Source: an optimization exercise on an open RTL-to-GDS flow (aim: small area, a short achievable clock period and few clock cycles). Production flows keep margins and buffers that such runs may drop. Only simulation tests tie the RTL to the original design; equivalence was not proved. No activity file was given, so power comes from the tool's default toggle rates.

===== design/flow/design.v =====
module Reg #(WIDTH = 1, RESET_VAL = 0) (
    input clk,
    input rst,
    input [WIDTH-1:0] din,
    output reg [WIDTH-1:0] dout,
    input wen
  );
    always @(posedge clk) begin
      if (rst) dout <=  RESET_VAL;
      else if (wen) dout <=  din;
    end
endmodule
module RegAR #(WIDTH = 1, RESET_VAL = 0) (
    input clk,
    input rst,
    input [WIDTH-1:0] din,
    output reg [WIDTH-1:0] dout,
    input wen
  );
    always @(posedge clk or posedge rst) begin
      if (rst) dout <=  RESET_VAL;
      else if (wen) dout <=  din;
    end
endmodule
module MuxKeyInternal #(NR_KEY = 2, KEY_LEN = 1, DATA_LEN = 1, HAS_DEFAULT = 0) (
    output reg [DATA_LEN-1:0] out,
    input [KEY_LEN-1:0] key,
    input [DATA_LEN-1:0] default_out,
    input [NR_KEY*(KEY_LEN + DATA_LEN)-1:0] lut
  );
    localparam PAIR_LEN = KEY_LEN + DATA_LEN;
    wire [PAIR_LEN-1:0] pair_list [NR_KEY-1:0];
    wire [KEY_LEN-1:0] key_list [NR_KEY-1:0];
    wire [DATA_LEN-1:0] data_list [NR_KEY-1:0];
    generate
      for (genvar n = 0; n < NR_KEY; n = n + 1) begin
        assign pair_list[n] = lut[PAIR_LEN*(n+1)-1 : PAIR_LEN*n];
        assign data_list[n] = pair_list[n][DATA_LEN-1:0];
        assign key_list[n]  = pair_list[n][PAIR_LEN-1:DATA_LEN];
      end
    endgenerate
    reg [DATA_LEN-1 : 0] lut_out;
    reg hit;
    integer i;
    always @(*) begin
      lut_out = 0;
      hit = 0;
      for (i = 0; i < NR_KEY; i = i + 1) begin
        lut_out = lut_out | ({DATA_LEN{key == key_list[i]}} & data_list[i]);
        hit = hit | (key == key_list[i]);
      end
      if (!HAS_DEFAULT) out = lut_out;
      else out = (hit ? lut_out : default_out);
    end
  endmodule
  module MuxKey #(NR_KEY = 2, KEY_LEN = 1, DATA_LEN = 1) (
    output [DATA_LEN-1:0] out,
    input [KEY_LEN-1:0] key,
    input [NR_KEY*(KEY_LEN + DATA_LEN)-1:0] lut
  );
    MuxKeyInternal #(NR_KEY, KEY_LEN, DATA_LEN, 0) i0 (out, key, {DATA_LEN{1'b0}}, lut);
  endmodule
  module MuxKeyWithDefault #(NR_KEY = 2, KEY_LEN = 1, DATA_LEN = 1) (
    output [DATA_LEN-1:0] out,
    input [KEY_LEN-1:0] key,
    input [DATA_LEN-1:0] default_out,
    input [NR_KEY*(KEY_LEN + DATA_LEN)-1:0] lut
  );
    MuxKeyInternal #(NR_KEY, KEY_LEN, DATA_LEN, 1) i0 (out, key, default_out, lut);
  endmodule
module Adder #(DATA_LEN = 32)(
    input [DATA_LEN-1:0]A,
    input [DATA_LEN-1:0]B,
    input Cin,
    output Carry,
    output Zero,
    output Overflow,
    output [DATA_LEN-1:0]Result
);
    wire [DATA_LEN-1:0] t_no_Cin;
    assign t_no_Cin           = B ^ {DATA_LEN{Cin}};
    assign {Carry, Result}    = A + t_no_Cin + {{31{1'b0}},Cin};
    assign Overflow           = (A[DATA_LEN-1] == t_no_Cin[DATA_LEN-1]) && (Result [DATA_LEN-1] != A[DATA_LEN-1]);
    assign Zero               = ~(|Result);
endmodule
module shifter(
    input  [31:0] Din,
    input  [4:0]Shamt,
    input  L_R,
    input  A_L,
    output [31:0]Dout
);
    wire [63:0] sra_intern;
    assign      sra_intern = {{32{Din[31]}},Din} >> Shamt;
    assign      Dout       = A_L?(L_R?(Din << Shamt):sra_intern[31:0]):(L_R?(Din << Shamt):(Din >> Shamt));
endmodule
module encode #(
    OUT_WIDTH = 2
)(in, out);
    localparam IN_WIDTH = 1 << OUT_WIDTH;
    input      [ IN_WIDTH - 1: 0] in;
    output reg [OUT_WIDTH - 1: 0] out;
    integer i;
    always@(*)begin
        out = 0;
        for(i = IN_WIDTH - 1; i >= 0; i = i - 1) begin
            if(in[i]) begin
                out = i[OUT_WIDTH - 1:0];
            end
        end
    end    
endmodule
module ICache(
    input             i_clk    ,
    input             i_rst    ,
    input     [31: 0] i_araddr ,
    input             i_arvalid,
    output            o_arready,
    output    [31: 0] o_rdata  ,
    output    [ 1: 0] o_rresp  ,
    output            o_rvalid ,
    input             i_rready ,
    output    [31: 0] o_araddr ,
    output    [ 7: 0] o_arlen  ,
    output    [ 2: 0] o_arsize ,
    output    [ 1: 0] o_arburst,
    output            o_arvalid,
    input             i_arready,
    input     [31: 0] i_rdata  ,
    input     [ 1: 0] i_rresp  ,
    input             i_rlast  ,
    input             i_rvalid ,
    output            o_rready 
);
    localparam CACHE_SIZE_WIDTH = 6;
    localparam CACHE_WAY_WIDTH  = 1;
    localparam BLOCK_SIZE_WIDTH = 2;
    localparam ADDR_WIDTH       = 32;
    localparam DATA_WIDTH       = 32;
    localparam CACHE_SIZE       = 1 << CACHE_SIZE_WIDTH;
    localparam CACHE_WAY_NUM    = 1 << CACHE_WAY_WIDTH ;
    localparam BLOCK_SIZE       = 1 << BLOCK_SIZE_WIDTH;
    localparam ARLEN            = BLOCK_SIZE/4 - 1;
    localparam ARSIZE           = 3'b010          ;
    localparam ARBURST          = 2'b01           ;
    localparam WAIT_ARVALID     = 3'b000;
    localparam WAIT_ARREADY     = 3'b001;
    localparam WAIT_RVALID      = 3'b011;
    localparam WAIT_RLAST       = 3'b010;
    localparam UPD_VTAG         = 3'b110;
    localparam WAIT_RREADY      = 3'b100;
    wire [ADDR_WIDTH - 1: 0] cache_addr    ;
    wire                     cache_hit     ;
    wire [DATA_WIDTH - 1: 0] cache_rdata   ;
    wire                     cache_vtag_upd;
    wire                     cache_data_upd;
    wire [DATA_WIDTH - 1: 0] cache_wdata   ;
    cache_core 
    #(
        .CACHE_SIZE_WIDTH (CACHE_SIZE_WIDTH),
        .CACHE_WAY_WIDTH  (CACHE_WAY_WIDTH ),
        .BLOCK_SIZE_WIDTH (BLOCK_SIZE_WIDTH),
        .ADDR_WIDTH       (ADDR_WIDTH      ),
        .DATA_WIDTH       (DATA_WIDTH      )
    )cache_core_inst(
        .clk     (i_clk         ),
        .rst     (i_rst         ),
        .addr    (cache_addr    ),
        .hit     (cache_hit     ),
        .rdata   (cache_rdata   ),
        .vtag_upd(cache_vtag_upd),
        .data_upd(cache_data_upd),
        .wdata   (cache_wdata   )
    );
    wire [ADDR_WIDTH - 1: 0] raddr           ;
    wire [ADDR_WIDTH - 1: 0] addr            ;
    wire [ADDR_WIDTH - 1: 0] addr_reg_d      ;
    wire [ADDR_WIDTH - 1: 0] addr_reg_q      ;
    wire                     addr_reg_e      ;
    Reg  # (ADDR_WIDTH, 0) addr_reg
    (
        .clk (i_clk           ),
        .rst (i_rst           ),
        .din (addr_reg_d      ),
        .dout(addr_reg_q      ),
        .wen (addr_reg_e      )
    );
    assign addr_reg_d = raddr                        ;
    assign addr       = addr_reg_e? raddr: addr_reg_q;
    wire                     cache_addr_sel          ;
    wire                     cache_addr_reg_inpu_sel ;
    wire [ADDR_WIDTH - 1: 0] bank_align_addr         ;
    wire [ADDR_WIDTH - 1: 0] cache_addr_reg_d        ;
    wire [ADDR_WIDTH - 1: 0] cache_addr_reg_q        ;
    wire                     cache_addr_reg_e        ;
    Reg  # (ADDR_WIDTH, 0) cache_addr_reg
    (
        .clk (i_clk           ),
        .rst (i_rst           ),
        .din (cache_addr_reg_d),
        .dout(cache_addr_reg_q),
        .wen (cache_addr_reg_e)
    );
    assign bank_align_addr  = addr & ~(BLOCK_SIZE - 1);
    assign cache_addr_reg_d = cache_addr_reg_inpu_sel? bank_align_addr: cache_addr_reg_q + DATA_WIDTH/8;
    assign cache_addr       = cache_addr_sel? cache_addr_reg_q: addr;
    wire [ 1: 0] resp_reg_d;
    wire [ 1: 0] resp_reg_q;
    wire         resp_reg_e;
    Reg # (2, 0) resp_reg
    (
        .clk (i_clk           ),
        .rst (i_rst           ),
        .din (resp_reg_d      ),
        .dout(resp_reg_q      ),
        .wen (resp_reg_e      )
    );
    reg [ 2: 0] state, nstate;
    always@(posedge i_clk) begin
        if(i_rst) begin
            state <= WAIT_ARVALID;
        end
        else begin
            state <= nstate      ;
        end
    end
    always@(*) begin
        case(state)
            WAIT_ARVALID: nstate = i_arvalid? (cache_hit? WAIT_RREADY: WAIT_ARREADY): WAIT_ARVALID;
            WAIT_ARREADY: nstate = i_arready       ? WAIT_RVALID : WAIT_ARREADY;
            WAIT_RVALID : nstate = i_rvalid ? (i_rlast  ? UPD_VTAG   : WAIT_RLAST  ): WAIT_RVALID ;
            WAIT_RLAST  : nstate = i_rlast         ? UPD_VTAG    : WAIT_RLAST  ;
            UPD_VTAG    : nstate = WAIT_RREADY                                 ;
            WAIT_RREADY : nstate = i_rready        ? WAIT_ARVALID: WAIT_RREADY ;  
            default     : nstate = WAIT_ARVALID                                ;
        endcase
    end
    wire receive_addr_ok = i_arvalid & o_arready;
    wire trans_data_ok   = o_rvalid  & i_rready ;
    wire trans_addr_ok   = o_arvalid & i_arready;
    wire receive_data_ok = i_rvalid  & o_rready ;
    assign raddr     = i_araddr             ;
    assign o_arready = state == WAIT_ARVALID;
    assign o_rdata   =          cache_rdata ;
    assign o_rresp   = resp_reg_q           ;
    assign o_rvalid  = state == WAIT_RREADY ;
    assign addr_reg_e              = receive_addr_ok;
    assign cache_addr_reg_inpu_sel = receive_addr_ok;
    assign cache_addr_sel          = receive_data_ok;
    assign cache_addr_reg_e        = receive_addr_ok | receive_data_ok;
    assign cache_data_upd          = receive_data_ok;
    assign cache_vtag_upd          = state == UPD_VTAG;
    assign resp_reg_e              = receive_data_ok & i_rlast;
    assign o_araddr                = cache_addr_reg_q;
    assign o_arlen                 = ARLEN ;
    assign o_arsize                = ARSIZE;
    assign o_arburst               = ARBURST;
    assign cache_wdata             = i_rdata;
    assign o_arvalid               = state == WAIT_ARREADY;
    assign resp_reg_d              = i_rresp;
    assign o_rready                = state == WAIT_RVALID | state == WAIT_RLAST;
    reg [103: 0] dbg_state;
    always@(*) begin
        case(state)
            WAIT_ARVALID: dbg_state = "WAIT_ARVALID";
            WAIT_ARREADY: dbg_state = "WAIT_ARREADY";
            WAIT_RVALID : dbg_state = "WAIT_RVALID" ;
            WAIT_RLAST  : dbg_state = "WAIT_RLAST"  ;
            UPD_VTAG    : dbg_state = "UPD_VTAG"    ;
            WAIT_RREADY : dbg_state = "WAIT_RREADY" ;
            default     : dbg_state = "UNKNOWN";
        endcase
    end
endmodule
module cache_core #(
    CACHE_SIZE_WIDTH = 12              ,
    CACHE_WAY_WIDTH  =  4              ,
    BLOCK_SIZE_WIDTH =  7              ,
    ADDR_WIDTH       = 32              ,
    DATA_WIDTH       = 32              
)(
    clk                                ,
    rst                                ,
    addr                               ,
    hit                                ,
    rdata                              ,
    vtag_upd                           ,
    data_upd                           ,
    wdata   
);
    input                      clk     ;
    input                      rst     ;
    input  [ADDR_WIDTH - 1: 0] addr    ;
    input                      vtag_upd;
    input                      data_upd;
    input  [DATA_WIDTH - 1: 0] wdata   ;
    output                     hit     ;
    output [DATA_WIDTH - 1: 0] rdata   ;
    localparam CACHE_SIZE    = 1 << CACHE_SIZE_WIDTH;
    localparam CACHE_WAY_NUM = 1 << CACHE_WAY_WIDTH ;
    localparam BLOCK_SIZE    = 1 << BLOCK_SIZE_WIDTH;
    wire [  CACHE_WAY_NUM - 1: 0] cache_way_valid;
    wire [  CACHE_WAY_NUM - 1: 0] cache_way_hit  ;
    wire [     DATA_WIDTH - 1: 0] cache_way_rdata [CACHE_WAY_NUM - 1: 0];
    wire [CACHE_WAY_WIDTH - 1: 0] cache_way_sel  ;
    wire [  CACHE_WAY_NUM - 1: 0] replace_way_sel;
    genvar g;
    generate
        for(g = 0; g < CACHE_WAY_NUM; g=g+1)begin:cache_way_inst
            cache_way #(
                .ADDR_WIDTH  (                                            ADDR_WIDTH),
                .DATA_WIDTH  (                                            DATA_WIDTH),
                .TAG_WIDTH   (ADDR_WIDTH       - CACHE_SIZE_WIDTH + CACHE_WAY_WIDTH ),
                .INDEX_WIDTH (CACHE_SIZE_WIDTH - CACHE_WAY_WIDTH  - BLOCK_SIZE_WIDTH),
                .OFFSET_WIDTH(                                      BLOCK_SIZE_WIDTH)
            )cache_way_inst(
                .clk     (clk                          ),
                .rst     (rst                          ),
                .addr    (addr                         ),
                .vtag_upd(vtag_upd & replace_way_sel[g]),
                .wen     (data_upd & replace_way_sel[g]),
                .wdata   (wdata                        ),
                .valid   (cache_way_valid[g]           ),
                .hit     (cache_way_hit[g]             ),
                .rdata   (cache_way_rdata[g]           )
            );
        end
    endgenerate
    encode #(
        .OUT_WIDTH(CACHE_WAY_WIDTH)
    ) encode_inst(
        .in (cache_way_hit), 
        .out(cache_way_sel)
    );
    assign rdata = cache_way_rdata[cache_way_sel];
    assign hit = |cache_way_hit                  ;
    integer i;
    reg [CACHE_WAY_NUM - 1: 0] unvalid_way_sel;
    reg found;
    always @(*) begin
        unvalid_way_sel = 'b1;
        found = 1'b0;
        for (i = 0; i < CACHE_WAY_NUM; i = i + 1) begin
            if (~cache_way_valid[i] && !found) begin
                found = 1'b1;
            end
            if (!found) begin
                unvalid_way_sel = unvalid_way_sel << 1;
            end
        end
    end
    wire [ 7: 0] random    ; 
    lfsr lfsr_inst( 
        .clk       (clk   ),  
        .reset     (rst   ),  
        .random_val(random) 
    );
    wire [CACHE_WAY_NUM - 1: 0] replace_way_reg_d;
    wire [CACHE_WAY_NUM - 1: 0] replace_way_reg_q;
    wire                        replace_way_reg_e;
    Reg # (CACHE_WAY_NUM, 0) replace_way_reg
    (
        .clk (clk              ),
        .rst (rst              ),
        .din (replace_way_reg_d),
        .dout(replace_way_reg_q),
        .wen (replace_way_reg_e)
    );
    assign replace_way_reg_d = (&cache_way_valid)? (1 << random[CACHE_WAY_WIDTH - 1: 0]): unvalid_way_sel;
    assign replace_way_reg_e = data_upd                                                                  ; 
    assign replace_way_sel   = data_upd? replace_way_reg_d: replace_way_reg_q                            ;
endmodule
module cache_way # (
    ADDR_WIDTH  = 32,
    DATA_WIDTH  = 32,
    TAG_WIDTH   = 24,
    INDEX_WIDTH =  1,
    OFFSET_WIDTH=  7
)(
    clk                                ,
    rst                                ,
    addr                               ,
    vtag_upd                           ,
    wen                                ,
    wdata                              ,
    valid                              ,
    hit                                ,
    rdata                              
);
    input                           clk;
    input                           rst;
    input  [ADDR_WIDTH - 1: 0]     addr;
    input                      vtag_upd;
    input                           wen;
    input  [DATA_WIDTH - 1: 0]    wdata;
    output                        valid;
    output                          hit;
    output [DATA_WIDTH - 1: 0]    rdata;
    wire [  TAG_WIDTH - 1: 0]     tag = addr[TAG_WIDTH + INDEX_WIDTH + OFFSET_WIDTH - 1:INDEX_WIDTH + OFFSET_WIDTH];
    wire [INDEX_WIDTH - 1: 0]   index = addr[            INDEX_WIDTH + OFFSET_WIDTH - 1:              OFFSET_WIDTH];
    wire [ OFFSET_WIDTH-1: 0]  offset = addr[                          OFFSET_WIDTH - 1:                         0];
    wire [1+TAG_WIDTH-1: 0] vtag_out;
    vtag_way #(
        .TAG_WIDTH   (   TAG_WIDTH),
        .INDEX_WIDTH ( INDEX_WIDTH),
        .OFFSET_WIDTH(OFFSET_WIDTH)
    )vtag_way_inst(
        .clk  (clk       ),
        .rst  (rst       ),
        .index(index     ),
        .din  ({1'b1,tag}),
        .wen  (vtag_upd  ),
        .dout (vtag_out  )
    );
    data_way #(
        .INDEX_WIDTH ( INDEX_WIDTH),
        .OFFSET_WIDTH(OFFSET_WIDTH),
        .DATA_WIDTH  (  DATA_WIDTH)
    )data_way_inst(
        .clk   (clk       ),
        .index (index     ),
        .offset(offset    ),
        .wen   (wen       ),
        .wdata (wdata     ),
        .rdata (rdata     )
    );
    assign valid = vtag_out[TAG_WIDTH]                     ;
    assign hit   = valid & (vtag_out[TAG_WIDTH - 1 :0] == tag);
endmodule
module data_way #(
    INDEX_WIDTH  =  1,
    OFFSET_WIDTH =  7,
    DATA_WIDTH   = 32
)(
    clk                                 ,
    index                               ,
    offset                              ,
    wen                                 ,
    wdata                               ,
    rdata                               
);
    localparam LINE_NUM = 1 << INDEX_WIDTH;
    input                         clk   ;
    input   [ INDEX_WIDTH - 1: 0] index ;
    input   [OFFSET_WIDTH - 1: 0] offset;
    input                         wen   ;
    input   [              31: 0] wdata ;
    output  [               31:0] rdata ;
    wire  [      LINE_NUM-1: 0] sel = 1 << index;
    wire [31:0] line_data_out [LINE_NUM-1: 0];
    genvar i;
    generate
        for(i = 0; i < LINE_NUM; i=i+1)begin:data_bank_sram_inst
            data_bank_sram #(
                .DATA_WIDTH     (  DATA_WIDTH),
                .BANK_ADDR_WIDTH(OFFSET_WIDTH)
            )
            data_bank_sram_inst(
                .clk (clk             ),
                .addr(offset          ),
                .ena (sel[i]          ),
                .wen (sel[i] & wen    ),
                .din (wdata           ),
                .dout(line_data_out[i])
            );
        end
    endgenerate
    assign rdata = line_data_out[index];
endmodule
module vtag_way #(
    TAG_WIDTH    = 24,
    INDEX_WIDTH  =  1,
    OFFSET_WIDTH =  7
)(
    clk                               ,
    rst                               ,
    index                             ,
    din                               ,
    wen                               ,
    dout                              
);
    localparam LINE_NUM = 1 << INDEX_WIDTH;
    input                        clk  ;
    input                        rst  ;
    input  [ INDEX_WIDTH - 1: 0] index;
    input  [   1+TAG_WIDTH-1: 0] din  ;
    input                        wen  ;
    output [   1+TAG_WIDTH-1: 0] dout ;
    wire  [      LINE_NUM-1: 0] sel = 1 << index;
    wire [1+TAG_WIDTH-1: 0] line_vtag_out [LINE_NUM-1: 0];
    genvar i;
    generate
        for(i = 0; i < LINE_NUM; i = i+1)begin:vtag_reg_inst
            Reg #(1+TAG_WIDTH, 0) vtag_reg(
                .clk (clk             ),
                .rst (rst             ),
                .din (din             ),
                .dout(line_vtag_out[i]),
                .wen (wen&sel[i]      )
            );
        end
    endgenerate
    assign dout = line_vtag_out[index];
endmodule
module data_bank_sram #(
    DATA_WIDTH      = 32,
    BANK_ADDR_WIDTH =  7
)(
    input                           clk  ,
    input  [BANK_ADDR_WIDTH - 1: 0] addr ,
    input                           ena  ,
    input                           wen  ,
    input  [                 31: 0] din  ,
    output [                 31: 0] dout
);
    localparam ADDR_SIZE = 1<<BANK_ADDR_WIDTH;
    reg [             7: 0] data_sram [ADDR_SIZE - 1: 0];
    reg [DATA_WIDTH - 1: 0] output_buffer;
    always@(posedge clk) begin
        if(ena) begin
            if(wen) begin
                data_sram[addr    ] <= din[ 7: 0];  
                data_sram[addr + 1] <= din[15: 8];  
                data_sram[addr + 2] <= din[23:16];  
                data_sram[addr + 3] <= din[31:24];
            end
            else begin
                output_buffer <= {data_sram[addr+3], data_sram[addr+2], data_sram[addr+1], data_sram[addr]};
            end
        end
    end
    assign dout = output_buffer;
endmodule
module lfsr
( 
    input           clk         ,
    input           reset       ,
    output  [ 7: 0] random_val  
);
    reg [7:0] r_lfsr;
    always @(posedge clk) begin
        if (reset) begin
            r_lfsr <= 8'b1;
        end
        else begin
            r_lfsr[0] <= r_lfsr[7];
            r_lfsr[1] <= r_lfsr[0];
            r_lfsr[2] <= r_lfsr[1];
            r_lfsr[3] <= r_lfsr[2];
            r_lfsr[4] <= r_lfsr[3] ^ r_lfsr[7];
            r_lfsr[5] <= r_lfsr[4] ^ r_lfsr[7];
            r_lfsr[6] <= r_lfsr[5] ^ r_lfsr[7];
            r_lfsr[7] <= r_lfsr[6];
        end
    end
    assign random_val = r_lfsr;
endmodule
module pc(
	input            clk_i    ,
	input            rst_n_i  ,
	input            ena_i    ,
	input     [31:0] next_pc_i,
	output    [31:0] pc_o
);
	wire rst = ~rst_n_i ;
	Reg # (32, 0) PC_inst (
		.clk (clk_i    ),
		.rst (rst      ),
		.din (next_pc_i),
		.dout(pc_o     ),
		.wen (ena_i    )
  	);
endmodule
module ifu_control(
    input              clk_i    ,
    input              rst_n_i  ,
    input      [31: 0] pc_i     ,
    output             ena_o    ,
    output     [31: 0] inst_o   ,
    output             valid_o  ,
    input              ready_i  ,
    input              done_i   ,
    output     [ 3: 0] arid_o   ,
    output     [31: 0] araddr_o ,
    output     [ 7: 0] arlen_o  ,
    output     [ 2: 0] arsize_o ,
    output     [ 1: 0] arburst_o,
    output             arvalid_o,
    input              arready_i,
    input      [ 3: 0] rid_i    ,
    input      [31: 0] rdata_i  ,
    input      [ 1: 0] rresp_i  ,
    input              rlast_i  ,
    input              rvalid_i ,
    output             rready_o 
);
    wire rst      = ~rst_n_i            ;  
    wire raddr_ok = arvalid_o& arready_i;
    wire read_ok  = rready_o & rvalid_i ;
    localparam IDLE          = 4'b0000     ;
    localparam FIRST_UP_PC   = 4'b0001     ;
    localparam WAIT_RREQUEST = 4'b0010     ;
    localparam WAIT_ARREADY  = 4'b0011     ;
    localparam WAIT_RVALID   = 4'b0100     ;
    localparam WAIT_READY    = 4'b0101     ;
    reg [ 3: 0] state, next_state;
    always @(posedge clk_i) begin
        if(rst)begin
            state <= IDLE;
        end
        else begin
            state <= next_state ;
        end
    end
    always @(*) begin
        case(state)
            IDLE         : next_state = FIRST_UP_PC                           ;
            FIRST_UP_PC  : next_state = WAIT_ARREADY                          ;
            WAIT_RREQUEST: next_state = done_i  ? WAIT_ARREADY : WAIT_RREQUEST;
            WAIT_ARREADY : next_state = raddr_ok? WAIT_RVALID  : WAIT_ARREADY ; 
            WAIT_RVALID  : next_state = read_ok ? WAIT_READY   : WAIT_RVALID  ;
            WAIT_READY   : next_state = ready_i ? WAIT_RREQUEST: WAIT_READY   ;
            default      : next_state =                          IDLE;
        endcase
    end
    assign ena_o     = state == FIRST_UP_PC | done_i;
    assign arid_o    = 4'b0                                                       ; 
    assign araddr_o  = (state == WAIT_ARREADY)? pc_i : 32'b0                      ;
    assign arlen_o   = 8'b0                                                       ; 
    assign arsize_o  = 3'b010                                                     ; 
    assign arburst_o = 2'b01                                                      ; 
    wire   arvalid   = state == WAIT_ARREADY                                      ;
    wire   rready    = (state == WAIT_RVALID) & rvalid_i                          ;
    assign arvalid_o = arvalid;
    assign rready_o  = rready ;
    assign valid_o = (state == WAIT_READY)                             ;
    wire   inst_en = (rvalid_i & rready_o)                             ; 
    Reg # (32, 0) inst_reg_inst (clk_i, rst, rdata_i, inst_o, inst_en) ;
endmodule
module ifu(
    input           clk_i    ,
    input           rst_n_i  ,
    input   [31: 0] next_pc_i, 
    output  [31: 0] pc_o     ,
    output  [31: 0] inst_o   ,
    input           done_i   ,
    output          valid_o  ,
    input           ready_i  ,
    output  [ 3: 0] arid_o   ,
    output  [31: 0] araddr_o ,
    output  [ 7: 0] arlen_o  ,
    output  [ 2: 0] arsize_o ,
    output  [ 1: 0] arburst_o,    
    output          arvalid_o,
    input           arready_i,
    input   [ 3: 0] rid_i    ,
    input   [31: 0] rdata_i  ,
    input   [ 1: 0] rresp_i  ,
    input           rlast_i  ,
    input           rvalid_i ,
    output          rready_o
);
    wire    [31: 0] pc_pc    ;
    wire            pc_ena   ;
    wire            rst_i = ~ rst_n_i;
    pc  pc_inst (
        .clk_i    (clk_i    ),
        .rst_n_i  (rst_n_i  ),
        .ena_i    (pc_ena   ),
        .next_pc_i(next_pc_i),
        .pc_o     (pc_pc    )
    );
    assign pc_o = pc_pc;
    wire [31: 0] o_ifu_control_araddr;
    wire [ 7: 0] o_ifu_control_arlen;
    wire [ 2: 0] o_ifu_control_arsize;
    wire [ 1: 0] o_ifu_control_arburst;
    wire         o_ifu_control_arvalid;
    wire         o_ifu_control_rready;
    wire         o_icache_arready;
    wire [31: 0] o_icache_rdata;
    wire [ 1: 0] o_icache_rresp;
    wire         o_icache_rvalid;
    wire [31: 0] o_icache_araddr;
    wire [ 7: 0] o_icache_arlen;
    wire [ 2: 0] o_icache_arsize;
    wire [ 1: 0] o_icache_arburst;
    wire         o_icache_arvalid;
    wire         o_icache_rready;
    ifu_control  ifu_control_inst (
        .clk_i    (clk_i    ),
        .rst_n_i  (rst_n_i  ),
        .pc_i     (pc_pc    ),
        .ena_o    (pc_ena   ),
        .inst_o   (inst_o   ),
        .valid_o  (valid_o  ),
        .ready_i  (ready_i  ),
        .done_i   (done_i   ),
        .arid_o   (         ),
        .araddr_o (o_ifu_control_araddr ),
        .arlen_o  (o_ifu_control_arlen  ),
        .arsize_o (o_ifu_control_arsize ),
        .arburst_o(o_ifu_control_arburst),
        .arvalid_o(o_ifu_control_arvalid),
        .arready_i(o_icache_arready     ),
        .rid_i    (                     ),
        .rdata_i  (o_icache_rdata       ),
        .rresp_i  (o_icache_rresp       ),
        .rlast_i  (                     ),
        .rvalid_i (o_icache_rvalid      ),
        .rready_o (o_ifu_control_rready )
    );
    ICache  ICache_inst (
        .i_clk    (clk_i           ),
        .i_rst    (rst_i           ),
        .i_araddr (o_ifu_control_araddr ),
        .i_arvalid(o_ifu_control_arvalid),
        .o_arready(o_icache_arready),
        .o_rdata  (o_icache_rdata  ),
        .o_rresp  (o_icache_rresp  ),
        .o_rvalid (o_icache_rvalid ),
        .i_rready (o_ifu_control_rready),
        .o_araddr (o_icache_araddr ),
        .o_arlen  (o_icache_arlen  ),
        .o_arsize (o_icache_arsize ),
        .o_arburst(o_icache_arburst),
        .o_arvalid(o_icache_arvalid),
        .i_arready(arready_i),
        .i_rdata  (rdata_i  ),
        .i_rresp  (rresp_i  ),
        .i_rlast  (rlast_i  ),
        .i_rvalid (rvalid_i ),
        .o_rready (o_icache_rready )
    );
    assign arid_o   = 4'b0             ;
    assign araddr_o = o_icache_araddr  ;
    assign arlen_o  = o_icache_arlen   ;
    assign arsize_o = o_icache_arsize  ;
    assign arburst_o = o_icache_arburst;
    assign arvalid_o = o_icache_arvalid;
    assign rready_o = o_icache_rready;
endmodule
module ImmGen(
    input  [31:0] inst,
    input  [ 2:0] ext_opt,
    output [31:0] imm
);
    wire [31:0]immI = {{20{inst[31]}}, inst[31:20]};
    wire [31:0]immU = {inst[31:12], 12'b0};
    wire [31:0]immS = {{20{inst[31]}},inst[31:25],inst[11:7]};
    wire [31:0]immB = {{20{inst[31]}},inst[7],inst[30:25],inst[11:8],1'b0};
    wire [31:0]immJ = {{11{inst[31]}},inst[31],inst[19:12],inst[20],inst[30:21],1'b0};
    MuxKeyWithDefault #(5, 3, 32) ImmGen_MUX (imm, ext_opt, immI, {
        3'b000, immI,
        3'b001, immU,
        3'b010, immS,
        3'b011, immB,
        3'b100, immJ
    });
endmodule
module ContrGen(
	input             i_clk,
	input             i_rst,
	input             i_valid,
	input             i_ready,
	input      [31:0] i_inst,
	output     [ 2:0] o_extopt,
	output     [ 1:0] o_reg_sel,
	output            o_reg_wena,
	output            o_MemWr,
	output     [ 2:0] o_MemOp,
	output            o_MemRe,
	output            o_pc_sel,
	output     [ 2:0] o_branch,
	output            o_ALUAsrc,
	output     [ 1:0] o_ALUBsrc,
	output     [ 3:0] o_alu_ctr
);
	wire[ 6:0]  opcode      = i_inst[ 6: 0];
	wire [2:0]  rv32_func3  = i_inst[14:12];
	wire [6:0]  rv32_func7  = i_inst[31:25];
	wire opcode_1_0_00  = (opcode[1:0] == 2'b00);
  	wire opcode_1_0_01  = (opcode[1:0] == 2'b01);
 	wire opcode_1_0_10  = (opcode[1:0] == 2'b10);
  	wire opcode_1_0_11  = (opcode[1:0] == 2'b11);
	wire opcode_4_2_000 = (opcode[4:2] == 3'b000);
	wire opcode_4_2_001 = (opcode[4:2] == 3'b001);
	wire opcode_4_2_010 = (opcode[4:2] == 3'b010);
	wire opcode_4_2_011 = (opcode[4:2] == 3'b011);
	wire opcode_4_2_100 = (opcode[4:2] == 3'b100);
	wire opcode_4_2_101 = (opcode[4:2] == 3'b101);
	wire opcode_4_2_110 = (opcode[4:2] == 3'b110);
	wire opcode_4_2_111 = (opcode[4:2] == 3'b111);
	wire opcode_6_5_00  = (opcode[6:5] == 2'b00);
	wire opcode_6_5_01  = (opcode[6:5] == 2'b01);
	wire opcode_6_5_10  = (opcode[6:5] == 2'b10);
	wire opcode_6_5_11  = (opcode[6:5] == 2'b11);
	wire rv32_func3_000 = (rv32_func3 == 3'b000);
	wire rv32_func3_001 = (rv32_func3 == 3'b001);
	wire rv32_func3_010 = (rv32_func3 == 3'b010);
	wire rv32_func3_011 = (rv32_func3 == 3'b011);
	wire rv32_func3_100 = (rv32_func3 == 3'b100);
	wire rv32_func3_101 = (rv32_func3 == 3'b101);
	wire rv32_func3_110 = (rv32_func3 == 3'b110);
	wire rv32_func3_111 = (rv32_func3 == 3'b111);
	wire rv32_func7_0000000 = (rv32_func7 == 7'b0000000);
	wire rv32_func7_0100000 = (rv32_func7 == 7'b0100000);
	wire rv32_func7_0000001 = (rv32_func7 == 7'b0000001);
	wire rv32_func7_0000101 = (rv32_func7 == 7'b0000101);
	wire rv32_func7_0001001 = (rv32_func7 == 7'b0001001);
	wire rv32_func7_0001101 = (rv32_func7 == 7'b0001101);
	wire rv32_func7_0010101 = (rv32_func7 == 7'b0010101);
	wire rv32_func7_0100001 = (rv32_func7 == 7'b0100001);
	wire rv32_func7_0010001 = (rv32_func7 == 7'b0010001);
	wire rv32_func7_0101101 = (rv32_func7 == 7'b0101101);
	wire rv32_func7_1111111 = (rv32_func7 == 7'b1111111);
	wire rv32_func7_0000100 = (rv32_func7 == 7'b0000100); 
	wire rv32_func7_0001000 = (rv32_func7 == 7'b0001000); 
	wire rv32_func7_0001100 = (rv32_func7 == 7'b0001100); 
	wire rv32_func7_0101100 = (rv32_func7 == 7'b0101100); 
	wire rv32_func7_0010000 = (rv32_func7 == 7'b0010000); 
	wire rv32_func7_0010100 = (rv32_func7 == 7'b0010100); 
	wire rv32_func7_1100000 = (rv32_func7 == 7'b1100000); 
	wire rv32_func7_1110000 = (rv32_func7 == 7'b1110000); 
	wire rv32_func7_1010000 = (rv32_func7 == 7'b1010000); 
	wire rv32_func7_1101000 = (rv32_func7 == 7'b1101000); 
	wire rv32_func7_1111000 = (rv32_func7 == 7'b1111000); 
	wire rv32_func7_1010001 = (rv32_func7 == 7'b1010001);  
	wire rv32_func7_1110001 = (rv32_func7 == 7'b1110001);  
	wire rv32_func7_1100001 = (rv32_func7 == 7'b1100001);  
	wire rv32_func7_1101001 = (rv32_func7 == 7'b1101001);  
  	wire rv32_op       = opcode_6_5_01 & opcode_4_2_100 & opcode_1_0_11;
	wire rv32_jalr     = opcode_6_5_11 & opcode_4_2_001 & opcode_1_0_11;
	wire rv32_load     = opcode_6_5_00 & opcode_4_2_000 & opcode_1_0_11; 
	wire rv32_op_imm   = opcode_6_5_00 & opcode_4_2_100 & opcode_1_0_11;
	wire rv32_system   = opcode_6_5_11 & opcode_4_2_100 & opcode_1_0_11;
	wire rv32_store    = opcode_6_5_01 & opcode_4_2_000 & opcode_1_0_11; 
	wire rv32_branch   = opcode_6_5_11 & opcode_4_2_000 & opcode_1_0_11; 
	wire rv32_auipc    = opcode_6_5_00 & opcode_4_2_101 & opcode_1_0_11; 
	wire rv32_lui      = opcode_6_5_01 & opcode_4_2_101 & opcode_1_0_11;
	wire rv32_jal      = opcode_6_5_11 & opcode_4_2_011 & opcode_1_0_11; 
	wire rv32_beq      = rv32_branch & rv32_func3_000;
	wire rv32_bne      = rv32_branch & rv32_func3_001;
	wire rv32_blt      = rv32_branch & rv32_func3_100;
	wire rv32_bge      = rv32_branch & rv32_func3_101;
	wire rv32_bltu     = rv32_branch & rv32_func3_110;
	wire rv32_bgeu     = rv32_branch & rv32_func3_111;
	wire rv32_addi     = rv32_op_imm & rv32_func3_000;
	wire rv32_slti     = rv32_op_imm & rv32_func3_010;
	wire rv32_sltiu    = rv32_op_imm & rv32_func3_011;
	wire rv32_xori     = rv32_op_imm & rv32_func3_100;
	wire rv32_ori      = rv32_op_imm & rv32_func3_110;
	wire rv32_andi     = rv32_op_imm & rv32_func3_111;
	wire rv32_slli     = rv32_op_imm & rv32_func3_001 & (i_inst[31:26] == 6'b000000);
	wire rv32_srli     = rv32_op_imm & rv32_func3_101 & (i_inst[31:26] == 6'b000000);
	wire rv32_srai     = rv32_op_imm & rv32_func3_101 & (i_inst[31:26] == 6'b010000);
	wire rv32_add      = rv32_op     & rv32_func3_000 & rv32_func7_0000000;
	wire rv32_sub      = rv32_op     & rv32_func3_000 & rv32_func7_0100000;
	wire rv32_sll      = rv32_op     & rv32_func3_001 & rv32_func7_0000000;
	wire rv32_slt      = rv32_op     & rv32_func3_010 & rv32_func7_0000000;
	wire rv32_sltu     = rv32_op     & rv32_func3_011 & rv32_func7_0000000;
	wire rv32_xor      = rv32_op     & rv32_func3_100 & rv32_func7_0000000;
	wire rv32_srl      = rv32_op     & rv32_func3_101 & rv32_func7_0000000;
	wire rv32_sra      = rv32_op     & rv32_func3_101 & rv32_func7_0100000;
	wire rv32_or       = rv32_op     & rv32_func3_110 & rv32_func7_0000000;
	wire rv32_and      = rv32_op     & rv32_func3_111 & rv32_func7_0000000;
	wire rv32_lb       = rv32_load   & rv32_func3_000;
	wire rv32_lh       = rv32_load   & rv32_func3_001;
	wire rv32_lw       = rv32_load   & rv32_func3_010;
	wire rv32_lbu      = rv32_load   & rv32_func3_100;
	wire rv32_lhu      = rv32_load   & rv32_func3_101;
	wire rv32_sb       = rv32_store  & rv32_func3_000;
	wire rv32_sh       = rv32_store  & rv32_func3_001;
	wire rv32_sw       = rv32_store  & rv32_func3_010;
	wire rv32_imm_sel_i = rv32_op_imm | rv32_jalr | rv32_load;
	wire rv32_imm_sel_u = rv32_lui | rv32_auipc;
	wire rv32_imm_sel_s = rv32_store;
	wire rv32_imm_sel_b = rv32_branch;
	wire rv32_imm_sel_j = rv32_jal;
	wire rv32_ebreak   = rv32_system & rv32_func3_000 & (i_inst[31:20] == 12'b0000_0000_0001);
	wire rv32_ecall    = rv32_system & rv32_func3_000 & (i_inst[31:20] == 12'b0000_0000_0000);
    wire rv32_mret     = rv32_system & rv32_func3_000 & (i_inst[31:20] == 12'b0011_0000_0010);
	wire rv32_csrrw    = rv32_system & rv32_func3_001; 
    wire rv32_csrrs    = rv32_system & rv32_func3_010;
    wire rv32_csrrwi   = rv32_system & rv32_func3_101; 
    wire rv32_csrrsi   = rv32_system & rv32_func3_110; 
	assign o_extopt = 
          {3{rv32_imm_sel_i}} & 3'b000
        | {3{rv32_imm_sel_u}} & 3'b001
        | {3{rv32_imm_sel_s}} & 3'b010
        | {3{rv32_imm_sel_b}} & 3'b011
        | {3{rv32_imm_sel_j}} & 3'b100;
	assign o_ALUAsrc = 
		  rv32_auipc 
		| rv32_jal 
		| rv32_jalr;
	assign o_ALUBsrc = 
		  {2{rv32_lui | rv32_auipc  | rv32_op_imm | rv32_load | rv32_store}}  & 2'b01
		| {2{rv32_jal | rv32_jalr}} & 2'b10;
	assign o_alu_ctr = 
		  {4{rv32_auipc | rv32_addi  | rv32_add | rv32_jal | rv32_jalr | rv32_load  | rv32_store}} & 4'b0000
		| {4{rv32_sub}} & 4'b1000
		| {4{rv32_slli  | rv32_sll}} & 4'bX001
		| {4{rv32_slti  | rv32_slt   |rv32_beq  | rv32_bne | rv32_blt  | rv32_bge}} & 4'b0010
		| {4{rv32_sltiu | rv32_sltu  | rv32_bltu| rv32_bgeu}}          & 4'b1010
		| {4{rv32_lui}} & 4'bx011
		| {4{rv32_xori  | rv32_xor}} & 4'bx100
		| {4{rv32_srli  | rv32_srl}} & 4'b0101
		| {4{rv32_srai  | rv32_sra}} & 4'b1101
		| {4{rv32_ori   | rv32_or }} & 4'bx110
		| {4{rv32_andi  | rv32_and}} & 4'bx111;
	assign o_branch = 
		  {3{rv32_jal            }} & 3'b001
		| {3{rv32_jalr           }} & 3'b010
		| {3{rv32_beq            }} & 3'b100
		| {3{rv32_bne            }} & 3'b101
		| {3{rv32_blt | rv32_bltu}} & 3'b110
		| {3{rv32_bge | rv32_bgeu}} & 3'b111;
	assign o_pc_sel = rv32_ecall | rv32_mret;
	assign o_MemOp = 
	      {3{rv32_lb | rv32_sb}} & 3'b000
		| {3{rv32_lh | rv32_sh}} & 3'b001
		| {3{rv32_lw | rv32_sw}} & 3'b010
		| {3{rv32_lbu         }} & 3'b100
		| {3{rv32_lhu         }} & 3'b101;
	assign o_MemWr = rv32_store;
	assign o_MemRe = rv32_load;
	assign o_reg_sel = 
		  {2{rv32_lb    | rv32_lh    | rv32_lw     | rv32_lbu   | rv32_lhu}} & 2'b01
		| {2{rv32_csrrs | rv32_csrrw | rv32_csrrsi | rv32_csrrwi          }} & 2'b10;
	assign o_reg_wena   = 
		  rv32_op 
		| rv32_jalr 
		| rv32_op_imm 
		| rv32_auipc 
		| rv32_lui 
		| rv32_jal 
		| rv32_load 
		| rv32_csrrw 
		| rv32_csrrs 
		| rv32_csrrwi 
		| rv32_csrrsi;
endmodule
module idu(
    input            i_clk,
    input            i_rst,
    input      [31:0]i_pc,
    input      [31:0]i_inst,
    output            o_reg_wena,
    output     [1:0]  o_reg_sel,
    output     [ 2:0] o_MemOp,
	output            o_MemWr,
    output            o_MemRe,
    output            o_pc_sel,
    output     [ 2:0] o_branch,
    output     [ 3:0] o_alu_ctr,
    output            o_ALUAsrc,
	output     [ 1:0] o_ALUBsrc,
    output     [31:0] o_pc,
    output     [31:0] o_imm,
    output     [31:0] o_src1,
    output     [31:0] o_src2,
    output     [31:0] o_inst,
    output     [ 4:0] o_reg1_raddr,
    output     [ 4:0] o_reg2_raddr,
    input      [31:0] i_reg1_rdata,
    input      [31:0] i_reg2_rdata,
    input            i_valid,
    output           o_ready,
    output           o_valid,
    input            i_ready
);
    wire [2:0] ext_opt;
    ContrGen  ContrGen_inst (
        .i_clk(i_clk),
        .i_rst(i_rst),
        .i_valid(o_valid),
        .i_ready(i_ready),
        .i_inst(i_inst),
        .o_extopt(ext_opt),
        .o_reg_sel(o_reg_sel),
        .o_reg_wena(o_reg_wena),
        .o_MemWr(o_MemWr),
        .o_MemOp(o_MemOp),
        .o_MemRe(o_MemRe),
        .o_pc_sel(o_pc_sel),
        .o_branch(o_branch),
        .o_alu_ctr(o_alu_ctr),
        .o_ALUAsrc(o_ALUAsrc),
        .o_ALUBsrc(o_ALUBsrc)
    );
    ImmGen  ImmGen_inst (
        .inst(i_inst),
        .ext_opt(ext_opt),
        .imm(o_imm)
    );
    assign o_reg1_raddr = i_inst[19:15];
    assign o_reg2_raddr = i_inst[24:20];
    assign o_pc    = i_pc;
    assign o_src1  = i_reg1_rdata;
    assign o_src2  = i_reg2_rdata;
    assign o_inst  = i_inst;
    assign o_valid = i_valid;
    assign o_ready = i_ready;
endmodule
module alu_in_mux(
    input  [31:0]pc,
    input  [31:0]src1,
    input  [31:0]src2,
    input  [31:0]imm,
    input        ALUAsrc,
    input  [ 1:0]ALUBsrc,
    output [31:0]A,
    output [31:0]B
);
    assign A = ALUAsrc?pc:src1;
    MuxKey #(4, 2, 32) ALUBsrc_MUX (B, ALUBsrc,{
        2'b00, src2,
        2'b01, imm,
        2'b10, 32'b100,
        2'b11, src2
    });
endmodule
module ALU(
    input  [31:0]  A,
    input  [31:0]  B,
    input  [3: 0]  ALUctr,
    output [31: 0] ALUout,
    output         Less,
    output         Zero
);
    wire        SUBctr;
    wire        SIGctr;
    wire        DIRctr; 
    wire        ARIctr; 
    assign ARIctr =  ALUctr[3] &  ALUctr[2] & ~ALUctr[1] &  ALUctr[0];
    assign DIRctr = ~ALUctr[2] & ~ALUctr[1] &  ALUctr[0];
    assign SIGctr = ~ALUctr[3] & ~ALUctr[2] &  ALUctr[1] & ~ALUctr[0];
    assign SUBctr =  ALUctr[3] & ~ALUctr[2] & ~ALUctr[1] & ~ALUctr[0] | ~ALUctr[2] & ALUctr[1] & ~ALUctr[0];
    wire [31:0] adder;
    wire [31:0] shift;
    wire [31:0] slt;
    wire [31:0] XOR;
    wire [31:0] OR;
    wire [31:0] AND;
    wire        Carry;
    wire        Overflow;
    Adder  Adder_inst (
        .A(A),
        .B(B),
        .Cin(SUBctr),
        .Carry(Carry),
        .Zero(Zero),
        .Overflow(Overflow),
        .Result(adder)
    );
    shifter  shifter_inst (
        .Din(A),
        .Shamt(B[4:0]),
        .L_R(DIRctr),
        .A_L(ARIctr),
        .Dout(shift)
  );
  assign slt = {{31{1'b0}},Less};
  assign XOR = A ^ B;
  assign OR  = A | B;
  assign AND = A & B;
    MuxKey #(8, 3, 32) Alu_MUX (ALUout, ALUctr[2:0], {
        3'b000, adder,
        3'b001, shift,
        3'b010, slt,
        3'b011, B,
        3'b100, XOR,
        3'b101, shift,
        3'b110, OR,
        3'b111, AND
    });
    assign Less = SIGctr?(Overflow ^ adder[31]):(Carry ^ SUBctr);
endmodule
module BranchCond(
    input [2:0]Branch,
    input      Zero,
    input      Less,
    output     PCAsrc,
    output     PCBsrc
);
    assign PCAsrc = 
          (~Branch[2] &  Branch[0]) 
        | (~Branch[1] &  Branch[0] & ~Zero) 
        | (~Branch[2] &  Branch[1]) 
        | ( Branch[1] & ~Branch[0] &  Less) 
        | ( Branch[1] &  Branch[0] & ~Less) 
        | ( Branch[2] & ~Branch[1] & ~Branch[0] &  Zero);
    assign PCBsrc = ~Branch[2] & Branch[1];
endmodule
module PcGen(
    input  [31:0]imm,
    input  [31:0]pc,
    input  [31:0]src1,
    input        PCAsrc,
    input        PCBsrc,
    output [31:0]next_pc
);
    wire [31:0]A;
    wire [31:0]B;
    assign A = PCAsrc?imm:32'd4;
    assign B = PCBsrc?src1:pc;
    assign next_pc = A + B;
endmodule
module pc_in_mux(
    input  [31:0]A,
    input  [31:0]B,
    input        S,
    output [31:0]O
);
    assign O = S?A:B;
endmodule
module exu(
    input            i_clk,
    input            i_rst,
    output    [31:0] o_next_pc,
    input     [31:0] i_csr_src,
    input            i_reg_wena,
    input     [ 1:0] i_reg_sel,
    input            i_MemWr,
    input     [ 2:0] i_MemOp,
    input            i_MemRe,
    input            i_pc_sel,
    input     [ 2:0] i_branch,
    input     [ 3:0] i_alu_ctr,
    input            i_ALUAsrc,
    input     [ 1:0] i_ALUBsrc,
    input     [31:0] i_pc,
    input     [31:0] i_imm,
    input     [31:0] i_src1,
    input     [31:0] i_src2,
    input     [31:0] i_inst,
    output            o_reg_wena,
    output     [ 1:0] o_reg_sel,
    output            o_MemWr,
    output     [ 2:0] o_MemOp,
    output            o_MemRe,
    output     [31:0] o_ALUout,
    output     [31:0] o_pc,
    output     [31:0] o_imm,
    output     [31:0] o_src1,
    output     [31:0] o_src2,
    output     [31:0] o_inst,
    input            i_valid,
    output           o_ready,
    output           o_valid,
    input            i_ready
);
    wire [31:0]A;
    wire [31:0]B;
    alu_in_mux  alu_in_mux_inst (
        .pc(i_pc),
        .src1(i_src1),
        .src2(i_src2),
        .imm(i_imm),
        .ALUAsrc(i_ALUAsrc),
        .ALUBsrc(i_ALUBsrc),
        .A(A),
        .B(B)
    );
    wire  Less;
    wire  Zero;
    ALU  ALU_inst (
        .A(A),
        .B(B),
        .ALUctr(i_alu_ctr),
        .ALUout(o_ALUout),
        .Less(Less),
        .Zero(Zero)
    );
    wire  PCAsrc;
    wire  PCBsrc;
    BranchCond  BranchCond_inst (
        .Branch(i_branch),
        .Zero(Zero),
        .Less(Less),
        .PCAsrc(PCAsrc),
        .PCBsrc(PCBsrc)
    );
    wire [31:0]o_PcGen_next_pc;
    PcGen  PcGen_inst (
        .imm(i_imm),
        .pc(i_pc),
        .src1(i_src1),
        .PCAsrc(PCAsrc),
        .PCBsrc(PCBsrc),
        .next_pc(o_PcGen_next_pc)
    );
    wire [31: 0] next_pc;
    pc_in_mux  pc_in_mux_inst (
        .A(i_csr_src),
        .B(o_PcGen_next_pc),
        .S(i_pc_sel),
        .O(next_pc)
    );
    localparam RESET_VECTOR = 32'h80000000;
    Reg # (32, RESET_VECTOR) pc_reg_inst (i_clk, i_rst, next_pc, o_next_pc, o_valid & i_ready);
    assign o_reg_wena = i_reg_wena;
    assign o_reg_sel  = i_reg_sel;
    assign o_MemWr    = i_MemWr; 
    assign o_MemOp    = i_MemOp;
    assign o_MemRe    = i_MemRe;
    assign o_pc       = i_pc;
    assign o_src1     = i_src1;
    assign o_src2     = i_src2;
    assign o_inst     = i_inst;
    assign o_valid    = i_valid;
    assign o_ready    = i_ready;
endmodule
module lsu_control(
    input          clk_i      ,
    input          rst_n_i    ,
    input          MemWr_i    ,
    input  [ 2: 0] MemOp_i    ,
    input          MemRe_i    ,
    input  [31: 0] addr_i     ,
    input  [31: 0] wdata_i    ,
    input          valid_i    ,
    output         ready_o    ,
    output [ 3: 0] arid_o     ,
    output [31: 0] araddr_o   ,
    output [ 7: 0] arlen_o    ,
    output [ 2: 0] arsize_o   ,
    output [ 1: 0] arburst_o  ,
    output         arvalid_o  ,
    input          arready_i  ,
    input  [ 3: 0] rid_i      ,
    input  [31: 0] rdata_i    ,
    input  [ 1: 0] rresp_i    ,
    input          rlast_i    ,
    input          rvalid_i   ,
    output         rready_o   ,
    output [ 3: 0] awid_o     ,
    output [31: 0] awaddr_o   ,
    output [ 7: 0] awlen_o    ,
    output [ 2: 0] awsize_o   ,
    output [ 1: 0] awburst_o  ,
    output         awvalid_o  ,
    input          awready_i  ,
    output [ 3: 0] wid_o      ,
    output [31: 0] wdata_o    ,
    output [ 3: 0] wstrb_o    ,
    output         wlast_o    ,
    output         wvalid_o   ,
    input          wready_i   ,
    input  [ 3: 0] bid_i      ,
    input  [ 1: 0] bresp_i    ,
    input          bvalid_i   ,
    output         bready_o   ,
    output [31: 0] mem_rdata_o,
    output         valid_o    ,
    input          ready_i
);
    wire        rst      =          ~ rst_n_i  ;
    wire        raddr_ok = arvalid_o& arready_i;
    wire        waddr_ok = awvalid_o& awready_i;
    wire        read_ok  = rready_o & rvalid_i ;
    wire        write_ok = wvalid_o & wready_i ;
    wire        wb_ok    = bready_o & bvalid_i ;
    wire [ 7: 0] bdata   = wdata_i[ 7: 0]      ;
    wire [15: 0] hdata   = wdata_i[15: 0]      ;
    wire [31: 0] wdata   = wdata_i[31: 0]      ;
    wire         sb_000  = MemOp_i == 3'b000   ;
    wire         sh_001  = MemOp_i == 3'b001   ;
    wire         sw_010  = MemOp_i == 3'b010   ;
    wire         lb_000  = MemOp_i == 3'b000   ;
    wire         lh_001  = MemOp_i == 3'b001   ;
    wire         lw_010  = MemOp_i == 3'b010   ;
    wire         lbu_100 = MemOp_i == 3'b100   ;
    wire         lhu_101 = MemOp_i == 3'b101   ;
    wire [ 1: 0] offset  = addr_i[ 1: 0]       ;
    wire offset_0        = offset == 2'b00     ;
    wire offset_1        = offset == 2'b01     ; 
    wire offset_2        = offset == 2'b10     ;
    wire offset_3        = offset == 2'b11     ;  
    parameter WAIT_VALID   = 9'b000000001   ;
    parameter WAIT_ARREADY = 9'b000000010   ;
    parameter WAIT_RLAST   = 9'b000000100   ;
    parameter WAIT_RVALID  = 9'b000001000   ;
    parameter WAIT_READY   = 9'b000010000   ;
    parameter ADDR_DATA_TRANS = 9'b000100000;
    parameter WAIT_BRESP      = 9'b001000000;
    parameter DATA_TRANS      = 9'b010000000;
    parameter ADDR_TRANS      = 9'b100000000;
    reg [ 8: 0] state, next_state;
    always @(posedge clk_i) begin
        if(rst) begin
            state <= WAIT_VALID;
        end
        else begin
            state <= next_state;
        end
    end
    always @(*) begin
        case (state)
            WAIT_VALID     : next_state = valid_i ? (MemRe_i? WAIT_ARREADY: MemWr_i? ADDR_DATA_TRANS: WAIT_READY): WAIT_VALID  ;
            WAIT_ARREADY   : next_state = raddr_ok? WAIT_RLAST                                                   : WAIT_ARREADY;
            WAIT_RLAST     : next_state = read_ok ? (rlast_i? WAIT_READY  : WAIT_RLAST)                          : WAIT_RVALID ;
            WAIT_RVALID    : next_state = read_ok ? (rlast_i? WAIT_READY  : WAIT_RLAST)                          : WAIT_RVALID ;
            WAIT_READY     : next_state = ready_i ? WAIT_VALID                                                   : WAIT_READY  ;
            ADDR_DATA_TRANS: next_state = (waddr_ok & write_ok & wlast_o)? WAIT_BRESP: 
                                          (waddr_ok & ~wlast_o          )? DATA_TRANS: 
                                          (write_ok & wlast_o           )? ADDR_TRANS: 
                                          ADDR_DATA_TRANS                            ;
            WAIT_BRESP     : next_state = wb_ok                          ? WAIT_READY                            : WAIT_BRESP  ;     
            DATA_TRANS     : next_state = (write_ok & wlast_o           )? WAIT_BRESP                            : DATA_TRANS  ;
            ADDR_TRANS     : next_state = waddr_ok                       ? WAIT_BRESP                            : ADDR_TRANS  ;
            default        : next_state = WAIT_VALID                                                                           ;
        endcase
    end
    assign ready_o = state == WAIT_VALID;
    assign valid_o = state == WAIT_READY                                                                ;
    wire   arvalid =   state == WAIT_ARREADY                                                            ;
    wire   rready  = ((state == WAIT_RLAST)  | (state == WAIT_RVALID)) & rvalid_i                       ;
    wire   awvalid = (state == ADDR_DATA_TRANS) | (state == ADDR_TRANS)                                 ;
    wire   wvalid  = (state == ADDR_DATA_TRANS) | (state == DATA_TRANS)                                 ;
    wire   bready  = (state == WAIT_BRESP     ) & bvalid_i                                              ; 
    assign arvalid_o = arvalid;
    assign rready_o  = rready ;
    assign awvalid_o = awvalid;
    assign wvalid_o  = wvalid ;
    assign bready_o  = bready ;
    wire [31: 0] addr;
    Reg # (32, 32'h30000000) addr_reg_inst (clk_i, rst, addr_i, addr, valid_i & ready_o);
    assign arid_o   = 4'b0    ;
    assign araddr_o = addr;
    assign arlen_o  = 8'b0    ;
    assign arsize_o = (lb_000 | lbu_100)? 3'b000:
                      (lh_001 | lhu_101)? 3'b001: 
                      3'b010;
    assign arburst_o= 2'b01   ;
    assign awid_o   = 4'b0    ;
    assign awaddr_o = addr;
    assign awlen_o  = 8'b0    ;
    assign awsize_o = MemOp_i ;
    assign awburst_o= 2'b01   ;
    assign wid_o    = 4'b0    ;
    assign wdata_o  = {32{sb_000 & offset_0}} & {24'b0, bdata       }
       |              {32{sb_000 & offset_1}} & {16'b0, bdata,  8'b0}
       |              {32{sb_000 & offset_2}} & { 8'b0, bdata, 16'b0}
       |              {32{sb_000 & offset_3}} & {       bdata, 24'b0}
       |              {32{sh_001 & offset_0}} & {16'b0, hdata       }
       |              {32{sh_001 & offset_1}} & { 8'b0, hdata,  8'b0}
       |              {32{sh_001 & offset_2}} & {       hdata, 16'b0}
       |              {32{sw_010 & offset_0}} & {       wdata       };
    assign wstrb_o  = {4{sb_000 & offset_0}} & 4'b0001
       |              {4{sb_000 & offset_1}} & 4'b0010
       |              {4{sb_000 & offset_2}} & 4'b0100
       |              {4{sb_000 & offset_3}} & 4'b1000
       |              {4{sh_001 & offset_0}} & 4'b0011
       |              {4{sh_001 & offset_1}} & 4'b0110
       |              {4{sh_001 & offset_2}} & 4'b1100
       |              {4{sw_010 & offset_0}} & 4'b1111;
    assign wlast_o  = wvalid_o; 
    wire [31: 0] unalign_src = {32{ lb_000}} & {{24{rdata_i[ 7]}},rdata_i[ 7: 0]}           
    |                          {32{ lh_001}} & {{16{rdata_i[15]}},rdata_i[15: 0]}
    |                          {32{ lw_010}} &                    rdata_i
    |                          {32{lbu_100}} & {24'b0            ,rdata_i[ 7: 0]}
    |                          {32{lhu_101}} & {16'b0            ,rdata_i[15: 0]};
    wire [31: 0] align_src   = {32{ lb_000 & offset_0}} & {{24{rdata_i[ 7]}},rdata_i[ 7: 0]}
    |                          {32{ lb_000 & offset_1}} & {{24{rdata_i[15]}},rdata_i[15: 8]}
    |                          {32{ lb_000 & offset_2}} & {{24{rdata_i[23]}},rdata_i[23:16]}
    |                          {32{ lb_000 & offset_3}} & {{24{rdata_i[31]}},rdata_i[31:24]}              
    |                          {32{ lh_001 & offset_0}} & {{16{rdata_i[15]}},rdata_i[15: 0]}
    |                          {32{ lh_001 & offset_1}} & {{16{rdata_i[23]}},rdata_i[23: 8]}
    |                          {32{ lh_001 & offset_2}} & {{16{rdata_i[31]}},rdata_i[31:16]}
    |                          {32{ lw_010 & offset_0}} &                    rdata_i
    |                          {32{lbu_100 & offset_0}} & {24'b0            ,rdata_i[ 7: 0]}
    |                          {32{lbu_100 & offset_1}} & {24'b0            ,rdata_i[15: 8]}
    |                          {32{lbu_100 & offset_2}} & {24'b0            ,rdata_i[23:16]}
    |                          {32{lbu_100 & offset_3}} & {24'b0            ,rdata_i[31:24]}           
    |                          {32{lhu_101 & offset_0}} & {16'b0            ,rdata_i[15: 0]}
    |                          {32{lhu_101 & offset_1}} & {16'b0            ,rdata_i[23: 8]}
    |                          {32{lhu_101 & offset_2}} & {16'b0            ,rdata_i[31:16]};
    wire is_uart = (addr_i >= 32'h10000000) && (addr_i <= 32'h10000fff);
    wire stb_reg_c = clk_i   ;
    wire stb_reg_r = rst     ;
    wire stb_reg_d = is_uart ;
    wire stb_reg_q           ;
    wire stb_reg_e = raddr_ok;
    Reg # (1, 0) stb_reg (
        .clk (stb_reg_c ),
        .rst (stb_reg_r ),
        .din (stb_reg_d ),
        .dout(stb_reg_q ),
        .wen (stb_reg_e )
    );
    wire         data_reg_c = clk_i                                                        ;
    wire         data_reg_r = rst                                                          ;
    wire [31: 0] data_reg_d = stb_reg_q? unalign_src: align_src                            ;
    wire [31: 0] data_reg_q                                                                ;
    wire         data_reg_e = (next_state == WAIT_READY)                                   ;
    Reg # (32, 0) data_reg (
        .clk (data_reg_c ),
        .rst (data_reg_r ),
        .din (data_reg_d ),
        .dout(data_reg_q ),
        .wen (data_reg_e )
    );
    assign      mem_rdata_o = data_reg_q                                                    ;
    wire lsu_error = ( state == WAIT_RLAST ) & read_ok & (rresp_i == 2'b10 | rresp_i == 2'b11)|
                     ( state == WAIT_BRESP ) & wb_ok   & (bresp_i == 2'b10 | bresp_i == 2'b11);
endmodule
module lsu(
    input          clk_i       ,
    input          rst_n_i     ,
    input          reg_wena_i  ,
    input  [ 1: 0] reg_sel_i   ,
    input          MemWr_i     ,
    input  [ 2: 0] MemOp_i     ,
    input          MemRe_i     , 
    input  [31: 0] ALUout_i    ,
    input  [31: 0] pc_i        ,
    input  [31: 0] imm_i       ,
    input  [31: 0] src1_i      ,
    input  [31: 0] src2_i      ,
    input  [31: 0] inst_i      ,
    input          valid_i     ,
    output         ready_o     ,
    output         reg_wena_o  ,
    output [ 1: 0] reg_sel_o   ,
    output [31: 0] mem_rdata_o ,
    output [31: 0] ALUout_o    ,
    output [31: 0] pc_o        ,
    output [31: 0] imm_o       ,
    output [31: 0] src1_o      ,
    output [31: 0] inst_o      ,
    output         valid_o     ,
    input          ready_i     ,
    output [ 3: 0] arid_o      ,
    output [31: 0] araddr_o    ,
    output [ 7: 0] arlen_o     ,
    output [ 2: 0] arsize_o    ,
    output [ 1: 0] arburst_o   ,
    output         arvalid_o   ,
    input          arready_i   ,
    input  [ 3: 0] rid_i       ,
    input  [31: 0] rdata_i     ,
    input  [ 1: 0] rresp_i     ,
    input          rlast_i     ,
    input          rvalid_i    ,
    output         rready_o    ,
    output [ 3: 0] awid_o      ,
    output [31: 0] awaddr_o    ,
    output [ 7: 0] awlen_o     ,
    output [ 2: 0] awsize_o    ,
    output [ 1: 0] awburst_o   ,
    output         awvalid_o   ,
    input          awready_i   ,
    output [ 3: 0] wid_o       ,
    output [31: 0] wdata_o     ,
    output [ 3: 0] wstrb_o     ,
    output         wlast_o     ,
    output         wvalid_o    ,
    input          wready_i    ,
    input  [ 3: 0] bid_i       ,
    input  [ 1: 0] bresp_i     ,
    input          bvalid_i    ,
    output         bready_o    
);
    lsu_control  lsu_control_inst (
        .clk_i      (clk_i      ),
        .rst_n_i    (rst_n_i    ),
        .MemWr_i    (MemWr_i    ),
        .MemOp_i    (MemOp_i    ),
        .MemRe_i    (MemRe_i    ),
        .addr_i     (ALUout_i   ),
        .wdata_i    (src2_i     ),
        .valid_i    (valid_i    ),
        .ready_o    (ready_o    ),
        .arid_o     (arid_o     ),
        .araddr_o   (araddr_o   ),
        .arlen_o    (arlen_o    ),
        .arsize_o   (arsize_o   ),
        .arburst_o  (arburst_o  ),
        .arvalid_o  (arvalid_o  ),
        .arready_i  (arready_i  ),
        .rid_i      (rid_i      ),
        .rdata_i    (rdata_i    ),
        .rresp_i    (rresp_i    ),
        .rlast_i    (rlast_i    ),
        .rvalid_i   (rvalid_i   ),
        .rready_o   (rready_o   ),
        .awid_o     (awid_o     ),
        .awaddr_o   (awaddr_o   ),
        .awlen_o    (awlen_o    ),
        .awsize_o   (awsize_o   ),
        .awburst_o  (awburst_o  ),
        .awvalid_o  (awvalid_o  ),
        .awready_i  (awready_i  ),
        .wid_o      (wid_o      ),
        .wdata_o    (wdata_o    ),
        .wstrb_o    (wstrb_o    ),
        .wlast_o    (wlast_o    ),
        .wvalid_o   (wvalid_o   ),
        .wready_i   (wready_i   ),
        .bid_i      (bid_i      ),
        .bresp_i    (bresp_i    ),
        .bvalid_i   (bvalid_i   ),
        .bready_o   (bready_o   ),
        .mem_rdata_o(mem_rdata_o),
        .valid_o    (valid_o    ),
        .ready_i    (ready_i    )
    );
    assign reg_wena_o = reg_wena_i;
    assign reg_sel_o  = reg_sel_i ;
    assign ALUout_o   = ALUout_i  ;
    assign pc_o       = pc_i      ;
    assign src1_o     = src1_i    ;
    assign inst_o     = inst_i    ;
    assign imm_o      = 32'b0     ;
endmodule
module csr(
    input        i_clk,
    input        i_rst_n,
    input  [31:0]i_csr_wdata1,
    input  [11:0]i_csr_waddr1,
    input        i_csr_wena1,
    input  [31:0]i_csr_wdata2,
    input  [11:0]i_csr_waddr2,
    input        i_csr_wena2,
    input  [11:0]i_csr_raddr,
    output [31:0]o_csr_rdata
);
    reg [31:0] csr [3:0];
    reg [1:0] w_idx1;
    reg [1:0] w_idx2;
    reg [2:0] r_idx ;
    always @(*) begin
        case(i_csr_waddr1)
            12'h300: w_idx1 = 2'b00;
            12'h305: w_idx1 = 2'b01;
            12'h341: w_idx1 = 2'b10;
            12'h342: w_idx1 = 2'b11;
            default: w_idx1 = 2'b00; 
        endcase
        case(i_csr_waddr2)
            12'h300: w_idx2 = 2'b00;
            12'h305: w_idx2 = 2'b01;
            12'h341: w_idx2 = 2'b10;
            12'h342: w_idx2 = 2'b11;
            default: w_idx2 = 2'b00; 
        endcase
        case(i_csr_raddr)
            12'h300: r_idx = 3'b000;
            12'h305: r_idx = 3'b001;
            12'h341: r_idx = 3'b010;
            12'h342: r_idx = 3'b011;
            12'hF11: r_idx = 3'b100;
            12'hF12: r_idx = 3'b101;
            default: r_idx = 3'b000; 
        endcase
    end
    always@(posedge i_clk)begin 
        if(~i_rst_n)begin 
            csr[0] <= 32'b0;
            csr[1] <= 32'b0;
            csr[2] <= 32'b0;
            csr[3] <= 32'b0;
        end
        else begin 
            if(i_csr_wena1)begin
                csr[w_idx1] <= i_csr_wdata1;
            end
            if(i_csr_wena2)begin
                csr[w_idx2] <= i_csr_wdata2;
            end
        end
    end
    MuxKeyWithDefault #(6, 3, 32) csr_read_mux(o_csr_rdata, r_idx, 32'b0, {
        3'b000, csr[0],
        3'b001, csr[1],
        3'b010, csr[2],
        3'b011, csr[3],
        3'b100, 32'h79737978,
        3'b101, 32'h015FDE21
    });
endmodule
module csr_control(
    input  [31:0] i_pc,
    input  [31:0] i_imm,
    input  [31:0] i_src1,
    input  [31:0] i_inst,
    input  [31:0] i_csr_src,
    input         i_ena,
    output [31:0] o_wdata1,
    output [11:0] o_waddr1,
    output        o_wena1,
    output [31:0] o_wdata2,
    output [11:0] o_waddr2,
    output        o_wena2,
    output [11:0] o_raddr
);
    wire[ 6:0]  opcode      = i_inst[ 6: 0];
    wire [2:0]  rv32_func3  = i_inst[14:12];
    wire opcode_6_5_11  = (opcode[6:5] == 2'b11);
    wire opcode_4_2_100 = (opcode[4:2] == 3'b100);
    wire opcode_1_0_11  = (opcode[1:0] == 2'b11);
    wire rv32_system   = opcode_6_5_11 & opcode_4_2_100 & opcode_1_0_11;
    wire rv32_func3_000 = (rv32_func3 == 3'b000);
    wire rv32_func3_001 = (rv32_func3 == 3'b001);
    wire rv32_func3_010 = (rv32_func3 == 3'b010);
    wire rv32_func3_101 = (rv32_func3 == 3'b101);
    wire rv32_func3_110 = (rv32_func3 == 3'b110);
    wire rv32_ecall    = rv32_system & rv32_func3_000 & (i_inst[31:20] == 12'b0000_0000_0000);
    wire rv32_mret     = rv32_system & rv32_func3_000 & (i_inst[31:20] == 12'b0011_0000_0010);
    wire rv32_csrrw    = rv32_system & rv32_func3_001; 
    wire rv32_csrrs    = rv32_system & rv32_func3_010;
    wire rv32_csrrwi   = rv32_system & rv32_func3_101; 
    wire rv32_csrrsi   = rv32_system & rv32_func3_110; 
    wire [2:0] csr_sel = 
          {3{rv32_ecall }} & 3'b000       
        | {3{rv32_csrrw }} & 3'b001		  
        | {3{rv32_csrrs }} & 3'b010       
        | {3{rv32_csrrwi}} & 3'b011       
        | {3{rv32_csrrsi}} & 3'b100;      
    MuxKeyWithDefault # (5, 3, 32) mux(o_wdata1, csr_sel, 32'b0, {
        3'b000, i_pc,
        3'b001, i_src1,
        3'b010, i_src1 | i_csr_src,
        3'b011, i_imm,
        3'b100, i_imm | i_csr_src
    });
    assign o_waddr1 = 
          {12{rv32_ecall             }} & 12'h341
        | {12{rv32_csrrw | rv32_csrrs}} & i_inst[31:20];
    assign o_wena1  = (rv32_ecall | rv32_csrrw | rv32_csrrs | rv32_csrrwi | rv32_csrrwi) & i_ena;
    assign o_wdata2 =
          {32{rv32_ecall             }} & 32'h0b
        | {32{rv32_mret              }} & 32'h80;
    assign o_waddr2 = 
          {12{rv32_ecall             }} & 12'h342 
        | {12{rv32_mret              }} & 12'h300;
    assign o_wena2  = (rv32_ecall | rv32_mret) & i_ena;
    assign o_raddr  = 
          {12{rv32_ecall                                         }} & 12'h305 
        | {12{rv32_mret                                          }} & 12'h341
        | {12{rv32_csrrw | rv32_csrrs | rv32_csrrwi | rv32_csrrwi}} & i_inst[31:20];
endmodule
module regfile_in_mux(
    input  [31:0]A,
    input  [31:0]B,
    input  [31:0]C,
    input  [ 1:0]S,
    output [31:0]O
);
    MuxKeyWithDefault # (3, 2, 32) mux_inst(O, S, 32'b0, {
        2'b00,B,
        2'b01,A,
        2'b10,C
    });
endmodule
module wbu_control(
    input  i_clk,
    input  i_rst_n,
    input  i_reg_wena,
    output o_reg_wena,
    output o_csr_ena,
    output o_done,
    input  i_valid,
    output o_ready
);
    reg state, nstate;
    parameter IDLE         = 1'b0;
    parameter WRITTEN_BACK = 1'b1;
    always @(posedge i_clk) begin
        if(~i_rst_n)
            state <= IDLE  ;
        else
            state <= nstate;                
    end
    always @(*) begin
        case(state)
            IDLE        : nstate = i_valid? WRITTEN_BACK: IDLE;
            WRITTEN_BACK: nstate = IDLE                       ;
            default     : nstate = IDLE                       ;
        endcase
    end
    assign o_reg_wena = state == IDLE & i_valid & i_reg_wena;
    assign o_csr_ena  = state == IDLE & i_valid             ; 
    assign o_ready    = state == IDLE                       ;
    assign o_done     = state == WRITTEN_BACK               ; 
endmodule
module wbu(
    input            i_clk,
    input            i_rst_n,
    input            i_reg_wena,
    input     [1:0]  i_reg_sel,
    input     [31:0] i_mem_rdata,
    input     [31:0] i_ALUout,
    input     [31:0] i_pc,
    input     [31:0] i_imm,
    input     [31:0] i_src1,
    input     [31:0] i_inst,
    output     [31:0] o_reg_wdata,
    output     [ 4:0] o_reg_waddr,
    output            o_reg_wena,
    output            o_done,
    output     [31:0] o_csr_src,
    input             i_valid,
    output            o_ready
);
    wire [31:0] csr_src;
    wire [31:0] wdata1;
    wire [11:0] waddr1;
    wire        wena1;
    wire [31:0] wdata2;
    wire [11:0] waddr2;
    wire        wena2;
    wire [11:0] raddr;
    wire csr_ena;
    csr_control  csr_control_inst (
        .i_pc(i_pc),
        .i_imm(i_imm),
        .i_src1(i_src1),
        .i_inst(i_inst),
        .i_csr_src(csr_src),
        .i_ena(csr_ena),
        .o_wdata1(wdata1),
        .o_waddr1(waddr1),
        .o_wena1(wena1),
        .o_wdata2(wdata2),
        .o_waddr2(waddr2),
        .o_wena2(wena2),
        .o_raddr(raddr)
    );
    csr  csr_inst (
        .i_clk(i_clk),
        .i_rst_n(i_rst_n),
        .i_csr_wdata1(wdata1),
        .i_csr_waddr1(waddr1),
        .i_csr_wena1(wena1),
        .i_csr_wdata2(wdata2),
        .i_csr_waddr2(waddr2),
        .i_csr_wena2(wena2),
        .i_csr_raddr(raddr),
        .o_csr_rdata(csr_src)
    );
    regfile_in_mux  regfile_in_mux_inst (
        .A(i_mem_rdata),
        .B(i_ALUout),
        .C(csr_src),
        .S(i_reg_sel),
        .O(o_reg_wdata)
    );
    wbu_control  wbu_control_inst (
        .i_clk(i_clk),
        .i_rst_n(i_rst_n),
        .i_reg_wena(i_reg_wena),
        .o_reg_wena(o_reg_wena),
        .o_csr_ena(csr_ena),
        .o_done(o_done),
        .i_valid(i_valid),
        .o_ready(o_ready)
    );
    assign o_reg_waddr  = i_inst[11:7];
    assign o_csr_src    = csr_src;
endmodule
module regfile(
	input            i_clk,
	input            i_rst_n,
	input      [ 4:0]i_reg1_raddr,
	output wire[31:0]o_reg1_rdata,
	input      [ 4:0]i_reg2_raddr,
	output wire[31:0]o_reg2_rdata,
	input       [ 4:0]i_reg_waddr,
	input       [31:0]i_reg_wdata,
	input             i_reg_wena
);
	reg [31:0] regs[31:1];
	assign o_reg1_rdata = (|i_reg1_raddr)?regs[i_reg1_raddr]:32'b0;
	assign o_reg2_rdata = (|i_reg2_raddr)?regs[i_reg2_raddr]:32'b0;
	integer i;
	always@(posedge i_clk)begin
		if(~i_rst_n)begin
			for(i=1;i<=32;i=i+1)begin 
				regs[i] <= 32'b0;
			end
		end
		else begin 
			if(i_reg_wena && i_reg_waddr != 5'b0)begin
				regs[i_reg_waddr] <= i_reg_wdata;
			end
		end
	end
endmodule
module arbiter(
    input          clk_i       ,
    input          rst_n_i     ,
    input  [ 3: 0] m0_arid_i   ,
    input  [31: 0] m0_araddr_i ,
    input  [ 7: 0] m0_arlen_i  ,
    input  [ 2: 0] m0_arsize_i ,
    input  [ 1: 0] m0_arburst_i,
    input          m0_arvalid_i,
    output         m0_arready_o,
    output [ 3: 0] m0_rid_o    ,
    output [31: 0] m0_rdata_o  ,
    output [ 1: 0] m0_rresp_o  ,
    output         m0_rlast_o  ,
    output         m0_rvalid_o ,
    input          m0_rready_i ,
    input  [ 3: 0] m0_awid_i   ,
    input  [31: 0] m0_awaddr_i ,
    input  [ 7: 0] m0_awlen_i  ,
    input  [ 2: 0] m0_awsize_i ,
    input  [ 1: 0] m0_awburst_i,
    input          m0_awvalid_i,
    output         m0_awready_o,
    input  [ 3: 0] m0_wid_i    ,
    input  [31: 0] m0_wdata_i  ,
    input  [ 3: 0] m0_wstrb_i  ,
    input          m0_wlast_i  ,
    input          m0_wvalid_i ,
    output         m0_wready_o ,
    output [ 3: 0] m0_bid_o    ,
    output [ 1: 0] m0_bresp_o  ,
    output         m0_bvalid_o ,
    input          m0_bready_i ,
    input  [ 3: 0] m1_arid_i   ,
    input  [31: 0] m1_araddr_i ,
    input  [ 7: 0] m1_arlen_i  ,
    input  [ 2: 0] m1_arsize_i ,
    input  [ 1: 0] m1_arburst_i,
    input          m1_arvalid_i,
    output         m1_arready_o,
    output [ 3: 0] m1_rid_o    ,
    output [31: 0] m1_rdata_o  ,
    output [ 1: 0] m1_rresp_o  ,
    output         m1_rlast_o  ,
    output         m1_rvalid_o ,
    input          m1_rready_i ,
    input  [ 3: 0] m1_awid_i   ,
    input  [31: 0] m1_awaddr_i ,
    input  [ 7: 0] m1_awlen_i  ,
    input  [ 2: 0] m1_awsize_i ,
    input  [ 1: 0] m1_awburst_i,
    input          m1_awvalid_i,
    output         m1_awready_o,
    input  [ 3: 0] m1_wid_i    ,
    input  [31: 0] m1_wdata_i  ,
    input  [ 3: 0] m1_wstrb_i  ,
    input          m1_wlast_i  ,
    input          m1_wvalid_i ,
    output         m1_wready_o ,
    output [ 3: 0] m1_bid_o    ,
    output [ 1: 0] m1_bresp_o  ,
    output         m1_bvalid_o ,
    input          m1_bready_i ,
    output [ 3: 0] arid_o      ,
    output [31: 0] araddr_o    ,
    output [ 7: 0] arlen_o     ,
    output [ 2: 0] arsize_o    ,
    output [ 1: 0] arburst_o   ,
    output         arvalid_o   ,
    input          arready_i   ,
    input  [ 3: 0] rid_i       ,
    input  [31: 0] rdata_i     ,
    input  [ 1: 0] rresp_i     ,
    input          rlast_i     ,
    input          rvalid_i    ,
    output         rready_o    ,
    output [ 3: 0] awid_o      ,
    output [31: 0] awaddr_o    ,
    output [ 7: 0] awlen_o     ,
    output [ 2: 0] awsize_o    ,
    output [ 1: 0] awburst_o   ,
    output         awvalid_o   ,
    input          awready_i   ,
    output [ 3: 0] wid_o       ,
    output [31: 0] wdata_o     ,
    output [ 3: 0] wstrb_o     ,
    output         wlast_o     ,
    output         wvalid_o    ,
    input          wready_i    ,
    input  [ 3: 0] bid_i       ,
    input  [ 1: 0] bresp_i     ,
    input          bvalid_i    ,
    output         bready_o    
);
    wire rst = ~ rst_n_i                                   ;
    parameter WAIT_ARVALID = 3'b001                        ;
    parameter M0_READ      = 3'b010                        ;
    parameter M1_READ      = 3'b100                        ;
    reg [ 2: 0] read_arbiter_state, next_read_arbiter_state;
    always @(posedge clk_i) begin
        if(rst) 
            read_arbiter_state <= WAIT_ARVALID             ;
        else
            read_arbiter_state <= next_read_arbiter_state  ;
    end
    always @(*) begin
        case(read_arbiter_state)
            WAIT_ARVALID: next_read_arbiter_state =                  m0_arvalid_i? M0_READ     : (m1_arvalid_i? M1_READ: WAIT_ARVALID);
            M0_READ     : next_read_arbiter_state = rlast_i & rvalid_i & rready_o? WAIT_ARVALID:                               M0_READ;
            M1_READ     : next_read_arbiter_state = rlast_i & rvalid_i & rready_o? WAIT_ARVALID:                               M1_READ;
            default     : next_read_arbiter_state = WAIT_ARVALID                                                                      ;
        endcase
    end
    assign arid_o       = m0_arvalid_i? m0_arid_i   : m1_arvalid_i? m1_arid_i   :  4'b0;
    assign araddr_o     = m0_arvalid_i? m0_araddr_i : m1_arvalid_i? m1_araddr_i : 32'b0;
    assign arlen_o      = m0_arvalid_i? m0_arlen_i  : m1_arvalid_i? m1_arlen_i  :  8'b0;
    assign arsize_o     = m0_arvalid_i? m0_arsize_i : m1_arvalid_i? m1_arsize_i :  3'b0;
    assign arburst_o    = m0_arvalid_i? m0_arburst_i: m1_arvalid_i? m1_arburst_i:  2'b0;
    assign arvalid_o    = m0_arvalid_i? m0_arvalid_i: m1_arvalid_i? m1_arvalid_i:  1'b0;
    assign rready_o     = (read_arbiter_state == M0_READ)? m0_rready_i : (read_arbiter_state == M1_READ)? m1_rready_i :  1'b0;
    assign m0_arready_o = m0_arvalid_i? arready_i: 1'b0;
    assign m1_arready_o = m1_arvalid_i? arready_i: 1'b0;
    assign m0_rid_o     = (read_arbiter_state == M0_READ)?     rid_i: 4'b0;
    assign m1_rid_o     = (read_arbiter_state == M1_READ)?     rid_i: 4'b0;
    assign m0_rdata_o   = (read_arbiter_state == M0_READ)?   rdata_i:32'b0;
    assign m1_rdata_o   = (read_arbiter_state == M1_READ)?   rdata_i:32'b0;
    assign m0_rresp_o   = (read_arbiter_state == M0_READ)?   rresp_i: 2'b0;
    assign m1_rresp_o   = (read_arbiter_state == M1_READ)?   rresp_i: 2'b0;
    assign m0_rlast_o   = (read_arbiter_state == M0_READ)?   rlast_i: 1'b0;
    assign m1_rlast_o   = (read_arbiter_state == M1_READ)?   rlast_i: 1'b0;
    assign m0_rvalid_o  = (read_arbiter_state == M0_READ)?  rvalid_i: 1'b0;
    assign m1_rvalid_o  = (read_arbiter_state == M1_READ)?  rvalid_i: 1'b0;
    parameter WAIT_AWVALID = 3'b001;
    parameter M0_WRITE     = 3'b010;
    parameter M1_WRITE     = 3'b100;
    reg [ 2: 0] write_arbiter_state, next_write_arbiter_state;
    always @(posedge clk_i) begin
        if(rst) 
            write_arbiter_state <= WAIT_AWVALID              ;
        else
            write_arbiter_state <= next_write_arbiter_state  ;
    end
    always @(*) begin
        case(write_arbiter_state)
            WAIT_AWVALID: next_write_arbiter_state =            m0_awvalid_i? M0_WRITE    : (m1_awvalid_i? M1_WRITE: WAIT_AWVALID);
            M0_WRITE    : next_write_arbiter_state = bvalid_i & m0_bready_i ? WAIT_AWVALID:                               M0_WRITE;
            M1_WRITE    : next_write_arbiter_state = bvalid_i & m1_bready_i ? WAIT_AWVALID:                               M1_WRITE;
            default     : next_write_arbiter_state = WAIT_AWVALID                                                                 ;
        endcase
    end
    assign awid_o   = m0_awvalid_i? m0_awid_i   : m1_awvalid_i? m1_awid_i   :  4'b0;
    assign awaddr_o = m0_awvalid_i? m0_awaddr_i : m1_awvalid_i? m1_awaddr_i : 32'b0;
    assign awlen_o  = m0_awvalid_i? m0_awlen_i  : m1_awvalid_i? m1_awlen_i  :  8'b0;
    assign awsize_o = m0_awvalid_i? m0_awsize_i : m1_awvalid_i? m1_awsize_i :  3'b0;
    assign awburst_o= m0_awvalid_i? m0_awburst_i: m1_awvalid_i? m1_awburst_i:  2'b0;
    assign awvalid_o= m0_awvalid_i? m0_awvalid_i: m1_awvalid_i? m1_awvalid_i:  1'b0;
    assign wid_o    = m0_awvalid_i? m0_wid_i    : m1_awvalid_i? m1_wid_i    :  4'b0;
    assign wdata_o  = m0_awvalid_i? m0_wdata_i  : m1_awvalid_i? m1_wdata_i  : 32'b0;
    assign wstrb_o  = m0_awvalid_i? m0_wstrb_i  : m1_awvalid_i? m1_wstrb_i  :  4'b0;
    assign wlast_o  = m0_awvalid_i? m0_wlast_i  : m1_awvalid_i? m1_wlast_i  :  1'b0;
    assign wvalid_o = m0_awvalid_i? m0_wvalid_i : m1_awvalid_i? m1_wvalid_i :  1'b0;
    assign bready_o = (write_arbiter_state == M0_WRITE)? m0_bready_i : (write_arbiter_state == M1_WRITE)? m1_bready_i :  1'b0;
    assign m0_awready_o = m0_awvalid_i? awready_i: 1'b0;
    assign m1_awready_o = m1_awvalid_i? awready_i: 1'b0;
    assign m0_wready_o  = m0_awvalid_i? wready_i : 1'b0;
    assign m1_wready_o  = m1_awvalid_i? wready_i : 1'b0;
    assign m0_bid_o     = (write_arbiter_state == M0_WRITE)? bid_i    : 4'b0;
    assign m1_bid_o     = (write_arbiter_state == M1_WRITE)? bid_i    : 4'b0;
    assign m0_bresp_o   = (write_arbiter_state == M0_WRITE)? bresp_i  : 2'b0;
    assign m1_bresp_o   = (write_arbiter_state == M1_WRITE)? bresp_i  : 2'b0;
    assign m0_bvalid_o  = (write_arbiter_state == M0_WRITE)? bvalid_i : 1'b0;
    assign m1_bvalid_o  = (write_arbiter_state == M1_WRITE)? bvalid_i : 1'b0;
endmodule
module core_top(                                                                                                                                 
    input          clk_i      ,
    input          rst_n_i    ,
    output [ 3: 0] arid_o     ,
    output [31: 0] araddr_o   ,
    output [ 7: 0] arlen_o    ,
    output [ 2: 0] arsize_o   ,
    output [ 1: 0] arburst_o  ,
    output         arvalid_o  ,
    input          arready_i  ,
    input  [ 3: 0] rid_i      ,
    input  [31: 0] rdata_i    ,
    input  [ 1: 0] rresp_i    ,
    input          rlast_i    ,
    input          rvalid_i   ,
    output         rready_o   ,
    output [ 3: 0] awid_o     ,
    output [31: 0] awaddr_o   ,
    output [ 7: 0] awlen_o    ,
    output [ 2: 0] awsize_o   ,
    output [ 1: 0] awburst_o  ,
    output         awvalid_o  ,
    input          awready_i  ,
    output [ 3: 0] wid_o      ,
    output [31: 0] wdata_o    ,
    output [ 3: 0] wstrb_o    ,
    output         wlast_o    ,
    output         wvalid_o   ,
    input          wready_i   ,
    input  [ 3: 0] bid_i      ,
    input  [ 1: 0] bresp_i    ,
    input          bvalid_i   ,
    output         bready_o   
  );
    wire [31: 0] ifu_pc_o     ;
    wire [31: 0] ifu_inst_o   ;
    wire         ifu_valid_o  ;
    wire [ 3: 0] ifu_arid_o   ;
    wire [31: 0] ifu_araddr_o ;
    wire [ 7: 0] ifu_arlen_o  ;
    wire [ 2: 0] ifu_arsize_o ;
    wire [ 1: 0] ifu_arburst_o;
    wire         ifu_arvalid_o;
    wire         ifu_rready_o ;
    wire        o_idu_reg_wena;
    wire [ 1:0] o_idu_reg_sel;
    wire        o_idu_MemWr;
    wire [ 2:0] o_idu_MemOp;
    wire        o_idu_MemRe;
    wire        o_idu_pc_sel;
    wire [ 2:0] o_idu_branch;
    wire [ 3:0] o_idu_alu_ctr;
    wire        o_idu_ALUAsrc;
    wire [ 1:0] o_idu_ALUBsrc;
    wire [31:0] o_idu_pc;
    wire [31:0] o_idu_imm;
    wire [31:0] o_idu_src1;
    wire [31:0] o_idu_src2;
    wire [31:0] o_idu_inst;
    wire        o_idu_ready;
    wire        o_idu_valid;
    wire [ 4:0] o_idu_reg1_raddr;
    wire [ 4:0] o_idu_reg2_raddr;
    wire [31:0] o_exu_next_pc;
    /*verilator lint_off UNOPTFLAT*/
    wire        o_exu_reg_wena;
     /*verilator lint_on UNOPTFLAT*/
    wire [ 1:0] o_exu_reg_sel;
    wire        o_exu_MemWr;
    wire [ 2:0] o_exu_MemOp;
    wire        o_exu_MemRe;
    wire [31:0] o_exu_ALUout;
    wire [31:0] o_exu_pc;
    wire [31:0] o_exu_imm;
    wire [31:0] o_exu_src1;
    wire [31:0] o_exu_src2;
    wire [31:0] o_exu_inst;
    wire        o_exu_ready;
    wire        o_exu_valid;
    wire        lsu_reg_wena_o;
    wire [ 1:0] lsu_reg_sel_o;
    wire [31:0] lsu_mem_rdata_o;
    wire [31:0] lsu_ALUout_o;
    wire [31:0] lsu_pc_o;
    wire [31:0] lsu_imm_o;
    wire [31:0] lsu_src1_o;
    wire [31:0] lsu_inst_o;
    wire        lsu_ready_o;
    wire        lsu_valid_o;
    wire [ 3:0] lsu_arid_o;
    wire [31:0] lsu_araddr_o;
    wire [ 7:0] lsu_arlen_o;
    wire [ 2:0] lsu_arsize_o;
    wire [ 1:0] lsu_arburst_o;
    wire        lsu_arvalid_o;
    wire        lsu_rready_o;
    wire [ 3:0] lsu_awid_o;
    wire [31:0] lsu_awaddr_o;
    wire [ 7:0] lsu_awlen_o;
    wire [ 2:0] lsu_awsize_o;
    wire [ 1:0] lsu_awburst_o;
    wire        lsu_awvalid_o;
    wire [ 3:0] lsu_wid_o;
    wire [31:0] lsu_wdata_o;
    wire [3 :0] lsu_wstrb_o;
    wire        lsu_wlast_o;
    wire        lsu_wvalid_o;
    wire        lsu_bready_o;
    wire [31:0] o_wbu_reg_wdata;
    wire [ 4:0] o_wbu_reg_waddr;
    wire        o_wbu_reg_wena;
    wire [31:0] o_wbu_csr_src;
    wire        o_wbu_done;
    wire        o_wbu_ready;
    wire [31:0] o_regfile_reg1_rdata;
    wire [31:0] o_regfile_reg2_rdata;
    wire         arbiter_m0_arready_o;
    wire [ 3: 0] arbiter_m0_rid_o    ;
    wire [31: 0] arbiter_m0_rdata_o  ;
    wire [ 1: 0] arbiter_m0_rresp_o  ;
    wire         arbiter_m0_rlast_o  ;
    wire         arbiter_m0_rvalid_o ;
    wire         arbiter_m1_arready_o;
    wire [ 3: 0] arbiter_m1_rid_o    ;
    wire [31: 0] arbiter_m1_rdata_o  ;
    wire [ 1: 0] arbiter_m1_rresp_o  ;
    wire         arbiter_m1_rlast_o  ;
    wire         arbiter_m1_rvalid_o ;
    wire         arbiter_m1_awready_o;
    wire         arbiter_m1_wready_o ;
    wire [ 3: 0] arbiter_m1_bid_o    ;
    wire [ 1: 0] arbiter_m1_bresp_o  ;
    wire         arbiter_m1_bvalid_o ;
    ifu  ifu_inst (
        .clk_i    (clk_i               ),
        .rst_n_i  (rst_n_i             ),
        .next_pc_i(o_exu_next_pc       ),
        .pc_o     (ifu_pc_o            ),
        .inst_o   (ifu_inst_o          ),
        .done_i   (o_wbu_done          ),
        .valid_o  (ifu_valid_o         ),
        .ready_i  (o_idu_ready         ),
        .arid_o   (ifu_arid_o          ),
        .araddr_o (ifu_araddr_o        ),
        .arlen_o  (ifu_arlen_o         ),
        .arsize_o (ifu_arsize_o        ),
        .arburst_o(ifu_arburst_o       ),
        .arvalid_o(ifu_arvalid_o       ),
        .arready_i(arbiter_m0_arready_o),
        .rid_i    (arbiter_m0_rid_o    ),
        .rdata_i  (arbiter_m0_rdata_o  ),
        .rresp_i  (arbiter_m0_rresp_o  ),
        .rlast_i  (arbiter_m0_rlast_o  ),
        .rvalid_i (arbiter_m0_rvalid_o ),
        .rready_o (ifu_rready_o        )
    );
    idu  idu_inst (
        .i_clk(clk_i ),
        .i_rst(~rst_n_i),
        .i_pc(ifu_pc_o),
        .i_inst(ifu_inst_o),
        .o_reg_wena(o_idu_reg_wena),
        .o_reg_sel(o_idu_reg_sel),
        .o_MemOp(o_idu_MemOp),
        .o_MemWr(o_idu_MemWr),
        .o_MemRe(o_idu_MemRe),
        .o_pc_sel(o_idu_pc_sel),
        .o_branch(o_idu_branch),
        .o_alu_ctr(o_idu_alu_ctr),
        .o_ALUAsrc(o_idu_ALUAsrc),
        .o_ALUBsrc(o_idu_ALUBsrc),
        .o_pc(o_idu_pc),
        .o_imm(o_idu_imm),
        .o_src1(o_idu_src1),
        .o_src2(o_idu_src2),
        .o_inst(o_idu_inst),
        .o_reg1_raddr(o_idu_reg1_raddr),
        .o_reg2_raddr(o_idu_reg2_raddr),
        .i_reg1_rdata(o_regfile_reg1_rdata),
        .i_reg2_rdata(o_regfile_reg2_rdata),
        .i_valid(ifu_valid_o),
        .o_ready(o_idu_ready),
        .o_valid(o_idu_valid),
        .i_ready(o_exu_ready)
    );
    exu  exu_inst (
        .i_clk(clk_i ),
        .i_rst(~rst_n_i),
        .o_next_pc (o_exu_next_pc),
        .i_csr_src (o_wbu_csr_src),
        .i_reg_wena(o_idu_reg_wena),
        .i_reg_sel (o_idu_reg_sel),
        .i_MemWr   (o_idu_MemWr),
        .i_MemOp   (o_idu_MemOp),
        .i_MemRe   (o_idu_MemRe),
        .i_pc_sel  (o_idu_pc_sel),
        .i_branch  (o_idu_branch),
        .i_alu_ctr (o_idu_alu_ctr),
        .i_ALUAsrc (o_idu_ALUAsrc),
        .i_ALUBsrc (o_idu_ALUBsrc),
        .i_pc      (o_idu_pc),
        .i_imm     (o_idu_imm),
        .i_src1    (o_idu_src1),
        .i_src2    (o_idu_src2),
        .i_inst    (o_idu_inst),
        .o_reg_wena(o_exu_reg_wena),
        .o_reg_sel (o_exu_reg_sel),
        .o_MemWr   (o_exu_MemWr),
        .o_MemOp   (o_exu_MemOp),
        .o_MemRe   (o_exu_MemRe),
        .o_ALUout  (o_exu_ALUout),
        .o_pc      (o_exu_pc),
        .o_imm     (o_exu_imm),
        .o_src1    (o_exu_src1),
        .o_src2    (o_exu_src2),
        .o_inst    (o_exu_inst),
        .i_valid   (o_idu_valid),
        .o_ready   (o_exu_ready),
        .o_valid   (o_exu_valid),
        .i_ready   (lsu_ready_o)
    );
    lsu  lsu_inst (
        .clk_i      (clk_i               ),
        .rst_n_i    (rst_n_i             ),
        .reg_wena_i (o_exu_reg_wena      ),
        .reg_sel_i  (o_exu_reg_sel       ),
        .MemWr_i    (o_exu_MemWr         ),
        .MemOp_i    (o_exu_MemOp         ),
        .MemRe_i    (o_exu_MemRe         ),
        .ALUout_i   (o_exu_ALUout        ),
        .pc_i       (o_exu_pc            ),
        .imm_i      (o_exu_imm           ),
        .src1_i     (o_exu_src1          ),
        .src2_i     (o_exu_src2          ),
        .inst_i     (o_exu_inst          ),
        .valid_i    (o_exu_valid         ),
        .ready_o    (lsu_ready_o         ),
        .reg_wena_o (lsu_reg_wena_o      ),
        .reg_sel_o  (lsu_reg_sel_o       ),
        .mem_rdata_o(lsu_mem_rdata_o     ),
        .ALUout_o   (lsu_ALUout_o        ),
        .pc_o       (lsu_pc_o            ),
        .imm_o      (lsu_imm_o           ),
        .src1_o     (lsu_src1_o          ),
        .inst_o     (lsu_inst_o          ),
        .valid_o    (lsu_valid_o         ),
        .ready_i    (o_wbu_ready         ),
        .arid_o     (lsu_arid_o          ),
        .araddr_o   (lsu_araddr_o        ),
        .arlen_o    (lsu_arlen_o         ),
        .arsize_o   (lsu_arsize_o        ),
        .arburst_o  (lsu_arburst_o       ),
        .arvalid_o  (lsu_arvalid_o       ),
        .arready_i  (arbiter_m1_arready_o),
        .rid_i      (arbiter_m1_rid_o    ),
        .rdata_i    (arbiter_m1_rdata_o  ),
        .rresp_i    (arbiter_m1_rresp_o  ),
        .rlast_i    (arbiter_m1_rlast_o  ),
        .rvalid_i   (arbiter_m1_rvalid_o ),
        .rready_o   (lsu_rready_o        ),
        .awid_o     (lsu_awid_o          ),
        .awaddr_o   (lsu_awaddr_o        ),
        .awlen_o    (lsu_awlen_o         ),
        .awsize_o   (lsu_awsize_o        ),
        .awburst_o  (lsu_awburst_o       ),
        .awvalid_o  (lsu_awvalid_o       ),
        .awready_i  (arbiter_m1_awready_o),
        .wid_o      (lsu_wid_o           ),
        .wdata_o    (lsu_wdata_o         ),
        .wstrb_o    (lsu_wstrb_o         ),
        .wlast_o    (lsu_wlast_o         ),
        .wvalid_o   (lsu_wvalid_o        ),
        .wready_i   (arbiter_m1_wready_o ),
        .bid_i      (arbiter_m1_bid_o    ),
        .bresp_i    (arbiter_m1_bresp_o  ),
        .bvalid_i   (arbiter_m1_bvalid_o ),
        .bready_o   (lsu_bready_o        )
    );
    wbu  wbu_inst (
        .i_clk      (clk_i),
        .i_rst_n    (rst_n_i),
        .i_reg_wena (lsu_reg_wena_o),
        .i_reg_sel  (lsu_reg_sel_o),
        .i_mem_rdata(lsu_mem_rdata_o),
        .i_ALUout   (lsu_ALUout_o),
        .i_pc       (lsu_pc_o),
        .i_imm      (lsu_imm_o),
        .i_src1     (lsu_src1_o),
        .i_inst     (lsu_inst_o),
        .o_reg_wdata(o_wbu_reg_wdata),
        .o_reg_waddr(o_wbu_reg_waddr),
        .o_reg_wena (o_wbu_reg_wena),
        .o_done     (o_wbu_done),
        .o_csr_src  (o_wbu_csr_src),
        .i_valid    (lsu_valid_o),
        .o_ready    (o_wbu_ready)
    );
    regfile  regfile_inst (
        .i_clk       (clk_i),
        .i_rst_n     (rst_n_i),
        .i_reg1_raddr(o_idu_reg1_raddr),
        .o_reg1_rdata(o_regfile_reg1_rdata),
        .i_reg2_raddr(o_idu_reg2_raddr),
        .o_reg2_rdata(o_regfile_reg2_rdata),
        .i_reg_waddr (o_wbu_reg_waddr),
        .i_reg_wdata (o_wbu_reg_wdata),
        .i_reg_wena  (o_wbu_reg_wena)
    );
    arbiter  arbiter_inst (
        .clk_i       (clk_i               ),
        .rst_n_i     (rst_n_i             ),
        .m0_arid_i   (ifu_arid_o          ),
        .m0_araddr_i (ifu_araddr_o        ),
        .m0_arlen_i  (ifu_arlen_o         ),
        .m0_arsize_i (ifu_arsize_o        ),
        .m0_arburst_i(ifu_arburst_o       ),
        .m0_arvalid_i(ifu_arvalid_o       ),
        .m0_arready_o(arbiter_m0_arready_o),
        .m0_rid_o    (arbiter_m0_rid_o    ),
        .m0_rdata_o  (arbiter_m0_rdata_o  ),
        .m0_rresp_o  (arbiter_m0_rresp_o  ),
        .m0_rlast_o  (arbiter_m0_rlast_o  ),
        .m0_rvalid_o (arbiter_m0_rvalid_o ),
        .m0_rready_i (ifu_rready_o        ),
        .m0_awid_i(4'b0),
        .m0_awaddr_i(32'b0),
        .m0_awlen_i(8'b0),
        .m0_awsize_i(3'b0),
        .m0_awburst_i(2'b0),
        .m0_awvalid_i(1'b0),
        .m0_awready_o(                    ),
        .m0_wid_i(4'b0),
        .m0_wdata_i(32'b0),
        .m0_wstrb_i(4'b0),
        .m0_wlast_i(1'b0),
        .m0_wvalid_i(1'b0),
        .m0_wready_o (                    ),
        .m0_bid_o    (                    ),
        .m0_bresp_o  (                    ),
        .m0_bvalid_o (                    ),
        .m0_bready_i(1'b0),
        .m1_arid_i   (lsu_arid_o          ),
        .m1_araddr_i (lsu_araddr_o        ),
        .m1_arlen_i  (lsu_arlen_o         ),
        .m1_arsize_i (lsu_arsize_o        ),
        .m1_arburst_i(lsu_arburst_o       ),
        .m1_arvalid_i(lsu_arvalid_o       ),
        .m1_arready_o(arbiter_m1_arready_o),
        .m1_rid_o    (arbiter_m1_rid_o    ),
        .m1_rdata_o  (arbiter_m1_rdata_o  ),
        .m1_rresp_o  (arbiter_m1_rresp_o  ),
        .m1_rlast_o  (arbiter_m1_rlast_o  ),
        .m1_rvalid_o (arbiter_m1_rvalid_o ),
        .m1_rready_i (lsu_rready_o        ),
        .m1_awid_i   (lsu_awid_o          ),
        .m1_awaddr_i (lsu_awaddr_o        ),
        .m1_awlen_i  (lsu_awlen_o         ),
        .m1_awsize_i (lsu_awsize_o        ),
        .m1_awburst_i(lsu_awburst_o       ),
        .m1_awvalid_i(lsu_awvalid_o       ),
        .m1_awready_o(arbiter_m1_awready_o),
        .m1_wid_i    (lsu_wid_o           ),
        .m1_wdata_i  (lsu_wdata_o         ),
        .m1_wstrb_i  (lsu_wstrb_o         ),
        .m1_wlast_i  (lsu_wlast_o         ),
        .m1_wvalid_i (lsu_wvalid_o        ),
        .m1_wready_o (arbiter_m1_wready_o ),
        .m1_bid_o    (arbiter_m1_bid_o    ),
        .m1_bresp_o  (arbiter_m1_bresp_o  ),
        .m1_bvalid_o (arbiter_m1_bvalid_o ),
        .m1_bready_i (lsu_bready_o        ),
        .arid_o      (arid_o              ),
        .araddr_o    (araddr_o            ),
        .arlen_o     (arlen_o             ),
        .arsize_o    (arsize_o            ),
        .arburst_o   (arburst_o           ),
        .arvalid_o   (arvalid_o           ),
        .arready_i   (arready_i           ),
        .rid_i       (rid_i               ),
        .rdata_i     (rdata_i             ),
        .rresp_i     (rresp_i             ),
        .rlast_i     (rlast_i             ),
        .rvalid_i    (rvalid_i            ),
        .rready_o    (rready_o            ),
        .awid_o      (awid_o              ),
        .awaddr_o    (awaddr_o            ),
        .awlen_o     (awlen_o             ),
        .awsize_o    (awsize_o            ),
        .awburst_o   (awburst_o           ),
        .awvalid_o   (awvalid_o           ),
        .awready_i   (awready_i           ),
        .wid_o       (wid_o               ),
        .wdata_o     (wdata_o             ),
        .wstrb_o     (wstrb_o             ),
        .wlast_o     (wlast_o             ),
        .wvalid_o    (wvalid_o            ),
        .wready_i    (wready_i            ),
        .bid_i       (bid_i               ),
        .bresp_i     (bresp_i             ),
        .bvalid_i    (bvalid_i            ),
        .bready_o    (bready_o            )
    );
endmodule           
module Xbar_NSoC(
    input          clk_i       ,
    input          rst_n_i     ,
    input  [ 3: 0] arid_i      ,
    input  [31: 0] araddr_i    ,
    input  [ 7: 0] arlen_i     ,
    input  [ 2: 0] arsize_i    ,
    input  [ 1: 0] arburst_i   ,
    input          arvalid_i   ,
    output         arready_o   ,
    output [ 3: 0] rid_o       ,
    output [31: 0] rdata_o     ,
    output [ 1: 0] rresp_o     ,
    output         rlast_o     ,
    output         rvalid_o    ,
    input          rready_i    ,
    input  [ 3: 0] awid_i      ,
    input  [31: 0] awaddr_i    ,
    input  [ 7: 0] awlen_i     ,
    input  [ 2: 0] awsize_i    ,
    input  [ 1: 0] awburst_i   ,
    input          awvalid_i   ,
    output         awready_o   ,
    input  [ 3: 0] wid_i       ,
    input  [31: 0] wdata_i     ,
    input  [ 3: 0] wstrb_i     ,
    input          wlast_i     ,
    input          wvalid_i    ,
    output         wready_o    ,
    output [ 3: 0] bid_o       ,
    output [ 1: 0] bresp_o     ,
    output         bvalid_o    ,
    input          bready_i    ,
    output [ 3: 0] s0_arid_o   ,
    output [31: 0] s0_araddr_o ,
    output [ 7: 0] s0_arlen_o  ,
    output [ 2: 0] s0_arsize_o ,
    output [ 1: 0] s0_arburst_o,
    output         s0_arvalid_o,
    input          s0_arready_i,
    input  [ 3: 0] s0_rid_i    ,
    input  [31: 0] s0_rdata_i  ,
    input  [ 1: 0] s0_rresp_i  ,
    input          s0_rlast_i  ,
    input          s0_rvalid_i ,
    output         s0_rready_o ,
    output [ 3: 0] s0_awid_o   ,
    output [31: 0] s0_awaddr_o ,
    output [ 7: 0] s0_awlen_o  ,
    output [ 2: 0] s0_awsize_o ,
    output [ 1: 0] s0_awburst_o,
    output         s0_awvalid_o,
    input          s0_awready_i,
    output [ 3: 0] s0_wid_o    ,
    output [31: 0] s0_wdata_o  ,
    output [ 3: 0] s0_wstrb_o  ,
    output         s0_wlast_o  ,
    output         s0_wvalid_o ,
    input          s0_wready_i ,
    input  [ 3: 0] s0_bid_i    ,
    input  [ 1: 0] s0_bresp_i  ,
    input          s0_bvalid_i ,
    output         s0_bready_o ,
    output [ 3: 0] s1_arid_o   ,
    output [31: 0] s1_araddr_o ,
    output [ 7: 0] s1_arlen_o  ,
    output [ 2: 0] s1_arsize_o ,
    output [ 1: 0] s1_arburst_o,
    output         s1_arvalid_o,
    input          s1_arready_i,
    input  [ 3: 0] s1_rid_i    ,
    input  [31: 0] s1_rdata_i  ,
    input  [ 1: 0] s1_rresp_i  ,
    input          s1_rlast_i  ,
    input          s1_rvalid_i ,
    output         s1_rready_o ,
    output [ 3: 0] s1_awid_o   ,
    output [31: 0] s1_awaddr_o ,
    output [ 7: 0] s1_awlen_o  ,
    output [ 2: 0] s1_awsize_o ,
    output [ 1: 0] s1_awburst_o,
    output         s1_awvalid_o,
    input          s1_awready_i,
    output [ 3: 0] s1_wid_o    ,
    output [31: 0] s1_wdata_o  ,
    output [ 3: 0] s1_wstrb_o  ,
    output         s1_wlast_o  ,
    output         s1_wvalid_o ,
    input          s1_wready_i ,
    input  [ 3: 0] s1_bid_i    ,
    input  [ 1: 0] s1_bresp_i  ,
    input          s1_bvalid_i ,
    output         s1_bready_o ,
    output [ 3: 0] s2_arid_o   ,
    output [31: 0] s2_araddr_o ,
    output [ 7: 0] s2_arlen_o  ,
    output [ 2: 0] s2_arsize_o ,
    output [ 1: 0] s2_arburst_o,
    output         s2_arvalid_o,
    input          s2_arready_i,
    input  [ 3: 0] s2_rid_i    ,
    input  [31: 0] s2_rdata_i  ,
    input  [ 1: 0] s2_rresp_i  ,
    input          s2_rlast_i  ,
    input          s2_rvalid_i ,
    output         s2_rready_o ,
    output [ 3: 0] s2_awid_o   ,
    output [31: 0] s2_awaddr_o ,
    output [ 7: 0] s2_awlen_o  ,
    output [ 2: 0] s2_awsize_o ,
    output [ 1: 0] s2_awburst_o,
    output         s2_awvalid_o,
    input          s2_awready_i,
    output [ 3: 0] s2_wid_o    ,
    output [31: 0] s2_wdata_o  ,
    output [ 3: 0] s2_wstrb_o  ,
    output         s2_wlast_o  ,
    output         s2_wvalid_o ,
    input          s2_wready_i ,
    input  [ 3: 0] s2_bid_i    ,
    input  [ 1: 0] s2_bresp_i  ,
    input          s2_bvalid_i ,
    output         s2_bready_o
);
    localparam DEVICE_BASE =   32'ha0000000             ;
    localparam SERIAL_PORT =   DEVICE_BASE + 32'h00003f8;
    localparam SERIAL_LEN  =   32'h8                    ;
    localparam RTC_ADDR    =   DEVICE_BASE + 32'h0000048;
    localparam RTC_LEN     =   32'h8                    ;
    wire            rst = ~ rst_n_i                ;
    wire [31: 0] araddr = araddr_i & ~32'h3        ;
    wire [31: 0] awaddr = awaddr_i & ~32'h3        ;
    wire S0_read_CS   = araddr >=  RTC_ADDR & araddr <= RTC_ADDR + RTC_LEN - 1;
    wire S0_write_CS  = awaddr >=  RTC_ADDR & awaddr <= RTC_ADDR + RTC_LEN - 1;
    wire S1_read_CS  = (araddr[31:28] ==  4'h8    );
    wire S1_write_CS = (awaddr[31:28] ==  4'h8    );
    wire S2_read_CS  = araddr >= SERIAL_PORT & araddr <= SERIAL_PORT + SERIAL_LEN - 1;
    wire S2_write_CS = awaddr >= SERIAL_PORT & awaddr <= SERIAL_PORT + SERIAL_LEN - 1;
    wire S3_read_CS  = ~(S0_read_CS  | S1_read_CS  | S2_read_CS );
    wire S3_write_CS = ~(S0_write_CS | S1_write_CS | S2_write_CS);
    parameter READ_IDLE= 5'b00001          ;
    parameter S0_READ  = 5'b00010          ;
    parameter S1_READ  = 5'b00100          ;
    parameter S2_READ  = 5'b01000          ;
    parameter S3_READ  = 5'b10000          ;
    reg [ 4: 0] read_state, next_read_state;
    always @(posedge clk_i) begin
        if(rst) 
            read_state <= READ_IDLE        ;
        else
            read_state <= next_read_state  ;
    end
    always @(*) begin
        case(read_state)
            READ_IDLE: next_read_state = arvalid_i? (S0_read_CS? S0_READ: S1_read_CS? S1_READ: S2_read_CS? S2_READ: S3_READ): READ_IDLE; 
            S0_READ  : next_read_state = s0_rlast_i & s0_rvalid_i & rready_i? READ_IDLE: S0_READ;
            S1_READ  : next_read_state = s1_rlast_i & s1_rvalid_i & rready_i? READ_IDLE: S1_READ;
            S2_READ  : next_read_state = s2_rlast_i & s2_rvalid_i & rready_i? READ_IDLE: S2_READ;
            S3_READ  : next_read_state =                            rready_i? READ_IDLE: S3_READ; 
            default  : next_read_state = S3_READ                                                ;
        endcase
    end
    assign s0_arid_o   = S0_read_CS? arid_i      : 4'b0;
    assign s0_araddr_o = S0_read_CS? araddr_i    :32'b0;
    assign s0_arlen_o  = S0_read_CS? arlen_i     : 8'b0;
    assign s0_arsize_o = S0_read_CS? arsize_i    : 3'b0;
    assign s0_arburst_o= S0_read_CS? arburst_i   : 2'b0;
    assign s0_arvalid_o= S0_read_CS? arvalid_i   : 1'b0;
    assign s0_rready_o = (read_state == S0_READ)? rready_i    : 1'b0;
    assign s1_arid_o   = S1_read_CS? arid_i      : 4'b0;
    assign s1_araddr_o = S1_read_CS? araddr_i    :32'b0;
    assign s1_arlen_o  = S1_read_CS? arlen_i     : 8'b0;
    assign s1_arsize_o = S1_read_CS? arsize_i    : 3'b0;
    assign s1_arburst_o= S1_read_CS? arburst_i   : 2'b0;
    assign s1_arvalid_o= S1_read_CS? arvalid_i   : 1'b0;
    assign s1_rready_o = (read_state == S1_READ)? rready_i    : 1'b0;
    assign s2_arid_o   = S2_read_CS? arid_i      : 4'b0;
    assign s2_araddr_o = S2_read_CS? araddr_i    :32'b0;
    assign s2_arlen_o  = S2_read_CS? arlen_i     : 8'b0;
    assign s2_arsize_o = S2_read_CS? arsize_i    : 3'b0;
    assign s2_arburst_o= S2_read_CS? arburst_i   : 2'b0;
    assign s2_arvalid_o= S2_read_CS? arvalid_i   : 1'b0;
    assign s2_rready_o = (read_state == S2_READ)? rready_i    : 1'b0;
    assign arready_o   = S0_read_CS? s0_arready_i: 
                         S1_read_CS? s1_arready_i: 
                         S2_read_CS? s2_arready_i: 
                         S3_read_CS?         1'b1: 
                         1'b0                    ;
    assign rid_o       = (read_state == S0_READ)? s0_rid_i  : 
                         (read_state == S1_READ)? s1_rid_i  : 
                         (read_state == S2_READ)? s2_rid_i  : 
                         (read_state == S3_READ)? 4'b0      : 
                         4'b0                               ;
    assign rdata_o     = (read_state == S0_READ)? s0_rdata_i:
                         (read_state == S1_READ)? s1_rdata_i:
                         (read_state == S2_READ)? s2_rdata_i:
                         (read_state == S3_READ)? 32'b0     :
                         32'b0                              ;    
    assign rresp_o     = (read_state == S0_READ)? s0_rresp_i:
                         (read_state == S1_READ)? s1_rresp_i:
                         (read_state == S2_READ)? s2_rresp_i:
                         (read_state == S3_READ)? 2'b11     : 
                         2'b0                               ;
    assign rlast_o     = (read_state == S0_READ)? s0_rlast_i:
                         (read_state == S1_READ)? s1_rlast_i:
                         (read_state == S2_READ)? s2_rlast_i:
                         (read_state == S3_READ)? 1'b1      :
                         1'b0                               ;
    assign rvalid_o    = (read_state == S0_READ)? s0_rvalid_i:
                         (read_state == S1_READ)? s1_rvalid_i:
                         (read_state == S2_READ)? s2_rvalid_i:
                         (read_state == S3_READ)?        1'b1:
                         1'b0                                ;
    parameter WRITE_IDLE= 5'b00001           ;
    parameter S0_WRITE  = 5'b00010           ;
    parameter S1_WRITE  = 5'b00100           ;
    parameter S2_WRITE  = 5'b01000           ;
    parameter S3_WRITE  = 5'b10000           ;
    reg [ 4: 0] write_state, next_write_state;
    always @(posedge clk_i) begin
        if(rst) 
            write_state <= WRITE_IDLE        ;
        else
            write_state <= next_write_state   ;
    end
    always @(*) begin
        case(write_state)
            WRITE_IDLE: next_write_state = awvalid_i? (S0_write_CS? S0_WRITE: S1_write_CS? S1_WRITE: S2_write_CS? S2_WRITE: S3_WRITE): WRITE_IDLE; 
            S0_WRITE  : next_write_state = s0_bvalid_i & bready_i? WRITE_IDLE: S0_WRITE;
            S1_WRITE  : next_write_state = s1_bvalid_i & bready_i? WRITE_IDLE: S1_WRITE;
            S2_WRITE  : next_write_state = s2_bvalid_i & bready_i? WRITE_IDLE: S2_WRITE;
            S3_WRITE  : next_write_state =                                   WRITE_IDLE;
            default   : next_write_state = S3_WRITE                                    ;
        endcase
    end
    assign s0_awid_o   = S0_write_CS? awid_i   :  4'b0;
    assign s0_awaddr_o = S0_write_CS? awaddr_i : 32'b0;
    assign s0_awlen_o  = S0_write_CS? awlen_i  :  8'b0;
    assign s0_awsize_o = S0_write_CS? awsize_i :  3'b0;
    assign s0_awburst_o= S0_write_CS? awburst_i:  2'b0;
    assign s0_awvalid_o= S0_write_CS? awvalid_i:  1'b0;
    assign s0_wid_o    = S0_write_CS? wid_i    :  4'b0;
    assign s0_wdata_o  = S0_write_CS? wdata_i  : 32'b0;
    assign s0_wstrb_o  = S0_write_CS? wstrb_i  :  4'b0;
    assign s0_wlast_o  = S0_write_CS? wlast_i  :  1'b0;
    assign s0_wvalid_o = S0_write_CS? wvalid_i :  1'b0;
    assign s0_bready_o = (write_state == S0_WRITE)? bready_i :  1'b0;
    assign s1_awid_o   = S1_write_CS? awid_i   :  4'b0;
    assign s1_awaddr_o = S1_write_CS? awaddr_i : 32'b0;
    assign s1_awlen_o  = S1_write_CS? awlen_i  :  8'b0;
    assign s1_awsize_o = S1_write_CS? awsize_i :  3'b0;
    assign s1_awburst_o= S1_write_CS? awburst_i:  2'b0;
    assign s1_awvalid_o= S1_write_CS? awvalid_i:  1'b0;
    assign s1_wid_o    = S1_write_CS? wid_i    :  4'b0;
    assign s1_wdata_o  = S1_write_CS? wdata_i  : 32'b0;
    assign s1_wstrb_o  = S1_write_CS? wstrb_i  :  4'b0;
    assign s1_wlast_o  = S1_write_CS? wlast_i  :  1'b0;
    assign s1_wvalid_o = S1_write_CS? wvalid_i :  1'b0;
    assign s1_bready_o = (write_state == S1_WRITE)? bready_i :  1'b0;
    assign s2_awid_o   = S2_write_CS? awid_i   :  4'b0;
    assign s2_awaddr_o = S2_write_CS? awaddr_i : 32'b0;
    assign s2_awlen_o  = S2_write_CS? awlen_i  :  8'b0;
    assign s2_awsize_o = S2_write_CS? awsize_i :  3'b0;
    assign s2_awburst_o= S2_write_CS? awburst_i:  2'b0;
    assign s2_awvalid_o= S2_write_CS? awvalid_i:  1'b0;
    assign s2_wid_o    = S2_write_CS? wid_i    :  4'b0;
    assign s2_wdata_o  = S2_write_CS? wdata_i  : 32'b0;
    assign s2_wstrb_o  = S2_write_CS? wstrb_i  :  4'b0;
    assign s2_wlast_o  = S2_write_CS? wlast_i  :  1'b0;
    assign s2_wvalid_o = S2_write_CS? wvalid_i :  1'b0;
    assign s2_bready_o = (write_state == S2_WRITE)? bready_i :  1'b0;
    assign awready_o   = S0_write_CS? s0_awready_i    :
                         S1_write_CS? s1_awready_i    :
                         S2_write_CS? s2_awready_i    :
                         S3_write_CS?         1'b1    :
                         1'b0                         ;
    assign wready_o    = S0_write_CS? s0_wready_i     :
                         S1_write_CS? s1_wready_i     :
                         S2_write_CS? s2_wready_i     :
                         S3_write_CS?         1'b1    :
                         1'b0                         ;
    assign bid_o       = (write_state == S0_WRITE)? s0_bid_i        :
                         (write_state == S1_WRITE)? s1_bid_i        :
                         (write_state == S2_WRITE)? s2_bid_i        :
                         (write_state == S3_WRITE)?         4'b0    :
                         4'b0                                       ;
    assign bresp_o     = (write_state == S0_WRITE)? s0_bresp_i      :
                         (write_state == S1_WRITE)? s1_bresp_i      :
                         (write_state == S2_WRITE)? s2_bresp_i      :
                         (write_state == S3_WRITE)?        2'b11    :
                         2'b00                                      ;
    assign bvalid_o    = (write_state == S0_WRITE)? s0_bvalid_i     :
                         (write_state == S1_WRITE)? s1_bvalid_i     :
                         (write_state == S2_WRITE)? s2_bvalid_i     :
                         (write_state == S3_WRITE)?         1'b1    :
                         1'b0                                       ;
endmodule
module Xbar(
    input          clk_i       ,
    input          rst_n_i     ,
    input  [ 3: 0] arid_i      ,
    input  [31: 0] araddr_i    ,
    input  [ 7: 0] arlen_i     ,
    input  [ 2: 0] arsize_i    ,
    input  [ 1: 0] arburst_i   ,
    input          arvalid_i   ,
    output         arready_o   ,
    output [ 3: 0] rid_o       ,
    output [31: 0] rdata_o     ,
    output [ 1: 0] rresp_o     ,
    output         rlast_o     ,
    output         rvalid_o    ,
    input          rready_i    ,
    input  [ 3: 0] awid_i      ,
    input  [31: 0] awaddr_i    ,
    input  [ 7: 0] awlen_i     ,
    input  [ 2: 0] awsize_i    ,
    input  [ 1: 0] awburst_i   ,
    input          awvalid_i   ,
    output         awready_o   ,
    input  [ 3: 0] wid_i       ,
    input  [31: 0] wdata_i     ,
    input  [ 3: 0] wstrb_i     ,
    input          wlast_i     ,
    input          wvalid_i    ,
    output         wready_o    ,
    output [ 3: 0] bid_o       ,
    output [ 1: 0] bresp_o     ,
    output         bvalid_o    ,
    input          bready_i    ,
    output [ 3: 0] s0_arid_o   ,
    output [31: 0] s0_araddr_o ,
    output [ 7: 0] s0_arlen_o  ,
    output [ 2: 0] s0_arsize_o ,
    output [ 1: 0] s0_arburst_o,
    output         s0_arvalid_o,
    input          s0_arready_i,
    input  [ 3: 0] s0_rid_i    ,
    input  [31: 0] s0_rdata_i  ,
    input  [ 1: 0] s0_rresp_i  ,
    input          s0_rlast_i  ,
    input          s0_rvalid_i ,
    output         s0_rready_o ,
    output [ 3: 0] s0_awid_o   ,
    output [31: 0] s0_awaddr_o ,
    output [ 7: 0] s0_awlen_o  ,
    output [ 2: 0] s0_awsize_o ,
    output [ 1: 0] s0_awburst_o,
    output         s0_awvalid_o,
    input          s0_awready_i,
    output [ 3: 0] s0_wid_o    ,
    output [31: 0] s0_wdata_o  ,
    output [ 3: 0] s0_wstrb_o  ,
    output         s0_wlast_o  ,
    output         s0_wvalid_o ,
    input          s0_wready_i ,
    input  [ 3: 0] s0_bid_i    ,
    input  [ 1: 0] s0_bresp_i  ,
    input          s0_bvalid_i ,
    output         s0_bready_o ,
    output [ 3: 0] s1_arid_o   ,
    output [31: 0] s1_araddr_o ,
    output [ 7: 0] s1_arlen_o  ,
    output [ 2: 0] s1_arsize_o ,
    output [ 1: 0] s1_arburst_o,
    output         s1_arvalid_o,
    input          s1_arready_i,
    input  [ 3: 0] s1_rid_i    ,
    input  [31: 0] s1_rdata_i  ,
    input  [ 1: 0] s1_rresp_i  ,
    input          s1_rlast_i  ,
    input          s1_rvalid_i ,
    output         s1_rready_o ,
    output [ 3: 0] s1_awid_o   ,
    output [31: 0] s1_awaddr_o ,
    output [ 7: 0] s1_awlen_o  ,
    output [ 2: 0] s1_awsize_o ,
    output [ 1: 0] s1_awburst_o,
    output         s1_awvalid_o,
    input          s1_awready_i,
    output [ 3: 0] s1_wid_o    ,
    output [31: 0] s1_wdata_o  ,
    output [ 3: 0] s1_wstrb_o  ,
    output         s1_wlast_o  ,
    output         s1_wvalid_o ,
    input          s1_wready_i ,
    input  [ 3: 0] s1_bid_i    ,
    input  [ 1: 0] s1_bresp_i  ,
    input          s1_bvalid_i ,
    output         s1_bready_o 
);
    wire            rst = ~ rst_n_i                ;
    wire [31: 0] araddr = araddr_i & ~32'h3        ;
    wire [31: 0] awaddr = awaddr_i & ~32'h3        ;
    wire S0_read_CS  = (araddr[31:16] == 16'h0200 );  
    wire S0_write_CS = (awaddr[31:16] == 16'h0200 );
    wire S1_read_CS  = ~ S0_read_CS ;
    wire S1_write_CS = ~ S0_write_CS;
    parameter READ_IDLE= 3'b001;
    parameter S0_READ  = 3'b010;
    parameter S1_READ  = 3'b100;
    reg [ 2: 0] read_state, next_read_state;
    always @(posedge clk_i) begin
        if(rst) 
            read_state <= READ_IDLE        ;
        else
            read_state <= next_read_state  ;
    end
    always @(*) begin
        case(read_state)
            READ_IDLE: next_read_state = arvalid_i? (S0_read_CS? S0_READ: S1_READ): READ_IDLE   ; 
            S0_READ  : next_read_state = s0_rlast_i & s0_rvalid_i & rready_i? READ_IDLE: S0_READ;
            S1_READ  : next_read_state = s1_rlast_i & s1_rvalid_i & rready_i? READ_IDLE: S1_READ;
            default  : next_read_state = READ_IDLE                                              ;
        endcase
    end
    assign s0_arid_o   = S0_read_CS? arid_i      : 4'b0;
    assign s0_araddr_o = S0_read_CS? araddr_i    :32'b0;
    assign s0_arlen_o  = S0_read_CS? arlen_i     : 8'b0;
    assign s0_arsize_o = S0_read_CS? arsize_i    : 3'b0;
    assign s0_arburst_o= S0_read_CS? arburst_i   : 2'b0;
    assign s0_arvalid_o= S0_read_CS? arvalid_i   : 1'b0;
    assign s0_rready_o = (read_state == S0_READ)? rready_i    : 1'b0;
    assign s1_arid_o   = S1_read_CS? arid_i      : 4'b0;
    assign s1_araddr_o = S1_read_CS? araddr_i    :32'b0;
    assign s1_arlen_o  = S1_read_CS? arlen_i     : 8'b0;
    assign s1_arsize_o = S1_read_CS? arsize_i    : 3'b0;
    assign s1_arburst_o= S1_read_CS? arburst_i   : 2'b0;
    assign s1_arvalid_o= S1_read_CS? arvalid_i   : 1'b0;
    assign s1_rready_o = (read_state == S1_READ)? rready_i    : 1'b0;
    assign arready_o   = S0_read_CS? s0_arready_i             : 
                         S1_read_CS? s1_arready_i             :  
                         1'b0                                 ;
    assign rid_o       = (read_state == S0_READ)? s0_rid_i    : 
                         (read_state == S1_READ)? s1_rid_i    : 
                         4'b0                                 ;
    assign rdata_o     = (read_state == S0_READ)? s0_rdata_i  :
                         (read_state == S1_READ)? s1_rdata_i  :
                         32'b0                                ;
    assign rresp_o     = (read_state == S0_READ)? s0_rresp_i  :
                         (read_state == S1_READ)? s1_rresp_i  :
                         2'b0                                 ;
    assign rlast_o     = (read_state == S0_READ)? s0_rlast_i  :
                         (read_state == S1_READ)? s1_rlast_i  :
                         1'b0                                 ;
    assign rvalid_o    = (read_state == S0_READ)? s0_rvalid_i :
                         (read_state == S1_READ)? s1_rvalid_i :
                         1'b0                                 ;
    parameter WRITE_IDLE= 3'b001;
    parameter S0_WRITE  = 3'b010;
    parameter S1_WRITE  = 3'b100;
    reg [ 2: 0] write_state, next_write_state;
    always @(posedge clk_i) begin
        if(rst) 
            write_state <= WRITE_IDLE        ;
        else
            write_state <= next_write_state  ;
    end
    always @(*) begin
        case(write_state)
            WRITE_IDLE: next_write_state = awvalid_i? (S0_write_CS? S0_WRITE: S1_WRITE): WRITE_IDLE; 
            S0_WRITE  : next_write_state = s0_bvalid_i & bready_i? WRITE_IDLE: S0_WRITE            ;
            S1_WRITE  : next_write_state = s1_bvalid_i & bready_i? WRITE_IDLE: S1_WRITE            ;
            default   : next_write_state = WRITE_IDLE                                              ;
        endcase
    end
    assign s0_awid_o   = S0_write_CS? awid_i   :  4'b0;
    assign s0_awaddr_o = S0_write_CS? awaddr_i : 32'b0;
    assign s0_awlen_o  = S0_write_CS? awlen_i  :  8'b0;
    assign s0_awsize_o = S0_write_CS? awsize_i :  3'b0;
    assign s0_awburst_o= S0_write_CS? awburst_i:  2'b0;
    assign s0_awvalid_o= S0_write_CS? awvalid_i:  1'b0;
    assign s0_wid_o    = S0_write_CS? wid_i    :  4'b0;
    assign s0_wdata_o  = S0_write_CS? wdata_i  : 32'b0;
    assign s0_wstrb_o  = S0_write_CS? wstrb_i  :  4'b0;
    assign s0_wlast_o  = S0_write_CS? wlast_i  :  1'b0;
    assign s0_wvalid_o = S0_write_CS? wvalid_i :  1'b0;
    assign s0_bready_o = (write_state == S0_WRITE)? bready_i :  1'b0;
    assign s1_awid_o   = S1_write_CS? awid_i   :  4'b0;
    assign s1_awaddr_o = S1_write_CS? awaddr_i : 32'b0;
    assign s1_awlen_o  = S1_write_CS? awlen_i  :  8'b0;
    assign s1_awsize_o = S1_write_CS? awsize_i :  3'b0;
    assign s1_awburst_o= S1_write_CS? awburst_i:  2'b0;
    assign s1_awvalid_o= S1_write_CS? awvalid_i:  1'b0;
    assign s1_wid_o    = S1_write_CS? wid_i    :  4'b0;
    assign s1_wdata_o  = S1_write_CS? wdata_i  : 32'b0;
    assign s1_wstrb_o  = S1_write_CS? wstrb_i  :  4'b0;
    assign s1_wlast_o  = S1_write_CS? wlast_i  :  1'b0;
    assign s1_wvalid_o = S1_write_CS? wvalid_i :  1'b0;
    assign s1_bready_o = (write_state == S1_WRITE)? bready_i :  1'b0;
    assign awready_o   = S0_write_CS? s0_awready_i                  :
                         S1_write_CS? s1_awready_i                  :
                         1'b0                                       ;
    assign wready_o    = S0_write_CS? s0_wready_i                   :
                         S1_write_CS? s1_wready_i                   :
                         1'b0                                       ;
    assign bid_o       = (write_state == S0_WRITE)? s0_bid_i        :
                         (write_state == S1_WRITE)? s1_bid_i        :
                         4'b0                                       ;
    assign bresp_o     = (write_state == S0_WRITE)? s0_bresp_i      :
                         (write_state == S1_WRITE)? s1_bresp_i      :
                         2'b00                                      ;
    assign bvalid_o    = (write_state == S0_WRITE)? s0_bvalid_i     :
                         (write_state == S1_WRITE)? s1_bvalid_i     :
                         1'b0                                       ;
endmodule
module CLINT (
    input          clk_i       ,
    input          rst_n_i     ,
    input  [ 3: 0] arid_i      ,
    input  [31: 0] araddr_i    ,
    input  [ 7: 0] arlen_i     ,
    input  [ 2: 0] arsize_i    ,
    input  [ 1: 0] arburst_i   ,
    input          arvalid_i   ,
    output         arready_o   ,
    output [ 3: 0] rid_o       ,
    output [31: 0] rdata_o     ,
    output [ 1: 0] rresp_o     ,
    output         rlast_o     ,
    output         rvalid_o    ,
    input          rready_i    ,
    input  [ 3: 0] awid_i      ,
    input  [31: 0] awaddr_i    ,
    input  [ 7: 0] awlen_i     ,
    input  [ 2: 0] awsize_i    ,
    input  [ 1: 0] awburst_i   ,
    input          awvalid_i   ,
    output         awready_o   ,
    input  [ 3: 0] wid_i       ,
    input  [31: 0] wdata_i     ,
    input  [ 3: 0] wstrb_i     ,
    input          wlast_i     ,
    input          wvalid_i    ,
    output         wready_o    ,
    output [ 3: 0] bid_o       ,
    output [ 1: 0] bresp_o     ,
    output         bvalid_o    ,
    input          bready_i
);
    wire rst = ~ rst_n_i       ;
    parameter WAIT_ARVALID = 1'b0;
    parameter WAIT_RREADY  = 1'b1;
    reg state, n_state;
    always @(posedge clk_i) begin
        if(rst) begin
            state <= WAIT_ARVALID ;
        end
        else begin
            state <= n_state      ;
        end
    end
    always @(*) begin
        case (state)
            WAIT_ARVALID: n_state = arvalid_i? WAIT_RREADY : WAIT_ARVALID;
            WAIT_RREADY : n_state = rready_i ? WAIT_ARVALID: WAIT_RREADY ; 
            default     : n_state = WAIT_ARVALID;
        endcase
    end
    wire [31: 0] addr_reg_q;
    Reg # (32, 0) addr_reg (
        .clk (clk_i                ),
        .rst (rst                  ),
        .din (araddr_i             ),
        .dout(addr_reg_q           ),
        .wen (arvalid_i & arready_o)
    );
    assign arready_o = state == WAIT_ARVALID;
    assign rid_o     = awid_i               ;
    assign rresp_o   = 2'b00                ;
    assign rlast_o   = state == WAIT_RREADY ;
    assign rvalid_o  = state == WAIT_RREADY ;
    wire [63: 0] count_reg_q;
    Reg # (64, 0) count_reg (
        .clk (clk_i                ),
        .rst (rst                  ),
        .din (count_reg_q + 64'b1  ),
        .dout(count_reg_q          ),
        .wen (1'b1                 )
    );
    assign rdata_o = (addr_reg_q == 32'ha000_004C)? count_reg_q[63: 32]:  (addr_reg_q == 32'ha000_0048)?count_reg_q[31: 0]: 32'b0;
    assign awready_o = 1'b0;
    assign wready_o  = 1'b0;
    assign bid_o     = 4'b0;
    assign bresp_o   = 2'b0;
    assign bvalid_o  = 1'b0;
endmodule
module AXI_Data_Width_Converter(
    input          clk_i       ,
    input          rst_n_i     ,
    input  [ 3: 0] arid_i      ,
    input  [31: 0] araddr_i    ,
    input  [ 7: 0] arlen_i     ,
    input  [ 2: 0] arsize_i    ,
    input  [ 1: 0] arburst_i   ,
    input          arvalid_i   ,
    output         arready_o   ,
    output [ 3: 0] rid_o       ,
    output [31: 0] rdata_o     ,
    output [ 1: 0] rresp_o     ,
    output         rlast_o     ,
    output         rvalid_o    ,
    input          rready_i    ,
    input  [ 3: 0] awid_i      ,
    input  [31: 0] awaddr_i    ,
    input  [ 7: 0] awlen_i     ,
    input  [ 2: 0] awsize_i    ,
    input  [ 1: 0] awburst_i   ,
    input          awvalid_i   ,
    output         awready_o   ,
    input  [ 3: 0] wid_i       ,
    input  [31: 0] wdata_i     ,
    input  [ 3: 0] wstrb_i     ,
    input          wlast_i     ,
    input          wvalid_i    ,
    output         wready_o    ,
    output [ 3: 0] bid_o       ,
    output [ 1: 0] bresp_o     ,
    output         bvalid_o    ,
    input          bready_i    ,
    output [ 3: 0] arid_o      ,
    output [31: 0] araddr_o    ,
    output [ 7: 0] arlen_o     ,
    output [ 2: 0] arsize_o    ,
    output [ 1: 0] arburst_o   ,
    output         arvalid_o   ,
    input          arready_i   ,
    input  [ 3: 0] rid_i       ,
    input  [63: 0] rdata_i     ,
    input  [ 1: 0] rresp_i     ,
    input          rlast_i     ,
    input          rvalid_i    ,
    output         rready_o    ,
    output [ 3: 0] awid_o      ,
    output [31: 0] awaddr_o    ,
    output [ 7: 0] awlen_o     ,
    output [ 2: 0] awsize_o    ,
    output [ 1: 0] awburst_o   ,
    output         awvalid_o   ,
    input          awready_i   ,
    output [ 3: 0] wid_o       ,
    output [63: 0] wdata_o     ,
    output [ 7: 0] wstrb_o     ,
    output         wlast_o     ,
    output         wvalid_o    ,
    input          wready_i    ,
    input  [ 3: 0] bid_i       ,
    input  [ 1: 0] bresp_i     ,
    input          bvalid_i    ,
    output         bready_o    
);
    wire         ar_offset_reg_c = clk_i                ;
    wire         ar_offset_reg_r = ~rst_n_i             ;
    wire [ 2: 0] ar_offset_reg_d = araddr_i[ 2: 0]      ;
    wire [ 2: 0] ar_offset_reg_q                        ;
    wire         ar_offset_reg_e = arvalid_i & arready_i;
    Reg # (3, 0) ar_offset_reg (
        .clk (ar_offset_reg_c )                         ,
        .rst (ar_offset_reg_r )                         ,
        .din (ar_offset_reg_d )                         ,
        .dout(ar_offset_reg_q )                         ,
        .wen (ar_offset_reg_e )
    );
    assign arid_o    = arid_i                           ;
    assign araddr_o  = araddr_i                         ;
    assign arlen_o   = arlen_i                          ;
    assign arsize_o  = arsize_i                         ;
    assign arburst_o = arburst_i                        ;
    assign arvalid_o = arvalid_i                        ;
    assign arready_o = arready_i                        ;
    assign rid_o     = rid_i                            ;
    assign rdata_o   = ar_offset_reg_q[2]               ?
                       rdata_i[63:32]: rdata_i[31: 0]   ;
    assign rresp_o   = rresp_i                          ;
    assign rlast_o   = rlast_i                          ;
    assign rvalid_o  = rvalid_i                         ;
    assign rready_o  = rready_i                         ;
    wire [ 2: 0]  aw_offset = awaddr_i[ 2: 0]           ;
    assign awid_o    = awid_i                           ;
    assign awaddr_o  = awaddr_i                         ;
    assign awlen_o   = awlen_i                          ;
    assign awsize_o  = awsize_i                         ;
    assign awburst_o = awburst_i                        ;
    assign awvalid_o = awvalid_i                        ;
    assign awready_o = awready_i                        ;
    assign wid_o     = wid_i                            ;
    assign wdata_o   = ((aw_offset == 3'b000) | 
                        (aw_offset == 3'b001) | 
                        (aw_offset == 3'b010) | 
                        (aw_offset == 3'b011))? 
                        {32'b0, wdata_i}      :
                        {wdata_i, 32'b0}                ;
    assign wstrb_o   = ((aw_offset == 3'b000) | 
                        (aw_offset == 3'b001) | 
                        (aw_offset == 3'b010) | 
                        (aw_offset == 3'b011))? 
                        {4'b0, wstrb_i}       : 
                        {wstrb_i, 4'b0}                 ;
    assign wlast_o   = wlast_i                          ;
    assign wvalid_o  = wvalid_i                         ;
    assign wready_o  = wready_i                         ;
    assign bid_o     = bid_i                            ;
    assign bresp_o   = bresp_i                          ;
    assign bvalid_o  = bvalid_i                         ;
    assign bready_o  = bready_i                         ;
endmodule
module ysyx_23060001(
    input          clock            ,
    input          reset            ,
    input          io_interrupt     ,
    input          io_master_awready,
    output         io_master_awvalid,
    output [31: 0] io_master_awaddr ,
    output [ 3: 0] io_master_awid   ,
    output [ 7: 0] io_master_awlen  ,
    output [ 2: 0] io_master_awsize ,
    output [ 1: 0] io_master_awburst,
    input          io_master_wready ,
    output         io_master_wvalid ,
    output [63: 0] io_master_wdata  ,
    output [ 7: 0] io_master_wstrb  ,
    output         io_master_wlast  ,
    output         io_master_bready ,
    input          io_master_bvalid ,
    input  [ 1: 0] io_master_bresp  ,
    input  [ 3: 0] io_master_bid    ,
    input          io_master_arready,
    output         io_master_arvalid,
    output [31: 0] io_master_araddr ,
    output [ 3: 0] io_master_arid   ,
    output [ 7: 0] io_master_arlen  ,
    output [ 2: 0] io_master_arsize ,
    output [ 1: 0] io_master_arburst,
    output         io_master_rready ,
    input          io_master_rvalid ,
    input  [ 1: 0] io_master_rresp  ,
    input  [63: 0] io_master_rdata  ,
    input          io_master_rlast  ,
    input  [ 3: 0] io_master_rid    ,
    output         io_slave_awready,
    input          io_slave_awvalid,
    input  [31: 0] io_slave_awaddr ,
    input  [ 3: 0] io_slave_awid   ,
    input  [ 7: 0] io_slave_awlen  ,
    input  [ 2: 0] io_slave_awsize ,
    input  [ 1: 0] io_slave_awburst,
    output         io_slave_wready ,
    input          io_slave_wvalid ,
    input  [63: 0] io_slave_wdata  ,
    input  [ 7: 0] io_slave_wstrb  ,
    input          io_slave_wlast  ,
    input          io_slave_bready ,
    output         io_slave_bvalid ,
    output [ 1: 0] io_slave_bresp  ,
    output [ 3: 0] io_slave_bid    ,
    output         io_slave_arready,
    input          io_slave_arvalid,
    input  [31: 0] io_slave_araddr ,
    input  [ 3: 0] io_slave_arid   ,
    input  [ 7: 0] io_slave_arlen  ,
    input  [ 2: 0] io_slave_arsize ,
    input  [ 1: 0] io_slave_arburst,
    input          io_slave_rready ,
    output         io_slave_rvalid ,
    output [ 1: 0] io_slave_rresp  ,
    output [63: 0] io_slave_rdata  ,
    output         io_slave_rlast  ,
    output [ 3: 0] io_slave_rid    
);
    wire [ 3: 0] core_top_arid_o   ;
    wire [31: 0] core_top_araddr_o ;
    wire [ 7: 0] core_top_arlen_o  ;
    wire [ 2: 0] core_top_arsize_o ;
    wire [ 1: 0] core_top_arburst_o;
    wire         core_top_arvalid_o;
    wire         core_top_rready_o ;
    wire [ 3: 0] core_top_awid_o   ;
    wire [31: 0] core_top_awaddr_o ;
    wire [ 7: 0] core_top_awlen_o  ;
    wire [ 2: 0] core_top_awsize_o ;
    wire [ 1: 0] core_top_awburst_o;
    wire         core_top_awvalid_o;
    wire [ 3: 0] core_top_wid_o    ;
    wire [31: 0] core_top_wdata_o  ;
    wire [ 3: 0] core_top_wstrb_o  ;
    wire         core_top_wlast_o  ;
    wire         core_top_wvalid_o ;
    wire         core_top_bready_o ;
    wire         xbar_arready_o    ;
    wire [ 3: 0] xbar_rid_o        ;
    wire [31: 0] xbar_rdata_o      ;
    wire [ 1: 0] xbar_rresp_o      ;
    wire         xbar_rlast_o      ;
    wire         xbar_rvalid_o     ;
    wire         xbar_awready_o    ;
    wire         xbar_wready_o     ;
    wire [ 3: 0] xbar_bid_o        ;
    wire [ 1: 0] xbar_bresp_o      ;
    wire         xbar_bvalid_o     ;
    wire [ 3: 0] xbar_s0_arid_o    ;
    wire [31: 0] xbar_s0_araddr_o  ;
    wire [ 7: 0] xbar_s0_arlen_o   ;
    wire [ 2: 0] xbar_s0_arsize_o  ;
    wire [ 1: 0] xbar_s0_arburst_o ;
    wire         xbar_s0_arvalid_o ;
    wire         xbar_s0_rready_o  ;
    wire [ 3: 0] xbar_s0_awid_o    ;
    wire [31: 0] xbar_s0_awaddr_o  ;
    wire [ 7: 0] xbar_s0_awlen_o   ;
    wire [ 2: 0] xbar_s0_awsize_o  ;
    wire [ 1: 0] xbar_s0_awburst_o ;
    wire         xbar_s0_awvalid_o ;
    wire [ 3: 0] xbar_s0_wid_o     ;
    wire [31: 0] xbar_s0_wdata_o   ;
    wire [ 3: 0] xbar_s0_wstrb_o   ;
    wire         xbar_s0_wlast_o   ;
    wire         xbar_s0_wvalid_o  ;
    wire         xbar_s0_bready_o  ;
    wire [ 3: 0] xbar_s1_arid_o    ;
    wire [31: 0] xbar_s1_araddr_o  ;
    wire [ 7: 0] xbar_s1_arlen_o   ;
    wire [ 2: 0] xbar_s1_arsize_o  ;
    wire [ 1: 0] xbar_s1_arburst_o ;
    wire         xbar_s1_arvalid_o ;
    wire         xbar_s1_rready_o  ;
    wire [ 3: 0] xbar_s1_awid_o    ;
    wire [31: 0] xbar_s1_awaddr_o  ;
    wire [ 7: 0] xbar_s1_awlen_o   ;
    wire [ 2: 0] xbar_s1_awsize_o  ;
    wire [ 1: 0] xbar_s1_awburst_o ;
    wire         xbar_s1_awvalid_o ;
    wire [ 3: 0] xbar_s1_wid_o     ;
    wire [31: 0] xbar_s1_wdata_o   ;
    wire [ 3: 0] xbar_s1_wstrb_o   ;
    wire         xbar_s1_wlast_o   ;
    wire         xbar_s1_wvalid_o  ;
    wire         xbar_s1_bready_o  ;
    wire         clint_arready_o   ;
    wire [ 3: 0] clint_rid_o       ;
    wire [31: 0] clint_rdata_o     ;
    wire [ 1: 0] clint_rresp_o     ;
    wire         clint_rlast_o     ;
    wire         clint_rvalid_o    ;
    wire         clint_awready_o   ;
    wire         clint_wready_o    ;
    wire [ 3: 0] clint_bid_o       ;
    wire [ 1: 0] clint_bresp_o     ;
    wire         clint_bvalid_o    ;
    wire         width_conv_arready_o ;
    wire [ 3: 0] width_conv_rid_o     ;
    wire [31: 0] width_conv_rdata_o   ;
    wire [ 1: 0] width_conv_rresp_o   ;
    wire         width_conv_rlast_o   ;
    wire         width_conv_rvalid_o  ;
    wire         width_conv_awready_o ;
    wire         width_conv_wready_o  ;
    wire [ 3: 0] width_conv_bid_o     ;
    wire [ 1: 0] width_conv_bresp_o   ;
    wire         width_conv_bvalid_o  ;
    core_top  core_top_inst (
        .clk_i       (clock             ),
        .rst_n_i     (~reset            ),
        .arid_o      (core_top_arid_o   ),
        .araddr_o    (core_top_araddr_o ),
        .arlen_o     (core_top_arlen_o  ),
        .arsize_o    (core_top_arsize_o ),
        .arburst_o   (core_top_arburst_o),
        .arvalid_o   (core_top_arvalid_o),
        .arready_i   (xbar_arready_o    ),
        .rid_i       (xbar_rid_o        ),
        .rdata_i     (xbar_rdata_o      ),
        .rresp_i     (xbar_rresp_o      ),
        .rlast_i     (xbar_rlast_o      ),
        .rvalid_i    (xbar_rvalid_o     ),
        .rready_o    (core_top_rready_o ),
        .awid_o      (core_top_awid_o   ),
        .awaddr_o    (core_top_awaddr_o ),
        .awlen_o     (core_top_awlen_o  ),
        .awsize_o    (core_top_awsize_o ),
        .awburst_o   (core_top_awburst_o),
        .awvalid_o   (core_top_awvalid_o),
        .awready_i   (xbar_awready_o    ),
        .wid_o       (core_top_wid_o    ),
        .wdata_o     (core_top_wdata_o  ),
        .wstrb_o     (core_top_wstrb_o  ),
        .wlast_o     (core_top_wlast_o  ),
        .wvalid_o    (core_top_wvalid_o ),
        .wready_i    (xbar_wready_o     ),
        .bid_i       (xbar_bid_o        ),
        .bresp_i     (xbar_bresp_o      ),
        .bvalid_i    (xbar_bvalid_o     ),
        .bready_o    (core_top_bready_o )
    );
    Xbar  Xbar_inst (
        .clk_i       (clock             ),
        .rst_n_i     (~reset            ),
        .arid_i      (core_top_arid_o   ),
        .araddr_i    (core_top_araddr_o ),
        .arlen_i     (core_top_arlen_o  ),
        .arsize_i    (core_top_arsize_o ),
        .arburst_i   (core_top_arburst_o),
        .arvalid_i   (core_top_arvalid_o),
        .arready_o   (xbar_arready_o    ),
        .rid_o       (xbar_rid_o        ),
        .rdata_o     (xbar_rdata_o      ),
        .rresp_o     (xbar_rresp_o      ),
        .rlast_o     (xbar_rlast_o      ),
        .rvalid_o    (xbar_rvalid_o     ),
        .rready_i    (core_top_rready_o ),
        .awid_i      (core_top_awid_o   ),
        .awaddr_i    (core_top_awaddr_o ),
        .awlen_i     (core_top_awlen_o  ),
        .awsize_i    (core_top_awsize_o ),
        .awburst_i   (core_top_awburst_o),
        .awvalid_i   (core_top_awvalid_o),
        .awready_o   (xbar_awready_o    ),
        .wid_i       (core_top_wid_o    ),
        .wdata_i     (core_top_wdata_o  ),
        .wstrb_i     (core_top_wstrb_o  ),
        .wlast_i     (core_top_wlast_o  ),
        .wvalid_i    (core_top_wvalid_o ),
        .wready_o    (xbar_wready_o     ),
        .bid_o       (xbar_bid_o        ),
        .bresp_o     (xbar_bresp_o      ),
        .bvalid_o    (xbar_bvalid_o     ),
        .bready_i    (core_top_bready_o ),
        .s0_arid_o   (xbar_s0_arid_o    ),
        .s0_araddr_o (xbar_s0_araddr_o  ),
        .s0_arlen_o  (xbar_s0_arlen_o   ),
        .s0_arsize_o (xbar_s0_arsize_o  ),
        .s0_arburst_o(xbar_s0_arburst_o ),
        .s0_arvalid_o(xbar_s0_arvalid_o ),
        .s0_arready_i(clint_arready_o   ),
        .s0_rid_i    (clint_rid_o       ),
        .s0_rdata_i  (clint_rdata_o     ),
        .s0_rresp_i  (clint_rresp_o     ),
        .s0_rlast_i  (clint_rlast_o     ),
        .s0_rvalid_i (clint_rvalid_o    ),
        .s0_rready_o (xbar_s0_rready_o  ),
        .s0_awid_o   (xbar_s0_awid_o    ),
        .s0_awaddr_o (xbar_s0_awaddr_o  ),
        .s0_awlen_o  (xbar_s0_awlen_o   ),
        .s0_awsize_o (xbar_s0_awsize_o  ),
        .s0_awburst_o(xbar_s0_awburst_o ),
        .s0_awvalid_o(xbar_s0_awvalid_o ),
        .s0_awready_i(clint_awready_o   ),
        .s0_wid_o    (xbar_s0_wid_o     ),
        .s0_wdata_o  (xbar_s0_wdata_o   ),
        .s0_wstrb_o  (xbar_s0_wstrb_o   ),
        .s0_wlast_o  (xbar_s0_wlast_o   ),
        .s0_wvalid_o (xbar_s0_wvalid_o  ),
        .s0_wready_i (clint_wready_o    ),
        .s0_bid_i    (clint_bid_o       ),
        .s0_bresp_i  (clint_bresp_o     ),
        .s0_bvalid_i (clint_bvalid_o    ),
        .s0_bready_o (xbar_s0_bready_o  ),
        .s1_arid_o   (xbar_s1_arid_o      ),
        .s1_araddr_o (xbar_s1_araddr_o    ),
        .s1_arlen_o  (xbar_s1_arlen_o     ),
        .s1_arsize_o (xbar_s1_arsize_o    ),
        .s1_arburst_o(xbar_s1_arburst_o   ),
        .s1_arvalid_o(xbar_s1_arvalid_o   ),
        .s1_arready_i(width_conv_arready_o),
        .s1_rid_i    (width_conv_rid_o    ),
        .s1_rdata_i  (width_conv_rdata_o  ),
        .s1_rresp_i  (width_conv_rresp_o  ),
        .s1_rlast_i  (width_conv_rlast_o  ),
        .s1_rvalid_i (width_conv_rvalid_o ),
        .s1_rready_o (xbar_s1_rready_o    ),
        .s1_awid_o   (xbar_s1_awid_o      ),
        .s1_awaddr_o (xbar_s1_awaddr_o    ),
        .s1_awlen_o  (xbar_s1_awlen_o     ),
        .s1_awsize_o (xbar_s1_awsize_o    ),
        .s1_awburst_o(xbar_s1_awburst_o   ),
        .s1_awvalid_o(xbar_s1_awvalid_o   ),
        .s1_awready_i(width_conv_awready_o),
        .s1_wid_o    (xbar_s1_wid_o       ),
        .s1_wdata_o  (xbar_s1_wdata_o     ),
        .s1_wstrb_o  (xbar_s1_wstrb_o     ),
        .s1_wlast_o  (xbar_s1_wlast_o     ),
        .s1_wvalid_o (xbar_s1_wvalid_o    ),
        .s1_wready_i (width_conv_wready_o ),
        .s1_bid_i    (width_conv_bid_o    ),
        .s1_bresp_i  (width_conv_bresp_o  ),
        .s1_bvalid_i (width_conv_bvalid_o ),
        .s1_bready_o (xbar_s1_bready_o    )
    );
    CLINT  CLINT_inst (
        .clk_i       (clock             ),
        .rst_n_i     (~reset            ),
        .arid_i      (xbar_s0_arid_o    ),
        .araddr_i    (xbar_s0_araddr_o  ),
        .arlen_i     (xbar_s0_arlen_o   ),
        .arsize_i    (xbar_s0_arsize_o  ),
        .arburst_i   (xbar_s0_arburst_o ),
        .arvalid_i   (xbar_s0_arvalid_o ),
        .arready_o   (clint_arready_o   ),
        .rid_o       (clint_rid_o       ),
        .rdata_o     (clint_rdata_o     ),
        .rresp_o     (clint_rresp_o     ),
        .rlast_o     (clint_rlast_o     ),
        .rvalid_o    (clint_rvalid_o    ),
        .rready_i    (xbar_s0_rready_o  ),
        .awid_i      (xbar_s0_awid_o    ),
        .awaddr_i    (xbar_s0_awaddr_o  ),
        .awlen_i     (xbar_s0_awlen_o   ),
        .awsize_i    (xbar_s0_awsize_o  ),
        .awburst_i   (xbar_s0_awburst_o ),
        .awvalid_i   (xbar_s0_awvalid_o ),
        .awready_o   (clint_awready_o   ),
        .wid_i       (xbar_s0_wid_o     ),
        .wdata_i     (xbar_s0_wdata_o   ),
        .wstrb_i     (xbar_s0_wstrb_o   ),
        .wlast_i     (xbar_s0_wlast_o   ),
        .wvalid_i    (xbar_s0_wvalid_o  ),
        .wready_o    (clint_wready_o    ),
        .bid_o       (clint_bid_o       ),
        .bresp_o     (clint_bresp_o     ),
        .bvalid_o    (clint_bvalid_o    ),
        .bready_i    (xbar_s0_bready_o  )
    );
    AXI_Data_Width_Converter  AXI_Data_Width_Converter_inst (
        .clk_i    (clock               ),
        .rst_n_i  (~reset              ),
        .arid_i   (xbar_s1_arid_o      ),
        .araddr_i (xbar_s1_araddr_o    ),
        .arlen_i  (xbar_s1_arlen_o     ),
        .arsize_i (xbar_s1_arsize_o    ),
        .arburst_i(xbar_s1_arburst_o   ),
        .arvalid_i(xbar_s1_arvalid_o   ),
        .arready_o(width_conv_arready_o),
        .rid_o    (width_conv_rid_o    ),
        .rdata_o  (width_conv_rdata_o  ),
        .rresp_o  (width_conv_rresp_o  ),
        .rlast_o  (width_conv_rlast_o  ),
        .rvalid_o (width_conv_rvalid_o ),
        .rready_i (xbar_s1_rready_o    ),
        .awid_i   (xbar_s1_awid_o      ),
        .awaddr_i (xbar_s1_awaddr_o    ),
        .awlen_i  (xbar_s1_awlen_o     ),
        .awsize_i (xbar_s1_awsize_o    ),
        .awburst_i(xbar_s1_awburst_o   ),
        .awvalid_i(xbar_s1_awvalid_o   ),
        .awready_o(width_conv_awready_o),
        .wid_i    (xbar_s1_wid_o       ),
        .wdata_i  (xbar_s1_wdata_o     ),
        .wstrb_i  (xbar_s1_wstrb_o     ),
        .wlast_i  (xbar_s1_wlast_o     ),
        .wvalid_i (xbar_s1_wvalid_o    ),
        .wready_o (width_conv_wready_o ),
        .bid_o    (width_conv_bid_o    ),
        .bresp_o  (width_conv_bresp_o  ),
        .bvalid_o (width_conv_bvalid_o ),
        .bready_i (xbar_s1_bready_o    ),
        .arid_o   (io_master_arid   ),
        .araddr_o (io_master_araddr ),
        .arlen_o  (io_master_arlen  ),
        .arsize_o (io_master_arsize ),
        .arburst_o(io_master_arburst),
        .arvalid_o(io_master_arvalid),
        .arready_i(io_master_arready),
        .rid_i    (io_master_rid    ),
        .rdata_i  (io_master_rdata  ),
        .rresp_i  (io_master_rresp  ),
        .rlast_i  (io_master_rlast  ),
        .rvalid_i (io_master_rvalid ),
        .rready_o (io_master_rready ),
        .awid_o   (io_master_awid   ),
        .awaddr_o (io_master_awaddr ),
        .awlen_o  (io_master_awlen  ),
        .awsize_o (io_master_awsize ),
        .awburst_o(io_master_awburst),
        .awvalid_o(io_master_awvalid),
        .awready_i(io_master_awready),
        .wid_o    (                 ),
        .wdata_o  (io_master_wdata  ),
        .wstrb_o  (io_master_wstrb  ),
        .wlast_o  (io_master_wlast  ),
        .wvalid_o (io_master_wvalid ),
        .wready_i (io_master_wready ),
        .bid_i    (io_master_bid    ),
        .bresp_i  (io_master_bresp  ),
        .bvalid_i (io_master_bvalid ),
        .bready_o (io_master_bready )
    );
    assign io_slave_awready = 1'b0 ;
    assign io_slave_wready  = 1'b0 ;
    assign io_slave_bvalid  = 1'b0 ;
    assign io_slave_bresp   = 2'b0 ;
    assign io_slave_bid     = 4'b0 ;
    assign io_slave_arready = 1'b0 ;
    assign io_slave_rvalid  = 1'b0 ;
    assign io_slave_rresp   = 2'b0 ;
    assign io_slave_rdata   = 64'b0;
    assign io_slave_rlast   = 1'b0 ;
    assign io_slave_rid     = 4'b0 ;
endmodule

===== design/flow/run.sh =====
#!/bin/bash
# synth_recipe.tcl (not shown) runs the flow's synth.tcl, then flattens the netlist and writes it again
# the make line also repeats each setting of config.mk as NAME=value (left out here)
make -C /OpenROAD-flow-scripts/flow DESIGN_CONFIG=/design/flow/config.mk WORK_HOME=/design/flow/orfs CLKGATE_MAP_FILE= SYNTH_SCRIPT=/design/flow/synth_recipe.tcl finish

===== design/flow/config.mk =====
export PLATFORM = sky130hd
export DESIGN_NAME = ysyx_23060001
export DESIGN_NICKNAME = ysyx_23060001
export VERILOG_FILES = /design/flow/design.v
export SDC_FILE = /design/flow/constraint.sdc
export NUM_CORES = 8
export LEC_CHECK = 0
export CAP_MARGIN = 20
export CORE_MARGIN = 2
export CORE_UTILIZATION = 40
export SETUP_SLACK_MARGIN = 0.8
export SLEW_MARGIN = 20

===== design/flow/constraint.sdc =====
create_clock -name core_clock -period 14.0 [get_ports {clock}]
set_input_delay 2.8000 -clock core_clock [delete_from_list [all_inputs] [get_ports {clock}]]
set_output_delay 2.8000 -clock core_clock [all_outputs]
set_load 0.01 [all_outputs]

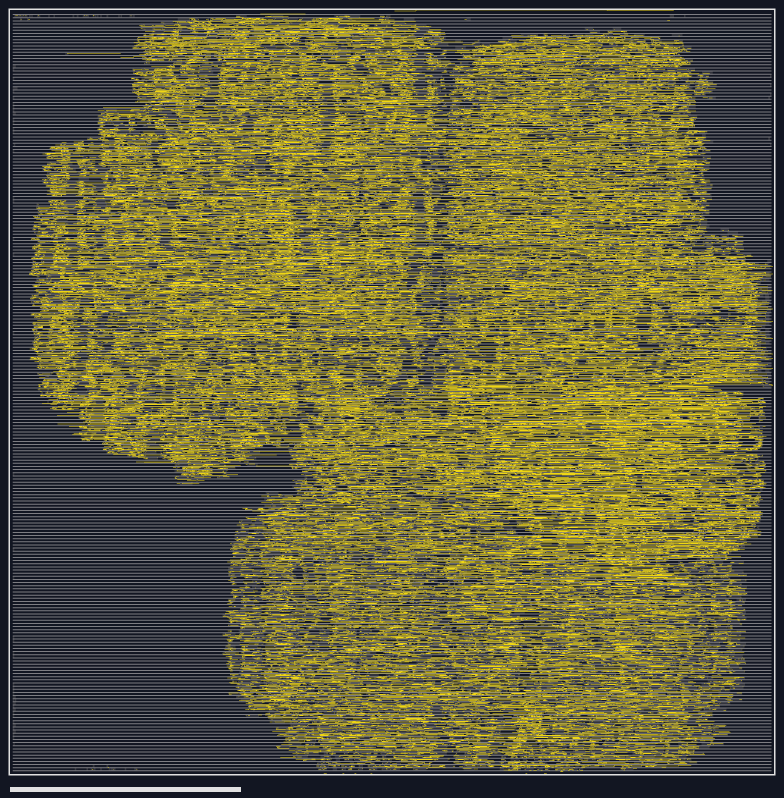
(images/layer_met1.png)
The bar under the picture is 200 µm long. Supply wires on this layer in gray. Cells faint in the background.
longest straight run: 166 µm
wire length on this layer: 282 mm
main direction: horizontal
nets with wire on the layer: 17,407
share of all routed wire: 38%

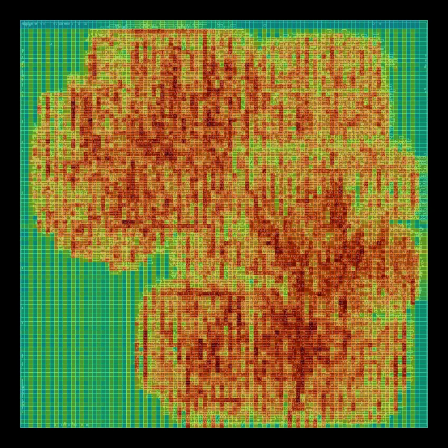
(images/congestion.png)
Most Crowded Layer GR: met2
met2 global-route usage: 0.4785
post-layout util: 0.4471
met3 GRT Util: 0.08206
Total GRT Usage: 0.3267

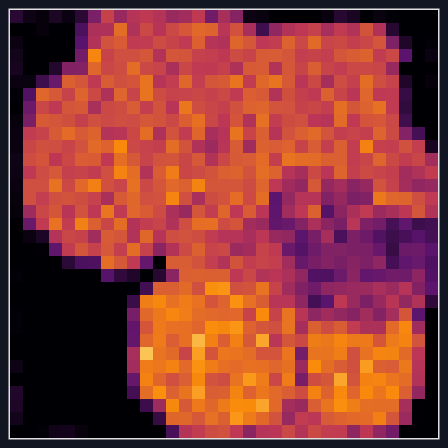
(images/cell_density.png)
33 x 33 tiles, from black (low) to pale yellow (high), 0 to 100% covered.
emptiest ninth of the die: lower left
nearly empty tiles: 17%
densest ninth of the die: bottom center
fullest tile: 87%
tiles over 75% full: 1.7%

==> metrics.md <==
| Metric | Value |
|---|---|
| Worst path required time | between 10 and 15 ns |
| Setup violators final | 0 |
| Detailed Route Iter0 Violations | roughly 23,000 |
| Worst Hold Depth | 1 |
| RSZ-0062 raised after global routing | no |
| R2r endpoint | core_top_inst.exu_inst.pc_reg_inst.dout[30]$_SDFFE_PP0P_ |
| Final hold vios | 0 |
| Transition time at the pin with the least slew margin | ~1.3 ns |
| Cts hold-fix bufs | 0 |
| RePlAce Congestion | between 1 and 1.5 |
| # IOs | slightly above 500 |
| CP max stage cell | mux2i_2 |
| Layout cells sized above 1 | 0.1143 |
| Clock buffer depth | 4 |
| CP Capture Type | output pin |
| Hold Path Class | flop to flop |
| Register clock-pin slew on the reported worst setup and hold paths | ~0.060 ns |
| CTS tree | yes |
| Layout Skew | between 0.1 and 0.15 ns |
| Drt drc | 0 |
| Slew HR | 0.1084 |
| Die area | 438,600 µm² |
| Comb pwr share | 0.034 |
| Seq pwr share | 0.499 |
| Vias per inst | 6.289 |
| Pin count of the biggest net entering global routing | roughly 200 |
| Status | complete, no violations |
| Die X | 662.2 µm |
| Critical path's largest stage delay | ~0.71 ns |
| Arrival @ worst endpoint | between 10 and 15 ns |
| Die height | approximately 660 µm |
| Clock Sinks | roughly 3,000 |
| Initial Util | 0.4019 |
| Crit path kind | flop to output pin |
| R2R Setup Slk | roughly 1.6 ns |
| Worst IR drop on VDD | a little over 0.00009 V |
| Max Freq | 77.24 MHz |
| Switch Pwr | 4.491 mW |
| Worst reg2reg path depth | 43 |
| Dpl hpwl | between 400,000 and 500,000 µm |
| Clk Latency, worst-skew pair | 1.02 ns |
| Crit Path Max Fanout | 32 |
| Area of the mapped netlist | ~170,000 µm² |
| Site Rows | roughly 240 |
| Dominant synthesized flop cell | edfxtp_1 |
| Post-Synthesis Cells | 18,900 |
| Startpoint Class | flop |
| Via count | around 150k |
| Initial antenna violation count | 47 |
Testbench counts, summed over its fixed seeds: cycles 3,447,656.
[power by group through the flow]
stage                     Combinational [mW]  Clock, mW  Sequential, mW
final                                  0.658       9.01            9.65
after global routing                   0.670       9.38            9.66
after CTS                              0.631       9.04            9.64
after detailed placement               0.629          0            9.83
after global placement                 0.625          0            9.82
after floorplan                        0.375          0            9.78
[per-layer routing]
metal,wire [µm],track usage,vias up
met5,127,0,-
met4,53490,0.1959,16
met3,92730,0.08206,1967
met2,312300,0.4785,10090
met1,282400,0.4357,74500
li1,-,-,66210
[kinds of logic after synthesis]
family	count (synthesis)	synth area share
AOI/OAI and AO/OA	4086	0.1394
adders and majority gates	138	0.01005
other	1	0.00002164
DFF	2993	0.4682
and+or+nand+nor	7948	0.1910
xor gates and xnor gates	207	0.01046
muxes	1481	0.1317
buffers and inverters	2048	0.04915
[worst max-delay path by stage]
stage / startpoint / end / slack (ns) / cells after the start
after floorplan: flop / core_top_inst.exu_inst.pc_reg_inst.dout[30]$_SDFFE_PP0P_ / 2.45 / 52
after global placement: flop / io_master_wdata[20] / 1.17 / 23
after detailed placement: flop / io_master_wdata[20] / 1.37 / 24
after CTS: flop / io_master_wdata[19] / 0.69 / 27
after global routing: flop / io_master_wdata[48] / 0.85 / 27
final: flop / io_master_wdata[43] / 1.05 / 28
[final cells by class]
class	count	area [µm²]
flip-flops and latches	2993	81180
fillers	41090	238400
well taps	5710	7144
inverters	161	619.3
diodes	12	30.03
clock inverters	172	1530
multi-input cells	14000	85870
clock buffers	456	9455
repair buffers	788	6964
[synthesized netlist by cell type (all sizes together) (120+ instances only)]
cell / instances / share of area
nand2: 4321 / 0.094
o211ai: 254 / 0.011
o21ai: 1563 / 0.045
ha: 136 / 0.0098
nor3: 120 / 0.0036
edfxtp: 2120 / 0.37
a31oi: 321 / 0.012
and3: 355 / 0.013
clkbuf: 1444 / 0.031
mux2i: 779 / 0.045
a211oi: 216 / 0.0094
nor2: 2103 / 0.046
buf: 443 / 0.014
a21oi: 1118 / 0.032
nand3: 525 / 0.015
mux4: 632 / 0.082
dfxtp: 873 / 0.10
xnor2: 125 / 0.0063
inv: 159 / 0.0034
[metrics by stage]
stage | cells | total power, mW | worst slack, ns | area, µm²
global route | 24290 | 19.71 | 0.8450 | 192800
floorplan | 19040 | 10.16 | 2.452 | 173800
CTS | 24270 | 19.32 | 0.6856 | 192400
detailed placement | 23640 | 10.46 | 1.368 | 181400
finish | 24290 | 19.32 | 1.053 | 192800
global placement | 23640 | 10.45 | 1.168 | 181300
[cells in the final DEF, fill, tap and decap left out, types with 349 or more instances in the layout]
| cell type | n |
|---|---|
| and3_1 | 354 |
| mux4_2 | 632 |
| mux2i_1 | 771 |
| buf_4 | 528 |
| a21oi_1 | 1087 |
| dfxtp_1 | 859 |
| clkbuf_16 | 349 |
| nand3_1 | 521 |
| nand2_1 | 4272 |
| nor2_1 | 2043 |
| edfxtp_1 | 2120 |
| o21ai_0 | 1530 |
[worst max-delay path: cells and delay by family, from the launching register on]
kind,cells,cell delay [ns]
AOI/OAI and AO/OA,11,3.09
xor gates and xnor gates,1,0.17
adders and majority gates,1,0.38
buffers and inverters,5,1.42
DFF,1,0.66
muxes,3,1.77
and+or+nand+nor,7,1.58
[what timing repair did]
| item | 4_1_cts | 5_1_grt |
|---|---|---|
| setup buffers | 0 | 4 |
| endpoints found under the hold margin | 0 | 0 |
| setup endpoints to repair | 51 | 73 |
| resized for setup | 5 | 13 |
| cloned | 0 | 1 |
| pin swaps | 0 | 1 |

==> separate check: timing with driven ports <==
The results above use ideal ports. As a check the final layout listed here was re-extracted and re-timed, cells and wires unchanged. Step 1: set_driving_cell puts a clkbuf_16 on clock and a buf_2 on each other input, an assumption about the parent block. Step 2 adds t to the input delays and takes it off the output delays; t is the mean of the earliest and latest rising clock arrival at the registers after step 1. Input paths then give back, and output paths get back, about the clock's delay inside the block. a / b / c = ideal / step 1 / step 2; a / b = the first two.
t (ns): 1.087
setup slack, ns: 1.053 / 0.931 / 1.577
clock arrival spread, ns: 0.114 / 0.113
pins driven straight from the clock port: 1
After both steps setup and hold are still met in this run. The setup slack of this run moves by -0.122 ns with the drivers and by +0.524 ns with both steps.
